This is an optimization exercise on Yosys and OpenROAD, whose aim is small area, not a production implementation. At most, simulation tests tie the RTL to the original design; equivalence was not proved. Not every run is shown, and edits may drop behaviour that the tests do not exercise. Only the layout flow was run in runs 4 to 9; the RTL was not checked for function there.

==> design/flow/config.mk <==
export PLATFORM = sky130hd
export DESIGN_NAME = Mesh
export DESIGN_NICKNAME = Mesh
export VERILOG_FILES = /design/flow/design.v
export SDC_FILE = /design/flow/constraint.sdc
export NUM_CORES = 4
export LEC_CHECK = 0
export CAP_MARGIN = 20
export CORE_MARGIN = 2
export CORE_UTILIZATION = 40
export CTS_BUF_LIST = sky130_fd_sc_hd__clkbuf_8
export CTS_CLUSTER_DIAMETER = 40
export CTS_CLUSTER_SIZE = 16
export PLACE_DENSITY = 0.6
export SLEW_MARGIN = 20
export SYNTH_HIERARCHICAL = 1
==> design/flow/constraint.sdc <==
create_clock -name core_clock -period 5.2 [get_ports {clock}]
set_input_delay 1.0400 -clock core_clock [delete_from_list [all_inputs] [get_ports {clock}]]
set_output_delay 1.0400 -clock core_clock [all_outputs]
set_load 0.01 [all_outputs]
==> design/flow/design.v <==
module CPA_R0(input ci, input [8:0] g, input [8:0] p, output [9:0] c);
  wire cin = ~ci;
  wire t1 = g[0] | (p[0] & cin);
  wire t2 = g[2] | (p[2] & g[1]);
  wire t3 = p[2] & p[1];
  wire t4 = g[4] | (p[4] & g[3]);
  wire t5 = p[4] & p[3];
  wire t6 = g[6] | (p[6] & g[5]);
  wire t7 = p[6] & p[5];
  wire t8 = g[8] | (p[8] & g[7]);
  wire t9 = p[8] & p[7];
  wire t10 = g[1] | (p[1] & t1);
  wire t11 = t2 | (t3 & t1);
  wire t12 = g[5] | (p[5] & t4);
  wire t13 = p[5] & t5;
  wire t14 = t6 | (t7 & t4);
  wire t15 = t7 & t5;
  wire t16 = g[3] | (p[3] & t11);
  wire t17 = t4 | (t5 & t11);
  wire t18 = t12 | (t13 & t11);
  wire t19 = t14 | (t15 & t11);
  wire t20 = g[7] | (p[7] & t19);
  wire t21 = t8 | (t9 & t19);
  assign c[0] = cin;
  assign c[1] = t1;
  assign c[2] = t10;
  assign c[3] = t11;
  assign c[4] = t16;
  assign c[5] = t17;
  assign c[6] = t18;
  assign c[7] = t19;
  assign c[8] = t20;
  assign c[9] = t21;
endmodule
module PE_R0(
  input         clock,
  input  [7:0]  a,
  input  [7:0]  b,
  input  [15:0] d,         
  input         keep,
  input         keep_n,
  output [15:0] c_out      
);
  reg  [15:0] acc;
  reg  [15:0] sh;
  wire [15:0] acc_d, sh_d;
  wire n1, n2, n3, n4, n5, n6, n7, n8, n9, n10, n11, n12, n13, n14, n15, n16;
  wire n17, n18, n19, n20, n21, n22, n23, n24, n25, n26, n27, n28, n29, n30, n31, n32;
  wire n33, n34, n35, n36, n37, n38, n39, n40, n41, n42, n43, n44, n45, n46, n47, n48;
  wire n49, n50, n51, n52, n53, n54, n55, n56, n57, n58, n59, n60, n61, n62, n63, n64;
  wire n65, n66, n67, n68, n69, n70, n71, n72, n73, n74, n75, n76, n77, n78, n79, n80;
  wire n81, n82, n83, n84, n85, n86, n87, n88, n89, n90, n91, n92, n93, n94, n95, n96;
  wire n97, n98, n99, n100, n101, n102, n103, n104, n105, n106, n107, n108, n109, n110, n111, n112;
  wire n113, n114, n115, n116, n117, n118, n119, n120, n121, n122, n123, n124, n125, n126, n127, n128;
  wire n129, n130, n131, n132, n133, n134, n135, n136, n137, n138, n139, n140, n141, n142, n143, n144;
  wire n145, n146, n147, n148, n149, n150, n151, n152, n153, n154, n155, n156, n157, n158, n159, n160;
  wire n161, n162, n163, n164, n165, n166, n167, n168, n169, n170, n171, n172, n173, n174, n175, n176;
  wire n177, n178, n179, n180, n181, n182, n183, n184, n185, n186, n187, n188, n189, n190, n191, n192;
  wire n193, n194, n195, n196, n197, n198, n199, n200, n201, n202, n203, n204, n205, n206, n207, n208;
  wire n209, n210, n211, n212, n213, n214, n215, n216, n217, n218, n219, n220, n221, n222, n223, n224;
  wire n225, n226, n227, n228, n229, n230;
  ND2 u1 (.a(a[0]), .b(b[0]), .y(n1));
  ND2 u2 (.a(a[0]), .b(b[1]), .y(n2));
  ND2 u3 (.a(a[0]), .b(b[2]), .y(n3));
  ND2 u4 (.a(a[0]), .b(b[3]), .y(n4));
  ND2 u5 (.a(a[0]), .b(b[4]), .y(n5));
  ND2 u6 (.a(a[0]), .b(b[5]), .y(n6));
  ND2 u7 (.a(a[0]), .b(b[6]), .y(n7));
  AN2 u8 (.a(a[0]), .b(b[7]), .y(n8));
  ND2 u9 (.a(a[1]), .b(b[0]), .y(n9));
  ND2 u10 (.a(a[1]), .b(b[1]), .y(n10));
  ND2 u11 (.a(a[1]), .b(b[2]), .y(n11));
  ND2 u12 (.a(a[1]), .b(b[3]), .y(n12));
  ND2 u13 (.a(a[1]), .b(b[4]), .y(n13));
  ND2 u14 (.a(a[1]), .b(b[5]), .y(n14));
  ND2 u15 (.a(a[1]), .b(b[6]), .y(n15));
  AN2 u16 (.a(a[1]), .b(b[7]), .y(n16));
  ND2 u17 (.a(a[2]), .b(b[0]), .y(n17));
  ND2 u18 (.a(a[2]), .b(b[1]), .y(n18));
  ND2 u19 (.a(a[2]), .b(b[2]), .y(n19));
  ND2 u20 (.a(a[2]), .b(b[3]), .y(n20));
  ND2 u21 (.a(a[2]), .b(b[4]), .y(n21));
  ND2 u22 (.a(a[2]), .b(b[5]), .y(n22));
  ND2 u23 (.a(a[2]), .b(b[6]), .y(n23));
  AN2 u24 (.a(a[2]), .b(b[7]), .y(n24));
  ND2 u25 (.a(a[3]), .b(b[0]), .y(n25));
  ND2 u26 (.a(a[3]), .b(b[1]), .y(n26));
  ND2 u27 (.a(a[3]), .b(b[2]), .y(n27));
  ND2 u28 (.a(a[3]), .b(b[3]), .y(n28));
  ND2 u29 (.a(a[3]), .b(b[4]), .y(n29));
  ND2 u30 (.a(a[3]), .b(b[5]), .y(n30));
  ND2 u31 (.a(a[3]), .b(b[6]), .y(n31));
  AN2 u32 (.a(a[3]), .b(b[7]), .y(n32));
  ND2 u33 (.a(a[4]), .b(b[0]), .y(n33));
  ND2 u34 (.a(a[4]), .b(b[1]), .y(n34));
  ND2 u35 (.a(a[4]), .b(b[2]), .y(n35));
  ND2 u36 (.a(a[4]), .b(b[3]), .y(n36));
  ND2 u37 (.a(a[4]), .b(b[4]), .y(n37));
  ND2 u38 (.a(a[4]), .b(b[5]), .y(n38));
  ND2 u39 (.a(a[4]), .b(b[6]), .y(n39));
  AN2 u40 (.a(a[4]), .b(b[7]), .y(n40));
  ND2 u41 (.a(a[5]), .b(b[0]), .y(n41));
  ND2 u42 (.a(a[5]), .b(b[1]), .y(n42));
  ND2 u43 (.a(a[5]), .b(b[2]), .y(n43));
  ND2 u44 (.a(a[5]), .b(b[3]), .y(n44));
  ND2 u45 (.a(a[5]), .b(b[4]), .y(n45));
  ND2 u46 (.a(a[5]), .b(b[5]), .y(n46));
  ND2 u47 (.a(a[5]), .b(b[6]), .y(n47));
  AN2 u48 (.a(a[5]), .b(b[7]), .y(n48));
  ND2 u49 (.a(a[6]), .b(b[0]), .y(n49));
  ND2 u50 (.a(a[6]), .b(b[1]), .y(n50));
  ND2 u51 (.a(a[6]), .b(b[2]), .y(n51));
  ND2 u52 (.a(a[6]), .b(b[3]), .y(n52));
  ND2 u53 (.a(a[6]), .b(b[4]), .y(n53));
  ND2 u54 (.a(a[6]), .b(b[5]), .y(n54));
  ND2 u55 (.a(a[6]), .b(b[6]), .y(n55));
  AN2 u56 (.a(a[6]), .b(b[7]), .y(n56));
  AN2 u57 (.a(a[7]), .b(b[0]), .y(n57));
  AN2 u58 (.a(a[7]), .b(b[1]), .y(n58));
  AN2 u59 (.a(a[7]), .b(b[2]), .y(n59));
  AN2 u60 (.a(a[7]), .b(b[3]), .y(n60));
  AN2 u61 (.a(a[7]), .b(b[4]), .y(n61));
  AN2 u62 (.a(a[7]), .b(b[5]), .y(n62));
  AN2 u63 (.a(a[7]), .b(b[6]), .y(n63));
  ND2 u64 (.a(a[7]), .b(b[7]), .y(n64));
  ND2 u65 (.a(a[1]), .b(b[7]), .y(n65));
  XNR2 u66 (.a(acc[1]), .b(n2), .y(n66));
  OR2 u67 (.a(acc[1]), .b(n2), .y(n67));
  FA u68 (.x(acc[2]), .y(n3), .z(n10), .s(n68), .c(n69));
  XNR2 u69 (.a(n17), .b(n67), .y(n70));
  OR2 u70 (.a(n17), .b(n67), .y(n71));
  FA u71 (.x(acc[3]), .y(n4), .z(n11), .s(n72), .c(n73));
  FA u72 (.x(n18), .y(n25), .z(n69), .s(n74), .c(n75));
  XNR2 u73 (.a(n72), .b(n71), .y(n76));
  OR2 u74 (.a(n72), .b(n71), .y(n77));
  FA u75 (.x(acc[4]), .y(n5), .z(n12), .s(n78), .c(n79));
  FA u76 (.x(n19), .y(n26), .z(n33), .s(n80), .c(n81));
  FA u77 (.x(n73), .y(n78), .z(n80), .s(n82), .c(n83));
  XNR2 u78 (.a(n77), .b(n75), .y(n84));
  OR2 u79 (.a(n77), .b(n75), .y(n85));
  FA u80 (.x(acc[5]), .y(n6), .z(n13), .s(n86), .c(n87));
  FA u81 (.x(n20), .y(n27), .z(n34), .s(n88), .c(n89));
  FA u82 (.x(n41), .y(n79), .z(n81), .s(n90), .c(n91));
  FA u83 (.x(n86), .y(n88), .z(n83), .s(n92), .c(n93));
  XNR2 u84 (.a(n90), .b(n85), .y(n94));
  OR2 u85 (.a(n90), .b(n85), .y(n95));
  FA u86 (.x(acc[6]), .y(n7), .z(n14), .s(n96), .c(n97));
  FA u87 (.x(n21), .y(n28), .z(n35), .s(n98), .c(n99));
  FA u88 (.x(n42), .y(n49), .z(n87), .s(n100), .c(n101));
  FA u89 (.x(n89), .y(n96), .z(n98), .s(n102), .c(n103));
  FA u90 (.x(n91), .y(n100), .z(n102), .s(n104), .c(n105));
  XNR2 u91 (.a(n93), .b(n95), .y(n106));
  OR2 u92 (.a(n93), .b(n95), .y(n107));
  FA u93 (.x(acc[7]), .y(n8), .z(n15), .s(n108), .c(n109));
  FA u94 (.x(n22), .y(n29), .z(n36), .s(n110), .c(n111));
  FA u95 (.x(n43), .y(n50), .z(n57), .s(n112), .c(n113));
  FA u96 (.x(n97), .y(n99), .z(n108), .s(n114), .c(n115));
  FA u97 (.x(n110), .y(n112), .z(n101), .s(n116), .c(n117));
  FA u98 (.x(n103), .y(n114), .z(n116), .s(n118), .c(n119));
  XNR2 u99 (.a(n105), .b(n107), .y(n120));
  OR2 u100 (.a(n105), .b(n107), .y(n121));
  FA u101 (.x(acc[8]), .y(n23), .z(n30), .s(n122), .c(n123));
  FA u102 (.x(n37), .y(n44), .z(n51), .s(n124), .c(n125));
  FA u103 (.x(n58), .y(n65), .z(n109), .s(n126), .c(n127));
  FA u104 (.x(n111), .y(n113), .z(n122), .s(n128), .c(n129));
  FA u105 (.x(n124), .y(n115), .z(n126), .s(n130), .c(n131));
  FA u106 (.x(n128), .y(n117), .z(n130), .s(n132), .c(n133));
  XNR2 u107 (.a(n119), .b(n132), .y(n134));
  OR2 u108 (.a(n119), .b(n132), .y(n135));
  FA u109 (.x(acc[9]), .y(n24), .z(n31), .s(n136), .c(n137));
  FA u110 (.x(n38), .y(n45), .z(n52), .s(n138), .c(n139));
  FA u111 (.x(n59), .y(n16), .z(n123), .s(n140), .c(n141));
  FA u112 (.x(n125), .y(n136), .z(n138), .s(n142), .c(n143));
  FA u113 (.x(n127), .y(n129), .z(n140), .s(n144), .c(n145));
  FA u114 (.x(n142), .y(n131), .z(n144), .s(n146), .c(n147));
  XNR2 u115 (.a(n133), .b(n146), .y(n148));
  OR2 u116 (.a(n133), .b(n146), .y(n149));
  FA u117 (.x(acc[10]), .y(n32), .z(n39), .s(n150), .c(n151));
  FA u118 (.x(n46), .y(n53), .z(n60), .s(n152), .c(n153));
  FA u119 (.x(n137), .y(n139), .z(n150), .s(n154), .c(n155));
  FA u120 (.x(n152), .y(n141), .z(n143), .s(n156), .c(n157));
  FA u121 (.x(n154), .y(n145), .z(n156), .s(n158), .c(n159));
  XNR2 u122 (.a(n147), .b(n158), .y(n160));
  OR2 u123 (.a(n147), .b(n158), .y(n161));
  FA u124 (.x(acc[11]), .y(n40), .z(n47), .s(n162), .c(n163));
  FA u125 (.x(n54), .y(n61), .z(n151), .s(n164), .c(n165));
  FA u126 (.x(n153), .y(n162), .z(n155), .s(n166), .c(n167));
  FA u127 (.x(n164), .y(n157), .z(n166), .s(n168), .c(n169));
  XNR2 u128 (.a(n159), .b(n168), .y(n170));
  OR2 u129 (.a(n159), .b(n168), .y(n171));
  FA u130 (.x(acc[12]), .y(n48), .z(n55), .s(n172), .c(n173));
  FA u131 (.x(n62), .y(n163), .z(n172), .s(n174), .c(n175));
  FA u132 (.x(n165), .y(n174), .z(n167), .s(n176), .c(n177));
  XNR2 u133 (.a(n169), .b(n176), .y(n178));
  OR2 u134 (.a(n169), .b(n176), .y(n179));
  FA u135 (.x(acc[13]), .y(n56), .z(n63), .s(n180), .c(n181));
  FA u136 (.x(n173), .y(n180), .z(n175), .s(n182), .c(n183));
  XNR2 u137 (.a(n182), .b(n177), .y(n184));
  OR2 u138 (.a(n182), .b(n177), .y(n185));
  FA u139 (.x(acc[14]), .y(n64), .z(n181), .s(n186), .c(n187));
  XNR2 u140 (.a(n186), .b(n183), .y(n188));
  OR2 u141 (.a(n186), .b(n183), .y(n189));
  XNR2 u142 (.a(acc[15]), .b(n187), .y(n190));
  OR2 u143 (.a(acc[0]), .b(n1), .y(n191));
  FA u144 (.x(n9), .y(n66), .z(n191), .s(n192), .c(n193));
  FA u145 (.x(n68), .y(n70), .z(n193), .s(n194), .c(n195));
  FA u146 (.x(n76), .y(n74), .z(n195), .s(n196), .c(n197));
  FA u147 (.x(n82), .y(n84), .z(n197), .s(n198), .c(n199));
  FA u148 (.x(n92), .y(n94), .z(n199), .s(n200), .c(n201));
  XOR2 u149 (.a(n104), .b(n106), .y(n202));
  NR2 u150 (.a(n104), .b(n106), .y(n203));
  XOR2 u151 (.a(n118), .b(n120), .y(n204));
  NR2 u152 (.a(n118), .b(n120), .y(n205));
  XOR2 u153 (.a(n121), .b(n134), .y(n206));
  NR2 u154 (.a(n121), .b(n134), .y(n207));
  XOR2 u155 (.a(n135), .b(n148), .y(n208));
  NR2 u156 (.a(n135), .b(n148), .y(n209));
  XOR2 u157 (.a(n149), .b(n160), .y(n210));
  NR2 u158 (.a(n149), .b(n160), .y(n211));
  XOR2 u159 (.a(n161), .b(n170), .y(n212));
  NR2 u160 (.a(n161), .b(n170), .y(n213));
  XOR2 u161 (.a(n178), .b(n171), .y(n214));
  NR2 u162 (.a(n178), .b(n171), .y(n215));
  XOR2 u163 (.a(n184), .b(n179), .y(n216));
  NR2 u164 (.a(n184), .b(n179), .y(n217));
  XOR2 u165 (.a(n188), .b(n185), .y(n218));
  NR2 u166 (.a(n188), .b(n185), .y(n219));
  XOR2 u167 (.a(n190), .b(n189), .y(n220));
  CPA_R0 cpa (.ci(n201), .g({n219, n217, n215, n213, n211, n209, n207, n205, n203}), .p({n218, n216, n214, n212, n210, n208, n206, n204, n202}), .c({n230, n229, n228, n227, n226, n225, n224, n223, n222, n221}));
  wire sx0_T;
  XOR2 ux0_T (.a(acc[0]), .b(n1), .y(sx0_T));
  MUXI ma0 (.s(keep), .sn(keep_n), .x1(sx0_T), .x0(d[0]), .y(acc_d[0]));
  MUXI ms0 (.s(keep), .sn(keep_n), .x1(d[0]), .x0(sx0_T), .y(sh_d[0]));
  MUXM ma1 (.s(keep_n), .x1(d[1]), .x0(n192), .y(acc_d[1]));
  MUXM ms1 (.s(keep), .x1(d[1]), .x0(n192), .y(sh_d[1]));
  MUXM ma2 (.s(keep_n), .x1(d[2]), .x0(n194), .y(acc_d[2]));
  MUXM ms2 (.s(keep), .x1(d[2]), .x0(n194), .y(sh_d[2]));
  MUXM ma3 (.s(keep_n), .x1(d[3]), .x0(n196), .y(acc_d[3]));
  MUXM ms3 (.s(keep), .x1(d[3]), .x0(n196), .y(sh_d[3]));
  MUXM ma4 (.s(keep_n), .x1(d[4]), .x0(n198), .y(acc_d[4]));
  MUXM ms4 (.s(keep), .x1(d[4]), .x0(n198), .y(sh_d[4]));
  MUXM ma5 (.s(keep_n), .x1(d[5]), .x0(n200), .y(acc_d[5]));
  MUXM ms5 (.s(keep), .x1(d[5]), .x0(n200), .y(sh_d[5]));
  wire sx6_T;
  XOR2 ux6_T (.a(n202), .b(n221), .y(sx6_T));
  MUXI ma6 (.s(keep), .sn(keep_n), .x1(sx6_T), .x0(d[6]), .y(acc_d[6]));
  MUXI ms6 (.s(keep), .sn(keep_n), .x1(d[6]), .x0(sx6_T), .y(sh_d[6]));
  wire sx7_T;
  XOR2 ux7_T (.a(n204), .b(n222), .y(sx7_T));
  MUXI ma7 (.s(keep), .sn(keep_n), .x1(sx7_T), .x0(d[7]), .y(acc_d[7]));
  MUXI ms7 (.s(keep), .sn(keep_n), .x1(d[7]), .x0(sx7_T), .y(sh_d[7]));
  wire sx8_T;
  XOR2 ux8_T (.a(n206), .b(n223), .y(sx8_T));
  MUXI ma8 (.s(keep), .sn(keep_n), .x1(sx8_T), .x0(d[8]), .y(acc_d[8]));
  MUXI ms8 (.s(keep), .sn(keep_n), .x1(d[8]), .x0(sx8_T), .y(sh_d[8]));
  wire sx9_T;
  XOR2 ux9_T (.a(n208), .b(n224), .y(sx9_T));
  MUXI ma9 (.s(keep), .sn(keep_n), .x1(sx9_T), .x0(d[9]), .y(acc_d[9]));
  MUXI ms9 (.s(keep), .sn(keep_n), .x1(d[9]), .x0(sx9_T), .y(sh_d[9]));
  wire sx10_T;
  XOR2 ux10_T (.a(n210), .b(n225), .y(sx10_T));
  MUXI ma10 (.s(keep), .sn(keep_n), .x1(sx10_T), .x0(d[10]), .y(acc_d[10]));
  MUXI ms10 (.s(keep), .sn(keep_n), .x1(d[10]), .x0(sx10_T), .y(sh_d[10]));
  wire sx11_T;
  XOR2 ux11_T (.a(n212), .b(n226), .y(sx11_T));
  MUXI ma11 (.s(keep), .sn(keep_n), .x1(sx11_T), .x0(d[11]), .y(acc_d[11]));
  MUXI ms11 (.s(keep), .sn(keep_n), .x1(d[11]), .x0(sx11_T), .y(sh_d[11]));
  wire sx12_T;
  XOR2 ux12_T (.a(n214), .b(n227), .y(sx12_T));
  MUXI ma12 (.s(keep), .sn(keep_n), .x1(sx12_T), .x0(d[12]), .y(acc_d[12]));
  MUXI ms12 (.s(keep), .sn(keep_n), .x1(d[12]), .x0(sx12_T), .y(sh_d[12]));
  wire sx13_T;
  XOR2 ux13_T (.a(n216), .b(n228), .y(sx13_T));
  MUXI ma13 (.s(keep), .sn(keep_n), .x1(sx13_T), .x0(d[13]), .y(acc_d[13]));
  MUXI ms13 (.s(keep), .sn(keep_n), .x1(d[13]), .x0(sx13_T), .y(sh_d[13]));
  wire sx14_T;
  XOR2 ux14_T (.a(n218), .b(n229), .y(sx14_T));
  MUXI ma14 (.s(keep), .sn(keep_n), .x1(sx14_T), .x0(d[14]), .y(acc_d[14]));
  MUXI ms14 (.s(keep), .sn(keep_n), .x1(d[14]), .x0(sx14_T), .y(sh_d[14]));
  wire sx15_T;
  XNR2 ux15_T (.a(n220), .b(n230), .y(sx15_T));
  MUXI ma15 (.s(keep), .sn(keep_n), .x1(sx15_T), .x0(d[15]), .y(acc_d[15]));
  MUXI ms15 (.s(keep), .sn(keep_n), .x1(d[15]), .x0(sx15_T), .y(sh_d[15]));
  always @(posedge clock) begin
    acc <= acc_d;
    sh  <= sh_d;
  end
  assign c_out = sh;
endmodule
module CPA_R1(input ci, input [8:0] g, input [8:0] p, output [9:0] c);
  wire cin = ~ci;
  wire t1 = g[0] | (p[0] & cin);
  wire t2 = g[2] | (p[2] & g[1]);
  wire t3 = p[2] & p[1];
  wire t4 = g[4] | (p[4] & g[3]);
  wire t5 = p[4] & p[3];
  wire t6 = g[6] | (p[6] & g[5]);
  wire t7 = p[6] & p[5];
  wire t8 = g[8] | (p[8] & g[7]);
  wire t9 = p[8] & p[7];
  wire t10 = g[1] | (p[1] & t1);
  wire t11 = t2 | (t3 & t1);
  wire t12 = g[5] | (p[5] & t4);
  wire t13 = p[5] & t5;
  wire t14 = t6 | (t7 & t4);
  wire t15 = t7 & t5;
  wire t16 = g[3] | (p[3] & t11);
  wire t17 = t4 | (t5 & t11);
  wire t18 = t12 | (t13 & t11);
  wire t19 = t14 | (t15 & t11);
  wire t20 = g[7] | (p[7] & t19);
  wire t21 = t8 | (t9 & t19);
  assign c[0] = cin;
  assign c[1] = t1;
  assign c[2] = t10;
  assign c[3] = t11;
  assign c[4] = t16;
  assign c[5] = t17;
  assign c[6] = t18;
  assign c[7] = t19;
  assign c[8] = t20;
  assign c[9] = t21;
endmodule
module PE_R1(
  input         clock,
  input  [7:0]  a,
  input  [7:0]  b,
  input  [15:0] d,         
  input         keep,
  input         keep_n,
  output [15:0] c_out      
);
  reg  [15:0] acc;
  reg  [15:0] sh;
  wire [15:0] acc_d, sh_d;
  wire n1, n2, n3, n4, n5, n6, n7, n8, n9, n10, n11, n12, n13, n14, n15, n16;
  wire n17, n18, n19, n20, n21, n22, n23, n24, n25, n26, n27, n28, n29, n30, n31, n32;
  wire n33, n34, n35, n36, n37, n38, n39, n40, n41, n42, n43, n44, n45, n46, n47, n48;
  wire n49, n50, n51, n52, n53, n54, n55, n56, n57, n58, n59, n60, n61, n62, n63, n64;
  wire n65, n66, n67, n68, n69, n70, n71, n72, n73, n74, n75, n76, n77, n78, n79, n80;
  wire n81, n82, n83, n84, n85, n86, n87, n88, n89, n90, n91, n92, n93, n94, n95, n96;
  wire n97, n98, n99, n100, n101, n102, n103, n104, n105, n106, n107, n108, n109, n110, n111, n112;
  wire n113, n114, n115, n116, n117, n118, n119, n120, n121, n122, n123, n124, n125, n126, n127, n128;
  wire n129, n130, n131, n132, n133, n134, n135, n136, n137, n138, n139, n140, n141, n142, n143, n144;
  wire n145, n146, n147, n148, n149, n150, n151, n152, n153, n154, n155, n156, n157, n158, n159, n160;
  wire n161, n162, n163, n164, n165, n166, n167, n168, n169, n170, n171, n172, n173, n174, n175, n176;
  wire n177, n178, n179, n180, n181, n182, n183, n184, n185, n186, n187, n188, n189, n190, n191, n192;
  wire n193, n194, n195, n196, n197, n198, n199, n200, n201, n202, n203, n204, n205, n206, n207, n208;
  wire n209, n210, n211, n212, n213, n214, n215, n216, n217, n218, n219, n220, n221, n222, n223, n224;
  wire n225, n226, n227, n228, n229, n230;
  ND2 u1 (.a(a[0]), .b(b[0]), .y(n1));
  ND2 u2 (.a(a[0]), .b(b[1]), .y(n2));
  ND2 u3 (.a(a[0]), .b(b[2]), .y(n3));
  ND2 u4 (.a(a[0]), .b(b[3]), .y(n4));
  ND2 u5 (.a(a[0]), .b(b[4]), .y(n5));
  ND2 u6 (.a(a[0]), .b(b[5]), .y(n6));
  ND2 u7 (.a(a[0]), .b(b[6]), .y(n7));
  AN2 u8 (.a(a[0]), .b(b[7]), .y(n8));
  ND2 u9 (.a(a[1]), .b(b[0]), .y(n9));
  ND2 u10 (.a(a[1]), .b(b[1]), .y(n10));
  ND2 u11 (.a(a[1]), .b(b[2]), .y(n11));
  ND2 u12 (.a(a[1]), .b(b[3]), .y(n12));
  ND2 u13 (.a(a[1]), .b(b[4]), .y(n13));
  ND2 u14 (.a(a[1]), .b(b[5]), .y(n14));
  ND2 u15 (.a(a[1]), .b(b[6]), .y(n15));
  AN2 u16 (.a(a[1]), .b(b[7]), .y(n16));
  ND2 u17 (.a(a[2]), .b(b[0]), .y(n17));
  ND2 u18 (.a(a[2]), .b(b[1]), .y(n18));
  ND2 u19 (.a(a[2]), .b(b[2]), .y(n19));
  ND2 u20 (.a(a[2]), .b(b[3]), .y(n20));
  ND2 u21 (.a(a[2]), .b(b[4]), .y(n21));
  ND2 u22 (.a(a[2]), .b(b[5]), .y(n22));
  ND2 u23 (.a(a[2]), .b(b[6]), .y(n23));
  AN2 u24 (.a(a[2]), .b(b[7]), .y(n24));
  ND2 u25 (.a(a[3]), .b(b[0]), .y(n25));
  ND2 u26 (.a(a[3]), .b(b[1]), .y(n26));
  ND2 u27 (.a(a[3]), .b(b[2]), .y(n27));
  ND2 u28 (.a(a[3]), .b(b[3]), .y(n28));
  ND2 u29 (.a(a[3]), .b(b[4]), .y(n29));
  ND2 u30 (.a(a[3]), .b(b[5]), .y(n30));
  ND2 u31 (.a(a[3]), .b(b[6]), .y(n31));
  AN2 u32 (.a(a[3]), .b(b[7]), .y(n32));
  ND2 u33 (.a(a[4]), .b(b[0]), .y(n33));
  ND2 u34 (.a(a[4]), .b(b[1]), .y(n34));
  ND2 u35 (.a(a[4]), .b(b[2]), .y(n35));
  ND2 u36 (.a(a[4]), .b(b[3]), .y(n36));
  ND2 u37 (.a(a[4]), .b(b[4]), .y(n37));
  ND2 u38 (.a(a[4]), .b(b[5]), .y(n38));
  ND2 u39 (.a(a[4]), .b(b[6]), .y(n39));
  AN2 u40 (.a(a[4]), .b(b[7]), .y(n40));
  ND2 u41 (.a(a[5]), .b(b[0]), .y(n41));
  ND2 u42 (.a(a[5]), .b(b[1]), .y(n42));
  ND2 u43 (.a(a[5]), .b(b[2]), .y(n43));
  ND2 u44 (.a(a[5]), .b(b[3]), .y(n44));
  ND2 u45 (.a(a[5]), .b(b[4]), .y(n45));
  ND2 u46 (.a(a[5]), .b(b[5]), .y(n46));
  ND2 u47 (.a(a[5]), .b(b[6]), .y(n47));
  AN2 u48 (.a(a[5]), .b(b[7]), .y(n48));
  ND2 u49 (.a(a[6]), .b(b[0]), .y(n49));
  ND2 u50 (.a(a[6]), .b(b[1]), .y(n50));
  ND2 u51 (.a(a[6]), .b(b[2]), .y(n51));
  ND2 u52 (.a(a[6]), .b(b[3]), .y(n52));
  ND2 u53 (.a(a[6]), .b(b[4]), .y(n53));
  ND2 u54 (.a(a[6]), .b(b[5]), .y(n54));
  ND2 u55 (.a(a[6]), .b(b[6]), .y(n55));
  AN2 u56 (.a(a[6]), .b(b[7]), .y(n56));
  AN2 u57 (.a(a[7]), .b(b[0]), .y(n57));
  AN2 u58 (.a(a[7]), .b(b[1]), .y(n58));
  AN2 u59 (.a(a[7]), .b(b[2]), .y(n59));
  AN2 u60 (.a(a[7]), .b(b[3]), .y(n60));
  AN2 u61 (.a(a[7]), .b(b[4]), .y(n61));
  AN2 u62 (.a(a[7]), .b(b[5]), .y(n62));
  AN2 u63 (.a(a[7]), .b(b[6]), .y(n63));
  ND2 u64 (.a(a[7]), .b(b[7]), .y(n64));
  ND2 u65 (.a(a[1]), .b(b[7]), .y(n65));
  XNR2 u66 (.a(acc[1]), .b(n2), .y(n66));
  OR2 u67 (.a(acc[1]), .b(n2), .y(n67));
  FA u68 (.x(acc[2]), .y(n3), .z(n10), .s(n68), .c(n69));
  XNR2 u69 (.a(n17), .b(n67), .y(n70));
  OR2 u70 (.a(n17), .b(n67), .y(n71));
  FA u71 (.x(acc[3]), .y(n4), .z(n11), .s(n72), .c(n73));
  FA u72 (.x(n18), .y(n25), .z(n69), .s(n74), .c(n75));
  XNR2 u73 (.a(n72), .b(n71), .y(n76));
  OR2 u74 (.a(n72), .b(n71), .y(n77));
  FA u75 (.x(acc[4]), .y(n5), .z(n12), .s(n78), .c(n79));
  FA u76 (.x(n19), .y(n26), .z(n33), .s(n80), .c(n81));
  FA u77 (.x(n73), .y(n78), .z(n80), .s(n82), .c(n83));
  XNR2 u78 (.a(n77), .b(n75), .y(n84));
  OR2 u79 (.a(n77), .b(n75), .y(n85));
  FA u80 (.x(acc[5]), .y(n6), .z(n13), .s(n86), .c(n87));
  FA u81 (.x(n20), .y(n27), .z(n34), .s(n88), .c(n89));
  FA u82 (.x(n41), .y(n79), .z(n81), .s(n90), .c(n91));
  FA u83 (.x(n86), .y(n88), .z(n83), .s(n92), .c(n93));
  XNR2 u84 (.a(n90), .b(n85), .y(n94));
  OR2 u85 (.a(n90), .b(n85), .y(n95));
  FA u86 (.x(acc[6]), .y(n7), .z(n14), .s(n96), .c(n97));
  FA u87 (.x(n21), .y(n28), .z(n35), .s(n98), .c(n99));
  FA u88 (.x(n42), .y(n49), .z(n87), .s(n100), .c(n101));
  FA u89 (.x(n89), .y(n96), .z(n98), .s(n102), .c(n103));
  FA u90 (.x(n91), .y(n100), .z(n102), .s(n104), .c(n105));
  XNR2 u91 (.a(n93), .b(n95), .y(n106));
  OR2 u92 (.a(n93), .b(n95), .y(n107));
  FA u93 (.x(acc[7]), .y(n8), .z(n15), .s(n108), .c(n109));
  FA u94 (.x(n22), .y(n29), .z(n36), .s(n110), .c(n111));
  FA u95 (.x(n43), .y(n50), .z(n57), .s(n112), .c(n113));
  FA u96 (.x(n97), .y(n99), .z(n108), .s(n114), .c(n115));
  FA u97 (.x(n110), .y(n112), .z(n101), .s(n116), .c(n117));
  FA u98 (.x(n103), .y(n114), .z(n116), .s(n118), .c(n119));
  XNR2 u99 (.a(n105), .b(n107), .y(n120));
  OR2 u100 (.a(n105), .b(n107), .y(n121));
  FA u101 (.x(acc[8]), .y(n23), .z(n30), .s(n122), .c(n123));
  FA u102 (.x(n37), .y(n44), .z(n51), .s(n124), .c(n125));
  FA u103 (.x(n58), .y(n65), .z(n109), .s(n126), .c(n127));
  FA u104 (.x(n111), .y(n113), .z(n122), .s(n128), .c(n129));
  FA u105 (.x(n124), .y(n115), .z(n126), .s(n130), .c(n131));
  FA u106 (.x(n128), .y(n117), .z(n130), .s(n132), .c(n133));
  XNR2 u107 (.a(n119), .b(n132), .y(n134));
  OR2 u108 (.a(n119), .b(n132), .y(n135));
  FA u109 (.x(acc[9]), .y(n24), .z(n31), .s(n136), .c(n137));
  FA u110 (.x(n38), .y(n45), .z(n52), .s(n138), .c(n139));
  FA u111 (.x(n59), .y(n16), .z(n123), .s(n140), .c(n141));
  FA u112 (.x(n125), .y(n136), .z(n138), .s(n142), .c(n143));
  FA u113 (.x(n127), .y(n129), .z(n140), .s(n144), .c(n145));
  FA u114 (.x(n142), .y(n131), .z(n144), .s(n146), .c(n147));
  XNR2 u115 (.a(n133), .b(n146), .y(n148));
  OR2 u116 (.a(n133), .b(n146), .y(n149));
  FA u117 (.x(acc[10]), .y(n32), .z(n39), .s(n150), .c(n151));
  FA u118 (.x(n46), .y(n53), .z(n60), .s(n152), .c(n153));
  FA u119 (.x(n137), .y(n139), .z(n150), .s(n154), .c(n155));
  FA u120 (.x(n152), .y(n141), .z(n143), .s(n156), .c(n157));
  FA u121 (.x(n154), .y(n145), .z(n156), .s(n158), .c(n159));
  XNR2 u122 (.a(n147), .b(n158), .y(n160));
  OR2 u123 (.a(n147), .b(n158), .y(n161));
  FA u124 (.x(acc[11]), .y(n40), .z(n47), .s(n162), .c(n163));
  FA u125 (.x(n54), .y(n61), .z(n151), .s(n164), .c(n165));
  FA u126 (.x(n153), .y(n162), .z(n155), .s(n166), .c(n167));
  FA u127 (.x(n164), .y(n157), .z(n166), .s(n168), .c(n169));
  XNR2 u128 (.a(n159), .b(n168), .y(n170));
  OR2 u129 (.a(n159), .b(n168), .y(n171));
  FA u130 (.x(acc[12]), .y(n48), .z(n55), .s(n172), .c(n173));
  FA u131 (.x(n62), .y(n163), .z(n172), .s(n174), .c(n175));
  FA u132 (.x(n165), .y(n174), .z(n167), .s(n176), .c(n177));
  XNR2 u133 (.a(n169), .b(n176), .y(n178));
  OR2 u134 (.a(n169), .b(n176), .y(n179));
  FA u135 (.x(acc[13]), .y(n56), .z(n63), .s(n180), .c(n181));
  FA u136 (.x(n173), .y(n180), .z(n175), .s(n182), .c(n183));
  XNR2 u137 (.a(n182), .b(n177), .y(n184));
  OR2 u138 (.a(n182), .b(n177), .y(n185));
  FA u139 (.x(acc[14]), .y(n64), .z(n181), .s(n186), .c(n187));
  XNR2 u140 (.a(n186), .b(n183), .y(n188));
  OR2 u141 (.a(n186), .b(n183), .y(n189));
  XNR2 u142 (.a(acc[15]), .b(n187), .y(n190));
  OR2 u143 (.a(acc[0]), .b(n1), .y(n191));
  FA u144 (.x(n9), .y(n66), .z(n191), .s(n192), .c(n193));
  FA u145 (.x(n68), .y(n70), .z(n193), .s(n194), .c(n195));
  FA u146 (.x(n76), .y(n74), .z(n195), .s(n196), .c(n197));
  FA u147 (.x(n82), .y(n84), .z(n197), .s(n198), .c(n199));
  FA u148 (.x(n92), .y(n94), .z(n199), .s(n200), .c(n201));
  XOR2 u149 (.a(n104), .b(n106), .y(n202));
  NR2 u150 (.a(n104), .b(n106), .y(n203));
  XOR2 u151 (.a(n118), .b(n120), .y(n204));
  NR2 u152 (.a(n118), .b(n120), .y(n205));
  XOR2 u153 (.a(n121), .b(n134), .y(n206));
  NR2 u154 (.a(n121), .b(n134), .y(n207));
  XOR2 u155 (.a(n135), .b(n148), .y(n208));
  NR2 u156 (.a(n135), .b(n148), .y(n209));
  XOR2 u157 (.a(n149), .b(n160), .y(n210));
  NR2 u158 (.a(n149), .b(n160), .y(n211));
  XOR2 u159 (.a(n161), .b(n170), .y(n212));
  NR2 u160 (.a(n161), .b(n170), .y(n213));
  XOR2 u161 (.a(n178), .b(n171), .y(n214));
  NR2 u162 (.a(n178), .b(n171), .y(n215));
  XOR2 u163 (.a(n184), .b(n179), .y(n216));
  NR2 u164 (.a(n184), .b(n179), .y(n217));
  XOR2 u165 (.a(n188), .b(n185), .y(n218));
  NR2 u166 (.a(n188), .b(n185), .y(n219));
  XOR2 u167 (.a(n190), .b(n189), .y(n220));
  CPA_R1 cpa (.ci(n201), .g({n219, n217, n215, n213, n211, n209, n207, n205, n203}), .p({n218, n216, n214, n212, n210, n208, n206, n204, n202}), .c({n230, n229, n228, n227, n226, n225, n224, n223, n222, n221}));
  wire sx0_N;
  XNR2 ux0_N (.a(acc[0]), .b(n1), .y(sx0_N));
  MUXN ma0 (.s(keep), .sn(keep_n), .x1(sx0_N), .x0(d[0]), .y(acc_d[0]));
  MUXI ms0 (.s(keep), .sn(keep_n), .x1(d[0]), .x0(sx0_N), .y(sh_d[0]));
  MUXN ma1 (.s(keep), .sn(keep_n), .x1(n192), .x0(d[1]), .y(acc_d[1]));
  MUXI ms1 (.s(keep), .sn(keep_n), .x1(d[1]), .x0(n192), .y(sh_d[1]));
  MUXN ma2 (.s(keep), .sn(keep_n), .x1(n194), .x0(d[2]), .y(acc_d[2]));
  MUXI ms2 (.s(keep), .sn(keep_n), .x1(d[2]), .x0(n194), .y(sh_d[2]));
  MUXN ma3 (.s(keep), .sn(keep_n), .x1(n196), .x0(d[3]), .y(acc_d[3]));
  MUXI ms3 (.s(keep), .sn(keep_n), .x1(d[3]), .x0(n196), .y(sh_d[3]));
  MUXN ma4 (.s(keep), .sn(keep_n), .x1(n198), .x0(d[4]), .y(acc_d[4]));
  MUXI ms4 (.s(keep), .sn(keep_n), .x1(d[4]), .x0(n198), .y(sh_d[4]));
  MUXN ma5 (.s(keep), .sn(keep_n), .x1(n200), .x0(d[5]), .y(acc_d[5]));
  MUXI ms5 (.s(keep), .sn(keep_n), .x1(d[5]), .x0(n200), .y(sh_d[5]));
  wire sx6_N;
  XNR2 ux6_N (.a(n202), .b(n221), .y(sx6_N));
  MUXN ma6 (.s(keep), .sn(keep_n), .x1(sx6_N), .x0(d[6]), .y(acc_d[6]));
  MUXI ms6 (.s(keep), .sn(keep_n), .x1(d[6]), .x0(sx6_N), .y(sh_d[6]));
  wire sx7_N;
  XNR2 ux7_N (.a(n204), .b(n222), .y(sx7_N));
  MUXN ma7 (.s(keep), .sn(keep_n), .x1(sx7_N), .x0(d[7]), .y(acc_d[7]));
  MUXI ms7 (.s(keep), .sn(keep_n), .x1(d[7]), .x0(sx7_N), .y(sh_d[7]));
  wire sx8_N;
  XNR2 ux8_N (.a(n206), .b(n223), .y(sx8_N));
  MUXN ma8 (.s(keep), .sn(keep_n), .x1(sx8_N), .x0(d[8]), .y(acc_d[8]));
  MUXI ms8 (.s(keep), .sn(keep_n), .x1(d[8]), .x0(sx8_N), .y(sh_d[8]));
  wire sx9_N;
  XNR2 ux9_N (.a(n208), .b(n224), .y(sx9_N));
  MUXN ma9 (.s(keep), .sn(keep_n), .x1(sx9_N), .x0(d[9]), .y(acc_d[9]));
  MUXI ms9 (.s(keep), .sn(keep_n), .x1(d[9]), .x0(sx9_N), .y(sh_d[9]));
  wire sx10_N;
  XNR2 ux10_N (.a(n210), .b(n225), .y(sx10_N));
  MUXN ma10 (.s(keep), .sn(keep_n), .x1(sx10_N), .x0(d[10]), .y(acc_d[10]));
  MUXI ms10 (.s(keep), .sn(keep_n), .x1(d[10]), .x0(sx10_N), .y(sh_d[10]));
  wire sx11_N;
  XNR2 ux11_N (.a(n212), .b(n226), .y(sx11_N));
  MUXN ma11 (.s(keep), .sn(keep_n), .x1(sx11_N), .x0(d[11]), .y(acc_d[11]));
  MUXI ms11 (.s(keep), .sn(keep_n), .x1(d[11]), .x0(sx11_N), .y(sh_d[11]));
  wire sx12_N;
  XNR2 ux12_N (.a(n214), .b(n227), .y(sx12_N));
  MUXN ma12 (.s(keep), .sn(keep_n), .x1(sx12_N), .x0(d[12]), .y(acc_d[12]));
  MUXI ms12 (.s(keep), .sn(keep_n), .x1(d[12]), .x0(sx12_N), .y(sh_d[12]));
  wire sx13_N;
  XNR2 ux13_N (.a(n216), .b(n228), .y(sx13_N));
  MUXN ma13 (.s(keep), .sn(keep_n), .x1(sx13_N), .x0(d[13]), .y(acc_d[13]));
  MUXI ms13 (.s(keep), .sn(keep_n), .x1(d[13]), .x0(sx13_N), .y(sh_d[13]));
  wire sx14_N;
  XNR2 ux14_N (.a(n218), .b(n229), .y(sx14_N));
  MUXN ma14 (.s(keep), .sn(keep_n), .x1(sx14_N), .x0(d[14]), .y(acc_d[14]));
  MUXI ms14 (.s(keep), .sn(keep_n), .x1(d[14]), .x0(sx14_N), .y(sh_d[14]));
  wire sx15_N;
  XOR2 ux15_N (.a(n220), .b(n230), .y(sx15_N));
  MUXN ma15 (.s(keep), .sn(keep_n), .x1(sx15_N), .x0(d[15]), .y(acc_d[15]));
  MUXI ms15 (.s(keep), .sn(keep_n), .x1(d[15]), .x0(sx15_N), .y(sh_d[15]));
  always @(posedge clock) begin
    acc <= acc_d;
    sh  <= sh_d;
  end
  assign c_out = sh;
endmodule
module CPA_R2(input ci, input [8:0] g, input [8:0] p, output [9:0] c);
  wire cin = ~ci;
  wire t1 = g[0] | (p[0] & cin);
  wire t2 = g[2] | (p[2] & g[1]);
  wire t3 = p[2] & p[1];
  wire t4 = g[4] | (p[4] & g[3]);
  wire t5 = p[4] & p[3];
  wire t6 = g[6] | (p[6] & g[5]);
  wire t7 = p[6] & p[5];
  wire t8 = g[8] | (p[8] & g[7]);
  wire t9 = p[8] & p[7];
  wire t10 = g[1] | (p[1] & t1);
  wire t11 = t2 | (t3 & t1);
  wire t12 = g[5] | (p[5] & t4);
  wire t13 = p[5] & t5;
  wire t14 = t6 | (t7 & t4);
  wire t15 = t7 & t5;
  wire t16 = g[3] | (p[3] & t11);
  wire t17 = t4 | (t5 & t11);
  wire t18 = t12 | (t13 & t11);
  wire t19 = t14 | (t15 & t11);
  wire t20 = g[7] | (p[7] & t19);
  wire t21 = t8 | (t9 & t19);
  assign c[0] = cin;
  assign c[1] = t1;
  assign c[2] = t10;
  assign c[3] = t11;
  assign c[4] = t16;
  assign c[5] = t17;
  assign c[6] = t18;
  assign c[7] = t19;
  assign c[8] = t20;
  assign c[9] = t21;
endmodule
module PE_R2(
  input         clock,
  input  [7:0]  a,
  input  [7:0]  b,
  input  [15:0] d,         
  input         keep,
  input         keep_n,
  output [15:0] c_out      
);
  reg  [15:0] acc;
  reg  [15:0] sh;
  wire [15:0] acc_d, sh_d;
  wire n1, n2, n3, n4, n5, n6, n7, n8, n9, n10, n11, n12, n13, n14, n15, n16;
  wire n17, n18, n19, n20, n21, n22, n23, n24, n25, n26, n27, n28, n29, n30, n31, n32;
  wire n33, n34, n35, n36, n37, n38, n39, n40, n41, n42, n43, n44, n45, n46, n47, n48;
  wire n49, n50, n51, n52, n53, n54, n55, n56, n57, n58, n59, n60, n61, n62, n63, n64;
  wire n65, n66, n67, n68, n69, n70, n71, n72, n73, n74, n75, n76, n77, n78, n79, n80;
  wire n81, n82, n83, n84, n85, n86, n87, n88, n89, n90, n91, n92, n93, n94, n95, n96;
  wire n97, n98, n99, n100, n101, n102, n103, n104, n105, n106, n107, n108, n109, n110, n111, n112;
  wire n113, n114, n115, n116, n117, n118, n119, n120, n121, n122, n123, n124, n125, n126, n127, n128;
  wire n129, n130, n131, n132, n133, n134, n135, n136, n137, n138, n139, n140, n141, n142, n143, n144;
  wire n145, n146, n147, n148, n149, n150, n151, n152, n153, n154, n155, n156, n157, n158, n159, n160;
  wire n161, n162, n163, n164, n165, n166, n167, n168, n169, n170, n171, n172, n173, n174, n175, n176;
  wire n177, n178, n179, n180, n181, n182, n183, n184, n185, n186, n187, n188, n189, n190, n191, n192;
  wire n193, n194, n195, n196, n197, n198, n199, n200, n201, n202, n203, n204, n205, n206, n207, n208;
  wire n209, n210, n211, n212, n213, n214, n215, n216, n217, n218, n219, n220, n221, n222, n223, n224;
  wire n225, n226, n227, n228, n229, n230;
  ND2 u1 (.a(a[0]), .b(b[0]), .y(n1));
  ND2 u2 (.a(a[0]), .b(b[1]), .y(n2));
  ND2 u3 (.a(a[0]), .b(b[2]), .y(n3));
  ND2 u4 (.a(a[0]), .b(b[3]), .y(n4));
  ND2 u5 (.a(a[0]), .b(b[4]), .y(n5));
  ND2 u6 (.a(a[0]), .b(b[5]), .y(n6));
  ND2 u7 (.a(a[0]), .b(b[6]), .y(n7));
  AN2 u8 (.a(a[0]), .b(b[7]), .y(n8));
  ND2 u9 (.a(a[1]), .b(b[0]), .y(n9));
  ND2 u10 (.a(a[1]), .b(b[1]), .y(n10));
  ND2 u11 (.a(a[1]), .b(b[2]), .y(n11));
  ND2 u12 (.a(a[1]), .b(b[3]), .y(n12));
  ND2 u13 (.a(a[1]), .b(b[4]), .y(n13));
  ND2 u14 (.a(a[1]), .b(b[5]), .y(n14));
  ND2 u15 (.a(a[1]), .b(b[6]), .y(n15));
  AN2 u16 (.a(a[1]), .b(b[7]), .y(n16));
  ND2 u17 (.a(a[2]), .b(b[0]), .y(n17));
  ND2 u18 (.a(a[2]), .b(b[1]), .y(n18));
  ND2 u19 (.a(a[2]), .b(b[2]), .y(n19));
  ND2 u20 (.a(a[2]), .b(b[3]), .y(n20));
  ND2 u21 (.a(a[2]), .b(b[4]), .y(n21));
  ND2 u22 (.a(a[2]), .b(b[5]), .y(n22));
  ND2 u23 (.a(a[2]), .b(b[6]), .y(n23));
  AN2 u24 (.a(a[2]), .b(b[7]), .y(n24));
  ND2 u25 (.a(a[3]), .b(b[0]), .y(n25));
  ND2 u26 (.a(a[3]), .b(b[1]), .y(n26));
  ND2 u27 (.a(a[3]), .b(b[2]), .y(n27));
  ND2 u28 (.a(a[3]), .b(b[3]), .y(n28));
  ND2 u29 (.a(a[3]), .b(b[4]), .y(n29));
  ND2 u30 (.a(a[3]), .b(b[5]), .y(n30));
  ND2 u31 (.a(a[3]), .b(b[6]), .y(n31));
  AN2 u32 (.a(a[3]), .b(b[7]), .y(n32));
  ND2 u33 (.a(a[4]), .b(b[0]), .y(n33));
  ND2 u34 (.a(a[4]), .b(b[1]), .y(n34));
  ND2 u35 (.a(a[4]), .b(b[2]), .y(n35));
  ND2 u36 (.a(a[4]), .b(b[3]), .y(n36));
  ND2 u37 (.a(a[4]), .b(b[4]), .y(n37));
  ND2 u38 (.a(a[4]), .b(b[5]), .y(n38));
  ND2 u39 (.a(a[4]), .b(b[6]), .y(n39));
  AN2 u40 (.a(a[4]), .b(b[7]), .y(n40));
  ND2 u41 (.a(a[5]), .b(b[0]), .y(n41));
  ND2 u42 (.a(a[5]), .b(b[1]), .y(n42));
  ND2 u43 (.a(a[5]), .b(b[2]), .y(n43));
  ND2 u44 (.a(a[5]), .b(b[3]), .y(n44));
  ND2 u45 (.a(a[5]), .b(b[4]), .y(n45));
  ND2 u46 (.a(a[5]), .b(b[5]), .y(n46));
  ND2 u47 (.a(a[5]), .b(b[6]), .y(n47));
  AN2 u48 (.a(a[5]), .b(b[7]), .y(n48));
  ND2 u49 (.a(a[6]), .b(b[0]), .y(n49));
  ND2 u50 (.a(a[6]), .b(b[1]), .y(n50));
  ND2 u51 (.a(a[6]), .b(b[2]), .y(n51));
  ND2 u52 (.a(a[6]), .b(b[3]), .y(n52));
  ND2 u53 (.a(a[6]), .b(b[4]), .y(n53));
  ND2 u54 (.a(a[6]), .b(b[5]), .y(n54));
  ND2 u55 (.a(a[6]), .b(b[6]), .y(n55));
  AN2 u56 (.a(a[6]), .b(b[7]), .y(n56));
  AN2 u57 (.a(a[7]), .b(b[0]), .y(n57));
  AN2 u58 (.a(a[7]), .b(b[1]), .y(n58));
  AN2 u59 (.a(a[7]), .b(b[2]), .y(n59));
  AN2 u60 (.a(a[7]), .b(b[3]), .y(n60));
  AN2 u61 (.a(a[7]), .b(b[4]), .y(n61));
  AN2 u62 (.a(a[7]), .b(b[5]), .y(n62));
  AN2 u63 (.a(a[7]), .b(b[6]), .y(n63));
  ND2 u64 (.a(a[7]), .b(b[7]), .y(n64));
  ND2 u65 (.a(a[1]), .b(b[7]), .y(n65));
  XNR2 u66 (.a(acc[1]), .b(n2), .y(n66));
  OR2 u67 (.a(acc[1]), .b(n2), .y(n67));
  FA u68 (.x(acc[2]), .y(n3), .z(n10), .s(n68), .c(n69));
  XNR2 u69 (.a(n17), .b(n67), .y(n70));
  OR2 u70 (.a(n17), .b(n67), .y(n71));
  FA u71 (.x(acc[3]), .y(n4), .z(n11), .s(n72), .c(n73));
  FA u72 (.x(n18), .y(n25), .z(n69), .s(n74), .c(n75));
  XNR2 u73 (.a(n72), .b(n71), .y(n76));
  OR2 u74 (.a(n72), .b(n71), .y(n77));
  FA u75 (.x(acc[4]), .y(n5), .z(n12), .s(n78), .c(n79));
  FA u76 (.x(n19), .y(n26), .z(n33), .s(n80), .c(n81));
  FA u77 (.x(n73), .y(n78), .z(n80), .s(n82), .c(n83));
  XNR2 u78 (.a(n77), .b(n75), .y(n84));
  OR2 u79 (.a(n77), .b(n75), .y(n85));
  FA u80 (.x(acc[5]), .y(n6), .z(n13), .s(n86), .c(n87));
  FA u81 (.x(n20), .y(n27), .z(n34), .s(n88), .c(n89));
  FA u82 (.x(n41), .y(n79), .z(n81), .s(n90), .c(n91));
  FA u83 (.x(n86), .y(n88), .z(n83), .s(n92), .c(n93));
  XNR2 u84 (.a(n90), .b(n85), .y(n94));
  OR2 u85 (.a(n90), .b(n85), .y(n95));
  FA u86 (.x(acc[6]), .y(n7), .z(n14), .s(n96), .c(n97));
  FA u87 (.x(n21), .y(n28), .z(n35), .s(n98), .c(n99));
  FA u88 (.x(n42), .y(n49), .z(n87), .s(n100), .c(n101));
  FA u89 (.x(n89), .y(n96), .z(n98), .s(n102), .c(n103));
  FA u90 (.x(n91), .y(n100), .z(n102), .s(n104), .c(n105));
  XNR2 u91 (.a(n93), .b(n95), .y(n106));
  OR2 u92 (.a(n93), .b(n95), .y(n107));
  FA u93 (.x(acc[7]), .y(n8), .z(n15), .s(n108), .c(n109));
  FA u94 (.x(n22), .y(n29), .z(n36), .s(n110), .c(n111));
  FA u95 (.x(n43), .y(n50), .z(n57), .s(n112), .c(n113));
  FA u96 (.x(n97), .y(n99), .z(n108), .s(n114), .c(n115));
  FA u97 (.x(n110), .y(n112), .z(n101), .s(n116), .c(n117));
  FA u98 (.x(n103), .y(n114), .z(n116), .s(n118), .c(n119));
  XNR2 u99 (.a(n105), .b(n107), .y(n120));
  OR2 u100 (.a(n105), .b(n107), .y(n121));
  FA u101 (.x(acc[8]), .y(n23), .z(n30), .s(n122), .c(n123));
  FA u102 (.x(n37), .y(n44), .z(n51), .s(n124), .c(n125));
  FA u103 (.x(n58), .y(n65), .z(n109), .s(n126), .c(n127));
  FA u104 (.x(n111), .y(n113), .z(n122), .s(n128), .c(n129));
  FA u105 (.x(n124), .y(n115), .z(n126), .s(n130), .c(n131));
  FA u106 (.x(n128), .y(n117), .z(n130), .s(n132), .c(n133));
  XNR2 u107 (.a(n119), .b(n132), .y(n134));
  OR2 u108 (.a(n119), .b(n132), .y(n135));
  FA u109 (.x(acc[9]), .y(n24), .z(n31), .s(n136), .c(n137));
  FA u110 (.x(n38), .y(n45), .z(n52), .s(n138), .c(n139));
  FA u111 (.x(n59), .y(n16), .z(n123), .s(n140), .c(n141));
  FA u112 (.x(n125), .y(n136), .z(n138), .s(n142), .c(n143));
  FA u113 (.x(n127), .y(n129), .z(n140), .s(n144), .c(n145));
  FA u114 (.x(n142), .y(n131), .z(n144), .s(n146), .c(n147));
  XNR2 u115 (.a(n133), .b(n146), .y(n148));
  OR2 u116 (.a(n133), .b(n146), .y(n149));
  FA u117 (.x(acc[10]), .y(n32), .z(n39), .s(n150), .c(n151));
  FA u118 (.x(n46), .y(n53), .z(n60), .s(n152), .c(n153));
  FA u119 (.x(n137), .y(n139), .z(n150), .s(n154), .c(n155));
  FA u120 (.x(n152), .y(n141), .z(n143), .s(n156), .c(n157));
  FA u121 (.x(n154), .y(n145), .z(n156), .s(n158), .c(n159));
  XNR2 u122 (.a(n147), .b(n158), .y(n160));
  OR2 u123 (.a(n147), .b(n158), .y(n161));
  FA u124 (.x(acc[11]), .y(n40), .z(n47), .s(n162), .c(n163));
  FA u125 (.x(n54), .y(n61), .z(n151), .s(n164), .c(n165));
  FA u126 (.x(n153), .y(n162), .z(n155), .s(n166), .c(n167));
  FA u127 (.x(n164), .y(n157), .z(n166), .s(n168), .c(n169));
  XNR2 u128 (.a(n159), .b(n168), .y(n170));
  OR2 u129 (.a(n159), .b(n168), .y(n171));
  FA u130 (.x(acc[12]), .y(n48), .z(n55), .s(n172), .c(n173));
  FA u131 (.x(n62), .y(n163), .z(n172), .s(n174), .c(n175));
  FA u132 (.x(n165), .y(n174), .z(n167), .s(n176), .c(n177));
  XNR2 u133 (.a(n169), .b(n176), .y(n178));
  OR2 u134 (.a(n169), .b(n176), .y(n179));
  FA u135 (.x(acc[13]), .y(n56), .z(n63), .s(n180), .c(n181));
  FA u136 (.x(n173), .y(n180), .z(n175), .s(n182), .c(n183));
  XNR2 u137 (.a(n182), .b(n177), .y(n184));
  OR2 u138 (.a(n182), .b(n177), .y(n185));
  FA u139 (.x(acc[14]), .y(n64), .z(n181), .s(n186), .c(n187));
  XNR2 u140 (.a(n186), .b(n183), .y(n188));
  OR2 u141 (.a(n186), .b(n183), .y(n189));
  XNR2 u142 (.a(acc[15]), .b(n187), .y(n190));
  OR2 u143 (.a(acc[0]), .b(n1), .y(n191));
  FA u144 (.x(n9), .y(n66), .z(n191), .s(n192), .c(n193));
  FA u145 (.x(n68), .y(n70), .z(n193), .s(n194), .c(n195));
  FA u146 (.x(n76), .y(n74), .z(n195), .s(n196), .c(n197));
  FA u147 (.x(n82), .y(n84), .z(n197), .s(n198), .c(n199));
  FA u148 (.x(n92), .y(n94), .z(n199), .s(n200), .c(n201));
  XOR2 u149 (.a(n104), .b(n106), .y(n202));
  NR2 u150 (.a(n104), .b(n106), .y(n203));
  XOR2 u151 (.a(n118), .b(n120), .y(n204));
  NR2 u152 (.a(n118), .b(n120), .y(n205));
  XOR2 u153 (.a(n121), .b(n134), .y(n206));
  NR2 u154 (.a(n121), .b(n134), .y(n207));
  XOR2 u155 (.a(n135), .b(n148), .y(n208));
  NR2 u156 (.a(n135), .b(n148), .y(n209));
  XOR2 u157 (.a(n149), .b(n160), .y(n210));
  NR2 u158 (.a(n149), .b(n160), .y(n211));
  XOR2 u159 (.a(n161), .b(n170), .y(n212));
  NR2 u160 (.a(n161), .b(n170), .y(n213));
  XOR2 u161 (.a(n178), .b(n171), .y(n214));
  NR2 u162 (.a(n178), .b(n171), .y(n215));
  XOR2 u163 (.a(n184), .b(n179), .y(n216));
  NR2 u164 (.a(n184), .b(n179), .y(n217));
  XOR2 u165 (.a(n188), .b(n185), .y(n218));
  NR2 u166 (.a(n188), .b(n185), .y(n219));
  XOR2 u167 (.a(n190), .b(n189), .y(n220));
  CPA_R2 cpa (.ci(n201), .g({n219, n217, n215, n213, n211, n209, n207, n205, n203}), .p({n218, n216, n214, n212, n210, n208, n206, n204, n202}), .c({n230, n229, n228, n227, n226, n225, n224, n223, n222, n221}));
  wire sx0_T;
  XOR2 ux0_T (.a(acc[0]), .b(n1), .y(sx0_T));
  MUXI ma0 (.s(keep), .sn(keep_n), .x1(sx0_T), .x0(d[0]), .y(acc_d[0]));
  MUXI ms0 (.s(keep), .sn(keep_n), .x1(d[0]), .x0(sx0_T), .y(sh_d[0]));
  MUXM ma1 (.s(keep_n), .x1(d[1]), .x0(n192), .y(acc_d[1]));
  MUXM ms1 (.s(keep), .x1(d[1]), .x0(n192), .y(sh_d[1]));
  MUXM ma2 (.s(keep_n), .x1(d[2]), .x0(n194), .y(acc_d[2]));
  MUXM ms2 (.s(keep), .x1(d[2]), .x0(n194), .y(sh_d[2]));
  MUXM ma3 (.s(keep_n), .x1(d[3]), .x0(n196), .y(acc_d[3]));
  MUXM ms3 (.s(keep), .x1(d[3]), .x0(n196), .y(sh_d[3]));
  MUXM ma4 (.s(keep_n), .x1(d[4]), .x0(n198), .y(acc_d[4]));
  MUXM ms4 (.s(keep), .x1(d[4]), .x0(n198), .y(sh_d[4]));
  MUXM ma5 (.s(keep_n), .x1(d[5]), .x0(n200), .y(acc_d[5]));
  MUXM ms5 (.s(keep), .x1(d[5]), .x0(n200), .y(sh_d[5]));
  wire sx6_T;
  XOR2 ux6_T (.a(n202), .b(n221), .y(sx6_T));
  MUXI ma6 (.s(keep), .sn(keep_n), .x1(sx6_T), .x0(d[6]), .y(acc_d[6]));
  MUXI ms6 (.s(keep), .sn(keep_n), .x1(d[6]), .x0(sx6_T), .y(sh_d[6]));
  wire sx7_T;
  XOR2 ux7_T (.a(n204), .b(n222), .y(sx7_T));
  MUXI ma7 (.s(keep), .sn(keep_n), .x1(sx7_T), .x0(d[7]), .y(acc_d[7]));
  MUXI ms7 (.s(keep), .sn(keep_n), .x1(d[7]), .x0(sx7_T), .y(sh_d[7]));
  wire sx8_T;
  XOR2 ux8_T (.a(n206), .b(n223), .y(sx8_T));
  MUXI ma8 (.s(keep), .sn(keep_n), .x1(sx8_T), .x0(d[8]), .y(acc_d[8]));
  MUXI ms8 (.s(keep), .sn(keep_n), .x1(d[8]), .x0(sx8_T), .y(sh_d[8]));
  wire sx9_T;
  XOR2 ux9_T (.a(n208), .b(n224), .y(sx9_T));
  MUXI ma9 (.s(keep), .sn(keep_n), .x1(sx9_T), .x0(d[9]), .y(acc_d[9]));
  MUXI ms9 (.s(keep), .sn(keep_n), .x1(d[9]), .x0(sx9_T), .y(sh_d[9]));
  wire sx10_T;
  XOR2 ux10_T (.a(n210), .b(n225), .y(sx10_T));
  MUXI ma10 (.s(keep), .sn(keep_n), .x1(sx10_T), .x0(d[10]), .y(acc_d[10]));
  MUXI ms10 (.s(keep), .sn(keep_n), .x1(d[10]), .x0(sx10_T), .y(sh_d[10]));
  wire sx11_T;
  XOR2 ux11_T (.a(n212), .b(n226), .y(sx11_T));
  MUXI ma11 (.s(keep), .sn(keep_n), .x1(sx11_T), .x0(d[11]), .y(acc_d[11]));
  MUXI ms11 (.s(keep), .sn(keep_n), .x1(d[11]), .x0(sx11_T), .y(sh_d[11]));
  wire sx12_T;
  XOR2 ux12_T (.a(n214), .b(n227), .y(sx12_T));
  MUXI ma12 (.s(keep), .sn(keep_n), .x1(sx12_T), .x0(d[12]), .y(acc_d[12]));
  MUXI ms12 (.s(keep), .sn(keep_n), .x1(d[12]), .x0(sx12_T), .y(sh_d[12]));
  wire sx13_T;
  XOR2 ux13_T (.a(n216), .b(n228), .y(sx13_T));
  MUXI ma13 (.s(keep), .sn(keep_n), .x1(sx13_T), .x0(d[13]), .y(acc_d[13]));
  MUXI ms13 (.s(keep), .sn(keep_n), .x1(d[13]), .x0(sx13_T), .y(sh_d[13]));
  wire sx14_T;
  XOR2 ux14_T (.a(n218), .b(n229), .y(sx14_T));
  MUXI ma14 (.s(keep), .sn(keep_n), .x1(sx14_T), .x0(d[14]), .y(acc_d[14]));
  MUXI ms14 (.s(keep), .sn(keep_n), .x1(d[14]), .x0(sx14_T), .y(sh_d[14]));
  wire sx15_T;
  XNR2 ux15_T (.a(n220), .b(n230), .y(sx15_T));
  MUXI ma15 (.s(keep), .sn(keep_n), .x1(sx15_T), .x0(d[15]), .y(acc_d[15]));
  MUXI ms15 (.s(keep), .sn(keep_n), .x1(d[15]), .x0(sx15_T), .y(sh_d[15]));
  always @(posedge clock) begin
    acc <= acc_d;
    sh  <= sh_d;
  end
  assign c_out = sh;
endmodule
module CPA_R3(input ci, input [8:0] g, input [8:0] p, output [9:0] c);
  wire cin = ~ci;
  wire t1 = g[0] | (p[0] & cin);
  wire t2 = g[2] | (p[2] & g[1]);
  wire t3 = p[2] & p[1];
  wire t4 = g[4] | (p[4] & g[3]);
  wire t5 = p[4] & p[3];
  wire t6 = g[6] | (p[6] & g[5]);
  wire t7 = p[6] & p[5];
  wire t8 = g[8] | (p[8] & g[7]);
  wire t9 = p[8] & p[7];
  wire t10 = g[1] | (p[1] & t1);
  wire t11 = t2 | (t3 & t1);
  wire t12 = g[5] | (p[5] & t4);
  wire t13 = p[5] & t5;
  wire t14 = t6 | (t7 & t4);
  wire t15 = t7 & t5;
  wire t16 = g[3] | (p[3] & t11);
  wire t17 = t4 | (t5 & t11);
  wire t18 = t12 | (t13 & t11);
  wire t19 = t14 | (t15 & t11);
  wire t20 = g[7] | (p[7] & t19);
  wire t21 = t8 | (t9 & t19);
  assign c[0] = cin;
  assign c[1] = t1;
  assign c[2] = t10;
  assign c[3] = t11;
  assign c[4] = t16;
  assign c[5] = t17;
  assign c[6] = t18;
  assign c[7] = t19;
  assign c[8] = t20;
  assign c[9] = t21;
endmodule
module PE_R3(
  input         clock,
  input  [7:0]  a,
  input  [7:0]  b,
  input  [15:0] d,         
  input         keep,
  input         keep_n,
  output [15:0] c_out      
);
  reg  [15:0] acc;
  reg  [15:0] sh;
  wire [15:0] acc_d, sh_d;
  wire n1, n2, n3, n4, n5, n6, n7, n8, n9, n10, n11, n12, n13, n14, n15, n16;
  wire n17, n18, n19, n20, n21, n22, n23, n24, n25, n26, n27, n28, n29, n30, n31, n32;
  wire n33, n34, n35, n36, n37, n38, n39, n40, n41, n42, n43, n44, n45, n46, n47, n48;
  wire n49, n50, n51, n52, n53, n54, n55, n56, n57, n58, n59, n60, n61, n62, n63, n64;
  wire n65, n66, n67, n68, n69, n70, n71, n72, n73, n74, n75, n76, n77, n78, n79, n80;
  wire n81, n82, n83, n84, n85, n86, n87, n88, n89, n90, n91, n92, n93, n94, n95, n96;
  wire n97, n98, n99, n100, n101, n102, n103, n104, n105, n106, n107, n108, n109, n110, n111, n112;
  wire n113, n114, n115, n116, n117, n118, n119, n120, n121, n122, n123, n124, n125, n126, n127, n128;
  wire n129, n130, n131, n132, n133, n134, n135, n136, n137, n138, n139, n140, n141, n142, n143, n144;
  wire n145, n146, n147, n148, n149, n150, n151, n152, n153, n154, n155, n156, n157, n158, n159, n160;
  wire n161, n162, n163, n164, n165, n166, n167, n168, n169, n170, n171, n172, n173, n174, n175, n176;
  wire n177, n178, n179, n180, n181, n182, n183, n184, n185, n186, n187, n188, n189, n190, n191, n192;
  wire n193, n194, n195, n196, n197, n198, n199, n200, n201, n202, n203, n204, n205, n206, n207, n208;
  wire n209, n210, n211, n212, n213, n214, n215, n216, n217, n218, n219, n220, n221, n222, n223, n224;
  wire n225, n226, n227, n228, n229, n230;
  ND2 u1 (.a(a[0]), .b(b[0]), .y(n1));
  ND2 u2 (.a(a[0]), .b(b[1]), .y(n2));
  ND2 u3 (.a(a[0]), .b(b[2]), .y(n3));
  ND2 u4 (.a(a[0]), .b(b[3]), .y(n4));
  ND2 u5 (.a(a[0]), .b(b[4]), .y(n5));
  ND2 u6 (.a(a[0]), .b(b[5]), .y(n6));
  ND2 u7 (.a(a[0]), .b(b[6]), .y(n7));
  AN2 u8 (.a(a[0]), .b(b[7]), .y(n8));
  ND2 u9 (.a(a[1]), .b(b[0]), .y(n9));
  ND2 u10 (.a(a[1]), .b(b[1]), .y(n10));
  ND2 u11 (.a(a[1]), .b(b[2]), .y(n11));
  ND2 u12 (.a(a[1]), .b(b[3]), .y(n12));
  ND2 u13 (.a(a[1]), .b(b[4]), .y(n13));
  ND2 u14 (.a(a[1]), .b(b[5]), .y(n14));
  ND2 u15 (.a(a[1]), .b(b[6]), .y(n15));
  AN2 u16 (.a(a[1]), .b(b[7]), .y(n16));
  ND2 u17 (.a(a[2]), .b(b[0]), .y(n17));
  ND2 u18 (.a(a[2]), .b(b[1]), .y(n18));
  ND2 u19 (.a(a[2]), .b(b[2]), .y(n19));
  ND2 u20 (.a(a[2]), .b(b[3]), .y(n20));
  ND2 u21 (.a(a[2]), .b(b[4]), .y(n21));
  ND2 u22 (.a(a[2]), .b(b[5]), .y(n22));
  ND2 u23 (.a(a[2]), .b(b[6]), .y(n23));
  AN2 u24 (.a(a[2]), .b(b[7]), .y(n24));
  ND2 u25 (.a(a[3]), .b(b[0]), .y(n25));
  ND2 u26 (.a(a[3]), .b(b[1]), .y(n26));
  ND2 u27 (.a(a[3]), .b(b[2]), .y(n27));
  ND2 u28 (.a(a[3]), .b(b[3]), .y(n28));
  ND2 u29 (.a(a[3]), .b(b[4]), .y(n29));
  ND2 u30 (.a(a[3]), .b(b[5]), .y(n30));
  ND2 u31 (.a(a[3]), .b(b[6]), .y(n31));
  AN2 u32 (.a(a[3]), .b(b[7]), .y(n32));
  ND2 u33 (.a(a[4]), .b(b[0]), .y(n33));
  ND2 u34 (.a(a[4]), .b(b[1]), .y(n34));
  ND2 u35 (.a(a[4]), .b(b[2]), .y(n35));
  ND2 u36 (.a(a[4]), .b(b[3]), .y(n36));
  ND2 u37 (.a(a[4]), .b(b[4]), .y(n37));
  ND2 u38 (.a(a[4]), .b(b[5]), .y(n38));
  ND2 u39 (.a(a[4]), .b(b[6]), .y(n39));
  AN2 u40 (.a(a[4]), .b(b[7]), .y(n40));
  ND2 u41 (.a(a[5]), .b(b[0]), .y(n41));
  ND2 u42 (.a(a[5]), .b(b[1]), .y(n42));
  ND2 u43 (.a(a[5]), .b(b[2]), .y(n43));
  ND2 u44 (.a(a[5]), .b(b[3]), .y(n44));
  ND2 u45 (.a(a[5]), .b(b[4]), .y(n45));
  ND2 u46 (.a(a[5]), .b(b[5]), .y(n46));
  ND2 u47 (.a(a[5]), .b(b[6]), .y(n47));
  AN2 u48 (.a(a[5]), .b(b[7]), .y(n48));
  ND2 u49 (.a(a[6]), .b(b[0]), .y(n49));
  ND2 u50 (.a(a[6]), .b(b[1]), .y(n50));
  ND2 u51 (.a(a[6]), .b(b[2]), .y(n51));
  ND2 u52 (.a(a[6]), .b(b[3]), .y(n52));
  ND2 u53 (.a(a[6]), .b(b[4]), .y(n53));
  ND2 u54 (.a(a[6]), .b(b[5]), .y(n54));
  ND2 u55 (.a(a[6]), .b(b[6]), .y(n55));
  AN2 u56 (.a(a[6]), .b(b[7]), .y(n56));
  AN2 u57 (.a(a[7]), .b(b[0]), .y(n57));
  AN2 u58 (.a(a[7]), .b(b[1]), .y(n58));
  AN2 u59 (.a(a[7]), .b(b[2]), .y(n59));
  AN2 u60 (.a(a[7]), .b(b[3]), .y(n60));
  AN2 u61 (.a(a[7]), .b(b[4]), .y(n61));
  AN2 u62 (.a(a[7]), .b(b[5]), .y(n62));
  AN2 u63 (.a(a[7]), .b(b[6]), .y(n63));
  ND2 u64 (.a(a[7]), .b(b[7]), .y(n64));
  ND2 u65 (.a(a[1]), .b(b[7]), .y(n65));
  XNR2 u66 (.a(acc[1]), .b(n2), .y(n66));
  OR2 u67 (.a(acc[1]), .b(n2), .y(n67));
  FA u68 (.x(acc[2]), .y(n3), .z(n10), .s(n68), .c(n69));
  XNR2 u69 (.a(n17), .b(n67), .y(n70));
  OR2 u70 (.a(n17), .b(n67), .y(n71));
  FA u71 (.x(acc[3]), .y(n4), .z(n11), .s(n72), .c(n73));
  FA u72 (.x(n18), .y(n25), .z(n69), .s(n74), .c(n75));
  XNR2 u73 (.a(n72), .b(n71), .y(n76));
  OR2 u74 (.a(n72), .b(n71), .y(n77));
  FA u75 (.x(acc[4]), .y(n5), .z(n12), .s(n78), .c(n79));
  FA u76 (.x(n19), .y(n26), .z(n33), .s(n80), .c(n81));
  FA u77 (.x(n73), .y(n78), .z(n80), .s(n82), .c(n83));
  XNR2 u78 (.a(n77), .b(n75), .y(n84));
  OR2 u79 (.a(n77), .b(n75), .y(n85));
  FA u80 (.x(acc[5]), .y(n6), .z(n13), .s(n86), .c(n87));
  FA u81 (.x(n20), .y(n27), .z(n34), .s(n88), .c(n89));
  FA u82 (.x(n41), .y(n79), .z(n81), .s(n90), .c(n91));
  FA u83 (.x(n86), .y(n88), .z(n83), .s(n92), .c(n93));
  XNR2 u84 (.a(n90), .b(n85), .y(n94));
  OR2 u85 (.a(n90), .b(n85), .y(n95));
  FA u86 (.x(acc[6]), .y(n7), .z(n14), .s(n96), .c(n97));
  FA u87 (.x(n21), .y(n28), .z(n35), .s(n98), .c(n99));
  FA u88 (.x(n42), .y(n49), .z(n87), .s(n100), .c(n101));
  FA u89 (.x(n89), .y(n96), .z(n98), .s(n102), .c(n103));
  FA u90 (.x(n91), .y(n100), .z(n102), .s(n104), .c(n105));
  XNR2 u91 (.a(n93), .b(n95), .y(n106));
  OR2 u92 (.a(n93), .b(n95), .y(n107));
  FA u93 (.x(acc[7]), .y(n8), .z(n15), .s(n108), .c(n109));
  FA u94 (.x(n22), .y(n29), .z(n36), .s(n110), .c(n111));
  FA u95 (.x(n43), .y(n50), .z(n57), .s(n112), .c(n113));
  FA u96 (.x(n97), .y(n99), .z(n108), .s(n114), .c(n115));
  FA u97 (.x(n110), .y(n112), .z(n101), .s(n116), .c(n117));
  FA u98 (.x(n103), .y(n114), .z(n116), .s(n118), .c(n119));
  XNR2 u99 (.a(n105), .b(n107), .y(n120));
  OR2 u100 (.a(n105), .b(n107), .y(n121));
  FA u101 (.x(acc[8]), .y(n23), .z(n30), .s(n122), .c(n123));
  FA u102 (.x(n37), .y(n44), .z(n51), .s(n124), .c(n125));
  FA u103 (.x(n58), .y(n65), .z(n109), .s(n126), .c(n127));
  FA u104 (.x(n111), .y(n113), .z(n122), .s(n128), .c(n129));
  FA u105 (.x(n124), .y(n115), .z(n126), .s(n130), .c(n131));
  FA u106 (.x(n128), .y(n117), .z(n130), .s(n132), .c(n133));
  XNR2 u107 (.a(n119), .b(n132), .y(n134));
  OR2 u108 (.a(n119), .b(n132), .y(n135));
  FA u109 (.x(acc[9]), .y(n24), .z(n31), .s(n136), .c(n137));
  FA u110 (.x(n38), .y(n45), .z(n52), .s(n138), .c(n139));
  FA u111 (.x(n59), .y(n16), .z(n123), .s(n140), .c(n141));
  FA u112 (.x(n125), .y(n136), .z(n138), .s(n142), .c(n143));
  FA u113 (.x(n127), .y(n129), .z(n140), .s(n144), .c(n145));
  FA u114 (.x(n142), .y(n131), .z(n144), .s(n146), .c(n147));
  XNR2 u115 (.a(n133), .b(n146), .y(n148));
  OR2 u116 (.a(n133), .b(n146), .y(n149));
  FA u117 (.x(acc[10]), .y(n32), .z(n39), .s(n150), .c(n151));
  FA u118 (.x(n46), .y(n53), .z(n60), .s(n152), .c(n153));
  FA u119 (.x(n137), .y(n139), .z(n150), .s(n154), .c(n155));
  FA u120 (.x(n152), .y(n141), .z(n143), .s(n156), .c(n157));
  FA u121 (.x(n154), .y(n145), .z(n156), .s(n158), .c(n159));
  XNR2 u122 (.a(n147), .b(n158), .y(n160));
  OR2 u123 (.a(n147), .b(n158), .y(n161));
  FA u124 (.x(acc[11]), .y(n40), .z(n47), .s(n162), .c(n163));
  FA u125 (.x(n54), .y(n61), .z(n151), .s(n164), .c(n165));
  FA u126 (.x(n153), .y(n162), .z(n155), .s(n166), .c(n167));
  FA u127 (.x(n164), .y(n157), .z(n166), .s(n168), .c(n169));
  XNR2 u128 (.a(n159), .b(n168), .y(n170));
  OR2 u129 (.a(n159), .b(n168), .y(n171));
  FA u130 (.x(acc[12]), .y(n48), .z(n55), .s(n172), .c(n173));
  FA u131 (.x(n62), .y(n163), .z(n172), .s(n174), .c(n175));
  FA u132 (.x(n165), .y(n174), .z(n167), .s(n176), .c(n177));
  XNR2 u133 (.a(n169), .b(n176), .y(n178));
  OR2 u134 (.a(n169), .b(n176), .y(n179));
  FA u135 (.x(acc[13]), .y(n56), .z(n63), .s(n180), .c(n181));
  FA u136 (.x(n173), .y(n180), .z(n175), .s(n182), .c(n183));
  XNR2 u137 (.a(n182), .b(n177), .y(n184));
  OR2 u138 (.a(n182), .b(n177), .y(n185));
  FA u139 (.x(acc[14]), .y(n64), .z(n181), .s(n186), .c(n187));
  XNR2 u140 (.a(n186), .b(n183), .y(n188));
  OR2 u141 (.a(n186), .b(n183), .y(n189));
  XNR2 u142 (.a(acc[15]), .b(n187), .y(n190));
  OR2 u143 (.a(acc[0]), .b(n1), .y(n191));
  FA u144 (.x(n9), .y(n66), .z(n191), .s(n192), .c(n193));
  FA u145 (.x(n68), .y(n70), .z(n193), .s(n194), .c(n195));
  FA u146 (.x(n76), .y(n74), .z(n195), .s(n196), .c(n197));
  FA u147 (.x(n82), .y(n84), .z(n197), .s(n198), .c(n199));
  FA u148 (.x(n92), .y(n94), .z(n199), .s(n200), .c(n201));
  XOR2 u149 (.a(n104), .b(n106), .y(n202));
  NR2 u150 (.a(n104), .b(n106), .y(n203));
  XOR2 u151 (.a(n118), .b(n120), .y(n204));
  NR2 u152 (.a(n118), .b(n120), .y(n205));
  XOR2 u153 (.a(n121), .b(n134), .y(n206));
  NR2 u154 (.a(n121), .b(n134), .y(n207));
  XOR2 u155 (.a(n135), .b(n148), .y(n208));
  NR2 u156 (.a(n135), .b(n148), .y(n209));
  XOR2 u157 (.a(n149), .b(n160), .y(n210));
  NR2 u158 (.a(n149), .b(n160), .y(n211));
  XOR2 u159 (.a(n161), .b(n170), .y(n212));
  NR2 u160 (.a(n161), .b(n170), .y(n213));
  XOR2 u161 (.a(n178), .b(n171), .y(n214));
  NR2 u162 (.a(n178), .b(n171), .y(n215));
  XOR2 u163 (.a(n184), .b(n179), .y(n216));
  NR2 u164 (.a(n184), .b(n179), .y(n217));
  XOR2 u165 (.a(n188), .b(n185), .y(n218));
  NR2 u166 (.a(n188), .b(n185), .y(n219));
  XOR2 u167 (.a(n190), .b(n189), .y(n220));
  CPA_R3 cpa (.ci(n201), .g({n219, n217, n215, n213, n211, n209, n207, n205, n203}), .p({n218, n216, n214, n212, n210, n208, n206, n204, n202}), .c({n230, n229, n228, n227, n226, n225, n224, n223, n222, n221}));
  wire sx0_N;
  XNR2 ux0_N (.a(acc[0]), .b(n1), .y(sx0_N));
  MUXN ma0 (.s(keep), .sn(keep_n), .x1(sx0_N), .x0(d[0]), .y(acc_d[0]));
  MUXI ms0 (.s(keep), .sn(keep_n), .x1(d[0]), .x0(sx0_N), .y(sh_d[0]));
  MUXN ma1 (.s(keep), .sn(keep_n), .x1(n192), .x0(d[1]), .y(acc_d[1]));
  MUXI ms1 (.s(keep), .sn(keep_n), .x1(d[1]), .x0(n192), .y(sh_d[1]));
  MUXN ma2 (.s(keep), .sn(keep_n), .x1(n194), .x0(d[2]), .y(acc_d[2]));
  MUXI ms2 (.s(keep), .sn(keep_n), .x1(d[2]), .x0(n194), .y(sh_d[2]));
  MUXN ma3 (.s(keep), .sn(keep_n), .x1(n196), .x0(d[3]), .y(acc_d[3]));
  MUXI ms3 (.s(keep), .sn(keep_n), .x1(d[3]), .x0(n196), .y(sh_d[3]));
  MUXN ma4 (.s(keep), .sn(keep_n), .x1(n198), .x0(d[4]), .y(acc_d[4]));
  MUXI ms4 (.s(keep), .sn(keep_n), .x1(d[4]), .x0(n198), .y(sh_d[4]));
  MUXN ma5 (.s(keep), .sn(keep_n), .x1(n200), .x0(d[5]), .y(acc_d[5]));
  MUXI ms5 (.s(keep), .sn(keep_n), .x1(d[5]), .x0(n200), .y(sh_d[5]));
  wire sx6_N;
  XNR2 ux6_N (.a(n202), .b(n221), .y(sx6_N));
  MUXN ma6 (.s(keep), .sn(keep_n), .x1(sx6_N), .x0(d[6]), .y(acc_d[6]));
  MUXI ms6 (.s(keep), .sn(keep_n), .x1(d[6]), .x0(sx6_N), .y(sh_d[6]));
  wire sx7_N;
  XNR2 ux7_N (.a(n204), .b(n222), .y(sx7_N));
  MUXN ma7 (.s(keep), .sn(keep_n), .x1(sx7_N), .x0(d[7]), .y(acc_d[7]));
  MUXI ms7 (.s(keep), .sn(keep_n), .x1(d[7]), .x0(sx7_N), .y(sh_d[7]));
  wire sx8_N;
  XNR2 ux8_N (.a(n206), .b(n223), .y(sx8_N));
  MUXN ma8 (.s(keep), .sn(keep_n), .x1(sx8_N), .x0(d[8]), .y(acc_d[8]));
  MUXI ms8 (.s(keep), .sn(keep_n), .x1(d[8]), .x0(sx8_N), .y(sh_d[8]));
  wire sx9_N;
  XNR2 ux9_N (.a(n208), .b(n224), .y(sx9_N));
  MUXN ma9 (.s(keep), .sn(keep_n), .x1(sx9_N), .x0(d[9]), .y(acc_d[9]));
  MUXI ms9 (.s(keep), .sn(keep_n), .x1(d[9]), .x0(sx9_N), .y(sh_d[9]));
  wire sx10_N;
  XNR2 ux10_N (.a(n210), .b(n225), .y(sx10_N));
  MUXN ma10 (.s(keep), .sn(keep_n), .x1(sx10_N), .x0(d[10]), .y(acc_d[10]));
  MUXI ms10 (.s(keep), .sn(keep_n), .x1(d[10]), .x0(sx10_N), .y(sh_d[10]));
  wire sx11_N;
  XNR2 ux11_N (.a(n212), .b(n226), .y(sx11_N));
  MUXN ma11 (.s(keep), .sn(keep_n), .x1(sx11_N), .x0(d[11]), .y(acc_d[11]));
  MUXI ms11 (.s(keep), .sn(keep_n), .x1(d[11]), .x0(sx11_N), .y(sh_d[11]));
  wire sx12_N;
  XNR2 ux12_N (.a(n214), .b(n227), .y(sx12_N));
  MUXN ma12 (.s(keep), .sn(keep_n), .x1(sx12_N), .x0(d[12]), .y(acc_d[12]));
  MUXI ms12 (.s(keep), .sn(keep_n), .x1(d[12]), .x0(sx12_N), .y(sh_d[12]));
  wire sx13_N;
  XNR2 ux13_N (.a(n216), .b(n228), .y(sx13_N));
  MUXN ma13 (.s(keep), .sn(keep_n), .x1(sx13_N), .x0(d[13]), .y(acc_d[13]));
  MUXI ms13 (.s(keep), .sn(keep_n), .x1(d[13]), .x0(sx13_N), .y(sh_d[13]));
  wire sx14_N;
  XNR2 ux14_N (.a(n218), .b(n229), .y(sx14_N));
  MUXN ma14 (.s(keep), .sn(keep_n), .x1(sx14_N), .x0(d[14]), .y(acc_d[14]));
  MUXI ms14 (.s(keep), .sn(keep_n), .x1(d[14]), .x0(sx14_N), .y(sh_d[14]));
  wire sx15_N;
  XOR2 ux15_N (.a(n220), .b(n230), .y(sx15_N));
  MUXN ma15 (.s(keep), .sn(keep_n), .x1(sx15_N), .x0(d[15]), .y(acc_d[15]));
  MUXI ms15 (.s(keep), .sn(keep_n), .x1(d[15]), .x0(sx15_N), .y(sh_d[15]));
  always @(posedge clock) begin
    acc <= acc_d;
    sh  <= sh_d;
  end
  assign c_out = sh;
endmodule
module FA(input x, input y, input z, output s, output c);
  assign s = x ^ y ^ z;
  assign c = (x & y) | (x & z) | (y & z);
endmodule
module HA(input x, input y, output s, output c);
  assign s = x ^ y;
  assign c = x & y;
endmodule
module AN2(input a, input b, output y);
  assign y = a & b;
endmodule
module ND2(input a, input b, output y);
  assign y = ~(a & b);
endmodule
module NR2(input a, input b, output y);
  assign y = ~(a | b);
endmodule
module OR2(input a, input b, output y);
  assign y = a | b;
endmodule
module XOR2(input a, input b, output y);
  assign y = a ^ b;
endmodule
module XNR2(input a, input b, output y);
  assign y = ~(a ^ b);
endmodule
module INV(input a, output y);
  assign y = ~a;
endmodule
module MUXI(input s, input sn, input x1, input x0, output y);
  assign y = ~((sn | x1) & (s | x0));
endmodule
module MUXN(input s, input sn, input x1, input x0, output y);
  assign y = (s & x1) | (sn & x0);
endmodule
module MUXM(input s, input x1, input x0, output y);
  assign y = ~((~s & ~x0) | (s & x1));
endmodule
module Mesh(
  input         clock,
  input  [7:0]  io_in_a_0_0,
  input  [7:0]  io_in_a_1_0,
  input  [7:0]  io_in_a_2_0,
  input  [7:0]  io_in_a_3_0,
  input  [7:0]  io_in_d_0_0,
  input  [7:0]  io_in_d_1_0,
  input  [7:0]  io_in_d_2_0,
  input  [7:0]  io_in_d_3_0,
  input  [15:0] io_in_b_0_0,
  input  [15:0] io_in_b_1_0,
  input  [15:0] io_in_b_2_0,
  input  [15:0] io_in_b_3_0,
  input         io_in_control_0_0_propagate,
  input         io_in_control_1_0_propagate,
  input         io_in_control_2_0_propagate,
  input         io_in_control_3_0_propagate,
  output [15:0] io_out_c_0_0,
  output [15:0] io_out_c_1_0,
  output [15:0] io_out_c_2_0,
  output [15:0] io_out_c_3_0
);
  wire [7:0]  in_a [0:3];
  wire [7:0]  in_b [0:3];
  wire [15:0] in_d [0:3];
  wire        in_p [0:3];
  assign in_a[0] = io_in_a_0_0; assign in_a[1] = io_in_a_1_0;
  assign in_a[2] = io_in_a_2_0; assign in_a[3] = io_in_a_3_0;
  assign in_b[0] = io_in_d_0_0; assign in_b[1] = io_in_d_1_0;
  assign in_b[2] = io_in_d_2_0; assign in_b[3] = io_in_d_3_0;
  assign in_d[0] = io_in_b_0_0; assign in_d[1] = io_in_b_1_0;
  assign in_d[2] = io_in_b_2_0; assign in_d[3] = io_in_b_3_0;
  assign in_p[0] = io_in_control_0_0_propagate;
  assign in_p[1] = io_in_control_1_0_propagate;
  assign in_p[2] = io_in_control_2_0_propagate;
  assign in_p[3] = io_in_control_3_0_propagate;
  genvar i, j;
  generate
    for (i = 0; i < 4; i = i + 1) begin : row
      for (j = 0; j < 4; j = j + 1) begin : col
        reg  [7:0]  a_r;
        reg  [7:0]  b_r;
        reg  [15:0] d_r;
        reg         p_r;
        wire [15:0] c_out;
        wire        p_next;
        wire        keep, keep_n;
        if (j == 0) begin : ain
          always @(posedge clock) a_r <= in_a[i];
        end else begin : ain
          always @(posedge clock) a_r <= row[i].col[j-1].a_r;
        end
        if (i == 0) begin : top
          always @(posedge clock) begin
            b_r <= in_b[j];
            d_r <= in_d[j];
            p_r <= in_p[j];
          end
          assign p_next = in_p[j];
        end else begin : top
          always @(posedge clock) begin
            b_r <= row[i-1].col[j].b_r;
            d_r <= row[i-1].col[j].c_out;
            p_r <= row[i-1].col[j].p_r;
          end
          assign p_next = row[i-1].col[j].p_r;
        end
        XNR2 ukeep (.a(p_r), .b(p_next), .y(keep));
        INV  ukeepn (.a(keep), .y(keep_n));
        if (i == 0) begin : pe
          PE_R0 u (.clock(clock), .a(a_r), .b(b_r), .d(d_r), .keep(keep), .keep_n(keep_n), .c_out(c_out));
        end else if (i == 1) begin : pe
          PE_R1 u (.clock(clock), .a(a_r), .b(b_r), .d(d_r), .keep(keep), .keep_n(keep_n), .c_out(c_out));
        end else if (i == 2) begin : pe
          PE_R2 u (.clock(clock), .a(a_r), .b(b_r), .d(d_r), .keep(keep), .keep_n(keep_n), .c_out(c_out));
        end else begin : pe
          PE_R3 u (.clock(clock), .a(a_r), .b(b_r), .d(d_r), .keep(keep), .keep_n(keep_n), .c_out(c_out));
        end
      end
    end
  endgenerate
  reg [15:0] out_0, out_1, out_2, out_3;
  always @(posedge clock) begin
    out_0 <= row[3].col[0].c_out ^ 16'h0000;
    out_1 <= row[3].col[1].c_out ^ 16'h0000;
    out_2 <= row[3].col[2].c_out ^ 16'h0000;
    out_3 <= row[3].col[3].c_out ^ 16'h0000;
  end
  assign io_out_c_0_0 = out_0;
  assign io_out_c_1_0 = out_1;
  assign io_out_c_2_0 = out_2;
  assign io_out_c_3_0 = out_3;
endmodule
==> design/flow/run.sh <==
#!/bin/bash
# synth_recipe.tcl (not shown) runs the flow's synth.tcl, then flattens the netlist and writes it again
# the make line also repeats each setting of config.mk as NAME=value (left out here)
make -C /OpenROAD-flow-scripts/flow DESIGN_CONFIG=/design/flow/config.mk WORK_HOME=/design/flow/orfs CLKGATE_MAP_FILE= SYNTH_SCRIPT=/design/flow/synth_recipe.tcl finish
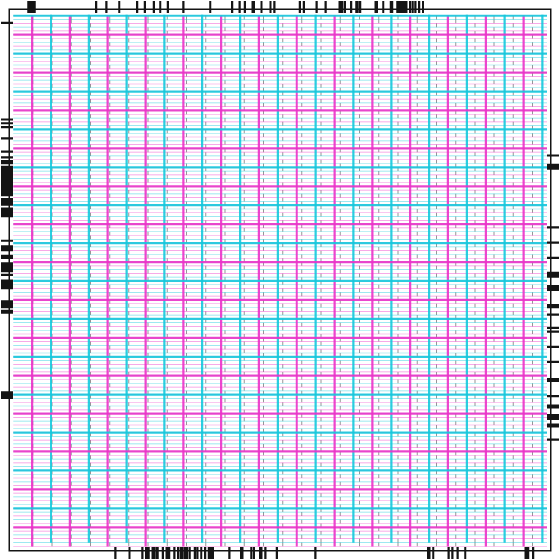
*PDN straps and rails, run 1*
Pins as bars on the die edge. Tap cells in grey.
Key: cyan = VDD; magenta = VSS
The core has 140 rows. 1917 tap cells. 197 signal pins sit on the boundary. 28 straps on met4.
Die W: 387.7 µm
Die Ht: 387.7 µm
Core ar.: 0.1459 mm²

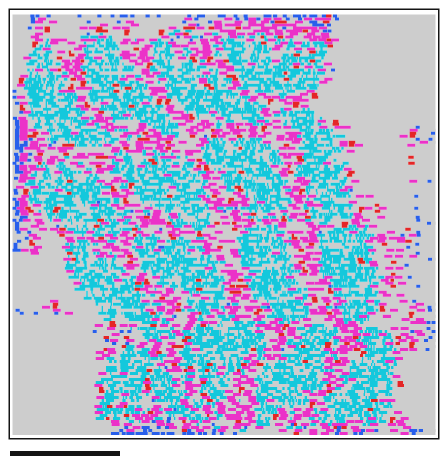
*Cell classes on the final placement, run 1*
Scale bar: 100 µm. Fill, decap, tap and diode cells in grey.
Key: magenta = flops [cells 1104]; red = clock drivers and dummy loads [cells 296]; cyan = combinational and other logic [cells 3952]; blue = other buffers and delay cells [cells 228]
post-layout util: 45.45%
Cell Rows: 140

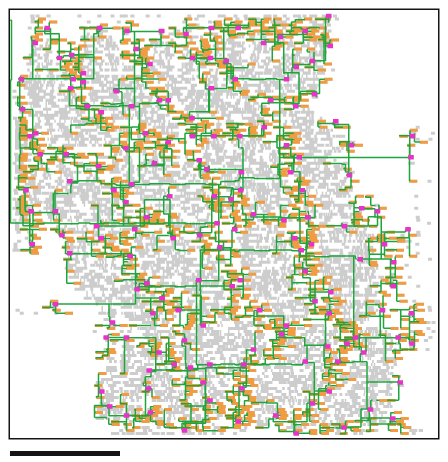
*Clock distribution, run 1*
Scale bar: 100 µm.
Key: orange = flip-flops [count 1104]; green = clock wires [length 14500 µm]; magenta = clock drivers [count 160]
Position of the flops: all over the die. There are 161 routed clock nets.
Worst Clk Skew: 0.05526 ns
clock latency (worst-skew pair): 0.93 ns

==> impl_metrics.json, run 1 <==
{
  "crit_path_max_fanout": 9,
  "viasPerCell": 4.875,
  "area_growth_pct": 12.64,
  "whs_ns": 0.2963,
  "cts-resized-gates": 0,
  "top_layer": "met4",
  "postCtsHoldBufs": 0,
  "dp_hpwl_mm": 99.47,
  "dp.cells": 7200,
  "whs_endpoint": "out_2[4]",
  "cts_buffer_depth": 3,
  "crit_end": "row[2].col[2].genblk3.genblk1.pe.u.sh[14]",
  "synth_top_area_cell": "dfxtp_1",
  "ant_nets": 0,
  "synth-seq-cells": 1104,
  "design_area_mm2": 0.06632,
  "rsz0062_at_grt": "false",
  "drv_slew": 0,
  "synth_fp_nets": 6197,
  "top_usage_layer": "met2",
  "cts_setup_buffers": 0,
  "synthSimpleGateAreaFrac_pct": 13.12,
  "grt_use_met3_pct": 3.551,
  "cp.arrival_ns": 5.27,
  "dieArea_mm2": 0.1503,
  "grt_max_degree": 34,
  "route.met2.wl_mm": 58.20,
  "top_register": "row.col.d_r",
  "synth_edf_count": 0,
  "path_class": "reg -> reg",
  "synth_ff_type": "dfxtp_1",
  "wl_per_cell_um": 17.32,
  "portBuffers": 196,
  "dpl_worst_slack_ns": 0.6650,
  "synthTopCellsByCount": "dfxtp_1 (1104), fa_1 (848), nand2_1 (848)",
  "cts.clk_slew.worst_paths_ns": 0.08,
  "synth-compound-area-share_pct": 7.582,
  "worstSetupPathDepth": 13,
  "drtPass1Iterations": 5,
  "cp_num_buf_inv": 0,
  "hold_depth": 0,
  "run_status": "timing/DRC/antenna clean",
  "finalSetupTns_ns": 0,
  "critPathMaxStageDelay_ns": 0.65,
  "grt-ovfl-total": 0,
  "synth_cell_types": 25,
  "layout_setup_ws_ns": 0.6594,
  "drc_errors": 0,
  "hold_viol_final": 0,
  "cts_sinks": 1104,
  "place.gp.congestion": 0.8336,
  "end_kind": "flop",
  "grt_pass1_vias": 39557,
  "crit_path_start": "row[2].col[2].a_r[2]",
  "synth_area_per_cell_um2": 11.29,
  "nets": 6427,
  "cts_max_level": 4,
  "required_ns": 5.93,
  "synth_xor_area_share_pct": 8.807,
  "crit_family": "adder cells",
  "max_freq_mhz": 220.2,
  "wl_met3_mm": 6.382,
  "cts_inserted_buffers": 160,
  "ys_warn_count": 11,
  "async_reset_ff_share_pct": 0,
  "r2r_setup_slack_ns": 0.66,
  "drive_gt1_share_pct": 6.989,
  "wl_met1_mm": 61.45,
  "max-slew-margin-rel_pct": 27.69,
  "grt_pass1_wl_mm": 213.7,
  "io_pins": 197,
  "synth_top_family_by_area": "adder cells",
  "via_count": 36580,
  "use_met1_pct": 25.03,
  "yosysSeqAreaShare_pct": 37.54,
  "ctsRootBufferMaster": "clkbuf_8",
  "antenna_found_initial": 5,
  "hold_path_class": "reg -> reg",
  "r2r_start": "row[2].col[2].a_r[2]",
  "synthAdderAreaFrac_pct": 28.83,
  "setup_viol": 0,
  "cts_tree": "yes",
  "synth_area_mm2": 0.05888,
  "start_kind": "flop",
  "synth_top_area_share_pct": 37.54,
  "synthMuxAreaShare_pct": 1.360,
  "min_from": "row[3].col[2].genblk3.genblk1.pe.u.sh[4]",
  "placed_area_mm2": 0.06239,
  "synthTopCellsByArea": "dfxtp_1 (38%), fa_1 (29%), nand2_1 (5.4%), xnor2_1 (5.1%), xor2_1 (3.7%)",
  "rr_worst_depth": 13,
  "instances_no_fill": 7503,
  "slowest_stage": "dfxtp_1"
}
[run 1: placed cells by master (no fill, tap or decap), types with 22 or more instances in the layout]
cell type / count
a21o_1: 32
a21oi_1: 96
a22o_1: 128
and2_1: 224
buf_4: 31
clkbuf_8: 166
clkdlybuf4s50_1: 196
clkinv_8: 27
dfxtp_1: 1104
fa_1: 848
inv_1: 113
inv_6: 22
inv_8: 29
mux2i_1: 80
nand2_1: 848
nand2b_1: 32
nor2_1: 208
nor3_1: 32
o21ai_2: 32
o22ai_1: 304
or2_1: 272
xnor2_1: 328
xor2_1: 248
[run 1: layout make-up]
type | count | area, µm² | area share, %
antenna | 6 | 15.01 | 0.02264
clock buffer | 166 | 2285 | 3.445
clock inverter | 130 | 1617 | 2.438
inverter | 112 | 420.4 | 0.6339
multi-input combinational | 3840 | 35270 | 53.19
sequential | 1104 | 22100 | 33.33
tap | 1917 | 2399 | 3.617
timing repair buffer | 228 | 2210 | 3.332
### Placement view, run 1

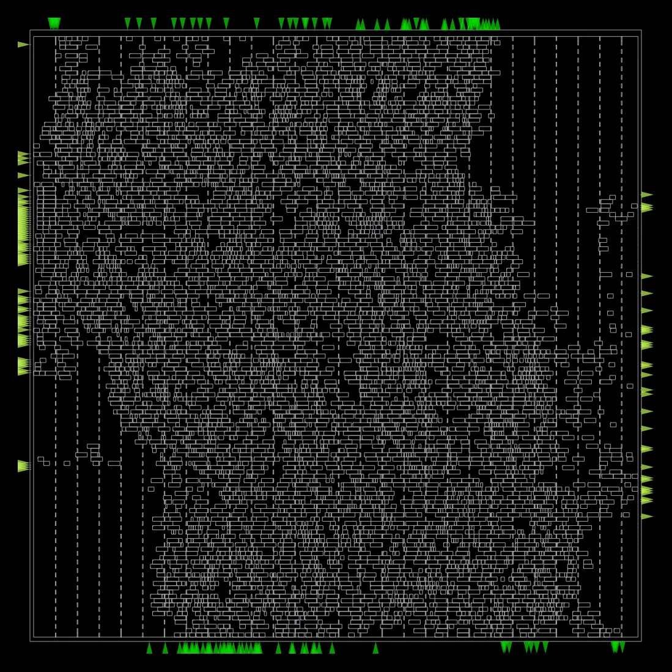

==> run 2: changes to the inputs <==
--- a/design/flow/config.mk
+++ b/design/flow/config.mk
@@ -8,9 +8,9 @@
 export CAP_MARGIN = 20
 export CORE_MARGIN = 2
 export CORE_UTILIZATION = 40
-export CTS_BUF_LIST = sky130_fd_sc_hd__clkbuf_8
-export CTS_CLUSTER_DIAMETER = 40
-export CTS_CLUSTER_SIZE = 16
+export CTS_BUF_LIST = sky130_fd_sc_hd__clkbuf_8 sky130_fd_sc_hd__clkbuf_16
+export CTS_CLUSTER_DIAMETER = 50
+export CTS_CLUSTER_SIZE = 20
 export PLACE_DENSITY = 0.6
 export SLEW_MARGIN = 20
 export SYNTH_HIERARCHICAL = 1
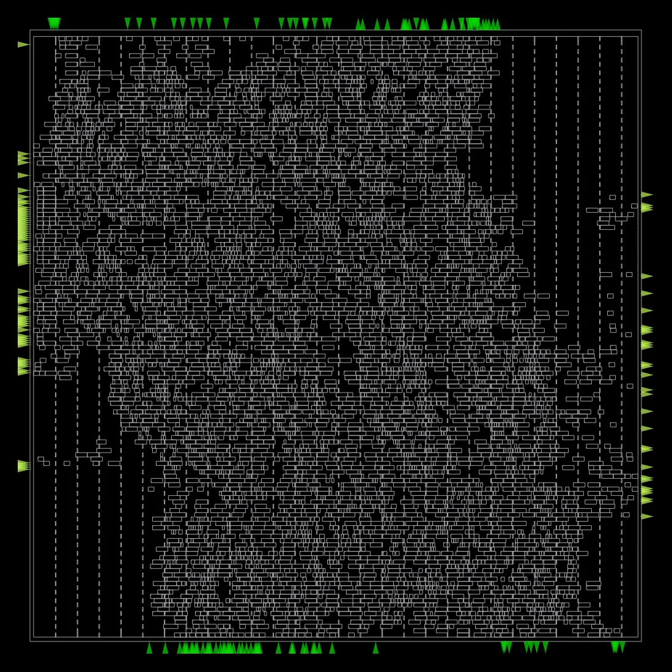
*Placement view, run 2*
seq_cells: 1104
post-layout util: 45.63%
Seq/total area: 33.20%

==> impl_metrics.json, run 2 <==
{
  "run_status": "timing/DRC/antenna clean",
  "synthAdderAreaFrac_pct": 28.83,
  "path_class": "reg -> reg",
  "ys_warn_count": 11,
  "drv_slew": 0,
  "rows": 140,
  "setup_viol": 0,
  "rsz0062_at_grt": "false",
  "final_cell_mix": "dfxtp_1 (1104), nand2_1 (848), fa_1 (848), xnor2_1 (328), o22ai_1 (304)",
  "start_kind": "flop",
  "viasPerCell": 4.879,
  "instances_no_fill": 7415,
  "placed_area_mm2": 0.06239,
  "whs_ns": 0.3065,
  "area_growth_pct": 13.08,
  "final_common_cell": "dfxtp_1",
  "min_from": "row[2].col[0].genblk3.genblk1.pe.u.sh[4]",
  "r2r_setup_slack_ns": 0.65,
  "cts_max_level": 3,
  "drc_errors": 0,
  "required_ns": 5.78,
  "hold_path_class": "reg -> reg",
  "nets": 6378,
  "max_freq_mhz": 219.9,
  "synth_ff_type": "dfxtp_1",
  "synth-seq-cells": 1104,
  "dpl_worst_slack_ns": 0.6650,
  "crit_end": "row[1].col[3].genblk3.pe.u.sh[15]",
  "cts-resized-gates": 0,
  "crit_path_start": "row[1].col[3].b_r[6]",
  "place.gp.congestion": 0.8336,
  "synth_area_mm2": 0.05888,
  "wl_per_cell_um": 17.37,
  "max-slew-margin-rel_pct": 28.57,
  "layout_setup_ws_ns": 0.6530,
  "synth_cell_types": 25,
  "async_reset_ff_share_pct": 0,
  "cts_sinks": 1104,
  "grt_max_degree": 34,
  "drtPass1Iterations": 6,
  "largest_reg_flops": 256,
  "cts_setup_buffers": 0,
  "crit_path_max_fanout": 9,
  "synth_fp_nets": 6197,
  "antenna_found_initial": 1,
  "hold_depth": 0,
  "whs_endpoint": "row[3].col[0].d_r[4]",
  "hold_viol_final": 0,
  "synth_xor_area_share_pct": 8.807,
  "design_area_mm2": 0.06658,
  "dp_hpwl_mm": 99.47,
  "grt_pass1_vias": 39026,
  "postCtsHoldBufs": 0,
  "synthMuxAreaShare_pct": 1.360,
  "dp.cells": 7200,
  "synth_area_per_cell_um2": 11.29,
  "end_kind": "flop",
  "die_x_um": 387.7,
  "cts_buffer_depth": 3,
  "synth_edf_count": 0,
  "synthTopCellsByCount": "dfxtp_1 (1104), fa_1 (848), nand2_1 (848)",
  "core-area_mm2": 0.1459,
  "r2r_start": "row[1].col[3].b_r[6]",
  "cp.arrival_ns": 5.12,
  "rr_worst_depth": 13,
  "drive_gt1_share_pct": 5.548,
  "finalSetupTns_ns": 0,
  "synthSimpleGateAreaFrac_pct": 13.12,
  "synth_top_family_by_area": "adder cells",
  "grt_pass1_wl_mm": 212.5,
  "io_pins": 197,
  "via_count": 36177,
  "dieArea_mm2": 0.1503,
  "synthTopCellsByArea": "dfxtp_1 (38%), fa_1 (29%), nand2_1 (5.4%), xnor2_1 (5.1%), xor2_1 (3.7%)",
  "cts_inserted_buffers": 112,
  "top_register": "row.col.d_r",
  "synth-compound-area-share_pct": 7.582,
  "reg2reg_to": "row[1].col[3].genblk3.pe.u.sh[15]",
  "portBuffers": 196,
  "ctsRootBufferMaster": "clkbuf_16",
  "synth_top_area_cell": "dfxtp_1",
  "die_y_um": 387.7,
  "cts.clk_slew.worst_paths_ns": 0.08
}
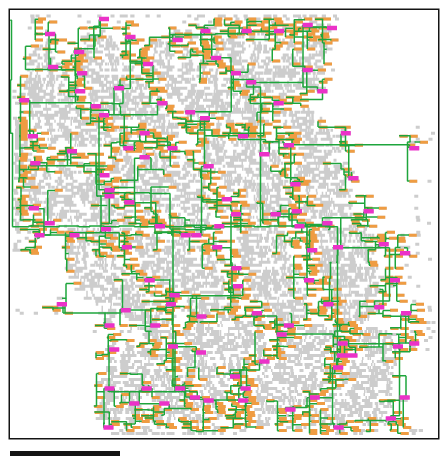
*Clock distribution, run 2*
Scale bar: 100 µm.
Key: green = clock wires [length 13600 µm]; orange = flip-flops [count 1104]; magenta = clock drivers [count 112]
Position of the flops: all over the die. There are 113 routed clock nets.
clock latency (worst-skew pair): 0.74 ns
Worst Clk Skew: 0.02900 ns

run 2: worst max-delay path, cell delays in order (launching register included):
cell and delay [ns]:
dfxtp_1 0.63, nand2_1 0.15, fa_1 0.53, fa_1 0.44
fa_1 0.57, fa_1 0.44, or2_1 0.27, xor2_1 0.37
a21oi_1 0.12, o21ai_1 0.25, nor3_1 0.09, a21oi_1 0.19
xor2_1 0.21, o22ai_1 0.13
run 2: layout make-up:
cell class | count | area, µm² | share of cell area (%)
clock buffer | 117 | 2872 | 4.313
tap | 1917 | 2399 | 3.603
antenna | 1 | 2.502 | 0.003759
sequential | 1104 | 22100 | 33.20
timing repair buffer | 227 | 2195 | 3.296
inverter | 112 | 420.4 | 0.6314
multi-input combinational | 3840 | 35270 | 52.98
clock inverter | 97 | 1316 | 1.977
run 2: metal layers:
layer / wire, µm / part of all wire, % / GRT usage [%]
met2: 58380 / 45 / 27.49
met3: 5598 / 4.3 / 2.402
met1: 61360 / 48 / 25.14
met4: 3452 / 2.7 / 5.632
met5: 0 / 0 / 0
### Cell classes on the final placement, run 2

Scale bar: 100 µm. Fill, decap, tap and diode cells in grey.
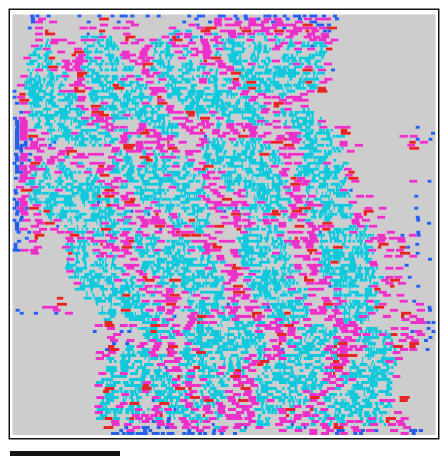

==> run 3: changes to the inputs <==
==> design/flow/flow/run.sh (new file) <==
#!/bin/bash
# Layout with the standard flow (standard synthesis unchanged), with two
# changes: the port buffers are the smallest buffer cell, and clock tree
# synthesis inserts no dummy load cells.
set -euo pipefail
CTS="-sink_clustering_enable -repair_clock_nets -sink_clustering_size 16 -sink_clustering_max_diameter 40 -buf_list sky130_fd_sc_hd__clkbuf_8 -dont_use_dummy_load"
bash standard.sh \
  "BUFFER_PORTS_ARGS=-buffer_cell sky130_fd_sc_hd__buf_1" \
  "CTS_ARGS=$CTS" \
  finish > flow.log 2>&1
==> design/flow/standard.sh (new file) <==
#!/bin/bash
# synth_recipe.tcl (not shown) runs the flow's synth.tcl, then flattens the netlist and writes it again
# the make line also repeats each setting of config.mk as NAME=value (left out here)
make -C /OpenROAD-flow-scripts/flow DESIGN_CONFIG=/design/flow/config.mk WORK_HOME=/design/flow/orfs CLKGATE_MAP_FILE= SYNTH_SCRIPT=/design/flow/synth_recipe.tcl "${@:-finish}"
==> design/flow/config.mk (replaced) <==
export PLATFORM = sky130hd
export DESIGN_NAME = Mesh
export DESIGN_NICKNAME = Mesh
export VERILOG_FILES = /design/flow/design.v
export SDC_FILE = /design/flow/constraint.sdc
export NUM_CORES = 4
export LEC_CHECK = 0
export CAP_MARGIN = 20
export CORE_MARGIN = 2
export CORE_UTILIZATION = 40
export CTS_BUF_LIST = sky130_fd_sc_hd__clkbuf_8
export CTS_CLUSTER_DIAMETER = 40
export CTS_CLUSTER_SIZE = 16
export PLACE_DENSITY = 0.6
export SLEW_MARGIN = 20
export SYNTH_HIERARCHICAL = 1
removed: design/flow/run.sh
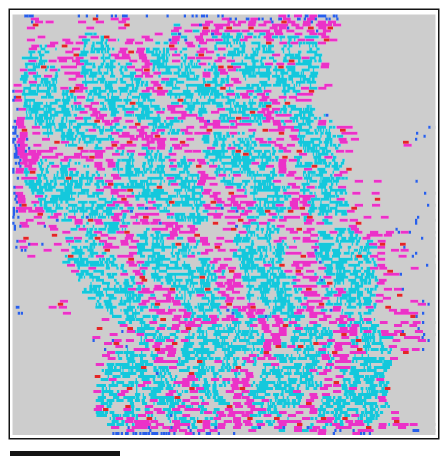
*Cell classes on the final placement, run 3*
Scale bar: 100 µm. Fill, decap, tap and diode cells in grey.
Key: blue = other buffers and delay cells [cells 224]; magenta = flops [cells 1104]; cyan = combinational and other logic [cells 3952]; red = clock drivers [cells 157]
Seq/total area: 34.91%
post-layout util: 43.39%
Post-Layout Inst Area: 0.06331 mm²

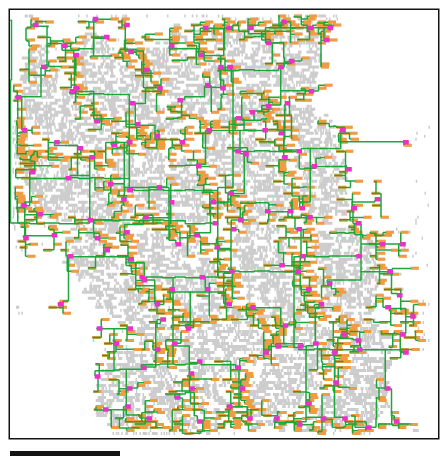
*Clock distribution, run 3*
Scale bar: 100 µm.
Key: magenta = clock drivers [count 157]; orange = flip-flops [count 1104]; green = clock wires [length 14100 µm]
There are 158 routed clock nets. Position of the flops: all over the die.
clock latency (worst-skew pair): 0.89 ns
Worst Clk Skew: 0.1096 ns

==> impl_metrics.json, run 3 <==
{
  "portBuffers": 196,
  "cts.clk_slew.worst_paths_ns": 0.10,
  "cp_num_buf_inv": 0,
  "largest_reg_flops": 256,
  "drive_gt1_share_pct": 4.580,
  "postCtsHoldBufs": 0,
  "synth_top_area_cell": "dfxtp_1",
  "min_period_ns": 4.573,
  "drtPass1Iterations": 5,
  "required_ns": 5.94,
  "drc_errors": 0,
  "ys_warn_count": 11,
  "area_growth_pct": 7.531,
  "multi_input_cells": 3840,
  "instances_no_fill": 7358,
  "top_register": "row.col.d_r",
  "cts_inserted_buffers": 157,
  "crit_path_max_fanout": 9,
  "run_status": "timing/DRC/antenna clean",
  "synth_top_area_share_pct": 37.54,
  "top_usage_layer": "met2",
  "synthAdderAreaFrac_pct": 28.83,
  "crit_chain": "nand2_1 -> fa_1 -> fa_1 -> fa_1 -> fa_1 -> or2_1 -> xor2_1 -> a21oi_1 -> o21ai_1 -> nor3_1 -> a21oi_1 -> xor2_1 -> o22ai_1",
  "worstSetupPathDepth": 13,
  "via_count": 36155,
  "dp.cells": 7197,
  "rows": 140,
  "final_common_cell": "dfxtp_1",
  "ctsRootBufferMaster": "clkbuf_8",
  "end_kind": "flop",
  "finalSetupTns_ns": 0,
  "totalWireLength_mm": 129.4,
  "synthMuxAreaShare_pct": 1.360,
  "rsz0062_at_grt": "false",
  "synth_xor_area_share_pct": 8.807,
  "place.gp.congestion": 0.8368,
  "grt_pass1_vias": 38633,
  "start_kind": "flop",
  "synth_area_mm2": 0.05888,
  "synth-seq-cells": 1104,
  "synthTopCellsByArea": "dfxtp_1 (38%), fa_1 (29%), nand2_1 (5.4%), xnor2_1 (5.1%), xor2_1 (3.7%)",
  "crit_family": "adder cells",
  "clock_area_share_pct": 3.413,
  "nNonClkBuffers": 224,
  "dp_hpwl_mm": 99.57,
  "r2r_setup_slack_ns": 0.63,
  "die_x_um": 387.7,
  "cts_setup_buffers": 0,
  "synthSimpleGateAreaFrac_pct": 13.12,
  "cts_max_level": 4,
  "nets": 6420,
  "grt_pass1_wl_mm": 211.5,
  "grt_max_degree": 34,
  "synthTopCellsByCount": "dfxtp_1 (1104), fa_1 (848), nand2_1 (848)",
  "synth_cell_types": 25,
  "hold_depth": 1,
  "placed_area_mm2": 0.06114,
  "synth-compound-area-share_pct": 7.582,
  "synth_top_family_by_area": "adder cells",
  "register_area_mm2": 0.02210,
  "dieArea_mm2": 0.1503,
  "n_clock_buffer": 157,
  "synth_ff_type": "dfxtp_1",
  "async_reset_ff_share_pct": 0,
  "cts_buffer_depth": 3,
  "hold_path_class": "in -> reg",
  "final_cell_mix": "dfxtp_1 (1104), nand2_1 (848), fa_1 (848), xnor2_1 (328), o22ai_1 (304)",
  "grt_use_met3_pct": 2.949,
  "cp.arrival_ns": 5.32,
  "cts-resized-gates": 0,
  "max_freq_mhz": 218.7,
  "synth_area_per_cell_um2": 11.29,
  "grt_use_met2_pct": 26.90,
  "tapCellCount": 1917,
  "hold_viol_final": 0,
  "seq_cells": 1104,
  "setup_viol": 0,
  "cpMostUsedCell": "fa_1",
  "die_y_um": 387.7,
  "critPathMaxStageDelay_ns": 0.62,
  "synth_fp_nets": 6197,
  "io_pins": 197,
  "antenna_found_initial": 4,
  "antennaDiodeCount": 4,
  "multi_input_area_share_pct": 55.72,
  "cts_sinks": 1104,
  "viasPerCell": 4.914,
  "multi_input_area_mm2": 0.03527,
  "crit_end": "row[3].col[1].genblk3.genblk1.pe.u.sh[15]",
  "reg2reg_to": "row[3].col[1].genblk3.genblk1.pe.u.sh[15]",
  "use_met1_pct": 25.30,
  "drv_slew": 0,
  "max-slew-margin-rel_pct": 30.98,
  "rr_worst_depth": 13,
  "top_area_cell_class": "multi-input gates",
  "wl_per_cell_um": 17.58,
  "slowest_stage": "dfxtp_1",
  "core-area_mm2": 0.1459,
  "synth_edf_count": 0,
  "crit_path_start": "row[3].col[1].a_r[2]",
  "buffer_area_share_pct": 1.494,
  "inv_count": 112,
  "path_class": "reg -> reg"
}
==> run 3: cell counts after synthesis <==
Identical to the previous run, type by type.
==> run 3: stage by stage <==
stage | hold slack (ns) | setup slack [ns]
global route | 0.1407 | 0.2771
CTS | 0.1068 | 0.6466
floorplan | 0.3096 | 1.191
detailed placement | 0.3121 | 0.6538
finish | 0.2338 | 0.6270
global placement | 0.3105 | 0.7187
==> run 3: worst min path at each step <==
stage,start,endpoint
4_1_cts,io_in_d_0_0[2],row[0].col[0].b_r[2]
5_1_grt,io_in_b_1_0[10],row[0].col[1].d_r[10]
6_report,io_in_b_1_0[13],row[0].col[1].d_r[13]
3_5_place_dp,row[3].col[2].genblk3.genblk1.pe.u.sh[7],out_2[7]
3_3_place_gp,row[2].col[3].genblk3.genblk1.pe.u.sh[12],row[3].col[3].d_r[12]
2_1_floorplan,row[3].col[0].genblk3.genblk1.pe.u.sh[0],out_0[0]
==> run 3: layer usage <==
metal	vias up	routed length, µm
li1	17204	-
met1	17927	62330
met2	793	57620
met3	231	5506
met4	0	3916
met5	-	0
### Wiring by layer, run 3

Scale bar: 100 µm.
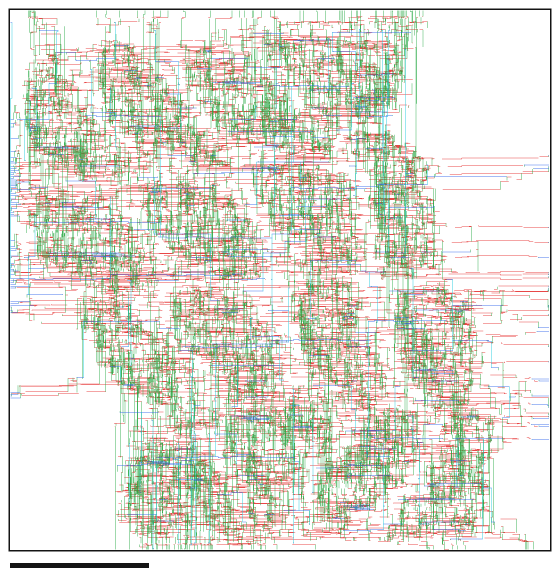

==> run 4: a larger rewrite; changed files in full <==
==> design/flow/design.v <==
module PE_R0(
  input         clock,
  input  [7:0]  a,
  input  [7:0]  b,
  input  [15:0] d,         
  input         keep,
  input         keep_n,
  output [15:0] c_out      
);
  reg  [15:0] acc;
  reg  [15:0] sh;
  wire [15:0] acc_d, sh_d;
  wire n1, n2, n3, n4, n5, n6, n7, n8, n9, n10, n11, n12, n13, n14, n15, n16;
  wire n17, n18, n19, n20, n21, n22, n23, n24, n25, n26, n27, n28, n29, n30, n31, n32;
  wire n33, n34, n35, n36, n37, n38, n39, n40, n41, n42, n43, n44, n45, n46, n47, n48;
  wire n49, n50, n51, n52, n53, n54, n55, n56, n57, n58, n59, n60, n61, n62, n63, n64;
  wire n65, n66, n67, n68, n69, n70, n71, n72, n73, n74, n75, n76, n77, n78, n79, n80;
  wire n81, n82, n83, n84, n85, n86, n87, n88, n89, n90, n91, n92, n93, n94, n95, n96;
  wire n97, n98, n99, n100, n101, n102, n103, n104, n105, n106, n107, n108, n109, n110, n111, n112;
  wire n113, n114, n115, n116, n117, n118, n119, n120, n121, n122, n123, n124, n125, n126, n127, n128;
  wire n129, n130, n131, n132, n133, n134, n135, n136, n137, n138, n139, n140, n141, n142, n143, n144;
  wire n145, n146, n147, n148, n149, n150, n151, n152, n153, n154, n155, n156, n157, n158, n159, n160;
  wire n161, n162, n163, n164, n165, n166, n167, n168, n169, n170, n171, n172, n173, n174, n175, n176;
  wire n177, n178, n179, n180, n181, n182, n183, n184, n185, n186, n187, n188, n189, n190, n191, n192;
  wire n193, n194, n195, n196, n197, n198, n199, n200, n201, n202, n203, n204, n205, n206, n207, n208;
  wire n209, n210, n211, n212, n213, n214, n215, n216, n217, n218, n219, n220, n221, n222, n223, n224;
  wire n225;
  ND2 u1 (.a(a[0]), .b(b[0]), .y(n1));
  ND2 u2 (.a(a[0]), .b(b[1]), .y(n2));
  ND2 u3 (.a(a[0]), .b(b[2]), .y(n3));
  ND2 u4 (.a(a[0]), .b(b[3]), .y(n4));
  ND2 u5 (.a(a[0]), .b(b[4]), .y(n5));
  ND2 u6 (.a(a[0]), .b(b[5]), .y(n6));
  ND2 u7 (.a(a[0]), .b(b[6]), .y(n7));
  AN2 u8 (.a(a[0]), .b(b[7]), .y(n8));
  ND2 u9 (.a(a[1]), .b(b[0]), .y(n9));
  ND2 u10 (.a(a[1]), .b(b[1]), .y(n10));
  ND2 u11 (.a(a[1]), .b(b[2]), .y(n11));
  ND2 u12 (.a(a[1]), .b(b[3]), .y(n12));
  ND2 u13 (.a(a[1]), .b(b[4]), .y(n13));
  ND2 u14 (.a(a[1]), .b(b[5]), .y(n14));
  ND2 u15 (.a(a[1]), .b(b[6]), .y(n15));
  AN2 u16 (.a(a[1]), .b(b[7]), .y(n16));
  ND2 u17 (.a(a[2]), .b(b[0]), .y(n17));
  ND2 u18 (.a(a[2]), .b(b[1]), .y(n18));
  ND2 u19 (.a(a[2]), .b(b[2]), .y(n19));
  ND2 u20 (.a(a[2]), .b(b[3]), .y(n20));
  ND2 u21 (.a(a[2]), .b(b[4]), .y(n21));
  ND2 u22 (.a(a[2]), .b(b[5]), .y(n22));
  ND2 u23 (.a(a[2]), .b(b[6]), .y(n23));
  AN2 u24 (.a(a[2]), .b(b[7]), .y(n24));
  ND2 u25 (.a(a[3]), .b(b[0]), .y(n25));
  ND2 u26 (.a(a[3]), .b(b[1]), .y(n26));
  ND2 u27 (.a(a[3]), .b(b[2]), .y(n27));
  ND2 u28 (.a(a[3]), .b(b[3]), .y(n28));
  ND2 u29 (.a(a[3]), .b(b[4]), .y(n29));
  ND2 u30 (.a(a[3]), .b(b[5]), .y(n30));
  ND2 u31 (.a(a[3]), .b(b[6]), .y(n31));
  AN2 u32 (.a(a[3]), .b(b[7]), .y(n32));
  ND2 u33 (.a(a[4]), .b(b[0]), .y(n33));
  ND2 u34 (.a(a[4]), .b(b[1]), .y(n34));
  ND2 u35 (.a(a[4]), .b(b[2]), .y(n35));
  ND2 u36 (.a(a[4]), .b(b[3]), .y(n36));
  ND2 u37 (.a(a[4]), .b(b[4]), .y(n37));
  ND2 u38 (.a(a[4]), .b(b[5]), .y(n38));
  ND2 u39 (.a(a[4]), .b(b[6]), .y(n39));
  AN2 u40 (.a(a[4]), .b(b[7]), .y(n40));
  ND2 u41 (.a(a[5]), .b(b[0]), .y(n41));
  ND2 u42 (.a(a[5]), .b(b[1]), .y(n42));
  ND2 u43 (.a(a[5]), .b(b[2]), .y(n43));
  ND2 u44 (.a(a[5]), .b(b[3]), .y(n44));
  ND2 u45 (.a(a[5]), .b(b[4]), .y(n45));
  ND2 u46 (.a(a[5]), .b(b[5]), .y(n46));
  ND2 u47 (.a(a[5]), .b(b[6]), .y(n47));
  AN2 u48 (.a(a[5]), .b(b[7]), .y(n48));
  ND2 u49 (.a(a[6]), .b(b[0]), .y(n49));
  ND2 u50 (.a(a[6]), .b(b[1]), .y(n50));
  ND2 u51 (.a(a[6]), .b(b[2]), .y(n51));
  ND2 u52 (.a(a[6]), .b(b[3]), .y(n52));
  ND2 u53 (.a(a[6]), .b(b[4]), .y(n53));
  ND2 u54 (.a(a[6]), .b(b[5]), .y(n54));
  ND2 u55 (.a(a[6]), .b(b[6]), .y(n55));
  AN2 u56 (.a(a[6]), .b(b[7]), .y(n56));
  AN2 u57 (.a(a[7]), .b(b[0]), .y(n57));
  AN2 u58 (.a(a[7]), .b(b[1]), .y(n58));
  AN2 u59 (.a(a[7]), .b(b[2]), .y(n59));
  AN2 u60 (.a(a[7]), .b(b[3]), .y(n60));
  AN2 u61 (.a(a[7]), .b(b[4]), .y(n61));
  AN2 u62 (.a(a[7]), .b(b[5]), .y(n62));
  AN2 u63 (.a(a[7]), .b(b[6]), .y(n63));
  ND2 u64 (.a(a[7]), .b(b[7]), .y(n64));
  ND2 u65 (.a(a[1]), .b(b[7]), .y(n65));
  FA u66 (.x(acc[1]), .y(n2), .z(n9), .s(n66), .c(n67));
  FA u67 (.x(acc[2]), .y(n3), .z(n10), .s(n68), .c(n69));
  FA u68 (.x(n17), .y(n67), .z(n68), .s(n70), .c(n71));
  FA u69 (.x(acc[3]), .y(n4), .z(n11), .s(n72), .c(n73));
  FA u70 (.x(n18), .y(n25), .z(n69), .s(n74), .c(n75));
  FA u71 (.x(n72), .y(n71), .z(n74), .s(n76), .c(n77));
  FA u72 (.x(acc[4]), .y(n5), .z(n12), .s(n78), .c(n79));
  FA u73 (.x(n19), .y(n26), .z(n33), .s(n80), .c(n81));
  FA u74 (.x(n73), .y(n78), .z(n80), .s(n82), .c(n83));
  FA u75 (.x(n75), .y(n82), .z(n77), .s(n84), .c(n85));
  FA u76 (.x(acc[5]), .y(n6), .z(n13), .s(n86), .c(n87));
  FA u77 (.x(n20), .y(n27), .z(n34), .s(n88), .c(n89));
  FA u78 (.x(n41), .y(n79), .z(n81), .s(n90), .c(n91));
  FA u79 (.x(n86), .y(n88), .z(n83), .s(n92), .c(n93));
  FA u80 (.x(n90), .y(n92), .z(n85), .s(n94), .c(n95));
  FA u81 (.x(acc[6]), .y(n7), .z(n14), .s(n96), .c(n97));
  FA u82 (.x(n21), .y(n28), .z(n35), .s(n98), .c(n99));
  FA u83 (.x(n42), .y(n49), .z(n87), .s(n100), .c(n101));
  FA u84 (.x(n89), .y(n96), .z(n98), .s(n102), .c(n103));
  FA u85 (.x(n91), .y(n100), .z(n102), .s(n104), .c(n105));
  FA u86 (.x(n93), .y(n104), .z(n95), .s(n106), .c(n107));
  FA u87 (.x(acc[7]), .y(n8), .z(n15), .s(n108), .c(n109));
  FA u88 (.x(n22), .y(n29), .z(n36), .s(n110), .c(n111));
  FA u89 (.x(n43), .y(n50), .z(n57), .s(n112), .c(n113));
  FA u90 (.x(n97), .y(n99), .z(n108), .s(n114), .c(n115));
  FA u91 (.x(n110), .y(n112), .z(n101), .s(n116), .c(n117));
  FA u92 (.x(n103), .y(n114), .z(n116), .s(n118), .c(n119));
  XNR2 u93 (.a(n105), .b(n118), .y(n120));
  OR2 u94 (.a(n105), .b(n118), .y(n121));
  FA u95 (.x(acc[8]), .y(n23), .z(n30), .s(n122), .c(n123));
  FA u96 (.x(n37), .y(n44), .z(n51), .s(n124), .c(n125));
  FA u97 (.x(n58), .y(n65), .z(n109), .s(n126), .c(n127));
  FA u98 (.x(n111), .y(n113), .z(n122), .s(n128), .c(n129));
  FA u99 (.x(n124), .y(n115), .z(n126), .s(n130), .c(n131));
  FA u100 (.x(n128), .y(n117), .z(n130), .s(n132), .c(n133));
  FA u101 (.x(n119), .y(n132), .z(n121), .s(n134), .c(n135));
  FA u102 (.x(acc[9]), .y(n24), .z(n31), .s(n136), .c(n137));
  FA u103 (.x(n38), .y(n45), .z(n52), .s(n138), .c(n139));
  FA u104 (.x(n59), .y(n16), .z(n123), .s(n140), .c(n141));
  FA u105 (.x(n125), .y(n136), .z(n138), .s(n142), .c(n143));
  FA u106 (.x(n127), .y(n129), .z(n140), .s(n144), .c(n145));
  FA u107 (.x(n142), .y(n131), .z(n144), .s(n146), .c(n147));
  XNR2 u108 (.a(n133), .b(n146), .y(n148));
  OR2 u109 (.a(n133), .b(n146), .y(n149));
  FA u110 (.x(acc[10]), .y(n32), .z(n39), .s(n150), .c(n151));
  FA u111 (.x(n46), .y(n53), .z(n60), .s(n152), .c(n153));
  FA u112 (.x(n137), .y(n139), .z(n150), .s(n154), .c(n155));
  FA u113 (.x(n152), .y(n141), .z(n143), .s(n156), .c(n157));
  FA u114 (.x(n154), .y(n145), .z(n156), .s(n158), .c(n159));
  FA u115 (.x(n147), .y(n158), .z(n149), .s(n160), .c(n161));
  FA u116 (.x(acc[11]), .y(n40), .z(n47), .s(n162), .c(n163));
  FA u117 (.x(n54), .y(n61), .z(n151), .s(n164), .c(n165));
  FA u118 (.x(n153), .y(n162), .z(n155), .s(n166), .c(n167));
  FA u119 (.x(n164), .y(n157), .z(n166), .s(n168), .c(n169));
  XNR2 u120 (.a(n159), .b(n168), .y(n170));
  OR2 u121 (.a(n159), .b(n168), .y(n171));
  FA u122 (.x(acc[12]), .y(n48), .z(n55), .s(n172), .c(n173));
  FA u123 (.x(n62), .y(n163), .z(n172), .s(n174), .c(n175));
  FA u124 (.x(n165), .y(n174), .z(n167), .s(n176), .c(n177));
  FA u125 (.x(n169), .y(n176), .z(n171), .s(n178), .c(n179));
  FA u126 (.x(acc[13]), .y(n56), .z(n63), .s(n180), .c(n181));
  FA u127 (.x(n173), .y(n180), .z(n175), .s(n182), .c(n183));
  FA u128 (.x(n182), .y(n177), .z(n179), .s(n184), .c(n185));
  FA u129 (.x(acc[14]), .y(n64), .z(n181), .s(n186), .c(n187));
  XNR2 u130 (.a(n186), .b(n183), .y(n188));
  OR2 u131 (.a(n186), .b(n183), .y(n189));
  XOR2 u132 (.a(acc[15]), .b(n187), .y(n191));
  XOR2 u133 (.a(n191), .b(n189), .y(n190));
  OR2 u134 (.a(acc[0]), .b(n1), .y(n192));
  OR2 u135 (.a(n66), .b(n192), .y(n193));
  OR2 u136 (.a(n70), .b(n193), .y(n194));
  OR2 u137 (.a(n76), .b(n194), .y(n195));
  OR2 u138 (.a(n84), .b(n195), .y(n196));
  OR2 u139 (.a(n94), .b(n196), .y(n197));
  OR2 u140 (.a(n106), .b(n197), .y(n198));
  XOR2 u141 (.a(n120), .b(n107), .y(n199));
  NR2 u142 (.a(n120), .b(n107), .y(n200));
  XOR2 u143 (.a(n148), .b(n135), .y(n201));
  NR2 u144 (.a(n148), .b(n135), .y(n202));
  XOR2 u145 (.a(n170), .b(n161), .y(n203));
  NR2 u146 (.a(n170), .b(n161), .y(n204));
  XOR2 u147 (.a(n188), .b(n185), .y(n205));
  NR2 u148 (.a(n188), .b(n185), .y(n206));
  INV u149 (.a(n198), .y(n207));
  AOI21 u150 (.a1(n199), .a2(n207), .b1(n200), .y(n208));
  NR2 u151 (.a(n134), .b(n208), .y(n209));
  INV u152 (.a(n134), .y(n210));
  ND2 u153 (.a(n201), .b(n210), .y(n211));
  INV u154 (.a(n202), .y(n212));
  OAI21 u155 (.a1(n211), .a2(n208), .b1(n212), .y(n213));
  INV u156 (.a(n160), .y(n214));
  ND2 u157 (.a(n214), .b(n213), .y(n215));
  ND2 u158 (.a(n203), .b(n214), .y(n216));
  INV u159 (.a(n216), .y(n217));
  AOI21 u160 (.a1(n217), .a2(n213), .b1(n204), .y(n218));
  NR2 u161 (.a(n178), .b(n218), .y(n219));
  NR2 u162 (.a(n184), .b(n178), .y(n220));
  ND2 u163 (.a(n220), .b(n204), .y(n221));
  ND2 u164 (.a(n220), .b(n217), .y(n222));
  INV u165 (.a(n213), .y(n223));
  OAI21 u166 (.a1(n222), .a2(n223), .b1(n221), .y(n224));
  AOI21 u167 (.a1(n205), .a2(n224), .b1(n206), .y(n225));
  wire sx0_T;
  XOR2 ux0_T (.a(acc[0]), .b(n1), .y(sx0_T));
  MUXI ma0 (.s(keep), .sn(keep_n), .x1(sx0_T), .x0(d[0]), .y(acc_d[0]));
  MUXI ms0 (.s(keep), .sn(keep_n), .x1(d[0]), .x0(sx0_T), .y(sh_d[0]));
  wire sx1_T;
  XOR2 ux1_T (.a(n66), .b(n192), .y(sx1_T));
  MUXI ma1 (.s(keep), .sn(keep_n), .x1(sx1_T), .x0(d[1]), .y(acc_d[1]));
  MUXI ms1 (.s(keep), .sn(keep_n), .x1(d[1]), .x0(sx1_T), .y(sh_d[1]));
  wire sx2_T;
  XOR2 ux2_T (.a(n70), .b(n193), .y(sx2_T));
  MUXI ma2 (.s(keep), .sn(keep_n), .x1(sx2_T), .x0(d[2]), .y(acc_d[2]));
  MUXI ms2 (.s(keep), .sn(keep_n), .x1(d[2]), .x0(sx2_T), .y(sh_d[2]));
  wire sx3_T;
  XOR2 ux3_T (.a(n76), .b(n194), .y(sx3_T));
  MUXI ma3 (.s(keep), .sn(keep_n), .x1(sx3_T), .x0(d[3]), .y(acc_d[3]));
  MUXI ms3 (.s(keep), .sn(keep_n), .x1(d[3]), .x0(sx3_T), .y(sh_d[3]));
  wire sx4_T;
  XOR2 ux4_T (.a(n84), .b(n195), .y(sx4_T));
  MUXI ma4 (.s(keep), .sn(keep_n), .x1(sx4_T), .x0(d[4]), .y(acc_d[4]));
  MUXI ms4 (.s(keep), .sn(keep_n), .x1(d[4]), .x0(sx4_T), .y(sh_d[4]));
  wire sx5_T;
  XOR2 ux5_T (.a(n94), .b(n196), .y(sx5_T));
  MUXI ma5 (.s(keep), .sn(keep_n), .x1(sx5_T), .x0(d[5]), .y(acc_d[5]));
  MUXI ms5 (.s(keep), .sn(keep_n), .x1(d[5]), .x0(sx5_T), .y(sh_d[5]));
  wire sx6_T;
  XOR2 ux6_T (.a(n106), .b(n197), .y(sx6_T));
  MUXI ma6 (.s(keep), .sn(keep_n), .x1(sx6_T), .x0(d[6]), .y(acc_d[6]));
  MUXI ms6 (.s(keep), .sn(keep_n), .x1(d[6]), .x0(sx6_T), .y(sh_d[6]));
  wire sx7_T;
  XNR2 ux7_T (.a(n199), .b(n198), .y(sx7_T));
  MUXI ma7 (.s(keep), .sn(keep_n), .x1(sx7_T), .x0(d[7]), .y(acc_d[7]));
  MUXI ms7 (.s(keep), .sn(keep_n), .x1(d[7]), .x0(sx7_T), .y(sh_d[7]));
  wire sx8_T;
  XOR2 ux8_T (.a(n134), .b(n208), .y(sx8_T));
  MUXI ma8 (.s(keep), .sn(keep_n), .x1(sx8_T), .x0(d[8]), .y(acc_d[8]));
  MUXI ms8 (.s(keep), .sn(keep_n), .x1(d[8]), .x0(sx8_T), .y(sh_d[8]));
  wire sx9_T;
  XOR2 ux9_T (.a(n201), .b(n209), .y(sx9_T));
  MUXI ma9 (.s(keep), .sn(keep_n), .x1(sx9_T), .x0(d[9]), .y(acc_d[9]));
  MUXI ms9 (.s(keep), .sn(keep_n), .x1(d[9]), .x0(sx9_T), .y(sh_d[9]));
  wire sx10_T;
  XNR2 ux10_T (.a(n160), .b(n213), .y(sx10_T));
  MUXI ma10 (.s(keep), .sn(keep_n), .x1(sx10_T), .x0(d[10]), .y(acc_d[10]));
  MUXI ms10 (.s(keep), .sn(keep_n), .x1(d[10]), .x0(sx10_T), .y(sh_d[10]));
  wire sx11_T;
  XNR2 ux11_T (.a(n203), .b(n215), .y(sx11_T));
  MUXI ma11 (.s(keep), .sn(keep_n), .x1(sx11_T), .x0(d[11]), .y(acc_d[11]));
  MUXI ms11 (.s(keep), .sn(keep_n), .x1(d[11]), .x0(sx11_T), .y(sh_d[11]));
  wire sx12_T;
  XOR2 ux12_T (.a(n178), .b(n218), .y(sx12_T));
  MUXI ma12 (.s(keep), .sn(keep_n), .x1(sx12_T), .x0(d[12]), .y(acc_d[12]));
  MUXI ms12 (.s(keep), .sn(keep_n), .x1(d[12]), .x0(sx12_T), .y(sh_d[12]));
  wire sx13_T;
  XNR2 ux13_T (.a(n184), .b(n219), .y(sx13_T));
  MUXI ma13 (.s(keep), .sn(keep_n), .x1(sx13_T), .x0(d[13]), .y(acc_d[13]));
  MUXI ms13 (.s(keep), .sn(keep_n), .x1(d[13]), .x0(sx13_T), .y(sh_d[13]));
  wire sx14_T;
  XOR2 ux14_T (.a(n205), .b(n224), .y(sx14_T));
  MUXI ma14 (.s(keep), .sn(keep_n), .x1(sx14_T), .x0(d[14]), .y(acc_d[14]));
  MUXI ms14 (.s(keep), .sn(keep_n), .x1(d[14]), .x0(sx14_T), .y(sh_d[14]));
  wire sx15_T;
  XNR2 ux15_T (.a(n190), .b(n225), .y(sx15_T));
  MUXI ma15 (.s(keep), .sn(keep_n), .x1(sx15_T), .x0(d[15]), .y(acc_d[15]));
  MUXI ms15 (.s(keep), .sn(keep_n), .x1(d[15]), .x0(sx15_T), .y(sh_d[15]));
  always @(posedge clock) begin
    acc <= acc_d;
    sh  <= sh_d;
  end
  assign c_out = sh;
endmodule
module PE_R1(
  input         clock,
  input  [7:0]  a,
  input  [7:0]  b,
  input  [15:0] d,         
  input         keep,
  input         keep_n,
  output [15:0] c_out      
);
  reg  [15:0] acc;
  reg  [15:0] sh;
  wire [15:0] acc_d, sh_d;
  wire n1, n2, n3, n4, n5, n6, n7, n8, n9, n10, n11, n12, n13, n14, n15, n16;
  wire n17, n18, n19, n20, n21, n22, n23, n24, n25, n26, n27, n28, n29, n30, n31, n32;
  wire n33, n34, n35, n36, n37, n38, n39, n40, n41, n42, n43, n44, n45, n46, n47, n48;
  wire n49, n50, n51, n52, n53, n54, n55, n56, n57, n58, n59, n60, n61, n62, n63, n64;
  wire n65, n66, n67, n68, n69, n70, n71, n72, n73, n74, n75, n76, n77, n78, n79, n80;
  wire n81, n82, n83, n84, n85, n86, n87, n88, n89, n90, n91, n92, n93, n94, n95, n96;
  wire n97, n98, n99, n100, n101, n102, n103, n104, n105, n106, n107, n108, n109, n110, n111, n112;
  wire n113, n114, n115, n116, n117, n118, n119, n120, n121, n122, n123, n124, n125, n126, n127, n128;
  wire n129, n130, n131, n132, n133, n134, n135, n136, n137, n138, n139, n140, n141, n142, n143, n144;
  wire n145, n146, n147, n148, n149, n150, n151, n152, n153, n154, n155, n156, n157, n158, n159, n160;
  wire n161, n162, n163, n164, n165, n166, n167, n168, n169, n170, n171, n172, n173, n174, n175, n176;
  wire n177, n178, n179, n180, n181, n182, n183, n184, n185, n186, n187, n188, n189, n190, n191, n192;
  wire n193, n194, n195, n196, n197, n198, n199, n200, n201, n202, n203, n204, n205, n206, n207, n208;
  wire n209, n210, n211, n212, n213, n214, n215, n216, n217, n218, n219, n220, n221, n222, n223, n224;
  wire n225;
  ND2 u1 (.a(a[0]), .b(b[0]), .y(n1));
  ND2 u2 (.a(a[0]), .b(b[1]), .y(n2));
  ND2 u3 (.a(a[0]), .b(b[2]), .y(n3));
  ND2 u4 (.a(a[0]), .b(b[3]), .y(n4));
  ND2 u5 (.a(a[0]), .b(b[4]), .y(n5));
  ND2 u6 (.a(a[0]), .b(b[5]), .y(n6));
  ND2 u7 (.a(a[0]), .b(b[6]), .y(n7));
  AN2 u8 (.a(a[0]), .b(b[7]), .y(n8));
  ND2 u9 (.a(a[1]), .b(b[0]), .y(n9));
  ND2 u10 (.a(a[1]), .b(b[1]), .y(n10));
  ND2 u11 (.a(a[1]), .b(b[2]), .y(n11));
  ND2 u12 (.a(a[1]), .b(b[3]), .y(n12));
  ND2 u13 (.a(a[1]), .b(b[4]), .y(n13));
  ND2 u14 (.a(a[1]), .b(b[5]), .y(n14));
  ND2 u15 (.a(a[1]), .b(b[6]), .y(n15));
  AN2 u16 (.a(a[1]), .b(b[7]), .y(n16));
  ND2 u17 (.a(a[2]), .b(b[0]), .y(n17));
  ND2 u18 (.a(a[2]), .b(b[1]), .y(n18));
  ND2 u19 (.a(a[2]), .b(b[2]), .y(n19));
  ND2 u20 (.a(a[2]), .b(b[3]), .y(n20));
  ND2 u21 (.a(a[2]), .b(b[4]), .y(n21));
  ND2 u22 (.a(a[2]), .b(b[5]), .y(n22));
  ND2 u23 (.a(a[2]), .b(b[6]), .y(n23));
  AN2 u24 (.a(a[2]), .b(b[7]), .y(n24));
  ND2 u25 (.a(a[3]), .b(b[0]), .y(n25));
  ND2 u26 (.a(a[3]), .b(b[1]), .y(n26));
  ND2 u27 (.a(a[3]), .b(b[2]), .y(n27));
  ND2 u28 (.a(a[3]), .b(b[3]), .y(n28));
  ND2 u29 (.a(a[3]), .b(b[4]), .y(n29));
  ND2 u30 (.a(a[3]), .b(b[5]), .y(n30));
  ND2 u31 (.a(a[3]), .b(b[6]), .y(n31));
  AN2 u32 (.a(a[3]), .b(b[7]), .y(n32));
  ND2 u33 (.a(a[4]), .b(b[0]), .y(n33));
  ND2 u34 (.a(a[4]), .b(b[1]), .y(n34));
  ND2 u35 (.a(a[4]), .b(b[2]), .y(n35));
  ND2 u36 (.a(a[4]), .b(b[3]), .y(n36));
  ND2 u37 (.a(a[4]), .b(b[4]), .y(n37));
  ND2 u38 (.a(a[4]), .b(b[5]), .y(n38));
  ND2 u39 (.a(a[4]), .b(b[6]), .y(n39));
  AN2 u40 (.a(a[4]), .b(b[7]), .y(n40));
  ND2 u41 (.a(a[5]), .b(b[0]), .y(n41));
  ND2 u42 (.a(a[5]), .b(b[1]), .y(n42));
  ND2 u43 (.a(a[5]), .b(b[2]), .y(n43));
  ND2 u44 (.a(a[5]), .b(b[3]), .y(n44));
  ND2 u45 (.a(a[5]), .b(b[4]), .y(n45));
  ND2 u46 (.a(a[5]), .b(b[5]), .y(n46));
  ND2 u47 (.a(a[5]), .b(b[6]), .y(n47));
  AN2 u48 (.a(a[5]), .b(b[7]), .y(n48));
  ND2 u49 (.a(a[6]), .b(b[0]), .y(n49));
  ND2 u50 (.a(a[6]), .b(b[1]), .y(n50));
  ND2 u51 (.a(a[6]), .b(b[2]), .y(n51));
  ND2 u52 (.a(a[6]), .b(b[3]), .y(n52));
  ND2 u53 (.a(a[6]), .b(b[4]), .y(n53));
  ND2 u54 (.a(a[6]), .b(b[5]), .y(n54));
  ND2 u55 (.a(a[6]), .b(b[6]), .y(n55));
  AN2 u56 (.a(a[6]), .b(b[7]), .y(n56));
  AN2 u57 (.a(a[7]), .b(b[0]), .y(n57));
  AN2 u58 (.a(a[7]), .b(b[1]), .y(n58));
  AN2 u59 (.a(a[7]), .b(b[2]), .y(n59));
  AN2 u60 (.a(a[7]), .b(b[3]), .y(n60));
  AN2 u61 (.a(a[7]), .b(b[4]), .y(n61));
  AN2 u62 (.a(a[7]), .b(b[5]), .y(n62));
  AN2 u63 (.a(a[7]), .b(b[6]), .y(n63));
  ND2 u64 (.a(a[7]), .b(b[7]), .y(n64));
  ND2 u65 (.a(a[1]), .b(b[7]), .y(n65));
  FA u66 (.x(acc[1]), .y(n2), .z(n9), .s(n66), .c(n67));
  FA u67 (.x(acc[2]), .y(n3), .z(n10), .s(n68), .c(n69));
  FA u68 (.x(n17), .y(n67), .z(n68), .s(n70), .c(n71));
  FA u69 (.x(acc[3]), .y(n4), .z(n11), .s(n72), .c(n73));
  FA u70 (.x(n18), .y(n25), .z(n69), .s(n74), .c(n75));
  FA u71 (.x(n72), .y(n71), .z(n74), .s(n76), .c(n77));
  FA u72 (.x(acc[4]), .y(n5), .z(n12), .s(n78), .c(n79));
  FA u73 (.x(n19), .y(n26), .z(n33), .s(n80), .c(n81));
  FA u74 (.x(n73), .y(n78), .z(n80), .s(n82), .c(n83));
  FA u75 (.x(n75), .y(n82), .z(n77), .s(n84), .c(n85));
  FA u76 (.x(acc[5]), .y(n6), .z(n13), .s(n86), .c(n87));
  FA u77 (.x(n20), .y(n27), .z(n34), .s(n88), .c(n89));
  FA u78 (.x(n41), .y(n79), .z(n81), .s(n90), .c(n91));
  FA u79 (.x(n86), .y(n88), .z(n83), .s(n92), .c(n93));
  FA u80 (.x(n90), .y(n92), .z(n85), .s(n94), .c(n95));
  FA u81 (.x(acc[6]), .y(n7), .z(n14), .s(n96), .c(n97));
  FA u82 (.x(n21), .y(n28), .z(n35), .s(n98), .c(n99));
  FA u83 (.x(n42), .y(n49), .z(n87), .s(n100), .c(n101));
  FA u84 (.x(n89), .y(n96), .z(n98), .s(n102), .c(n103));
  FA u85 (.x(n91), .y(n100), .z(n102), .s(n104), .c(n105));
  FA u86 (.x(n93), .y(n104), .z(n95), .s(n106), .c(n107));
  FA u87 (.x(acc[7]), .y(n8), .z(n15), .s(n108), .c(n109));
  FA u88 (.x(n22), .y(n29), .z(n36), .s(n110), .c(n111));
  FA u89 (.x(n43), .y(n50), .z(n57), .s(n112), .c(n113));
  FA u90 (.x(n97), .y(n99), .z(n108), .s(n114), .c(n115));
  FA u91 (.x(n110), .y(n112), .z(n101), .s(n116), .c(n117));
  FA u92 (.x(n103), .y(n114), .z(n116), .s(n118), .c(n119));
  XNR2 u93 (.a(n105), .b(n118), .y(n120));
  OR2 u94 (.a(n105), .b(n118), .y(n121));
  FA u95 (.x(acc[8]), .y(n23), .z(n30), .s(n122), .c(n123));
  FA u96 (.x(n37), .y(n44), .z(n51), .s(n124), .c(n125));
  FA u97 (.x(n58), .y(n65), .z(n109), .s(n126), .c(n127));
  FA u98 (.x(n111), .y(n113), .z(n122), .s(n128), .c(n129));
  FA u99 (.x(n124), .y(n115), .z(n126), .s(n130), .c(n131));
  FA u100 (.x(n128), .y(n117), .z(n130), .s(n132), .c(n133));
  FA u101 (.x(n119), .y(n132), .z(n121), .s(n134), .c(n135));
  FA u102 (.x(acc[9]), .y(n24), .z(n31), .s(n136), .c(n137));
  FA u103 (.x(n38), .y(n45), .z(n52), .s(n138), .c(n139));
  FA u104 (.x(n59), .y(n16), .z(n123), .s(n140), .c(n141));
  FA u105 (.x(n125), .y(n136), .z(n138), .s(n142), .c(n143));
  FA u106 (.x(n127), .y(n129), .z(n140), .s(n144), .c(n145));
  FA u107 (.x(n142), .y(n131), .z(n144), .s(n146), .c(n147));
  XNR2 u108 (.a(n133), .b(n146), .y(n148));
  OR2 u109 (.a(n133), .b(n146), .y(n149));
  FA u110 (.x(acc[10]), .y(n32), .z(n39), .s(n150), .c(n151));
  FA u111 (.x(n46), .y(n53), .z(n60), .s(n152), .c(n153));
  FA u112 (.x(n137), .y(n139), .z(n150), .s(n154), .c(n155));
  FA u113 (.x(n152), .y(n141), .z(n143), .s(n156), .c(n157));
  FA u114 (.x(n154), .y(n145), .z(n156), .s(n158), .c(n159));
  FA u115 (.x(n147), .y(n158), .z(n149), .s(n160), .c(n161));
  FA u116 (.x(acc[11]), .y(n40), .z(n47), .s(n162), .c(n163));
  FA u117 (.x(n54), .y(n61), .z(n151), .s(n164), .c(n165));
  FA u118 (.x(n153), .y(n162), .z(n155), .s(n166), .c(n167));
  FA u119 (.x(n164), .y(n157), .z(n166), .s(n168), .c(n169));
  XNR2 u120 (.a(n159), .b(n168), .y(n170));
  OR2 u121 (.a(n159), .b(n168), .y(n171));
  FA u122 (.x(acc[12]), .y(n48), .z(n55), .s(n172), .c(n173));
  FA u123 (.x(n62), .y(n163), .z(n172), .s(n174), .c(n175));
  FA u124 (.x(n165), .y(n174), .z(n167), .s(n176), .c(n177));
  FA u125 (.x(n169), .y(n176), .z(n171), .s(n178), .c(n179));
  FA u126 (.x(acc[13]), .y(n56), .z(n63), .s(n180), .c(n181));
  FA u127 (.x(n173), .y(n180), .z(n175), .s(n182), .c(n183));
  FA u128 (.x(n182), .y(n177), .z(n179), .s(n184), .c(n185));
  FA u129 (.x(acc[14]), .y(n64), .z(n181), .s(n186), .c(n187));
  XNR2 u130 (.a(n186), .b(n183), .y(n188));
  OR2 u131 (.a(n186), .b(n183), .y(n189));
  XOR2 u132 (.a(acc[15]), .b(n187), .y(n191));
  XOR2 u133 (.a(n191), .b(n189), .y(n190));
  OR2 u134 (.a(acc[0]), .b(n1), .y(n192));
  OR2 u135 (.a(n66), .b(n192), .y(n193));
  OR2 u136 (.a(n70), .b(n193), .y(n194));
  OR2 u137 (.a(n76), .b(n194), .y(n195));
  OR2 u138 (.a(n84), .b(n195), .y(n196));
  OR2 u139 (.a(n94), .b(n196), .y(n197));
  OR2 u140 (.a(n106), .b(n197), .y(n198));
  XOR2 u141 (.a(n120), .b(n107), .y(n199));
  NR2 u142 (.a(n120), .b(n107), .y(n200));
  XOR2 u143 (.a(n148), .b(n135), .y(n201));
  NR2 u144 (.a(n148), .b(n135), .y(n202));
  XOR2 u145 (.a(n170), .b(n161), .y(n203));
  NR2 u146 (.a(n170), .b(n161), .y(n204));
  XOR2 u147 (.a(n188), .b(n185), .y(n205));
  NR2 u148 (.a(n188), .b(n185), .y(n206));
  INV u149 (.a(n198), .y(n207));
  AOI21 u150 (.a1(n199), .a2(n207), .b1(n200), .y(n208));
  NR2 u151 (.a(n134), .b(n208), .y(n209));
  INV u152 (.a(n134), .y(n210));
  ND2 u153 (.a(n201), .b(n210), .y(n211));
  INV u154 (.a(n202), .y(n212));
  OAI21 u155 (.a1(n211), .a2(n208), .b1(n212), .y(n213));
  INV u156 (.a(n160), .y(n214));
  ND2 u157 (.a(n214), .b(n213), .y(n215));
  ND2 u158 (.a(n203), .b(n214), .y(n216));
  INV u159 (.a(n216), .y(n217));
  AOI21 u160 (.a1(n217), .a2(n213), .b1(n204), .y(n218));
  NR2 u161 (.a(n178), .b(n218), .y(n219));
  NR2 u162 (.a(n184), .b(n178), .y(n220));
  ND2 u163 (.a(n220), .b(n204), .y(n221));
  ND2 u164 (.a(n220), .b(n217), .y(n222));
  INV u165 (.a(n213), .y(n223));
  OAI21 u166 (.a1(n222), .a2(n223), .b1(n221), .y(n224));
  AOI21 u167 (.a1(n205), .a2(n224), .b1(n206), .y(n225));
  wire sx0_N;
  XNR2 ux0_N (.a(acc[0]), .b(n1), .y(sx0_N));
  MUXN ma0 (.s(keep), .sn(keep_n), .x1(sx0_N), .x0(d[0]), .y(acc_d[0]));
  MUXI ms0 (.s(keep), .sn(keep_n), .x1(d[0]), .x0(sx0_N), .y(sh_d[0]));
  wire sx1_N;
  XNR2 ux1_N (.a(n66), .b(n192), .y(sx1_N));
  MUXN ma1 (.s(keep), .sn(keep_n), .x1(sx1_N), .x0(d[1]), .y(acc_d[1]));
  MUXI ms1 (.s(keep), .sn(keep_n), .x1(d[1]), .x0(sx1_N), .y(sh_d[1]));
  wire sx2_N;
  XNR2 ux2_N (.a(n70), .b(n193), .y(sx2_N));
  MUXN ma2 (.s(keep), .sn(keep_n), .x1(sx2_N), .x0(d[2]), .y(acc_d[2]));
  MUXI ms2 (.s(keep), .sn(keep_n), .x1(d[2]), .x0(sx2_N), .y(sh_d[2]));
  wire sx3_N;
  XNR2 ux3_N (.a(n76), .b(n194), .y(sx3_N));
  MUXN ma3 (.s(keep), .sn(keep_n), .x1(sx3_N), .x0(d[3]), .y(acc_d[3]));
  MUXI ms3 (.s(keep), .sn(keep_n), .x1(d[3]), .x0(sx3_N), .y(sh_d[3]));
  wire sx4_N;
  XNR2 ux4_N (.a(n84), .b(n195), .y(sx4_N));
  MUXN ma4 (.s(keep), .sn(keep_n), .x1(sx4_N), .x0(d[4]), .y(acc_d[4]));
  MUXI ms4 (.s(keep), .sn(keep_n), .x1(d[4]), .x0(sx4_N), .y(sh_d[4]));
  wire sx5_N;
  XNR2 ux5_N (.a(n94), .b(n196), .y(sx5_N));
  MUXN ma5 (.s(keep), .sn(keep_n), .x1(sx5_N), .x0(d[5]), .y(acc_d[5]));
  MUXI ms5 (.s(keep), .sn(keep_n), .x1(d[5]), .x0(sx5_N), .y(sh_d[5]));
  wire sx6_N;
  XNR2 ux6_N (.a(n106), .b(n197), .y(sx6_N));
  MUXN ma6 (.s(keep), .sn(keep_n), .x1(sx6_N), .x0(d[6]), .y(acc_d[6]));
  MUXI ms6 (.s(keep), .sn(keep_n), .x1(d[6]), .x0(sx6_N), .y(sh_d[6]));
  wire sx7_N;
  XOR2 ux7_N (.a(n199), .b(n198), .y(sx7_N));
  MUXN ma7 (.s(keep), .sn(keep_n), .x1(sx7_N), .x0(d[7]), .y(acc_d[7]));
  MUXI ms7 (.s(keep), .sn(keep_n), .x1(d[7]), .x0(sx7_N), .y(sh_d[7]));
  wire sx8_N;
  XNR2 ux8_N (.a(n134), .b(n208), .y(sx8_N));
  MUXN ma8 (.s(keep), .sn(keep_n), .x1(sx8_N), .x0(d[8]), .y(acc_d[8]));
  MUXI ms8 (.s(keep), .sn(keep_n), .x1(d[8]), .x0(sx8_N), .y(sh_d[8]));
  wire sx9_N;
  XNR2 ux9_N (.a(n201), .b(n209), .y(sx9_N));
  MUXN ma9 (.s(keep), .sn(keep_n), .x1(sx9_N), .x0(d[9]), .y(acc_d[9]));
  MUXI ms9 (.s(keep), .sn(keep_n), .x1(d[9]), .x0(sx9_N), .y(sh_d[9]));
  wire sx10_N;
  XOR2 ux10_N (.a(n160), .b(n213), .y(sx10_N));
  MUXN ma10 (.s(keep), .sn(keep_n), .x1(sx10_N), .x0(d[10]), .y(acc_d[10]));
  MUXI ms10 (.s(keep), .sn(keep_n), .x1(d[10]), .x0(sx10_N), .y(sh_d[10]));
  wire sx11_N;
  XOR2 ux11_N (.a(n203), .b(n215), .y(sx11_N));
  MUXN ma11 (.s(keep), .sn(keep_n), .x1(sx11_N), .x0(d[11]), .y(acc_d[11]));
  MUXI ms11 (.s(keep), .sn(keep_n), .x1(d[11]), .x0(sx11_N), .y(sh_d[11]));
  wire sx12_N;
  XNR2 ux12_N (.a(n178), .b(n218), .y(sx12_N));
  MUXN ma12 (.s(keep), .sn(keep_n), .x1(sx12_N), .x0(d[12]), .y(acc_d[12]));
  MUXI ms12 (.s(keep), .sn(keep_n), .x1(d[12]), .x0(sx12_N), .y(sh_d[12]));
  wire sx13_N;
  XOR2 ux13_N (.a(n184), .b(n219), .y(sx13_N));
  MUXN ma13 (.s(keep), .sn(keep_n), .x1(sx13_N), .x0(d[13]), .y(acc_d[13]));
  MUXI ms13 (.s(keep), .sn(keep_n), .x1(d[13]), .x0(sx13_N), .y(sh_d[13]));
  wire sx14_N;
  XNR2 ux14_N (.a(n205), .b(n224), .y(sx14_N));
  MUXN ma14 (.s(keep), .sn(keep_n), .x1(sx14_N), .x0(d[14]), .y(acc_d[14]));
  MUXI ms14 (.s(keep), .sn(keep_n), .x1(d[14]), .x0(sx14_N), .y(sh_d[14]));
  wire sx15_N;
  XOR2 ux15_N (.a(n190), .b(n225), .y(sx15_N));
  MUXN ma15 (.s(keep), .sn(keep_n), .x1(sx15_N), .x0(d[15]), .y(acc_d[15]));
  MUXI ms15 (.s(keep), .sn(keep_n), .x1(d[15]), .x0(sx15_N), .y(sh_d[15]));
  always @(posedge clock) begin
    acc <= acc_d;
    sh  <= sh_d;
  end
  assign c_out = sh;
endmodule
module PE_R2(
  input         clock,
  input  [7:0]  a,
  input  [7:0]  b,
  input  [15:0] d,         
  input         keep,
  input         keep_n,
  output [15:0] c_out      
);
  reg  [15:0] acc;
  reg  [15:0] sh;
  wire [15:0] acc_d, sh_d;
  wire n1, n2, n3, n4, n5, n6, n7, n8, n9, n10, n11, n12, n13, n14, n15, n16;
  wire n17, n18, n19, n20, n21, n22, n23, n24, n25, n26, n27, n28, n29, n30, n31, n32;
  wire n33, n34, n35, n36, n37, n38, n39, n40, n41, n42, n43, n44, n45, n46, n47, n48;
  wire n49, n50, n51, n52, n53, n54, n55, n56, n57, n58, n59, n60, n61, n62, n63, n64;
  wire n65, n66, n67, n68, n69, n70, n71, n72, n73, n74, n75, n76, n77, n78, n79, n80;
  wire n81, n82, n83, n84, n85, n86, n87, n88, n89, n90, n91, n92, n93, n94, n95, n96;
  wire n97, n98, n99, n100, n101, n102, n103, n104, n105, n106, n107, n108, n109, n110, n111, n112;
  wire n113, n114, n115, n116, n117, n118, n119, n120, n121, n122, n123, n124, n125, n126, n127, n128;
  wire n129, n130, n131, n132, n133, n134, n135, n136, n137, n138, n139, n140, n141, n142, n143, n144;
  wire n145, n146, n147, n148, n149, n150, n151, n152, n153, n154, n155, n156, n157, n158, n159, n160;
  wire n161, n162, n163, n164, n165, n166, n167, n168, n169, n170, n171, n172, n173, n174, n175, n176;
  wire n177, n178, n179, n180, n181, n182, n183, n184, n185, n186, n187, n188, n189, n190, n191, n192;
  wire n193, n194, n195, n196, n197, n198, n199, n200, n201, n202, n203, n204, n205, n206, n207, n208;
  wire n209, n210, n211, n212, n213, n214, n215, n216, n217, n218, n219, n220, n221, n222, n223, n224;
  wire n225;
  ND2 u1 (.a(a[0]), .b(b[0]), .y(n1));
  ND2 u2 (.a(a[0]), .b(b[1]), .y(n2));
  ND2 u3 (.a(a[0]), .b(b[2]), .y(n3));
  ND2 u4 (.a(a[0]), .b(b[3]), .y(n4));
  ND2 u5 (.a(a[0]), .b(b[4]), .y(n5));
  ND2 u6 (.a(a[0]), .b(b[5]), .y(n6));
  ND2 u7 (.a(a[0]), .b(b[6]), .y(n7));
  AN2 u8 (.a(a[0]), .b(b[7]), .y(n8));
  ND2 u9 (.a(a[1]), .b(b[0]), .y(n9));
  ND2 u10 (.a(a[1]), .b(b[1]), .y(n10));
  ND2 u11 (.a(a[1]), .b(b[2]), .y(n11));
  ND2 u12 (.a(a[1]), .b(b[3]), .y(n12));
  ND2 u13 (.a(a[1]), .b(b[4]), .y(n13));
  ND2 u14 (.a(a[1]), .b(b[5]), .y(n14));
  ND2 u15 (.a(a[1]), .b(b[6]), .y(n15));
  AN2 u16 (.a(a[1]), .b(b[7]), .y(n16));
  ND2 u17 (.a(a[2]), .b(b[0]), .y(n17));
  ND2 u18 (.a(a[2]), .b(b[1]), .y(n18));
  ND2 u19 (.a(a[2]), .b(b[2]), .y(n19));
  ND2 u20 (.a(a[2]), .b(b[3]), .y(n20));
  ND2 u21 (.a(a[2]), .b(b[4]), .y(n21));
  ND2 u22 (.a(a[2]), .b(b[5]), .y(n22));
  ND2 u23 (.a(a[2]), .b(b[6]), .y(n23));
  AN2 u24 (.a(a[2]), .b(b[7]), .y(n24));
  ND2 u25 (.a(a[3]), .b(b[0]), .y(n25));
  ND2 u26 (.a(a[3]), .b(b[1]), .y(n26));
  ND2 u27 (.a(a[3]), .b(b[2]), .y(n27));
  ND2 u28 (.a(a[3]), .b(b[3]), .y(n28));
  ND2 u29 (.a(a[3]), .b(b[4]), .y(n29));
  ND2 u30 (.a(a[3]), .b(b[5]), .y(n30));
  ND2 u31 (.a(a[3]), .b(b[6]), .y(n31));
  AN2 u32 (.a(a[3]), .b(b[7]), .y(n32));
  ND2 u33 (.a(a[4]), .b(b[0]), .y(n33));
  ND2 u34 (.a(a[4]), .b(b[1]), .y(n34));
  ND2 u35 (.a(a[4]), .b(b[2]), .y(n35));
  ND2 u36 (.a(a[4]), .b(b[3]), .y(n36));
  ND2 u37 (.a(a[4]), .b(b[4]), .y(n37));
  ND2 u38 (.a(a[4]), .b(b[5]), .y(n38));
  ND2 u39 (.a(a[4]), .b(b[6]), .y(n39));
  AN2 u40 (.a(a[4]), .b(b[7]), .y(n40));
  ND2 u41 (.a(a[5]), .b(b[0]), .y(n41));
  ND2 u42 (.a(a[5]), .b(b[1]), .y(n42));
  ND2 u43 (.a(a[5]), .b(b[2]), .y(n43));
  ND2 u44 (.a(a[5]), .b(b[3]), .y(n44));
  ND2 u45 (.a(a[5]), .b(b[4]), .y(n45));
  ND2 u46 (.a(a[5]), .b(b[5]), .y(n46));
  ND2 u47 (.a(a[5]), .b(b[6]), .y(n47));
  AN2 u48 (.a(a[5]), .b(b[7]), .y(n48));
  ND2 u49 (.a(a[6]), .b(b[0]), .y(n49));
  ND2 u50 (.a(a[6]), .b(b[1]), .y(n50));
  ND2 u51 (.a(a[6]), .b(b[2]), .y(n51));
  ND2 u52 (.a(a[6]), .b(b[3]), .y(n52));
  ND2 u53 (.a(a[6]), .b(b[4]), .y(n53));
  ND2 u54 (.a(a[6]), .b(b[5]), .y(n54));
  ND2 u55 (.a(a[6]), .b(b[6]), .y(n55));
  AN2 u56 (.a(a[6]), .b(b[7]), .y(n56));
  AN2 u57 (.a(a[7]), .b(b[0]), .y(n57));
  AN2 u58 (.a(a[7]), .b(b[1]), .y(n58));
  AN2 u59 (.a(a[7]), .b(b[2]), .y(n59));
  AN2 u60 (.a(a[7]), .b(b[3]), .y(n60));
  AN2 u61 (.a(a[7]), .b(b[4]), .y(n61));
  AN2 u62 (.a(a[7]), .b(b[5]), .y(n62));
  AN2 u63 (.a(a[7]), .b(b[6]), .y(n63));
  ND2 u64 (.a(a[7]), .b(b[7]), .y(n64));
  ND2 u65 (.a(a[1]), .b(b[7]), .y(n65));
  FA u66 (.x(acc[1]), .y(n2), .z(n9), .s(n66), .c(n67));
  FA u67 (.x(acc[2]), .y(n3), .z(n10), .s(n68), .c(n69));
  FA u68 (.x(n17), .y(n67), .z(n68), .s(n70), .c(n71));
  FA u69 (.x(acc[3]), .y(n4), .z(n11), .s(n72), .c(n73));
  FA u70 (.x(n18), .y(n25), .z(n69), .s(n74), .c(n75));
  FA u71 (.x(n72), .y(n71), .z(n74), .s(n76), .c(n77));
  FA u72 (.x(acc[4]), .y(n5), .z(n12), .s(n78), .c(n79));
  FA u73 (.x(n19), .y(n26), .z(n33), .s(n80), .c(n81));
  FA u74 (.x(n73), .y(n78), .z(n80), .s(n82), .c(n83));
  FA u75 (.x(n75), .y(n82), .z(n77), .s(n84), .c(n85));
  FA u76 (.x(acc[5]), .y(n6), .z(n13), .s(n86), .c(n87));
  FA u77 (.x(n20), .y(n27), .z(n34), .s(n88), .c(n89));
  FA u78 (.x(n41), .y(n79), .z(n81), .s(n90), .c(n91));
  FA u79 (.x(n86), .y(n88), .z(n83), .s(n92), .c(n93));
  FA u80 (.x(n90), .y(n92), .z(n85), .s(n94), .c(n95));
  FA u81 (.x(acc[6]), .y(n7), .z(n14), .s(n96), .c(n97));
  FA u82 (.x(n21), .y(n28), .z(n35), .s(n98), .c(n99));
  FA u83 (.x(n42), .y(n49), .z(n87), .s(n100), .c(n101));
  FA u84 (.x(n89), .y(n96), .z(n98), .s(n102), .c(n103));
  FA u85 (.x(n91), .y(n100), .z(n102), .s(n104), .c(n105));
  FA u86 (.x(n93), .y(n104), .z(n95), .s(n106), .c(n107));
  FA u87 (.x(acc[7]), .y(n8), .z(n15), .s(n108), .c(n109));
  FA u88 (.x(n22), .y(n29), .z(n36), .s(n110), .c(n111));
  FA u89 (.x(n43), .y(n50), .z(n57), .s(n112), .c(n113));
  FA u90 (.x(n97), .y(n99), .z(n108), .s(n114), .c(n115));
  FA u91 (.x(n110), .y(n112), .z(n101), .s(n116), .c(n117));
  FA u92 (.x(n103), .y(n114), .z(n116), .s(n118), .c(n119));
  XNR2 u93 (.a(n105), .b(n118), .y(n120));
  OR2 u94 (.a(n105), .b(n118), .y(n121));
  FA u95 (.x(acc[8]), .y(n23), .z(n30), .s(n122), .c(n123));
  FA u96 (.x(n37), .y(n44), .z(n51), .s(n124), .c(n125));
  FA u97 (.x(n58), .y(n65), .z(n109), .s(n126), .c(n127));
  FA u98 (.x(n111), .y(n113), .z(n122), .s(n128), .c(n129));
  FA u99 (.x(n124), .y(n115), .z(n126), .s(n130), .c(n131));
  FA u100 (.x(n128), .y(n117), .z(n130), .s(n132), .c(n133));
  FA u101 (.x(n119), .y(n132), .z(n121), .s(n134), .c(n135));
  FA u102 (.x(acc[9]), .y(n24), .z(n31), .s(n136), .c(n137));
  FA u103 (.x(n38), .y(n45), .z(n52), .s(n138), .c(n139));
  FA u104 (.x(n59), .y(n16), .z(n123), .s(n140), .c(n141));
  FA u105 (.x(n125), .y(n136), .z(n138), .s(n142), .c(n143));
  FA u106 (.x(n127), .y(n129), .z(n140), .s(n144), .c(n145));
  FA u107 (.x(n142), .y(n131), .z(n144), .s(n146), .c(n147));
  XNR2 u108 (.a(n133), .b(n146), .y(n148));
  OR2 u109 (.a(n133), .b(n146), .y(n149));
  FA u110 (.x(acc[10]), .y(n32), .z(n39), .s(n150), .c(n151));
  FA u111 (.x(n46), .y(n53), .z(n60), .s(n152), .c(n153));
  FA u112 (.x(n137), .y(n139), .z(n150), .s(n154), .c(n155));
  FA u113 (.x(n152), .y(n141), .z(n143), .s(n156), .c(n157));
  FA u114 (.x(n154), .y(n145), .z(n156), .s(n158), .c(n159));
  FA u115 (.x(n147), .y(n158), .z(n149), .s(n160), .c(n161));
  FA u116 (.x(acc[11]), .y(n40), .z(n47), .s(n162), .c(n163));
  FA u117 (.x(n54), .y(n61), .z(n151), .s(n164), .c(n165));
  FA u118 (.x(n153), .y(n162), .z(n155), .s(n166), .c(n167));
  FA u119 (.x(n164), .y(n157), .z(n166), .s(n168), .c(n169));
  XNR2 u120 (.a(n159), .b(n168), .y(n170));
  OR2 u121 (.a(n159), .b(n168), .y(n171));
  FA u122 (.x(acc[12]), .y(n48), .z(n55), .s(n172), .c(n173));
  FA u123 (.x(n62), .y(n163), .z(n172), .s(n174), .c(n175));
  FA u124 (.x(n165), .y(n174), .z(n167), .s(n176), .c(n177));
  FA u125 (.x(n169), .y(n176), .z(n171), .s(n178), .c(n179));
  FA u126 (.x(acc[13]), .y(n56), .z(n63), .s(n180), .c(n181));
  FA u127 (.x(n173), .y(n180), .z(n175), .s(n182), .c(n183));
  FA u128 (.x(n182), .y(n177), .z(n179), .s(n184), .c(n185));
  FA u129 (.x(acc[14]), .y(n64), .z(n181), .s(n186), .c(n187));
  XNR2 u130 (.a(n186), .b(n183), .y(n188));
  OR2 u131 (.a(n186), .b(n183), .y(n189));
  XOR2 u132 (.a(acc[15]), .b(n187), .y(n191));
  XOR2 u133 (.a(n191), .b(n189), .y(n190));
  OR2 u134 (.a(acc[0]), .b(n1), .y(n192));
  OR2 u135 (.a(n66), .b(n192), .y(n193));
  OR2 u136 (.a(n70), .b(n193), .y(n194));
  OR2 u137 (.a(n76), .b(n194), .y(n195));
  OR2 u138 (.a(n84), .b(n195), .y(n196));
  OR2 u139 (.a(n94), .b(n196), .y(n197));
  OR2 u140 (.a(n106), .b(n197), .y(n198));
  XOR2 u141 (.a(n120), .b(n107), .y(n199));
  NR2 u142 (.a(n120), .b(n107), .y(n200));
  XOR2 u143 (.a(n148), .b(n135), .y(n201));
  NR2 u144 (.a(n148), .b(n135), .y(n202));
  XOR2 u145 (.a(n170), .b(n161), .y(n203));
  NR2 u146 (.a(n170), .b(n161), .y(n204));
  XOR2 u147 (.a(n188), .b(n185), .y(n205));
  NR2 u148 (.a(n188), .b(n185), .y(n206));
  INV u149 (.a(n198), .y(n207));
  AOI21 u150 (.a1(n199), .a2(n207), .b1(n200), .y(n208));
  NR2 u151 (.a(n134), .b(n208), .y(n209));
  INV u152 (.a(n134), .y(n210));
  ND2 u153 (.a(n201), .b(n210), .y(n211));
  INV u154 (.a(n202), .y(n212));
  OAI21 u155 (.a1(n211), .a2(n208), .b1(n212), .y(n213));
  INV u156 (.a(n160), .y(n214));
  ND2 u157 (.a(n214), .b(n213), .y(n215));
  ND2 u158 (.a(n203), .b(n214), .y(n216));
  INV u159 (.a(n216), .y(n217));
  AOI21 u160 (.a1(n217), .a2(n213), .b1(n204), .y(n218));
  NR2 u161 (.a(n178), .b(n218), .y(n219));
  NR2 u162 (.a(n184), .b(n178), .y(n220));
  ND2 u163 (.a(n220), .b(n204), .y(n221));
  ND2 u164 (.a(n220), .b(n217), .y(n222));
  INV u165 (.a(n213), .y(n223));
  OAI21 u166 (.a1(n222), .a2(n223), .b1(n221), .y(n224));
  AOI21 u167 (.a1(n205), .a2(n224), .b1(n206), .y(n225));
  wire sx0_T;
  XOR2 ux0_T (.a(acc[0]), .b(n1), .y(sx0_T));
  MUXI ma0 (.s(keep), .sn(keep_n), .x1(sx0_T), .x0(d[0]), .y(acc_d[0]));
  MUXI ms0 (.s(keep), .sn(keep_n), .x1(d[0]), .x0(sx0_T), .y(sh_d[0]));
  wire sx1_T;
  XOR2 ux1_T (.a(n66), .b(n192), .y(sx1_T));
  MUXI ma1 (.s(keep), .sn(keep_n), .x1(sx1_T), .x0(d[1]), .y(acc_d[1]));
  MUXI ms1 (.s(keep), .sn(keep_n), .x1(d[1]), .x0(sx1_T), .y(sh_d[1]));
  wire sx2_T;
  XOR2 ux2_T (.a(n70), .b(n193), .y(sx2_T));
  MUXI ma2 (.s(keep), .sn(keep_n), .x1(sx2_T), .x0(d[2]), .y(acc_d[2]));
  MUXI ms2 (.s(keep), .sn(keep_n), .x1(d[2]), .x0(sx2_T), .y(sh_d[2]));
  wire sx3_T;
  XOR2 ux3_T (.a(n76), .b(n194), .y(sx3_T));
  MUXI ma3 (.s(keep), .sn(keep_n), .x1(sx3_T), .x0(d[3]), .y(acc_d[3]));
  MUXI ms3 (.s(keep), .sn(keep_n), .x1(d[3]), .x0(sx3_T), .y(sh_d[3]));
  wire sx4_T;
  XOR2 ux4_T (.a(n84), .b(n195), .y(sx4_T));
  MUXI ma4 (.s(keep), .sn(keep_n), .x1(sx4_T), .x0(d[4]), .y(acc_d[4]));
  MUXI ms4 (.s(keep), .sn(keep_n), .x1(d[4]), .x0(sx4_T), .y(sh_d[4]));
  wire sx5_T;
  XOR2 ux5_T (.a(n94), .b(n196), .y(sx5_T));
  MUXI ma5 (.s(keep), .sn(keep_n), .x1(sx5_T), .x0(d[5]), .y(acc_d[5]));
  MUXI ms5 (.s(keep), .sn(keep_n), .x1(d[5]), .x0(sx5_T), .y(sh_d[5]));
  wire sx6_T;
  XOR2 ux6_T (.a(n106), .b(n197), .y(sx6_T));
  MUXI ma6 (.s(keep), .sn(keep_n), .x1(sx6_T), .x0(d[6]), .y(acc_d[6]));
  MUXI ms6 (.s(keep), .sn(keep_n), .x1(d[6]), .x0(sx6_T), .y(sh_d[6]));
  wire sx7_T;
  XNR2 ux7_T (.a(n199), .b(n198), .y(sx7_T));
  MUXI ma7 (.s(keep), .sn(keep_n), .x1(sx7_T), .x0(d[7]), .y(acc_d[7]));
  MUXI ms7 (.s(keep), .sn(keep_n), .x1(d[7]), .x0(sx7_T), .y(sh_d[7]));
  wire sx8_T;
  XOR2 ux8_T (.a(n134), .b(n208), .y(sx8_T));
  MUXI ma8 (.s(keep), .sn(keep_n), .x1(sx8_T), .x0(d[8]), .y(acc_d[8]));
  MUXI ms8 (.s(keep), .sn(keep_n), .x1(d[8]), .x0(sx8_T), .y(sh_d[8]));
  wire sx9_T;
  XOR2 ux9_T (.a(n201), .b(n209), .y(sx9_T));
  MUXI ma9 (.s(keep), .sn(keep_n), .x1(sx9_T), .x0(d[9]), .y(acc_d[9]));
  MUXI ms9 (.s(keep), .sn(keep_n), .x1(d[9]), .x0(sx9_T), .y(sh_d[9]));
  wire sx10_T;
  XNR2 ux10_T (.a(n160), .b(n213), .y(sx10_T));
  MUXI ma10 (.s(keep), .sn(keep_n), .x1(sx10_T), .x0(d[10]), .y(acc_d[10]));
  MUXI ms10 (.s(keep), .sn(keep_n), .x1(d[10]), .x0(sx10_T), .y(sh_d[10]));
  wire sx11_T;
  XNR2 ux11_T (.a(n203), .b(n215), .y(sx11_T));
  MUXI ma11 (.s(keep), .sn(keep_n), .x1(sx11_T), .x0(d[11]), .y(acc_d[11]));
  MUXI ms11 (.s(keep), .sn(keep_n), .x1(d[11]), .x0(sx11_T), .y(sh_d[11]));
  wire sx12_T;
  XOR2 ux12_T (.a(n178), .b(n218), .y(sx12_T));
  MUXI ma12 (.s(keep), .sn(keep_n), .x1(sx12_T), .x0(d[12]), .y(acc_d[12]));
  MUXI ms12 (.s(keep), .sn(keep_n), .x1(d[12]), .x0(sx12_T), .y(sh_d[12]));
  wire sx13_T;
  XNR2 ux13_T (.a(n184), .b(n219), .y(sx13_T));
  MUXI ma13 (.s(keep), .sn(keep_n), .x1(sx13_T), .x0(d[13]), .y(acc_d[13]));
  MUXI ms13 (.s(keep), .sn(keep_n), .x1(d[13]), .x0(sx13_T), .y(sh_d[13]));
  wire sx14_T;
  XOR2 ux14_T (.a(n205), .b(n224), .y(sx14_T));
  MUXI ma14 (.s(keep), .sn(keep_n), .x1(sx14_T), .x0(d[14]), .y(acc_d[14]));
  MUXI ms14 (.s(keep), .sn(keep_n), .x1(d[14]), .x0(sx14_T), .y(sh_d[14]));
  wire sx15_T;
  XNR2 ux15_T (.a(n190), .b(n225), .y(sx15_T));
  MUXI ma15 (.s(keep), .sn(keep_n), .x1(sx15_T), .x0(d[15]), .y(acc_d[15]));
  MUXI ms15 (.s(keep), .sn(keep_n), .x1(d[15]), .x0(sx15_T), .y(sh_d[15]));
  always @(posedge clock) begin
    acc <= acc_d;
    sh  <= sh_d;
  end
  assign c_out = sh;
endmodule
module PE_R3(
  input         clock,
  input  [7:0]  a,
  input  [7:0]  b,
  input  [15:0] d,         
  input         keep,
  input         keep_n,
  output [15:0] c_out      
);
  reg  [15:0] acc;
  reg  [15:0] sh;
  wire [15:0] acc_d, sh_d;
  wire n1, n2, n3, n4, n5, n6, n7, n8, n9, n10, n11, n12, n13, n14, n15, n16;
  wire n17, n18, n19, n20, n21, n22, n23, n24, n25, n26, n27, n28, n29, n30, n31, n32;
  wire n33, n34, n35, n36, n37, n38, n39, n40, n41, n42, n43, n44, n45, n46, n47, n48;
  wire n49, n50, n51, n52, n53, n54, n55, n56, n57, n58, n59, n60, n61, n62, n63, n64;
  wire n65, n66, n67, n68, n69, n70, n71, n72, n73, n74, n75, n76, n77, n78, n79, n80;
  wire n81, n82, n83, n84, n85, n86, n87, n88, n89, n90, n91, n92, n93, n94, n95, n96;
  wire n97, n98, n99, n100, n101, n102, n103, n104, n105, n106, n107, n108, n109, n110, n111, n112;
  wire n113, n114, n115, n116, n117, n118, n119, n120, n121, n122, n123, n124, n125, n126, n127, n128;
  wire n129, n130, n131, n132, n133, n134, n135, n136, n137, n138, n139, n140, n141, n142, n143, n144;
  wire n145, n146, n147, n148, n149, n150, n151, n152, n153, n154, n155, n156, n157, n158, n159, n160;
  wire n161, n162, n163, n164, n165, n166, n167, n168, n169, n170, n171, n172, n173, n174, n175, n176;
  wire n177, n178, n179, n180, n181, n182, n183, n184, n185, n186, n187, n188, n189, n190, n191, n192;
  wire n193, n194, n195, n196, n197, n198, n199, n200, n201, n202, n203, n204, n205, n206, n207, n208;
  wire n209, n210, n211, n212, n213, n214, n215, n216, n217, n218, n219, n220, n221, n222, n223, n224;
  wire n225;
  ND2 u1 (.a(a[0]), .b(b[0]), .y(n1));
  ND2 u2 (.a(a[0]), .b(b[1]), .y(n2));
  ND2 u3 (.a(a[0]), .b(b[2]), .y(n3));
  ND2 u4 (.a(a[0]), .b(b[3]), .y(n4));
  ND2 u5 (.a(a[0]), .b(b[4]), .y(n5));
  ND2 u6 (.a(a[0]), .b(b[5]), .y(n6));
  ND2 u7 (.a(a[0]), .b(b[6]), .y(n7));
  AN2 u8 (.a(a[0]), .b(b[7]), .y(n8));
  ND2 u9 (.a(a[1]), .b(b[0]), .y(n9));
  ND2 u10 (.a(a[1]), .b(b[1]), .y(n10));
  ND2 u11 (.a(a[1]), .b(b[2]), .y(n11));
  ND2 u12 (.a(a[1]), .b(b[3]), .y(n12));
  ND2 u13 (.a(a[1]), .b(b[4]), .y(n13));
  ND2 u14 (.a(a[1]), .b(b[5]), .y(n14));
  ND2 u15 (.a(a[1]), .b(b[6]), .y(n15));
  AN2 u16 (.a(a[1]), .b(b[7]), .y(n16));
  ND2 u17 (.a(a[2]), .b(b[0]), .y(n17));
  ND2 u18 (.a(a[2]), .b(b[1]), .y(n18));
  ND2 u19 (.a(a[2]), .b(b[2]), .y(n19));
  ND2 u20 (.a(a[2]), .b(b[3]), .y(n20));
  ND2 u21 (.a(a[2]), .b(b[4]), .y(n21));
  ND2 u22 (.a(a[2]), .b(b[5]), .y(n22));
  ND2 u23 (.a(a[2]), .b(b[6]), .y(n23));
  AN2 u24 (.a(a[2]), .b(b[7]), .y(n24));
  ND2 u25 (.a(a[3]), .b(b[0]), .y(n25));
  ND2 u26 (.a(a[3]), .b(b[1]), .y(n26));
  ND2 u27 (.a(a[3]), .b(b[2]), .y(n27));
  ND2 u28 (.a(a[3]), .b(b[3]), .y(n28));
  ND2 u29 (.a(a[3]), .b(b[4]), .y(n29));
  ND2 u30 (.a(a[3]), .b(b[5]), .y(n30));
  ND2 u31 (.a(a[3]), .b(b[6]), .y(n31));
  AN2 u32 (.a(a[3]), .b(b[7]), .y(n32));
  ND2 u33 (.a(a[4]), .b(b[0]), .y(n33));
  ND2 u34 (.a(a[4]), .b(b[1]), .y(n34));
  ND2 u35 (.a(a[4]), .b(b[2]), .y(n35));
  ND2 u36 (.a(a[4]), .b(b[3]), .y(n36));
  ND2 u37 (.a(a[4]), .b(b[4]), .y(n37));
  ND2 u38 (.a(a[4]), .b(b[5]), .y(n38));
  ND2 u39 (.a(a[4]), .b(b[6]), .y(n39));
  AN2 u40 (.a(a[4]), .b(b[7]), .y(n40));
  ND2 u41 (.a(a[5]), .b(b[0]), .y(n41));
  ND2 u42 (.a(a[5]), .b(b[1]), .y(n42));
  ND2 u43 (.a(a[5]), .b(b[2]), .y(n43));
  ND2 u44 (.a(a[5]), .b(b[3]), .y(n44));
  ND2 u45 (.a(a[5]), .b(b[4]), .y(n45));
  ND2 u46 (.a(a[5]), .b(b[5]), .y(n46));
  ND2 u47 (.a(a[5]), .b(b[6]), .y(n47));
  AN2 u48 (.a(a[5]), .b(b[7]), .y(n48));
  ND2 u49 (.a(a[6]), .b(b[0]), .y(n49));
  ND2 u50 (.a(a[6]), .b(b[1]), .y(n50));
  ND2 u51 (.a(a[6]), .b(b[2]), .y(n51));
  ND2 u52 (.a(a[6]), .b(b[3]), .y(n52));
  ND2 u53 (.a(a[6]), .b(b[4]), .y(n53));
  ND2 u54 (.a(a[6]), .b(b[5]), .y(n54));
  ND2 u55 (.a(a[6]), .b(b[6]), .y(n55));
  AN2 u56 (.a(a[6]), .b(b[7]), .y(n56));
  AN2 u57 (.a(a[7]), .b(b[0]), .y(n57));
  AN2 u58 (.a(a[7]), .b(b[1]), .y(n58));
  AN2 u59 (.a(a[7]), .b(b[2]), .y(n59));
  AN2 u60 (.a(a[7]), .b(b[3]), .y(n60));
  AN2 u61 (.a(a[7]), .b(b[4]), .y(n61));
  AN2 u62 (.a(a[7]), .b(b[5]), .y(n62));
  AN2 u63 (.a(a[7]), .b(b[6]), .y(n63));
  ND2 u64 (.a(a[7]), .b(b[7]), .y(n64));
  ND2 u65 (.a(a[1]), .b(b[7]), .y(n65));
  FA u66 (.x(acc[1]), .y(n2), .z(n9), .s(n66), .c(n67));
  FA u67 (.x(acc[2]), .y(n3), .z(n10), .s(n68), .c(n69));
  FA u68 (.x(n17), .y(n67), .z(n68), .s(n70), .c(n71));
  FA u69 (.x(acc[3]), .y(n4), .z(n11), .s(n72), .c(n73));
  FA u70 (.x(n18), .y(n25), .z(n69), .s(n74), .c(n75));
  FA u71 (.x(n72), .y(n71), .z(n74), .s(n76), .c(n77));
  FA u72 (.x(acc[4]), .y(n5), .z(n12), .s(n78), .c(n79));
  FA u73 (.x(n19), .y(n26), .z(n33), .s(n80), .c(n81));
  FA u74 (.x(n73), .y(n78), .z(n80), .s(n82), .c(n83));
  FA u75 (.x(n75), .y(n82), .z(n77), .s(n84), .c(n85));
  FA u76 (.x(acc[5]), .y(n6), .z(n13), .s(n86), .c(n87));
  FA u77 (.x(n20), .y(n27), .z(n34), .s(n88), .c(n89));
  FA u78 (.x(n41), .y(n79), .z(n81), .s(n90), .c(n91));
  FA u79 (.x(n86), .y(n88), .z(n83), .s(n92), .c(n93));
  FA u80 (.x(n90), .y(n92), .z(n85), .s(n94), .c(n95));
  FA u81 (.x(acc[6]), .y(n7), .z(n14), .s(n96), .c(n97));
  FA u82 (.x(n21), .y(n28), .z(n35), .s(n98), .c(n99));
  FA u83 (.x(n42), .y(n49), .z(n87), .s(n100), .c(n101));
  FA u84 (.x(n89), .y(n96), .z(n98), .s(n102), .c(n103));
  FA u85 (.x(n91), .y(n100), .z(n102), .s(n104), .c(n105));
  FA u86 (.x(n93), .y(n104), .z(n95), .s(n106), .c(n107));
  FA u87 (.x(acc[7]), .y(n8), .z(n15), .s(n108), .c(n109));
  FA u88 (.x(n22), .y(n29), .z(n36), .s(n110), .c(n111));
  FA u89 (.x(n43), .y(n50), .z(n57), .s(n112), .c(n113));
  FA u90 (.x(n97), .y(n99), .z(n108), .s(n114), .c(n115));
  FA u91 (.x(n110), .y(n112), .z(n101), .s(n116), .c(n117));
  FA u92 (.x(n103), .y(n114), .z(n116), .s(n118), .c(n119));
  XNR2 u93 (.a(n105), .b(n118), .y(n120));
  OR2 u94 (.a(n105), .b(n118), .y(n121));
  FA u95 (.x(acc[8]), .y(n23), .z(n30), .s(n122), .c(n123));
  FA u96 (.x(n37), .y(n44), .z(n51), .s(n124), .c(n125));
  FA u97 (.x(n58), .y(n65), .z(n109), .s(n126), .c(n127));
  FA u98 (.x(n111), .y(n113), .z(n122), .s(n128), .c(n129));
  FA u99 (.x(n124), .y(n115), .z(n126), .s(n130), .c(n131));
  FA u100 (.x(n128), .y(n117), .z(n130), .s(n132), .c(n133));
  FA u101 (.x(n119), .y(n132), .z(n121), .s(n134), .c(n135));
  FA u102 (.x(acc[9]), .y(n24), .z(n31), .s(n136), .c(n137));
  FA u103 (.x(n38), .y(n45), .z(n52), .s(n138), .c(n139));
  FA u104 (.x(n59), .y(n16), .z(n123), .s(n140), .c(n141));
  FA u105 (.x(n125), .y(n136), .z(n138), .s(n142), .c(n143));
  FA u106 (.x(n127), .y(n129), .z(n140), .s(n144), .c(n145));
  FA u107 (.x(n142), .y(n131), .z(n144), .s(n146), .c(n147));
  XNR2 u108 (.a(n133), .b(n146), .y(n148));
  OR2 u109 (.a(n133), .b(n146), .y(n149));
  FA u110 (.x(acc[10]), .y(n32), .z(n39), .s(n150), .c(n151));
  FA u111 (.x(n46), .y(n53), .z(n60), .s(n152), .c(n153));
  FA u112 (.x(n137), .y(n139), .z(n150), .s(n154), .c(n155));
  FA u113 (.x(n152), .y(n141), .z(n143), .s(n156), .c(n157));
  FA u114 (.x(n154), .y(n145), .z(n156), .s(n158), .c(n159));
  FA u115 (.x(n147), .y(n158), .z(n149), .s(n160), .c(n161));
  FA u116 (.x(acc[11]), .y(n40), .z(n47), .s(n162), .c(n163));
  FA u117 (.x(n54), .y(n61), .z(n151), .s(n164), .c(n165));
  FA u118 (.x(n153), .y(n162), .z(n155), .s(n166), .c(n167));
  FA u119 (.x(n164), .y(n157), .z(n166), .s(n168), .c(n169));
  XNR2 u120 (.a(n159), .b(n168), .y(n170));
  OR2 u121 (.a(n159), .b(n168), .y(n171));
  FA u122 (.x(acc[12]), .y(n48), .z(n55), .s(n172), .c(n173));
  FA u123 (.x(n62), .y(n163), .z(n172), .s(n174), .c(n175));
  FA u124 (.x(n165), .y(n174), .z(n167), .s(n176), .c(n177));
  FA u125 (.x(n169), .y(n176), .z(n171), .s(n178), .c(n179));
  FA u126 (.x(acc[13]), .y(n56), .z(n63), .s(n180), .c(n181));
  FA u127 (.x(n173), .y(n180), .z(n175), .s(n182), .c(n183));
  FA u128 (.x(n182), .y(n177), .z(n179), .s(n184), .c(n185));
  FA u129 (.x(acc[14]), .y(n64), .z(n181), .s(n186), .c(n187));
  XNR2 u130 (.a(n186), .b(n183), .y(n188));
  OR2 u131 (.a(n186), .b(n183), .y(n189));
  XOR2 u132 (.a(acc[15]), .b(n187), .y(n191));
  XOR2 u133 (.a(n191), .b(n189), .y(n190));
  OR2 u134 (.a(acc[0]), .b(n1), .y(n192));
  OR2 u135 (.a(n66), .b(n192), .y(n193));
  OR2 u136 (.a(n70), .b(n193), .y(n194));
  OR2 u137 (.a(n76), .b(n194), .y(n195));
  OR2 u138 (.a(n84), .b(n195), .y(n196));
  OR2 u139 (.a(n94), .b(n196), .y(n197));
  OR2 u140 (.a(n106), .b(n197), .y(n198));
  XOR2 u141 (.a(n120), .b(n107), .y(n199));
  NR2 u142 (.a(n120), .b(n107), .y(n200));
  XOR2 u143 (.a(n148), .b(n135), .y(n201));
  NR2 u144 (.a(n148), .b(n135), .y(n202));
  XOR2 u145 (.a(n170), .b(n161), .y(n203));
  NR2 u146 (.a(n170), .b(n161), .y(n204));
  XOR2 u147 (.a(n188), .b(n185), .y(n205));
  NR2 u148 (.a(n188), .b(n185), .y(n206));
  INV u149 (.a(n198), .y(n207));
  AOI21 u150 (.a1(n199), .a2(n207), .b1(n200), .y(n208));
  NR2 u151 (.a(n134), .b(n208), .y(n209));
  INV u152 (.a(n134), .y(n210));
  ND2 u153 (.a(n201), .b(n210), .y(n211));
  INV u154 (.a(n202), .y(n212));
  OAI21 u155 (.a1(n211), .a2(n208), .b1(n212), .y(n213));
  INV u156 (.a(n160), .y(n214));
  ND2 u157 (.a(n214), .b(n213), .y(n215));
  ND2 u158 (.a(n203), .b(n214), .y(n216));
  INV u159 (.a(n216), .y(n217));
  AOI21 u160 (.a1(n217), .a2(n213), .b1(n204), .y(n218));
  NR2 u161 (.a(n178), .b(n218), .y(n219));
  NR2 u162 (.a(n184), .b(n178), .y(n220));
  ND2 u163 (.a(n220), .b(n204), .y(n221));
  ND2 u164 (.a(n220), .b(n217), .y(n222));
  INV u165 (.a(n213), .y(n223));
  OAI21 u166 (.a1(n222), .a2(n223), .b1(n221), .y(n224));
  AOI21 u167 (.a1(n205), .a2(n224), .b1(n206), .y(n225));
  wire sx0_N;
  XNR2 ux0_N (.a(acc[0]), .b(n1), .y(sx0_N));
  MUXN ma0 (.s(keep), .sn(keep_n), .x1(sx0_N), .x0(d[0]), .y(acc_d[0]));
  MUXI ms0 (.s(keep), .sn(keep_n), .x1(d[0]), .x0(sx0_N), .y(sh_d[0]));
  wire sx1_N;
  XNR2 ux1_N (.a(n66), .b(n192), .y(sx1_N));
  MUXN ma1 (.s(keep), .sn(keep_n), .x1(sx1_N), .x0(d[1]), .y(acc_d[1]));
  MUXI ms1 (.s(keep), .sn(keep_n), .x1(d[1]), .x0(sx1_N), .y(sh_d[1]));
  wire sx2_N;
  XNR2 ux2_N (.a(n70), .b(n193), .y(sx2_N));
  MUXN ma2 (.s(keep), .sn(keep_n), .x1(sx2_N), .x0(d[2]), .y(acc_d[2]));
  MUXI ms2 (.s(keep), .sn(keep_n), .x1(d[2]), .x0(sx2_N), .y(sh_d[2]));
  wire sx3_N;
  XNR2 ux3_N (.a(n76), .b(n194), .y(sx3_N));
  MUXN ma3 (.s(keep), .sn(keep_n), .x1(sx3_N), .x0(d[3]), .y(acc_d[3]));
  MUXI ms3 (.s(keep), .sn(keep_n), .x1(d[3]), .x0(sx3_N), .y(sh_d[3]));
  wire sx4_N;
  XNR2 ux4_N (.a(n84), .b(n195), .y(sx4_N));
  MUXN ma4 (.s(keep), .sn(keep_n), .x1(sx4_N), .x0(d[4]), .y(acc_d[4]));
  MUXI ms4 (.s(keep), .sn(keep_n), .x1(d[4]), .x0(sx4_N), .y(sh_d[4]));
  wire sx5_N;
  XNR2 ux5_N (.a(n94), .b(n196), .y(sx5_N));
  MUXN ma5 (.s(keep), .sn(keep_n), .x1(sx5_N), .x0(d[5]), .y(acc_d[5]));
  MUXI ms5 (.s(keep), .sn(keep_n), .x1(d[5]), .x0(sx5_N), .y(sh_d[5]));
  wire sx6_N;
  XNR2 ux6_N (.a(n106), .b(n197), .y(sx6_N));
  MUXN ma6 (.s(keep), .sn(keep_n), .x1(sx6_N), .x0(d[6]), .y(acc_d[6]));
  MUXI ms6 (.s(keep), .sn(keep_n), .x1(d[6]), .x0(sx6_N), .y(sh_d[6]));
  wire sx7_N;
  XOR2 ux7_N (.a(n199), .b(n198), .y(sx7_N));
  MUXN ma7 (.s(keep), .sn(keep_n), .x1(sx7_N), .x0(d[7]), .y(acc_d[7]));
  MUXI ms7 (.s(keep), .sn(keep_n), .x1(d[7]), .x0(sx7_N), .y(sh_d[7]));
  wire sx8_N;
  XNR2 ux8_N (.a(n134), .b(n208), .y(sx8_N));
  MUXN ma8 (.s(keep), .sn(keep_n), .x1(sx8_N), .x0(d[8]), .y(acc_d[8]));
  MUXI ms8 (.s(keep), .sn(keep_n), .x1(d[8]), .x0(sx8_N), .y(sh_d[8]));
  wire sx9_N;
  XNR2 ux9_N (.a(n201), .b(n209), .y(sx9_N));
  MUXN ma9 (.s(keep), .sn(keep_n), .x1(sx9_N), .x0(d[9]), .y(acc_d[9]));
  MUXI ms9 (.s(keep), .sn(keep_n), .x1(d[9]), .x0(sx9_N), .y(sh_d[9]));
  wire sx10_N;
  XOR2 ux10_N (.a(n160), .b(n213), .y(sx10_N));
  MUXN ma10 (.s(keep), .sn(keep_n), .x1(sx10_N), .x0(d[10]), .y(acc_d[10]));
  MUXI ms10 (.s(keep), .sn(keep_n), .x1(d[10]), .x0(sx10_N), .y(sh_d[10]));
  wire sx11_N;
  XOR2 ux11_N (.a(n203), .b(n215), .y(sx11_N));
  MUXN ma11 (.s(keep), .sn(keep_n), .x1(sx11_N), .x0(d[11]), .y(acc_d[11]));
  MUXI ms11 (.s(keep), .sn(keep_n), .x1(d[11]), .x0(sx11_N), .y(sh_d[11]));
  wire sx12_N;
  XNR2 ux12_N (.a(n178), .b(n218), .y(sx12_N));
  MUXN ma12 (.s(keep), .sn(keep_n), .x1(sx12_N), .x0(d[12]), .y(acc_d[12]));
  MUXI ms12 (.s(keep), .sn(keep_n), .x1(d[12]), .x0(sx12_N), .y(sh_d[12]));
  wire sx13_N;
  XOR2 ux13_N (.a(n184), .b(n219), .y(sx13_N));
  MUXN ma13 (.s(keep), .sn(keep_n), .x1(sx13_N), .x0(d[13]), .y(acc_d[13]));
  MUXI ms13 (.s(keep), .sn(keep_n), .x1(d[13]), .x0(sx13_N), .y(sh_d[13]));
  wire sx14_N;
  XNR2 ux14_N (.a(n205), .b(n224), .y(sx14_N));
  MUXN ma14 (.s(keep), .sn(keep_n), .x1(sx14_N), .x0(d[14]), .y(acc_d[14]));
  MUXI ms14 (.s(keep), .sn(keep_n), .x1(d[14]), .x0(sx14_N), .y(sh_d[14]));
  wire sx15_N;
  XOR2 ux15_N (.a(n190), .b(n225), .y(sx15_N));
  MUXN ma15 (.s(keep), .sn(keep_n), .x1(sx15_N), .x0(d[15]), .y(acc_d[15]));
  MUXI ms15 (.s(keep), .sn(keep_n), .x1(d[15]), .x0(sx15_N), .y(sh_d[15]));
  always @(posedge clock) begin
    acc <= acc_d;
    sh  <= sh_d;
  end
  assign c_out = sh;
endmodule
module FA(input x, input y, input z, output s, output c);
  assign s = x ^ y ^ z;
  assign c = (x & y) | (x & z) | (y & z);
endmodule
module HA(input x, input y, output s, output c);
  assign s = x ^ y;
  assign c = x & y;
endmodule
module AN2(input a, input b, output y);
  assign y = a & b;
endmodule
module ND2(input a, input b, output y);
  assign y = ~(a & b);
endmodule
module NR2(input a, input b, output y);
  assign y = ~(a | b);
endmodule
module OR2(input a, input b, output y);
  assign y = a | b;
endmodule
module XOR2(input a, input b, output y);
  assign y = a ^ b;
endmodule
module XNR2(input a, input b, output y);
  assign y = ~(a ^ b);
endmodule
module INV(input a, output y);
  assign y = ~a;
endmodule
module AOI21(input a1, input a2, input b1, output y);
  assign y = ~((a1 & a2) | b1);
endmodule
module OAI21(input a1, input a2, input b1, output y);
  assign y = ~((a1 | a2) & b1);
endmodule
module MUXI(input s, input sn, input x1, input x0, output y);
  assign y = ~((sn | x1) & (s | x0));
endmodule
module MUXN(input s, input sn, input x1, input x0, output y);
  assign y = (s & x1) | (sn & x0);
endmodule
module MUXM(input s, input x1, input x0, output y);
  assign y = ~((~s & ~x0) | (s & x1));
endmodule
module Mesh(
  input         clock,
  input  [7:0]  io_in_a_0_0,
  input  [7:0]  io_in_a_1_0,
  input  [7:0]  io_in_a_2_0,
  input  [7:0]  io_in_a_3_0,
  input  [7:0]  io_in_d_0_0,
  input  [7:0]  io_in_d_1_0,
  input  [7:0]  io_in_d_2_0,
  input  [7:0]  io_in_d_3_0,
  input  [15:0] io_in_b_0_0,
  input  [15:0] io_in_b_1_0,
  input  [15:0] io_in_b_2_0,
  input  [15:0] io_in_b_3_0,
  input         io_in_control_0_0_propagate,
  input         io_in_control_1_0_propagate,
  input         io_in_control_2_0_propagate,
  input         io_in_control_3_0_propagate,
  output [15:0] io_out_c_0_0,
  output [15:0] io_out_c_1_0,
  output [15:0] io_out_c_2_0,
  output [15:0] io_out_c_3_0
);
  wire [7:0]  in_a [0:3];
  wire [7:0]  in_b [0:3];
  wire [15:0] in_d [0:3];
  wire        in_p [0:3];
  assign in_a[0] = io_in_a_0_0; assign in_a[1] = io_in_a_1_0;
  assign in_a[2] = io_in_a_2_0; assign in_a[3] = io_in_a_3_0;
  assign in_b[0] = io_in_d_0_0; assign in_b[1] = io_in_d_1_0;
  assign in_b[2] = io_in_d_2_0; assign in_b[3] = io_in_d_3_0;
  assign in_d[0] = io_in_b_0_0; assign in_d[1] = io_in_b_1_0;
  assign in_d[2] = io_in_b_2_0; assign in_d[3] = io_in_b_3_0;
  assign in_p[0] = io_in_control_0_0_propagate;
  assign in_p[1] = io_in_control_1_0_propagate;
  assign in_p[2] = io_in_control_2_0_propagate;
  assign in_p[3] = io_in_control_3_0_propagate;
  genvar i, j;
  generate
    for (i = 0; i < 4; i = i + 1) begin : row
      for (j = 0; j < 4; j = j + 1) begin : col
        reg  [7:0]  a_r;
        reg  [7:0]  b_r;
        reg  [15:0] d_r;
        reg         p_r;
        wire [15:0] c_out;
        wire        p_next;
        wire        keep, keep_n;
        if (j == 0) begin : ain
          always @(posedge clock) a_r <= in_a[i];
        end else begin : ain
          always @(posedge clock) a_r <= row[i].col[j-1].a_r;
        end
        if (i == 0) begin : top
          always @(posedge clock) begin
            b_r <= in_b[j];
            d_r <= in_d[j];
            p_r <= in_p[j];
          end
          assign p_next = in_p[j];
        end else begin : top
          always @(posedge clock) begin
            b_r <= row[i-1].col[j].b_r;
            d_r <= row[i-1].col[j].c_out;
            p_r <= row[i-1].col[j].p_r;
          end
          assign p_next = row[i-1].col[j].p_r;
        end
        XNR2 ukeep (.a(p_r), .b(p_next), .y(keep));
        INV  ukeepn (.a(keep), .y(keep_n));
        if (i == 0) begin : pe
          PE_R0 u (.clock(clock), .a(a_r), .b(b_r), .d(d_r), .keep(keep), .keep_n(keep_n), .c_out(c_out));
        end else if (i == 1) begin : pe
          PE_R1 u (.clock(clock), .a(a_r), .b(b_r), .d(d_r), .keep(keep), .keep_n(keep_n), .c_out(c_out));
        end else if (i == 2) begin : pe
          PE_R2 u (.clock(clock), .a(a_r), .b(b_r), .d(d_r), .keep(keep), .keep_n(keep_n), .c_out(c_out));
        end else begin : pe
          PE_R3 u (.clock(clock), .a(a_r), .b(b_r), .d(d_r), .keep(keep), .keep_n(keep_n), .c_out(c_out));
        end
      end
    end
  endgenerate
  reg [15:0] out_0, out_1, out_2, out_3;
  always @(posedge clock) begin
    out_0 <= row[3].col[0].c_out ^ 16'h0000;
    out_1 <= row[3].col[1].c_out ^ 16'h0000;
    out_2 <= row[3].col[2].c_out ^ 16'h0000;
    out_3 <= row[3].col[3].c_out ^ 16'h0000;
  end
  assign io_out_c_0_0 = out_0;
  assign io_out_c_1_0 = out_1;
  assign io_out_c_2_0 = out_2;
  assign io_out_c_3_0 = out_3;
endmodule
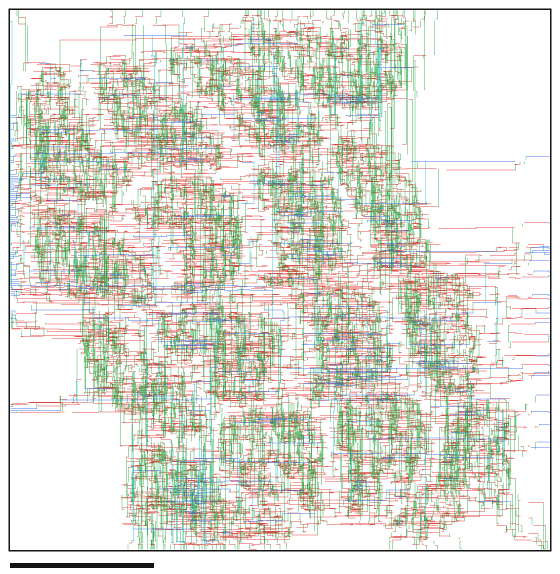
*Wiring by layer, run 4*
Scale bar: 100 µm.
Key: cyan = metal 4 [wire length 3300 µm]; red = metal 1 [wire length 58.1 mm]; blue = metal 3 [wire length 6870 µm]; green = metal 2 [wire length 57.0 mm]
routed len/inst: 18.11 µm
Vias: 34.29k
Overall Global Routing Usage: 18.26%
WL final: 125.3 mm

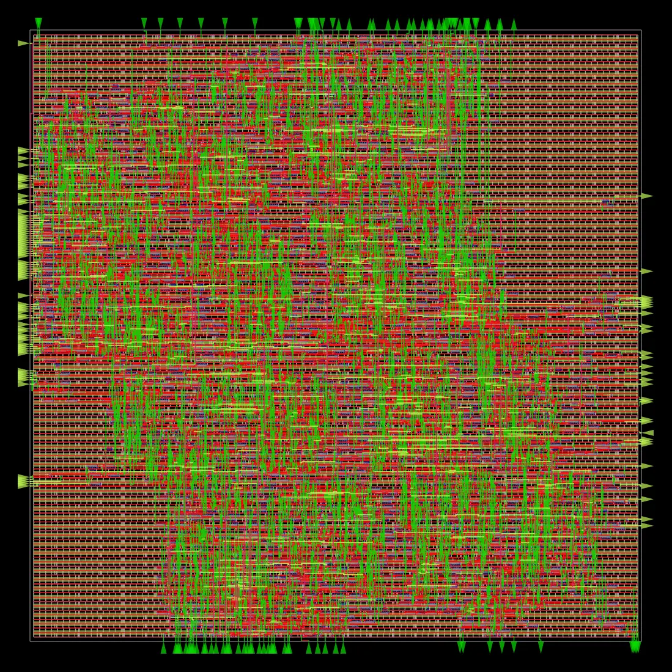
*Wires after detailed routing, run 4*
met3 wire length: 6.873 mm
met2 WL: 57.01 mm
uppermost routed layer: met4
Metal-1 WL: 58.14 mm

==> impl_metrics.json, run 4 <==
{
  "run_status": "timing/DRC/antenna clean",
  "cp_num_buf_inv": 2,
  "final_util_pct": 45.17,
  "largest_reg_flops": 256,
  "synth_area_mm2": 0.05527,
  "crit_family": "adder cells",
  "place.gp.congestion": 0.8568,
  "slowest_stage": "fa_1",
  "cts_sinks": 1104,
  "use_met1_pct": 25.65,
  "hold_path_class": "in -> reg",
  "crit_path_max_fanout": 6,
  "setup_viol": 0,
  "core-area_mm2": 0.1373,
  "nets": 6187,
  "postCtsHoldBufs": 0,
  "area_growth_pct": 12.23,
  "synthTopCellsByCount": "dfxtp_1 (1104), fa_1 (928), nand2_1 (896)",
  "synth_cell_types": 13,
  "layout_setup_ws_ns": 0.2038,
  "grt_pass1_wl_mm": 203.1,
  "die_x_um": 375.7,
  "rsz0062_at_grt": "false",
  "grt_pass1_vias": 37256,
  "io_pins": 197,
  "synth_top_area_share_pct": 39.99,
  "final_common_cell": "dfxtp_1",
  "critPathMaxStageDelay_ns": 0.51,
  "synth_xor_area_share_pct": 6.845,
  "viasPerCell": 4.954,
  "crit_chain": "nand2_1 -> fa_1 -> fa_1 -> fa_1 -> fa_1 -> fa_1 -> fa_1 -> or2_1 -> inv_1 -> a21oi_2 -> o21ai_1 -> inv_1 -> o21ai_1 -> a21oi_2 -> xor2_1 -> a22o_1",
  "cts_max_level": 4,
  "hold_viol_final": 0,
  "skew_ns": 0.1073,
  "max_freq_mhz": 200.2,
  "grt_use_met3_pct": 3.797,
  "synth_top_family_by_area": "adder cells",
  "cp.arrival_ns": 5.73,
  "synthTopCellsByArea": "dfxtp_1 (40%), fa_1 (34%), nand2_1 (6.1%), o22ai_1 (4.3%), xor2_1 (3.5%)",
  "finalSetupTns_ns": 0,
  "clock_latency_ns": 0.90,
  "min_period_ns": 4.996
}
[run 4: worst paths after layout]
| kind | from | to | slack [ns] | depth (start not counted) |
|---|---|---|---|---|
| worst max-delay path | row[1].col[0].a_r[1] | row[1].col[0].genblk3.pe.u.acc[15] | 0.20 | 16 |
| worst min-delay path | io_in_b_2_0[8] | row[0].col[2].d_r[8] | 0.24 | 1 |
| worst max register to register | row[1].col[0].a_r[1] | row[1].col[0].genblk3.pe.u.acc[15] | 0.20 | 16 |
| worst min register to register | row[2].col[2].genblk3.genblk1.pe.u.sh[2] | row[3].col[2].d_r[2] | 0.26 | 0 |
[run 4: area by class of cell]
cell class,count,area (µm²),area share [%]
Inverter,112,420.4,0.6777
Sequential cell,1104,22120,35.67
Multi-Input combinational cell,3360,32890,53.02
Timing Repair Buffer,393,2215,3.570
Antenna cell,3,7.507,0.01210
Tap cell,1794,2245,3.619
Clock buffer,155,2133,3.439
[run 4: metal layers]
layer | vias up | wire, µm
met1 | 17258 | 58140
met2 | 892 | 57010
met5 | - | 0
met4 | 0 | 3301
met3 | 208 | 6873
li1 | 15930 | -
### Clock distribution, run 4

Scale bar: 100 µm.
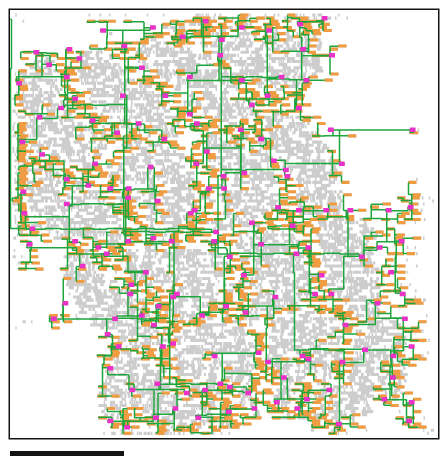

==> run 5: changes to the inputs <==
--- a/design/flow/config.mk
+++ b/design/flow/config.mk
@@ -8,9 +8,7 @@
 export CAP_MARGIN = 20
 export CORE_MARGIN = 2
 export CORE_UTILIZATION = 40
-export CTS_BUF_LIST = sky130_fd_sc_hd__clkbuf_8
-export CTS_CLUSTER_DIAMETER = 40
-export CTS_CLUSTER_SIZE = 16
+export GPL_TIMING_DRIVEN = 0
 export PLACE_DENSITY = 0.6
 export SLEW_MARGIN = 20
 export SYNTH_HIERARCHICAL = 1
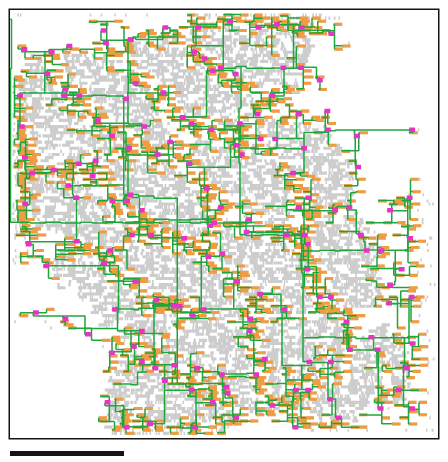
*Clock distribution, run 5*
Scale bar: 100 µm.
Key: green = clock wires [length 13800 µm]; orange = flip-flops [count 1104]; magenta = clock drivers [count 156]
Position of the flops: all over the die.
clock latency (worst-skew pair): 0.90 ns

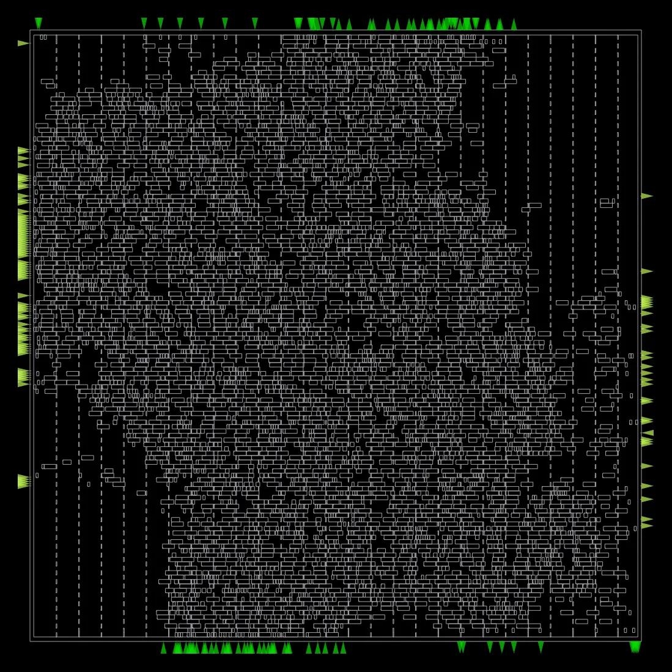
*Placement view, run 5*
Filler cells: 12.66k
# Taps: 1794
Cell Rows: 136

==> impl_metrics.json, run 5 <==
{
  "run_status": "timing/DRC/antenna clean",
  "cp.arrival_ns": 5.80,
  "dieArea_mm2": 0.1412,
  "dp_hpwl_mm": 92.32,
  "async_reset_ff_share_pct": 0,
  "reg2reg_to": "row[1].col[1].genblk3.pe.u.sh[15]",
  "grt_use_met2_pct": 27.84,
  "synth_area_mm2": 0.05527,
  "final_cell_mix": "dfxtp_1 (1010), fa_1 (928), nand2_1 (896), o22ai_1 (383), and2_1 (224)",
  "route.met2.wl_mm": 56.11,
  "design_area_mm2": 0.06113,
  "max_freq_mhz": 198.0,
  "postCtsHoldBufs": 0,
  "crit_family": "adder cells",
  "top_register": "row.col.d_r",
  "skew_ns": 0.09962,
  "drv_cap": 0,
  "rr_worst_depth": 16,
  "hold_path_class": "in -> reg",
  "worstSetupPathDepth": 16,
  "totalWireLength_mm": 121.1,
  "cts_buffer_depth": 3,
  "final_util_pct": 44.52,
  "start_kind": "flop",
  "grt_pass1_vias": 36899,
  "tightest_slew_ns": 1.081,
  "grt_usage_pct": 17.77,
  "synth_area_per_cell_um2": 12.08,
  "synth_top_area_share_pct": 39.99,
  "cts-resized-gates": 42,
  "yosysSeqAreaShare_pct": 39.99,
  "synth_edf_count": 0,
  "synthTopCellsByArea": "dfxtp_1 (40%), fa_1 (34%), nand2_1 (6.1%), o22ai_1 (4.3%), xor2_1 (3.5%)",
  "top_usage_layer": "met2",
  "cts_sinks": 1104,
  "cts_max_level": 4,
  "top_layer": "met4",
  "timing.final.crit_share_pct": 97.12,
  "cts_setup_buffers": 0,
  "setup_viol": 0,
  "whs_ns": 0.2317,
  "wl_met3_mm": 6.445,
  "die_y_um": 375.7,
  "final_common_cell": "dfxtp_1",
  "whs_endpoint": "row[0].col[0].a_r[1]",
  "register_area_mm2": 0.02225,
  "min_from": "io_in_a_0_0[1]",
  "cts.clk_slew.worst_paths_ns": 0.09,
  "path_class": "reg -> reg",
  "ctsRootBufferMaster": "clkbuf_8",
  "io_pins": 197,
  "grt_max_degree": 33,
  "core-area_mm2": 0.1373,
  "r2r_setup_slack_ns": 0.15,
  "min_period_ns": 5.050,
  "portBuffers": 196,
  "drc_errors": 0,
  "finalSetupTns_ns": 0,
  "drv_slew": 0,
  "critPathMaxStageDelay_ns": 0.51,
  "nets": 6016,
  "crit_end": "row[1].col[1].genblk3.pe.u.sh[15]",
  "synth_ff_type": "dfxtp_1",
  "cp_num_buf_inv": 2,
  "placed_area_mm2": 0.05866,
  "dr.first_iter.drc_count": 1937,
  "via_count": 33615,
  "grt-ovfl-total": 0,
  "drive_gt1_share_pct": 7.410,
  "required_ns": 5.95,
  "use_met1_pct": 24.79,
  "cts_tree": "yes",
  "max-slew-margin-rel_pct": 27.85,
  "crit_path_max_fanout": 9,
  "initial_core_util_pct": 40.25,
  "r2r_start": "row[1].col[1].b_r[2]",
  "wl_met1_mm": 55.56,
  "slowest_stage": "fa_1",
  "area_growth_pct": 10.60,
  "hold_depth": 1,
  "place.gp.congestion": 0.8310,
  "synth-seq-cells": 1104,
  "grt_use_met3_pct": 3.523,
  "crit_path_start": "row[1].col[1].b_r[2]",
  "hold_viol_final": 0,
  "wl_per_cell_um": 17.94,
  "viasPerCell": 4.981,
  "synthTopCellsByCount": "dfxtp_1 (1104), fa_1 (928), nand2_1 (896)",
  "die_x_um": 375.7,
  "multi_input_area_mm2": 0.03304,
  "largest_reg_flops": 256,
  "grt_pass1_wl_mm": 199.4,
  "cpMostUsedCell": "fa_1",
  "cts_inserted_buffers": 156,
  "end_kind": "flop",
  "crit_chain": "nand2_1 -> fa_1 -> fa_1 -> fa_1 -> fa_1 -> fa_1 -> fa_1 -> or2_1 -> inv_1 -> a21oi_2 -> o21ai_2 -> inv_1 -> o21ai_2 -> a21oi_2 -> xor2_1 -> o22ai_1",
  "synth_cell_types": 13
}
[run 5: cell counts after synthesis]
Identical to the previous run, type by type.
[run 5: area by class of cell]
| class | count | area share, % |
|---|---|---|
| multi-input combinational | 3360 | 54.05 |
| sequential | 1104 | 36.40 |
| tap | 1794 | 3.672 |
| clock buffer | 156 | 3.512 |
| timing repair buffer | 221 | 1.676 |
| inverter | 112 | 0.6877 |
| antenna | 1 | 0.004093 |
[run 5: cells by family (layout without fill, tap and decap cells)]
| logic type | Yosys count | in the layout | share of synthesized area (%) |
|---|---|---|---|
| simple gates | 1408 | 1408 | 11.37 |
| flops | 1104 | 1104 | 39.99 |
| fa+ha+maj | 928 | 928 | 33.61 |
| compound gates | 592 | 592 | 7.425 |
| xor+xnor | 432 | 432 | 6.845 |
| buf+inv | 112 | 489 | 0.7606 |
| other cells | 0 | 1 | 0 |
[run 5: per-stage QoR]
step | instances | setup WS, ns
2_1_floorplan | 4576 | 0.4995
3_3_place_gp | 6566 | -0.1973
3_5_place_dp | 6591 | -0.1932
4_1_cts | 6747 | 0.001645
5_1_grt | 6748 | -0.009789
6_report | 6748 | 0.1500
### Wires after detailed routing, run 5

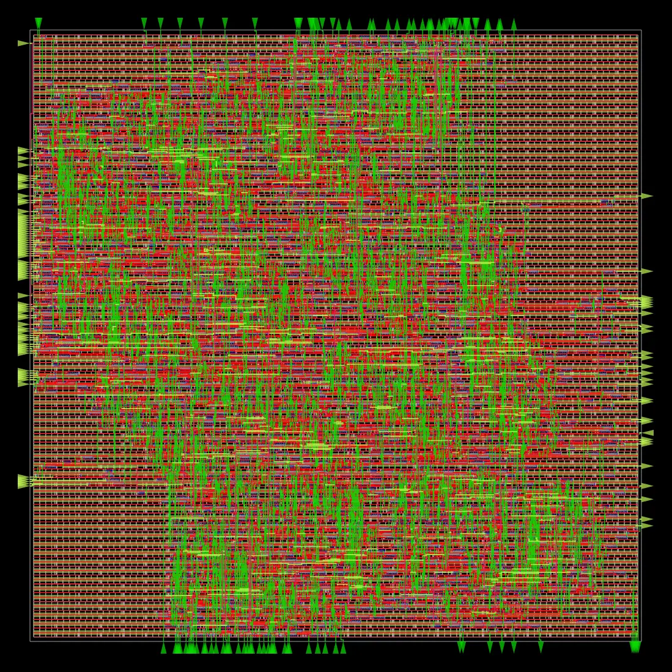

==> run 6: changes to the inputs <==
==> design/flow/flow/run.sh (replaced) <==
#!/bin/bash
# Layout with the standard flow (standard synthesis unchanged), with two
# changes: the port buffers are the smallest buffer cell, and clock tree
# synthesis inserts no dummy load cells.
set -euo pipefail
CTS="-sink_clustering_enable -repair_clock_nets -sink_clustering_size 30 -sink_clustering_max_diameter 60 -buf_list sky130_fd_sc_hd__clkbuf_16 -dont_use_dummy_load"
bash standard.sh \
  "BUFFER_PORTS_ARGS=-buffer_cell sky130_fd_sc_hd__buf_1" \
  "CTS_ARGS=$CTS" \
  finish > flow.log 2>&1
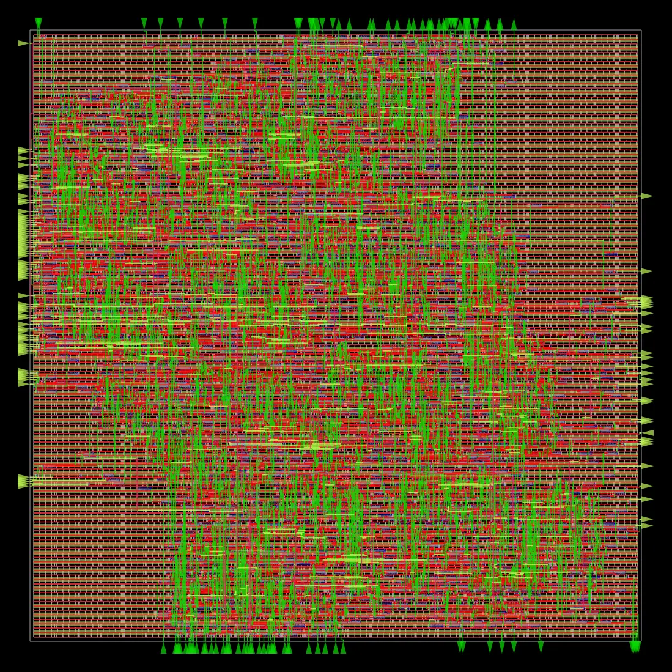
*Wires after detailed routing, run 6*
Overall Global Routing Usage: 17.64%
Vias: 33.46k

==> impl_metrics.json, run 6 <==
{
  "cts_inserted_buffers": 97,
  "r2r_setup_slack_ns": 0.20,
  "slowest_stage": "fa_1",
  "max-slew-margin-rel_pct": 27.59,
  "viasPerCell": 5.001,
  "layout_setup_ws_ns": 0.1971,
  "required_ns": 5.78,
  "yosysSeqAreaShare_pct": 39.99,
  "drv_cap": 0,
  "largest_reg_flops": 256,
  "reg2reg_to": "row[1].col[2].genblk3.pe.u.sh[15]",
  "ctsRootBufferMaster": "clkbuf_16",
  "tightest_slew_ns": 1.085,
  "fillers": 12632,
  "placed_area_mm2": 0.05866,
  "final_common_cell": "dfxtp_1",
  "grt_max_degree": 33,
  "setup_viol": 0,
  "dieArea_mm2": 0.1412,
  "grt_pass1_wl_mm": 198.8,
  "design_area_mm2": 0.06138,
  "cp_num_buf_inv": 2,
  "r2r_start": "row[1].col[2].b_r[2]",
  "drv_slew": 0,
  "synth_edf_count": 0,
  "path_class": "reg -> reg",
  "min_from": "row[0].col[2].pe.u.sh[11]",
  "synth_top_area_share_pct": 39.99,
  "rr_worst_depth": 16,
  "end_kind": "flop",
  "cpMostUsedCell": "fa_1",
  "cts_tree": "yes",
  "initial_core_util_pct": 40.25,
  "crit_family": "adder cells",
  "cp.arrival_ns": 5.58,
  "dp.cells": 6591,
  "wl_per_cell_um": 18.00,
  "crit_end": "row[1].col[2].genblk3.pe.u.sh[15]",
  "cts_max_level": 3,
  "grt-ovfl-total": 0,
  "place.gp.congestion": 0.8310,
  "hold_viol_final": 0,
  "skew_ns": 0.06836,
  "synth_area_mm2": 0.05527,
  "hold_depth": 0,
  "final_util_pct": 44.69,
  "grt_pass1_vias": 36520,
  "synth_ff_type": "dfxtp_1",
  "worstSetupPathDepth": 16,
  "clock_latency_ns": 0.71,
  "synth_cell_types": 13,
  "rows": 136,
  "area_growth_pct": 11.04,
  "dr.first_iter.drc_count": 1902,
  "cts_sinks": 1104,
  "top_register": "row.col.d_r",
  "finalSetupTns_ns": 0,
  "nets": 5958,
  "run_status": "timing/DRC/antenna clean",
  "final_cell_mix": "dfxtp_1 (1014), fa_1 (928), nand2_1 (896), o22ai_1 (383), and2_1 (224)",
  "cts_buffer_depth": 3,
  "dpl_worst_slack_ns": -0.1932,
  "whs_ns": 0.2954,
  "portBuffers": 196,
  "max_freq_mhz": 199.9,
  "timing.final.crit_share_pct": 96.21,
  "crit_path_start": "row[1].col[2].b_r[2]",
  "synth.most_common_cell": "dfxtp_1",
  "synth-seq-cells": 1104,
  "drive_gt1_share_pct": 6.129
}
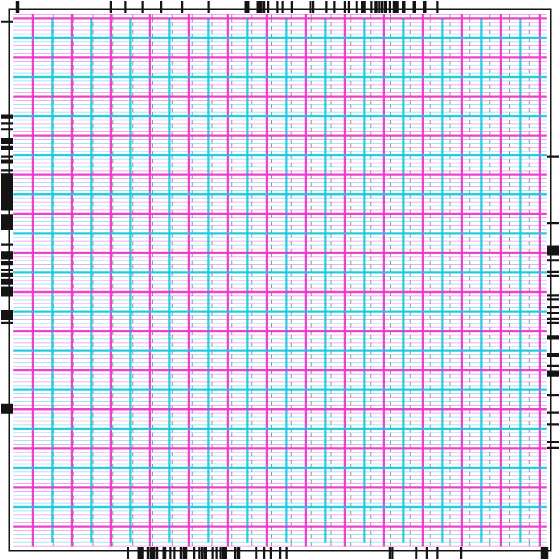
*PDN straps and rails, run 6*
Pins as bars on the die edge. Tap cells in grey.
Key: magenta = VSS; cyan = VDD
27 straps on met5. 1794 tap cells.
Die Ht: 375.7 µm
Core ar.: 0.1373 mm²
Die W: 375.7 µm

-- run 6: cell counts after synthesis --
Identical to the previous run, type by type.
-- run 6: cells by family after synthesis --
group / after synthesis / share of synthesized area [%]
xor+xnor: 432 / 6.845
simple gates: 1408 / 11.37
fa+ha+maj: 928 / 33.61
compound gates: 592 / 7.425
buf+inv: 112 / 0.7606
flops: 1104 / 39.99
-- run 6: area by class of cell --
class / count / area (µm²) / area share, %
multi-input cells: 3360 / 33000 / 53.77
clock buffers: 97 / 2427 / 3.955
inverters: 112 / 420.4 / 0.6850
repair buffers: 222 / 1052 / 1.714
flip-flops and latches: 1104 / 22230 / 36.22
well taps: 1794 / 2245 / 3.657
-- run 6: timing repair --
action                     in CTS  in global routing
buffers inserted                0                  0
hold buffers                    0                  0
pin swaps                       0                  1
setup endpoints to repair      30                 94
resized for setup              28                 96
-- run 6: routing by layer --
metal	vias up	global-route usage [%]	share of wire (%)
li1	15495	-	-
met4	0	5.350	2.4
met2	788	28.04	46
met3	175	2.800	5.1
met1	16997	24.84	46
met5	-	0	0
### Placement view, run 6

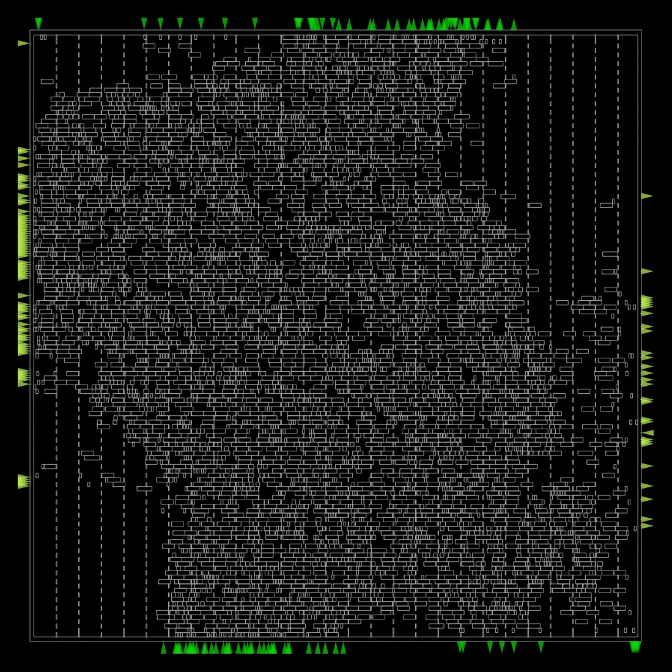

==> run 7: changes to the inputs <==
==> design/flow/flow/run.sh (replaced) <==
#!/bin/bash
# Layout with the standard flow (standard synthesis unchanged), with two
# changes: the port buffers are the smallest buffer cell, and clock tree
# synthesis inserts no dummy load cells.
set -euo pipefail
CTS="-sink_clustering_enable -repair_clock_nets -sink_clustering_size 24 -sink_clustering_max_diameter 50 -buf_list {sky130_fd_sc_hd__clkbuf_8 sky130_fd_sc_hd__clkbuf_16} -dont_use_dummy_load"
bash standard.sh \
  "BUFFER_PORTS_ARGS=-buffer_cell sky130_fd_sc_hd__buf_1" \
  "CTS_ARGS=$CTS" \
  finish > flow.log 2>&1
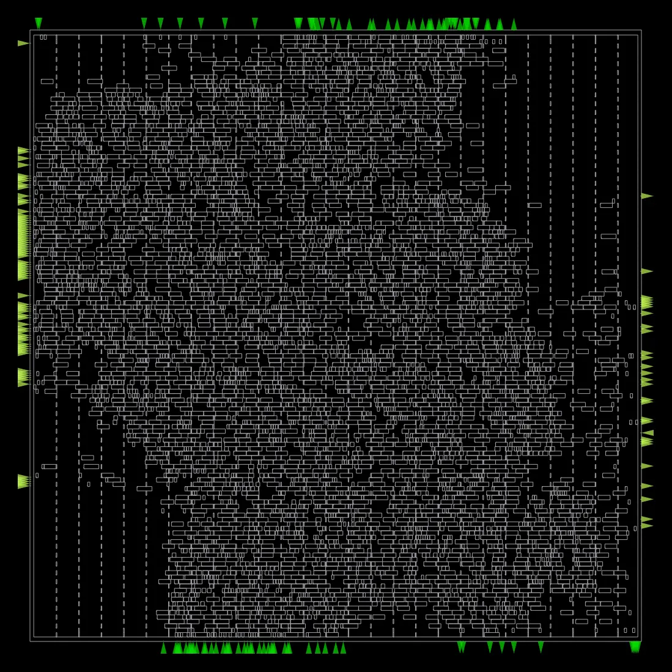
*Placement view, run 7*
Seq/total area: 36.04%
post-layout util: 44.92%
Filler cells: 12.57k
fin cells: 6700

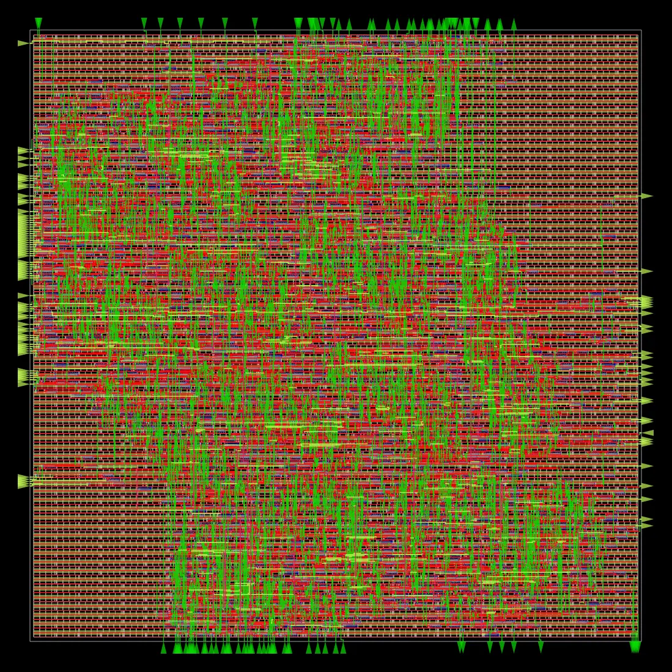
*Wires after detailed routing, run 7*
met3 wire length: 6.157 mm
met2 WL: 56.38 mm
WL final: 120.9 mm
Overall Global Routing Usage: 17.65%

==> impl_metrics.json, run 7 <==
{
  "seq_cells": 1104,
  "run_status": "timing/DRC/antenna clean",
  "multi_input_area_mm2": 0.03303,
  "wl_met1_mm": 55.94,
  "top_layer": "met4",
  "register_area_mm2": 0.02223,
  "tightest_slew_ns": 1.072,
  "reg2reg_to": "row[0].col[3].pe.u.acc[15]",
  "top_area_cell_class": "multi-input gates",
  "synth_cell_types": 13,
  "placed_area_mm2": 0.05866,
  "cts_max_level": 3,
  "cpMostUsedCell": "fa_1",
  "largest_reg_flops": 256,
  "final_common_cell": "dfxtp_1",
  "end_kind": "flop",
  "drive_gt1_share_pct": 6.441,
  "grt_pass1_wl_mm": 199.3,
  "rows": 136,
  "max_freq_mhz": 200.4,
  "grt_pass1_vias": 36525,
  "synth-seq-cells": 1104,
  "nets": 5969,
  "top_usage_layer": "met2",
  "multi_input_area_share_pct": 53.55,
  "dr.first_iter.drc_count": 1990,
  "cp_num_buf_inv": 0,
  "multi_input_cells": 3360,
  "required_ns": 5.71,
  "postCtsHoldBufs": 0,
  "wl_per_cell_um": 18.05,
  "crit_path_start": "row[0].col[3].b_r[4]",
  "rr_worst_depth": 14,
  "hold_viol_final": 0,
  "use_met1_pct": 25.04,
  "synth_ff_type": "dfxtp_1",
  "yosysSeqAreaShare_pct": 39.99,
  "crit_end": "row[0].col[3].pe.u.acc[15]",
  "clock_latency_ns": 0.74,
  "skew_ns": 0.07002,
  "design_area_mm2": 0.06168,
  "r2r_setup_slack_ns": 0.21,
  "area_growth_pct": 11.59,
  "dp.cells": 6591,
  "synth_area_mm2": 0.05527,
  "grt_use_met2_pct": 28.02,
  "dpl_worst_slack_ns": -0.1932,
  "r2r_start": "row[0].col[3].b_r[4]",
  "nNonClkBuffers": 221,
  "cts_sinks": 1104
}
-- run 7: cell counts after synthesis --
Identical to the previous run, type by type.
-- run 7: what timing repair did --
action	4_1_cts	5_1_grt
buffers inserted	0	0
gates resized for setup	29	102
pin swaps	0	1
setup endpoints to repair	31	90
cloned	0	0
-- run 7: worst min-delay path by stage --
stage                             to  slack, ns                                      start
2_1_floorplan               out_0[0]       0.31   row[3].col[0].genblk3.genblk1.pe.u.sh[0]
3_3_place_gp    row[3].col[2].d_r[6]       0.31   row[2].col[2].genblk3.genblk1.pe.u.sh[6]
3_5_place_dp               out_3[11]       0.31  row[3].col[3].genblk3.genblk1.pe.u.sh[11]
4_1_cts        row[2].col[3].d_r[15]       0.29          row[1].col[3].genblk3.pe.u.sh[15]
5_1_grt        row[2].col[3].d_r[15]       0.29          row[1].col[3].genblk3.pe.u.sh[15]
6_report       row[2].col[3].d_r[15]       0.29          row[1].col[3].genblk3.pe.u.sh[15]
-- run 7: kinds of logic after synthesis --
| family | synth area share, % |
|---|---|
| compound gates | 7.425 |
| xor+xnor | 6.845 |
| fa+ha+maj | 33.61 |
| buf+inv | 0.7606 |
| flops | 39.99 |
| simple gates | 11.37 |
### Clock distribution, run 7

Scale bar: 100 µm.
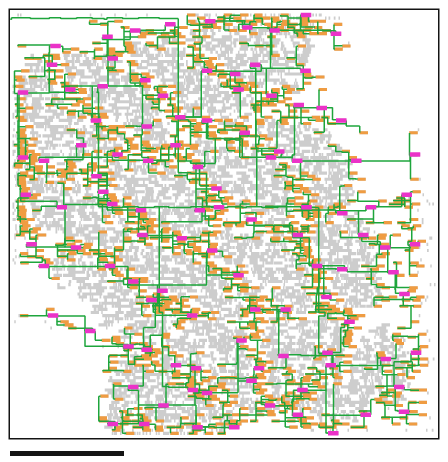

==> run 8: changes to the inputs <==
==> design/flow/flow/run.sh (replaced) <==
#!/bin/bash
# Layout with the standard flow (standard synthesis unchanged), with two
# changes: the port buffers are the smallest buffer cell, and clock tree
# synthesis inserts no dummy load cells.
set -euo pipefail
CTS="-sink_clustering_enable -repair_clock_nets -sink_clustering_size 10 -sink_clustering_max_diameter 40 -buf_list {sky130_fd_sc_hd__clkbuf_4 sky130_fd_sc_hd__clkbuf_8} -dont_use_dummy_load"
bash standard.sh \
  "BUFFER_PORTS_ARGS=-buffer_cell sky130_fd_sc_hd__buf_1" \
  "CTS_ARGS=$CTS" \
  finish > flow.log 2>&1
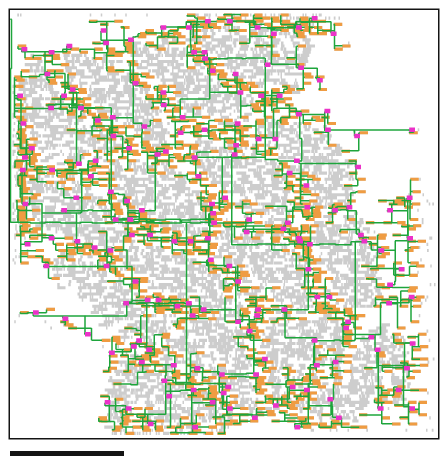
*Clock distribution, run 8*
Scale bar: 100 µm.
Key: green = clock wires [length 14200 µm]; orange = flip-flops [count 1104]; magenta = clock drivers [count 175]
Position of the flops: all over the die.
Worst Clk Skew: 0.1007 ns

==> impl_metrics.json, run 8 <==
{
  "required_ns": 5.92,
  "grt_pass1_wl_mm": 200.2,
  "synth_cell_types": 13,
  "portBuffers": 196,
  "route.met2.wl_mm": 56.40,
  "cts_sinks": 1104,
  "cts_setup_buffers": 0,
  "end_kind": "flop",
  "cts_buffer_depth": 3,
  "die_y_um": 375.7,
  "crit_chain": "nand2_1 -> fa_1 -> fa_1 -> fa_1 -> fa_1 -> fa_1 -> fa_1 -> or2_1 -> inv_1 -> a21oi_2 -> o21ai_2 -> inv_1 -> o21ai_2 -> a21oi_2 -> xor2_1 -> o22ai_1",
  "synth-seq-cells": 1104,
  "multi_input_area_mm2": 0.03303,
  "place.gp.congestion": 0.8310,
  "reg2reg_to": "row[1].col[1].genblk3.pe.u.sh[15]",
  "synth_edf_count": 0,
  "design_area_mm2": 0.06137,
  "max_freq_mhz": 198.7,
  "use_met1_pct": 24.82,
  "top_layer": "met4",
  "cts_max_level": 4,
  "path_class": "reg -> reg",
  "hold_viol_final": 0,
  "drive_gt1_share_pct": 7.804,
  "max-slew-margin-rel_pct": 28.70,
  "r2r_setup_slack_ns": 0.17,
  "grt_use_met2_pct": 27.92,
  "top_register": "row.col.d_r",
  "synthAdderAreaFrac_pct": 33.61,
  "synth-compound-area-share_pct": 7.425,
  "area_growth_pct": 11.04,
  "run_status": "timing/DRC/antenna clean",
  "yosysSeqAreaShare_pct": 39.99,
  "register_area_mm2": 0.02224,
  "dp.cells": 6591,
  "rr_worst_depth": 16,
  "cts_tree": "yes",
  "final_common_cell": "dfxtp_1",
  "grt_usage_pct": 17.84,
  "instances_no_fill": 6767,
  "fillers": 12643,
  "placed_area_mm2": 0.05866,
  "synthMuxAreaShare_pct": 0,
  "crit_end": "row[1].col[1].genblk3.pe.u.sh[15]",
  "wl_met3_mm": 6.388,
  "synth_area_mm2": 0.05527,
  "synthSimpleGateAreaFrac_pct": 11.37,
  "synth_xor_area_share_pct": 6.845,
  "tightest_slew_ns": 1.068,
  "clock_latency_ns": 0.90,
  "rows": 136,
  "async_reset_ff_share_pct": 0,
  "dr.first_iter.drc_count": 1869,
  "io_pins": 197,
  "crit_path_start": "row[1].col[1].a_r[0]",
  "min_from": "io_in_b_2_0[8]",
  "largest_reg_flops": 256,
  "cp_num_buf_inv": 2,
  "grt_pass1_vias": 37131,
  "final_cell_mix": "dfxtp_1 (1006), fa_1 (928), nand2_1 (896), o22ai_1 (383)",
  "synth_top_family_by_area": "adder cells",
  "cpMostUsedCell": "fa_1",
  "cts-resized-gates": 28,
  "synth_ff_type": "dfxtp_1",
  "initial_core_util_pct": 40.25,
  "dpl_worst_slack_ns": -0.1932,
  "grt_use_met3_pct": 3.642,
  "top_usage_layer": "met2",
  "die_x_um": 375.7,
  "r2r_start": "row[1].col[1].a_r[0]",
  "postCtsHoldBufs": 0,
  "whs_endpoint": "row[0].col[2].d_r[8]",
  "crit_path_max_fanout": 9,
  "nets": 6035,
  "final_util_pct": 44.69
}
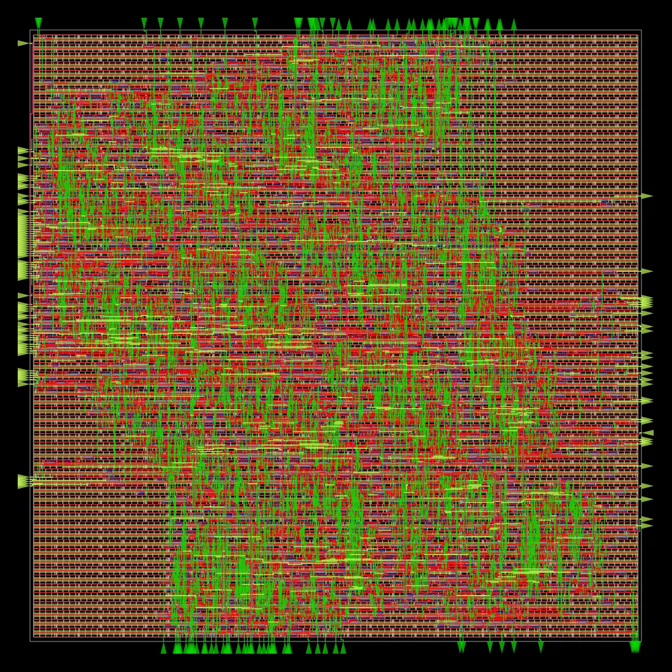
*Wires after detailed routing, run 8*
Metal-1 WL: 55.96 mm
routed len/inst: 17.97 µm
WL final: 121.6 mm

run 8: cell types whose count changed in the layout (fill, tap and decap cells not counted), sizes merged:
cell | previous run | this run
clkbuf | 109 | 175
diode | 0 | 1
run 8: layout make-up:
| class | instances | area share [%] |
|---|---|---|
| diodes | 1 | 0.004077 |
| clock buffers | 175 | 3.924 |
| inverters | 112 | 0.6850 |
| multi-input cells | 3360 | 53.82 |
| flip-flops and latches | 1104 | 36.24 |
| well taps | 1794 | 3.657 |
| repair buffers | 221 | 1.670 |
run 8: per-module statistics from Yosys (local to each module, per instance), a selection:
module / area, µm² / flops+latches / cells
AN2: 6.256 / 0 / 1
AOI21: 8.758 / 0 / 1
FA: 20.02 / 0 / 1
INV: 3.754 / 0 / 1
MUXN: 8.758 / 0 / 1
OR2: 6.256 / 0 / 1
PE_R0: 640.6 / 32 / 32
PE_R2: 640.6 / 32 / 32
PE_R3: 640.6 / 32 / 32
XNR2: 8.758 / 0 / 1
run 8: logic make-up after synthesis:
logic type | after synthesis
AOI/OAI and AO/OA | 592
buffers and inverters | 112
adders and majority gates | 928
xor gates and xnor gates | 432
and+or+nand+nor | 1408
DFF | 1104
### Wiring by layer, run 8

Scale bar: 100 µm.
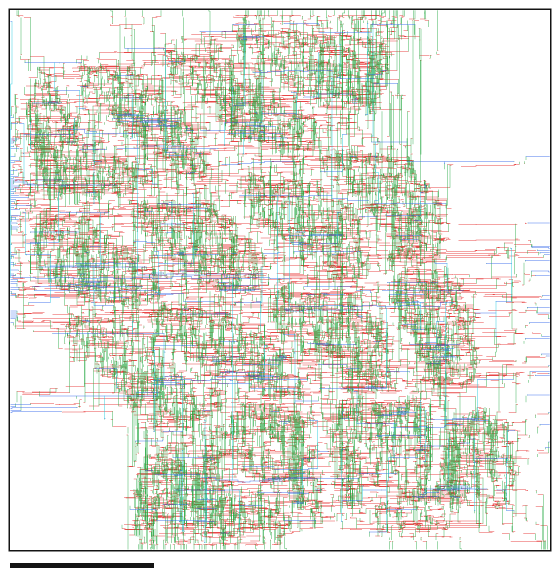

==> run 9: changes to the inputs <==
==> design/flow/flow/run.sh (replaced) <==
#!/bin/bash
# Layout with the standard flow (standard synthesis unchanged), with two
# changes: the port buffers are the smallest buffer cell, and clock tree
# synthesis inserts no dummy load cells.
set -euo pipefail
CTS="-sink_clustering_enable -repair_clock_nets -sink_clustering_size 16 -sink_clustering_max_diameter 70 -buf_list sky130_fd_sc_hd__clkbuf_8 -dont_use_dummy_load"
bash standard.sh \
  "BUFFER_PORTS_ARGS=-buffer_cell sky130_fd_sc_hd__buf_1" \
  "CTS_ARGS=$CTS" \
  finish > flow.log 2>&1
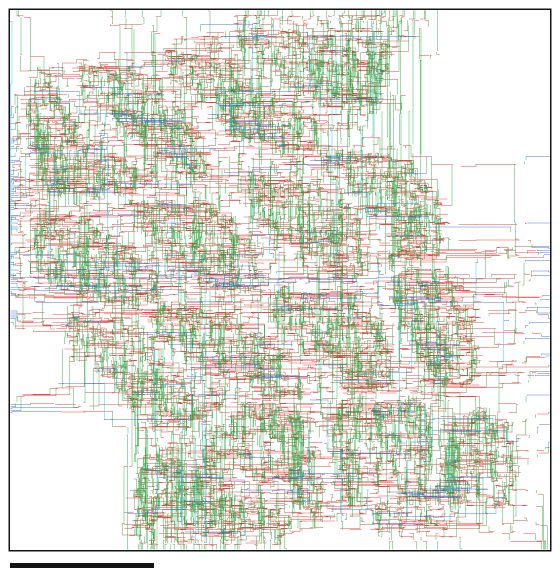
*Wiring by layer, run 9*
Scale bar: 100 µm.
Key: green = metal 2 [wire length 56.1 mm]; blue = metal 3 [wire length 6020 µm]; cyan = metal 4 [wire length 2550 µm]; red = metal 1 [wire length 55.8 mm]
routed len/inst: 18.01 µm
WL final: 120.5 mm
Vias: 33.40k
Overall Global Routing Usage: 17.61%

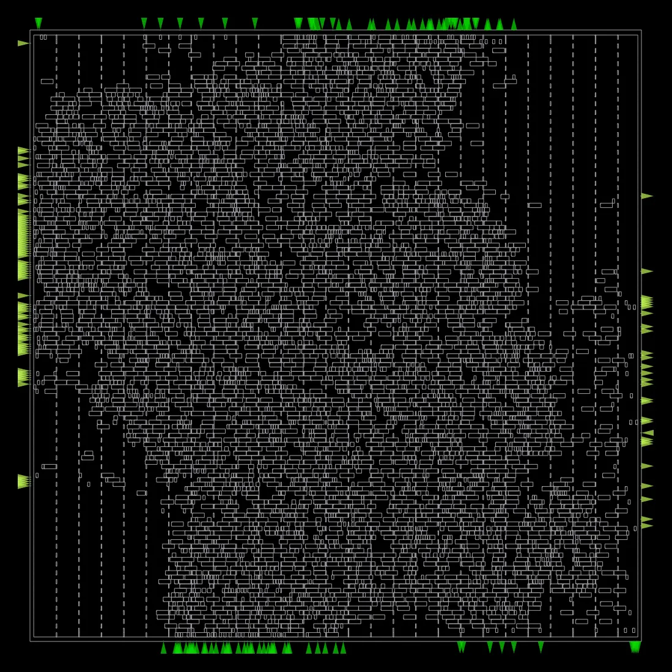
*Placement view, run 9*
Filler cells: 12.71k
fin cells: 6688
post-layout util: 43.88%
Seq/total area: 36.90%

==> impl_metrics.json, run 9 <==
{
  "crit_chain": "nand2_1 -> fa_1 -> fa_1 -> fa_1 -> fa_1 -> fa_1 -> fa_1 -> or2_1 -> inv_1 -> a21oi_2 -> o21ai_2 -> inv_1 -> o21ai_2 -> a21oi_2 -> xor2_1 -> o22ai_1",
  "grt_max_degree": 33,
  "min_period_ns": 5.024,
  "synth_top_area_cell": "dfxtp_1",
  "end_kind": "flop",
  "synth.most_common_cell": "dfxtp_1",
  "placed_area_mm2": 0.05866,
  "postCtsHoldBufs": 0,
  "grt_pass1_vias": 36443,
  "n_clock_buffer": 95,
  "nets": 5955,
  "async_reset_ff_share_pct": 0,
  "final_cell_mix": "dfxtp_1 (1014), fa_1 (928), nand2_1 (896), o22ai_1 (383)",
  "io_pins": 197,
  "r2r_start": "row[1].col[1].a_r[1]",
  "critPathMaxStageDelay_ns": 0.50,
  "hold_depth": 0,
  "crit_end": "row[1].col[1].genblk3.pe.u.sh[15]",
  "core-area_mm2": 0.1373,
  "path_class": "reg -> reg",
  "ys_warn_count": 11,
  "grt_pass1_wl_mm": 198.9,
  "worstSetupPathDepth": 16,
  "max-slew-margin-rel_pct": 27.71,
  "dieArea_mm2": 0.1412,
  "synth_cells": 4576,
  "synth-seq-cells": 1104,
  "cpMostUsedCell": "fa_1",
  "rows": 136,
  "inv_count": 112,
  "buffer_area_share_pct": 1.700,
  "area_growth_pct": 9.028,
  "hold_path_class": "reg -> reg",
  "cts_max_level": 3,
  "dpl_worst_slack_ns": -0.1932,
  "synth_edf_count": 0,
  "die_x_um": 375.7,
  "r2r_setup_slack_ns": 0.18,
  "multi_input_area_mm2": 0.03302,
  "hold_viol_final": 0,
  "finalSetupTns_ns": 0,
  "register_area_mm2": 0.02224,
  "design_area_mm2": 0.06026,
  "synth_fp_nets": 5637,
  "portBuffers": 196,
  "multi_input_cells": 3360,
  "dp.cells": 6591,
  "drive_gt1_share_pct": 6.092,
  "antennaDiodeCount": 2,
  "cts.clk_slew.worst_paths_ns": 0.10,
  "synth_ff_type": "dfxtp_1",
  "yosysSeqAreaShare_pct": 39.99,
  "whs_endpoint": "row[1].col[1].d_r[3]",
  "skew_ns": 0.06772,
  "top_area_cell_class": "multi-input gates",
  "rr_worst_depth": 16,
  "initial_core_util_pct": 40.25,
  "synth_area_mm2": 0.05527,
  "required_ns": 5.88,
  "synth_cell_types": 13,
  "seq_cells": 1104,
  "tapCellCount": 1794,
  "cp_num_buf_inv": 2,
  "nNonClkBuffers": 221,
  "start_kind": "flop",
  "max_freq_mhz": 199.0,
  "crit_path_max_fanout": 10,
  "reg2reg_to": "row[1].col[1].genblk3.pe.u.sh[15]",
  "place.gp.congestion": 0.8310,
  "clock_latency_ns": 0.79,
  "slowest_stage": "fa_1",
  "min_from": "row[0].col[1].pe.u.sh[3]",
  "final_common_cell": "dfxtp_1",
  "crit_path_start": "row[1].col[1].a_r[1]",
  "multi_input_area_share_pct": 54.80,
  "grt-ovfl-total": 0,
  "drv_slew": 0,
  "clock_area_share_pct": 2.170,
  "cts_buffer_depth": 3,
  "ant_nets": 0,
  "run_status": "timing/DRC/antenna clean",
  "cts_tree": "yes",
  "top_register": "row.col.d_r",
  "dr.first_iter.drc_count": 1839,
  "synth_top_area_share_pct": 39.99,
  "die_y_um": 375.7,
  "cts_setup_buffers": 0,
  "drtPass1Iterations": 5,
  "tightest_slew_ns": 1.083,
  "cts_sinks": 1104,
  "largest_reg_flops": 256
}
-- run 9: timing repair --
item                       in CTS  in global routing
gates resized for setup        28                103
pin swaps                       0                  1
setup endpoints to repair      32                 92
hold endpoints to repair        0                  0
-- run 9: per-layer routing --
| metal | vias to the layer above | GRT usage (%) | part of all wire, % |
|---|---|---|---|
| li1 | 15478 | - | - |
| met1 | 16980 | 25.04 | 46 |
| met2 | 789 | 28.08 | 47 |
| met3 | 157 | 2.603 | 5.0 |
| met4 | 0 | 4.842 | 2.1 |
| met5 | - | 0 | 0 |
-- run 9: cell families (layout without fill, tap and decap cells) --
family / count (synthesis) / in the layout / synth area share, %
and+or+nand+nor: 1408 / 1408 / 11.37
DFF: 1104 / 1104 / 39.99
adders and majority gates: 928 / 928 / 33.61
AOI/OAI and AO/OA: 592 / 592 / 7.425
xor gates and xnor gates: 432 / 432 / 6.845
buffers and inverters: 112 / 428 / 0.7606
other: 0 / 2 / 0
### Wires after detailed routing, run 9

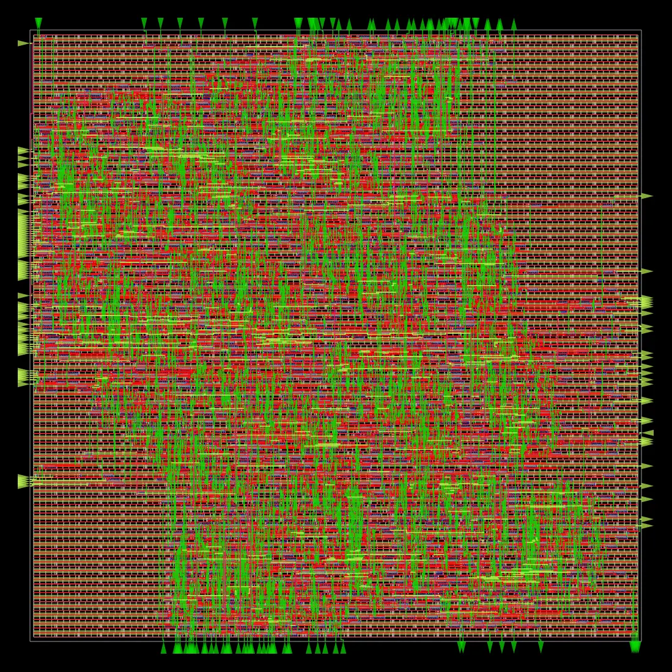

==> run 10: changes to the inputs <==
--- a/design/flow/design.v
+++ b/design/flow/design.v
@@ -1142,9 +1142,8 @@
         reg  [7:0]  a_r;
         reg  [7:0]  b_r;
         reg  [15:0] d_r;
-        reg         p_r;
+        reg         p_r;       
         wire [15:0] c_out;
-        wire        p_next;
         wire        keep, keep_n;
         if (j == 0) begin : ain
           always @(posedge clock) a_r <= in_a[i];
@@ -1157,16 +1156,15 @@
             d_r <= in_d[j];
             p_r <= in_p[j];
           end
-          assign p_next = in_p[j];
+          XNR2 ukeep (.a(p_r), .b(in_p[j]), .y(keep));
         end else begin : top
           always @(posedge clock) begin
             b_r <= row[i-1].col[j].b_r;
             d_r <= row[i-1].col[j].c_out;
-            p_r <= row[i-1].col[j].p_r;
+            p_r <= row[i-1].col[j].keep;
           end
-          assign p_next = row[i-1].col[j].p_r;
+          assign keep = p_r;
         end
-        XNR2 ukeep (.a(p_r), .b(p_next), .y(keep));
         INV  ukeepn (.a(keep), .y(keep_n));
         if (i == 0) begin : pe
           PE_R0 u (.clock(clock), .a(a_r), .b(b_r), .d(d_r), .keep(keep), .keep_n(keep_n), .c_out(c_out));
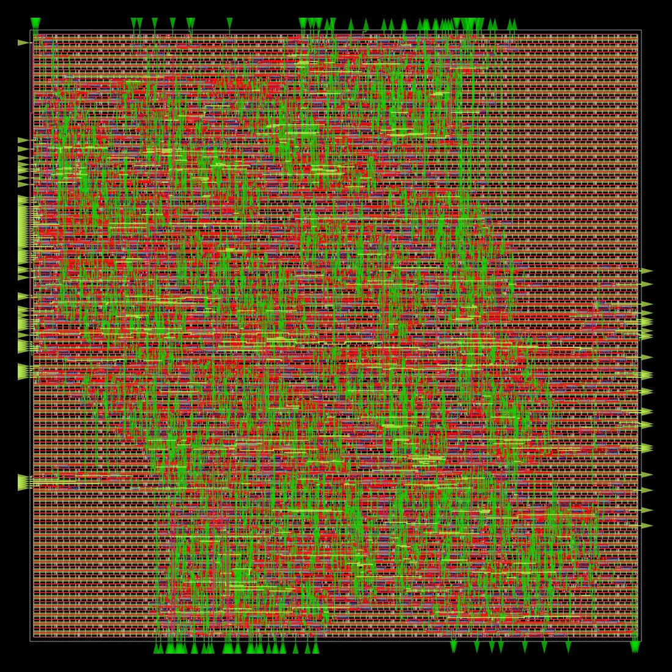
*Wires after detailed routing, run 10*
met2 WL: 55.11 mm
Metal-1 WL: 55.84 mm
Vias: 32.91k

==> impl_metrics.json, run 10 <==
{
  "run_status": "timing/DRC/antenna clean",
  "dr.first_iter.drc_count": 1901,
  "synth_top_area_share_pct": 40.06,
  "synth_cell_types": 13,
  "path_class": "reg -> reg",
  "synth_fp_nets": 5625,
  "grt_pass1_vias": 35925,
  "instances_no_fill": 6658,
  "die_y_um": 375.4,
  "cts_setup_buffers": 0,
  "synth_xor_area_share_pct": 6.668,
  "hold_depth": 0,
  "cp_num_buf_inv": 2,
  "synthSimpleGateAreaFrac_pct": 11.39,
  "cts-resized-gates": 28,
  "grt_usage_pct": 17.44,
  "cts_tree": "yes",
  "synthMuxAreaShare_pct": 0,
  "cts_buffer_depth": 3,
  "critPathMaxStageDelay_ns": 0.51,
  "hold_path_class": "reg -> reg",
  "synth_ff_type": "dfxtp_1",
  "rows": 136,
  "largest_reg_flops": 256,
  "synth-seq-cells": 1104,
  "synth.most_common_cell": "dfxtp_1",
  "grt-ovfl-total": 0,
  "core-area_mm2": 0.1372,
  "tightest_slew_ns": 1.074,
  "place.gp.congestion": 0.8276,
  "crit_end": "row[0].col[1].pe.u.sh[15]",
  "cts.clk_slew.worst_paths_ns": 0.10,
  "portBuffers": 196,
  "totalWireLength_mm": 118.9,
  "drtPass1Iterations": 5,
  "min_from": "row[3].col[3].genblk3.genblk1.pe.u.sh[10]",
  "synth_edf_count": 0,
  "synthAdderAreaFrac_pct": 33.68,
  "nets": 5925,
  "final_common_cell": "dfxtp_1",
  "reg2reg_to": "row[0].col[1].pe.u.sh[15]",
  "postCtsHoldBufs": 0,
  "grt_use_met3_pct": 2.635,
  "cpMostUsedCell": "fa_1",
  "worstSetupPathDepth": 16,
  "ant_nets": 0,
  "wl_per_cell_um": 17.86,
  "initial_core_util_pct": 40.22,
  "synth-compound-area-share_pct": 7.439,
  "cts_sinks": 1104,
  "grt_use_met2_pct": 27.51,
  "min_period_ns": 5.006,
  "use_met1_pct": 24.99,
  "rr_worst_depth": 16,
  "required_ns": 5.82,
  "wl_met3_mm": 5.529
}
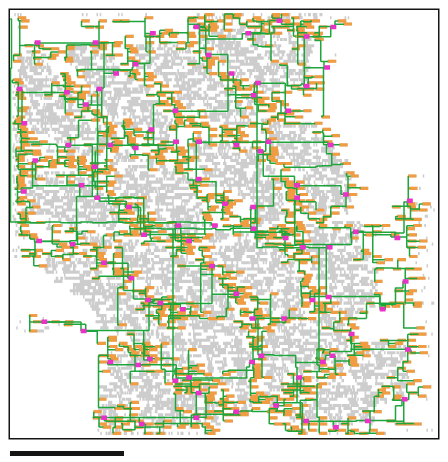
*Clock distribution, run 10*
Scale bar: 100 µm.
Key: orange = flip-flops [count 1104]; green = clock wires [length 13300 µm]; magenta = clock drivers [count 95]
There are 96 routed clock nets.
clock latency (worst-skew pair): 0.82 ns
Worst Clk Skew: 0.08552 ns

## run 10: cell count changes in the layout (fill, tap and decap cells not counted), sizes merged
| cell | change |
|---|---|
| buf | -18 |
| clkinv | +1 |
| xnor2 | -12 |
| inv | -1 |
## run 10: cell type report
| type | count | area [µm²] | share of cell area [%] |
|---|---|---|---|
| Sequential cell | 1104 | 22240 | 37.16 |
| Timing Repair Buffer | 203 | 814.5 | 1.361 |
| Multi-Input combinational cell | 3348 | 32810 | 54.83 |
| Inverter | 112 | 420.4 | 0.7026 |
| Tap cell | 1794 | 2245 | 3.751 |
| Clock buffer | 95 | 1308 | 2.185 |
| Antenna cell | 2 | 5.005 | 0.008364 |
## run 10: per-stage QoR
| stage | setup WS (ns) | cell area (µm²) | setup TNS [ns] | util (%) |
|---|---|---|---|---|
| after detailed placement | -0.2105 | 58270 | -0.7867 | 42.48 |
| after floorplan | 0.5016 | 55170 | 0 | - |
| after global placement | -0.1841 | 58150 | -1.172 | 42.40 |
| after CTS | 0.002921 | 59630 | 0 | 43.47 |
| after global routing | -0.002683 | 59830 | -0.002683 | 43.63 |
| final | 0.1944 | 59830 | 0 | 43.63 |
### PDN straps and rails, run 10

Pins as bars on the die edge. Tap cells in grey.
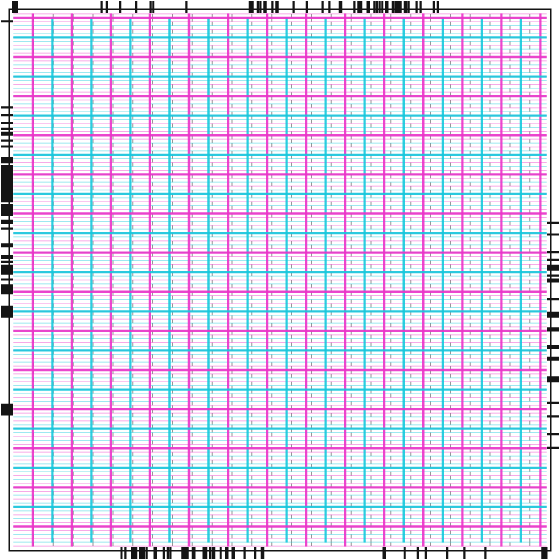

==> run 11: changes to the inputs <==
--- a/design/flow/config.mk
+++ b/design/flow/config.mk
@@ -7,8 +7,8 @@
 export LEC_CHECK = 0
 export CAP_MARGIN = 20
 export CORE_MARGIN = 2
-export CORE_UTILIZATION = 40
+export CORE_UTILIZATION = 55
 export GPL_TIMING_DRIVEN = 0
-export PLACE_DENSITY = 0.6
+export PLACE_DENSITY = 0.7
 export SLEW_MARGIN = 20
 export SYNTH_HIERARCHICAL = 1
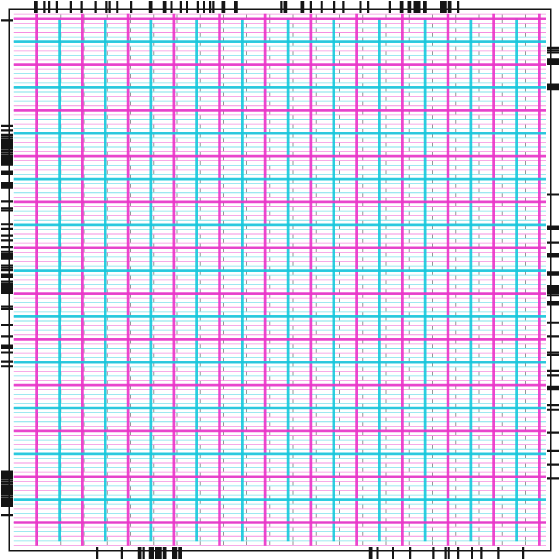
*PDN straps and rails, run 11*
Pins as bars on the die edge. Tap cells in grey.
Key: cyan = VDD; magenta = VSS
197 signal pins sit on the boundary. 117 met1 rails follow the rows. 1298 tap cells. The core has 116 rows. 23 straps on met5.
Die Ht: 320.7 µm
Core ar.: 0.09971 mm²
Die W: 320.7 µm

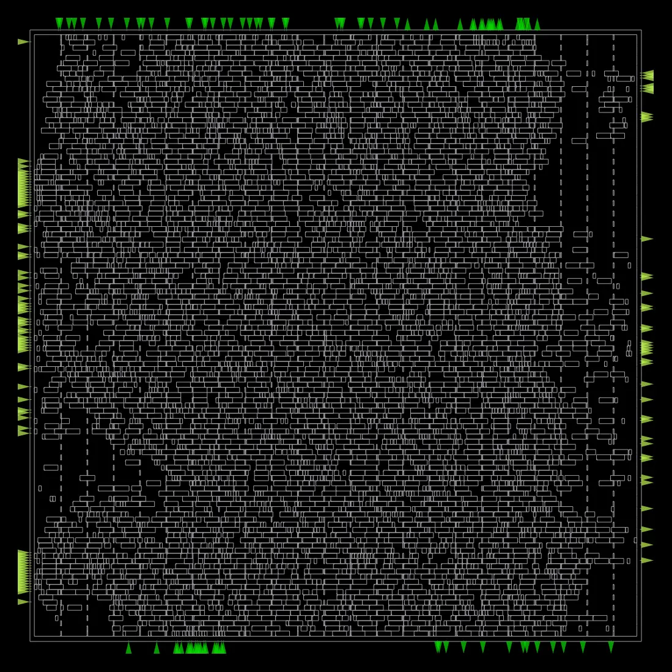
*Placement view, run 11*
fin cells: 6153
Cell Rows: 116
# Taps: 1298
Filler cells: 8058
Seq/total area: 37.61%

==> impl_metrics.json, run 11 <==
{
  "path_class": "reg -> reg",
  "postCtsHoldBufs": 0,
  "synth_cell_types": 13,
  "required_ns": 5.84,
  "final_common_cell": "dfxtp_1",
  "final_util_pct": 59.28,
  "synth-compound-area-share_pct": 7.439,
  "use_met1_pct": 33.91,
  "design_area_mm2": 0.05911,
  "cts-resized-gates": 35,
  "synth_edf_count": 0,
  "skew_ns": 0.06451,
  "drtPass1Iterations": 6,
  "synth.most_common_cell": "dfxtp_1",
  "placed_area_mm2": 0.05763,
  "initial_core_util_pct": 55.33,
  "cts_buffer_depth": 3,
  "hold_path_class": "reg -> reg",
  "cts.clk_slew.worst_paths_ns": 0.10,
  "run_status": "timing/DRC/antenna clean",
  "wl_per_cell_um": 18.31,
  "cts_sinks": 1104,
  "cp_num_buf_inv": 2,
  "place.gp.congestion": 0.8494,
  "dpl_worst_slack_ns": -0.2298,
  "grt_usage_pct": 22.95,
  "nets": 5916,
  "cts_tree": "yes",
  "totalWireLength_mm": 112.7,
  "grt-ovfl-total": 0,
  "cpMostUsedCell": "fa_1"
}
## run 11: cell counts after synthesis
No cell type changed its count.
## run 11: final cells by class
type	count	area [µm²]	share of cell area, %
timing repair buffer	202	803.3	1.359
clock buffer	87	1197	2.026
inverter	112	420.4	0.7112
antenna	2	5.005	0.008467
sequential	1104	22230	37.61
tap	1298	1624	2.748
multi-input combinational	3348	32830	55.54
## run 11: path summary, 6_finish.rpt
kind	endpoint	slack, ns	cells past startpoint	startpoint
max	row[1].col[0].genblk3.pe.u.acc[15]	0.18	16	row[1].col[0].b_r[2]
min	row[2].col[1].d_r[0]	0.29	0	row[1].col[1].genblk3.pe.u.sh[0]
max reg2reg	row[1].col[0].genblk3.pe.u.acc[15]	0.18	16	row[1].col[0].b_r[2]
min reg2reg	row[2].col[1].d_r[0]	0.29	0	row[1].col[1].genblk3.pe.u.sh[0]
## run 11: per-layer routing
metal | routed length (µm) | up-vias
met1 | 52470 | 16874
met5 | 27 | -
li1 | - | 15378
met2 | 51770 | 858
met4 | 2288 | 4
met3 | 6109 | 160
### Clock distribution, run 11

Scale bar: 100 µm.
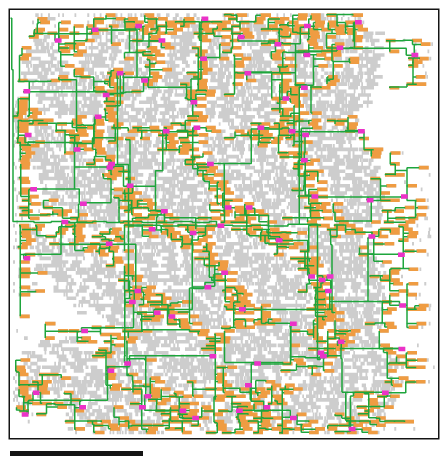

==> run 12: changes to the inputs <==
==> design/flow/flow/run.sh (replaced) <==
#!/bin/bash
# Layout with the standard flow (standard synthesis unchanged), with two
# changes: the port buffers are the smallest buffer cell, and clock tree
# synthesis inserts no dummy load cells.
set -euo pipefail
CTS="-sink_clustering_enable -repair_clock_nets -sink_clustering_size 18 -sink_clustering_max_diameter 100 -buf_list sky130_fd_sc_hd__clkbuf_8 -dont_use_dummy_load"
bash standard.sh \
  "BUFFER_PORTS_ARGS=-buffer_cell sky130_fd_sc_hd__buf_1" \
  "CTS_ARGS=$CTS" \
  finish > flow.log 2>&1
--- a/design/flow/config.mk
+++ b/design/flow/config.mk
@@ -7,8 +7,8 @@
 export LEC_CHECK = 0
 export CAP_MARGIN = 20
 export CORE_MARGIN = 2
-export CORE_UTILIZATION = 55
+export CORE_UTILIZATION = 40
 export GPL_TIMING_DRIVEN = 0
-export PLACE_DENSITY = 0.7
+export PLACE_DENSITY = 0.6
 export SLEW_MARGIN = 20
 export SYNTH_HIERARCHICAL = 1
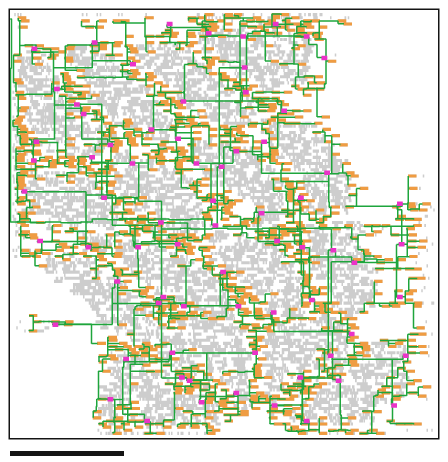
*Clock distribution, run 12*
Scale bar: 100 µm.
Key: magenta = clock drivers [count 72]; green = clock wires [length 13200 µm]; orange = flip-flops [count 1104]
Position of the flops: all over the die. There are 73 routed clock nets.
clock latency (worst-skew pair): 0.79 ns
Worst Clk Skew: 0.08436 ns

==> impl_metrics.json, run 12 <==
{
  "run_status": "timing/DRC/antenna clean",
  "crit_path_max_fanout": 9,
  "die_x_um": 375.4,
  "n_clock_buffer": 72,
  "min_from": "row[3].col[1].genblk3.genblk1.pe.u.sh[15]",
  "synth_edf_count": 0,
  "final_cell_mix": "dfxtp_1 (986), fa_1 (928), nand2_1 (896), o22ai_1 (383), and2_1 (224)",
  "synth_cell_types": 13,
  "hold_path_class": "reg -> reg",
  "synth_top_family_by_area": "adder cells",
  "synth_top_area_share_pct": 40.06,
  "seq_cells": 1104,
  "start_kind": "flop",
  "synthTopCellsByArea": "dfxtp_1 (40%), fa_1 (34%), nand2_1 (6.1%), o22ai_1 (4.4%), xor2_1 (3.6%)",
  "end_kind": "flop",
  "totalWireLength_mm": 119.1,
  "multi_input_area_mm2": 0.03280,
  "grt_pass1_wl_mm": 196.0,
  "dpl_worst_slack_ns": -0.2105,
  "hold_viol_final": 0,
  "grt-ovfl-total": 0,
  "synth_top_area_cell": "dfxtp_1",
  "cts_max_level": 3,
  "rows": 136,
  "final_common_cell": "dfxtp_1",
  "hold_depth": 0,
  "buffer_area_share_pct": 1.368,
  "drtPass1Iterations": 5,
  "drv_cap": 0,
  "crit_end": "row[1].col[1].genblk3.pe.u.sh[15]",
  "tightest_slew_ns": 1.089,
  "yosysSeqAreaShare_pct": 40.06,
  "ctsRootBufferMaster": "clkbuf_8",
  "synth_ff_type": "dfxtp_1",
  "cts_tree": "yes",
  "instances_no_fill": 6635,
  "r2r_setup_slack_ns": 0.19,
  "portBuffers": 196,
  "cts_inserted_buffers": 72,
  "antennaDiodeCount": 2,
  "register_area_mm2": 0.02227,
  "tapCellCount": 1794,
  "multi_input_cells": 3348,
  "grt_pass1_vias": 35756,
  "synth-compound-area-share_pct": 7.439,
  "crit_path_start": "row[1].col[1].b_r[1]",
  "die_y_um": 375.4,
  "grt_usage_pct": 17.43,
  "nNonClkBuffers": 203,
  "cts_sinks": 1104,
  "synthAdderAreaFrac_pct": 33.68,
  "cp.arrival_ns": 5.60,
  "required_ns": 5.79,
  "io_pins": 197,
  "rr_worst_depth": 16,
  "cts_buffer_depth": 3,
  "clock_area_share_pct": 1.664,
  "via_count": 32934,
  "multi_input_area_share_pct": 55.08,
  "setup_viol": 0,
  "whs_endpoint": "out_1[15]",
  "nets": 5902,
  "fillers": 12776,
  "synth_xor_area_share_pct": 6.668,
  "inv_count": 112,
  "worstSetupPathDepth": 16,
  "cp_num_buf_inv": 2,
  "synth.most_common_cell": "dfxtp_1",
  "async_reset_ff_share_pct": 0,
  "r2r_start": "row[1].col[1].b_r[1]",
  "path_class": "reg -> reg",
  "place.gp.congestion": 0.8276,
  "max_freq_mhz": 199.6,
  "initial_core_util_pct": 40.22,
  "cpMostUsedCell": "fa_1",
  "largest_reg_flops": 256,
  "seq-cell-share_pct": 37.40,
  "top_area_cell_class": "multi-input gates",
  "cts.clk_slew.worst_paths_ns": 0.11,
  "drive_gt1_share_pct": 5.621,
  "synthSimpleGateAreaFrac_pct": 11.39,
  "wl_per_cell_um": 17.95,
  "reg2reg_to": "row[1].col[1].genblk3.pe.u.sh[15]"
}
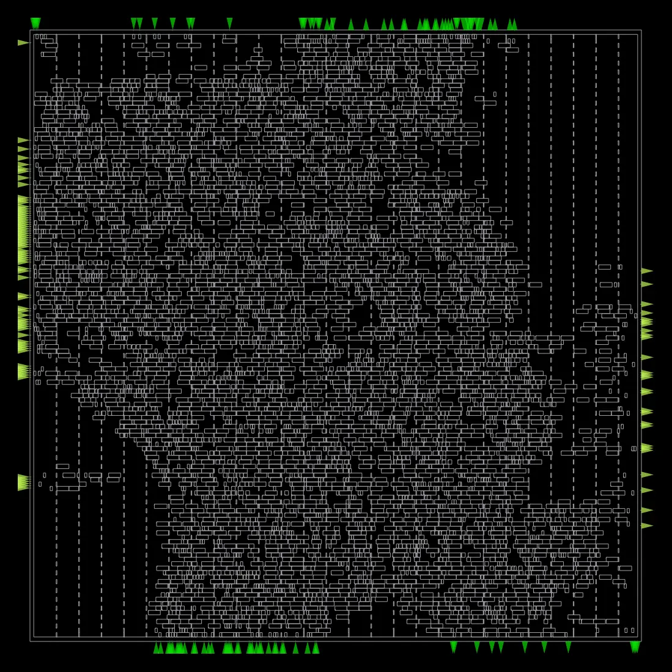
*Placement view, run 12*
Core ar.: 0.1372 mm²
post-layout util: 43.42%

-- run 12: stage by stage --
step / area [µm²]
6_report: 59550
3_3_place_gp: 58150
4_1_cts: 59310
2_1_floorplan: 55170
5_1_grt: 59550
3_5_place_dp: 58270
-- run 12: modules after synthesis (local to each module, per instance), excerpt --
module / area (µm²) / flops+latches / copies in the design / cells inside
AN2: 6.256 / 0 / 224 / 1
INV: 3.754 / 0 / 112 / 1
FA: 20.02 / 0 / 928 / 1
OAI21: 5.005 / 0 / 32 / 1
PE_R3: 640.6 / 32 / 4 / 32
PE_R0: 640.6 / 32 / 4 / 32
ND2: 3.754 / 0 / 896 / 1
-- run 12: routing by layer --
layer | GRT usage (%) | vias to the layer above | routed length, µm
met5 | 0 | - | 0
met4 | 4.766 | 0 | 2382
met3 | 2.521 | 126 | 5712
met2 | 27.64 | 742 | 55380
met1 | 25.00 | 16729 | 55590
li1 | - | 15337 | -
-- run 12: repair_timing --
action                                  in CTS  in global routing
hold buffers                                 0                  0
endpoints found under the setup margin      27                 86
gates cloned                                 0                  0
pin swaps                                    0                  1
resized for setup                           32                111

-- separate check: timing with driven ports --
Ports are ideal in the flow. The routed layouts listed here were re-timed in OpenROAD.
Step 1 sets driving cells, clkbuf_16 on the clock port and buf_2 on the other inputs (assumed; they add their load-dependent delay and slew).
Step 2 moves the port delays by t, midway between the first and last clock arrival at a register: inputs arrive t later, outputs are due t later. That takes back most of the time a late clock gives input paths.
Three values: ideal ports, drivers, drivers and shift; two values: the first two.
| run | shift t [ns] | setup slack, ns | clock arrival spread, ns | pins driven straight from the clock port |
|---|---|---|---|---|
| run 1 | 0.977 | 0.659 / 0.659 / 0.659 | 0.056 / 0.056 | 1 |
| run 2 | 0.804 | 0.653 / 0.653 / 0.653 | 0.035 / 0.036 | 1 |
| run 3 | 0.916 | 0.627 / 0.627 / 0.627 | 0.127 / 0.127 | 1 |
| run 4 | 0.923 | 0.204 / 0.204 / 0.204 | 0.122 / 0.122 | 1 |
| run 5 | 0.920 | 0.150 / 0.150 / 0.150 | 0.102 / 0.101 | 1 |
| run 6 | 0.758 | 0.197 / 0.197 / 0.197 | 0.083 / 0.083 | 1 |
| run 7 | 0.772 | 0.209 / 0.209 / 0.209 | 0.078 / 0.078 | 1 |
| run 8 | 0.923 | 0.166 / 0.166 / 0.166 | 0.106 / 0.106 | 1 |
| run 9 | 0.838 | 0.176 / 0.176 / 0.176 | 0.089 / 0.089 | 1 |
| run 10 | 0.843 | 0.194 / 0.194 / 0.194 | 0.105 / 0.105 | 1 |
| run 11 | 0.785 | 0.180 / 0.180 / 0.180 | 0.070 / 0.071 | 1 |
| run 12 | 0.822 | 0.190 / 0.190 / 0.190 | 0.092 / 0.092 | 1 |
After both steps setup and hold are still met in every run listed.
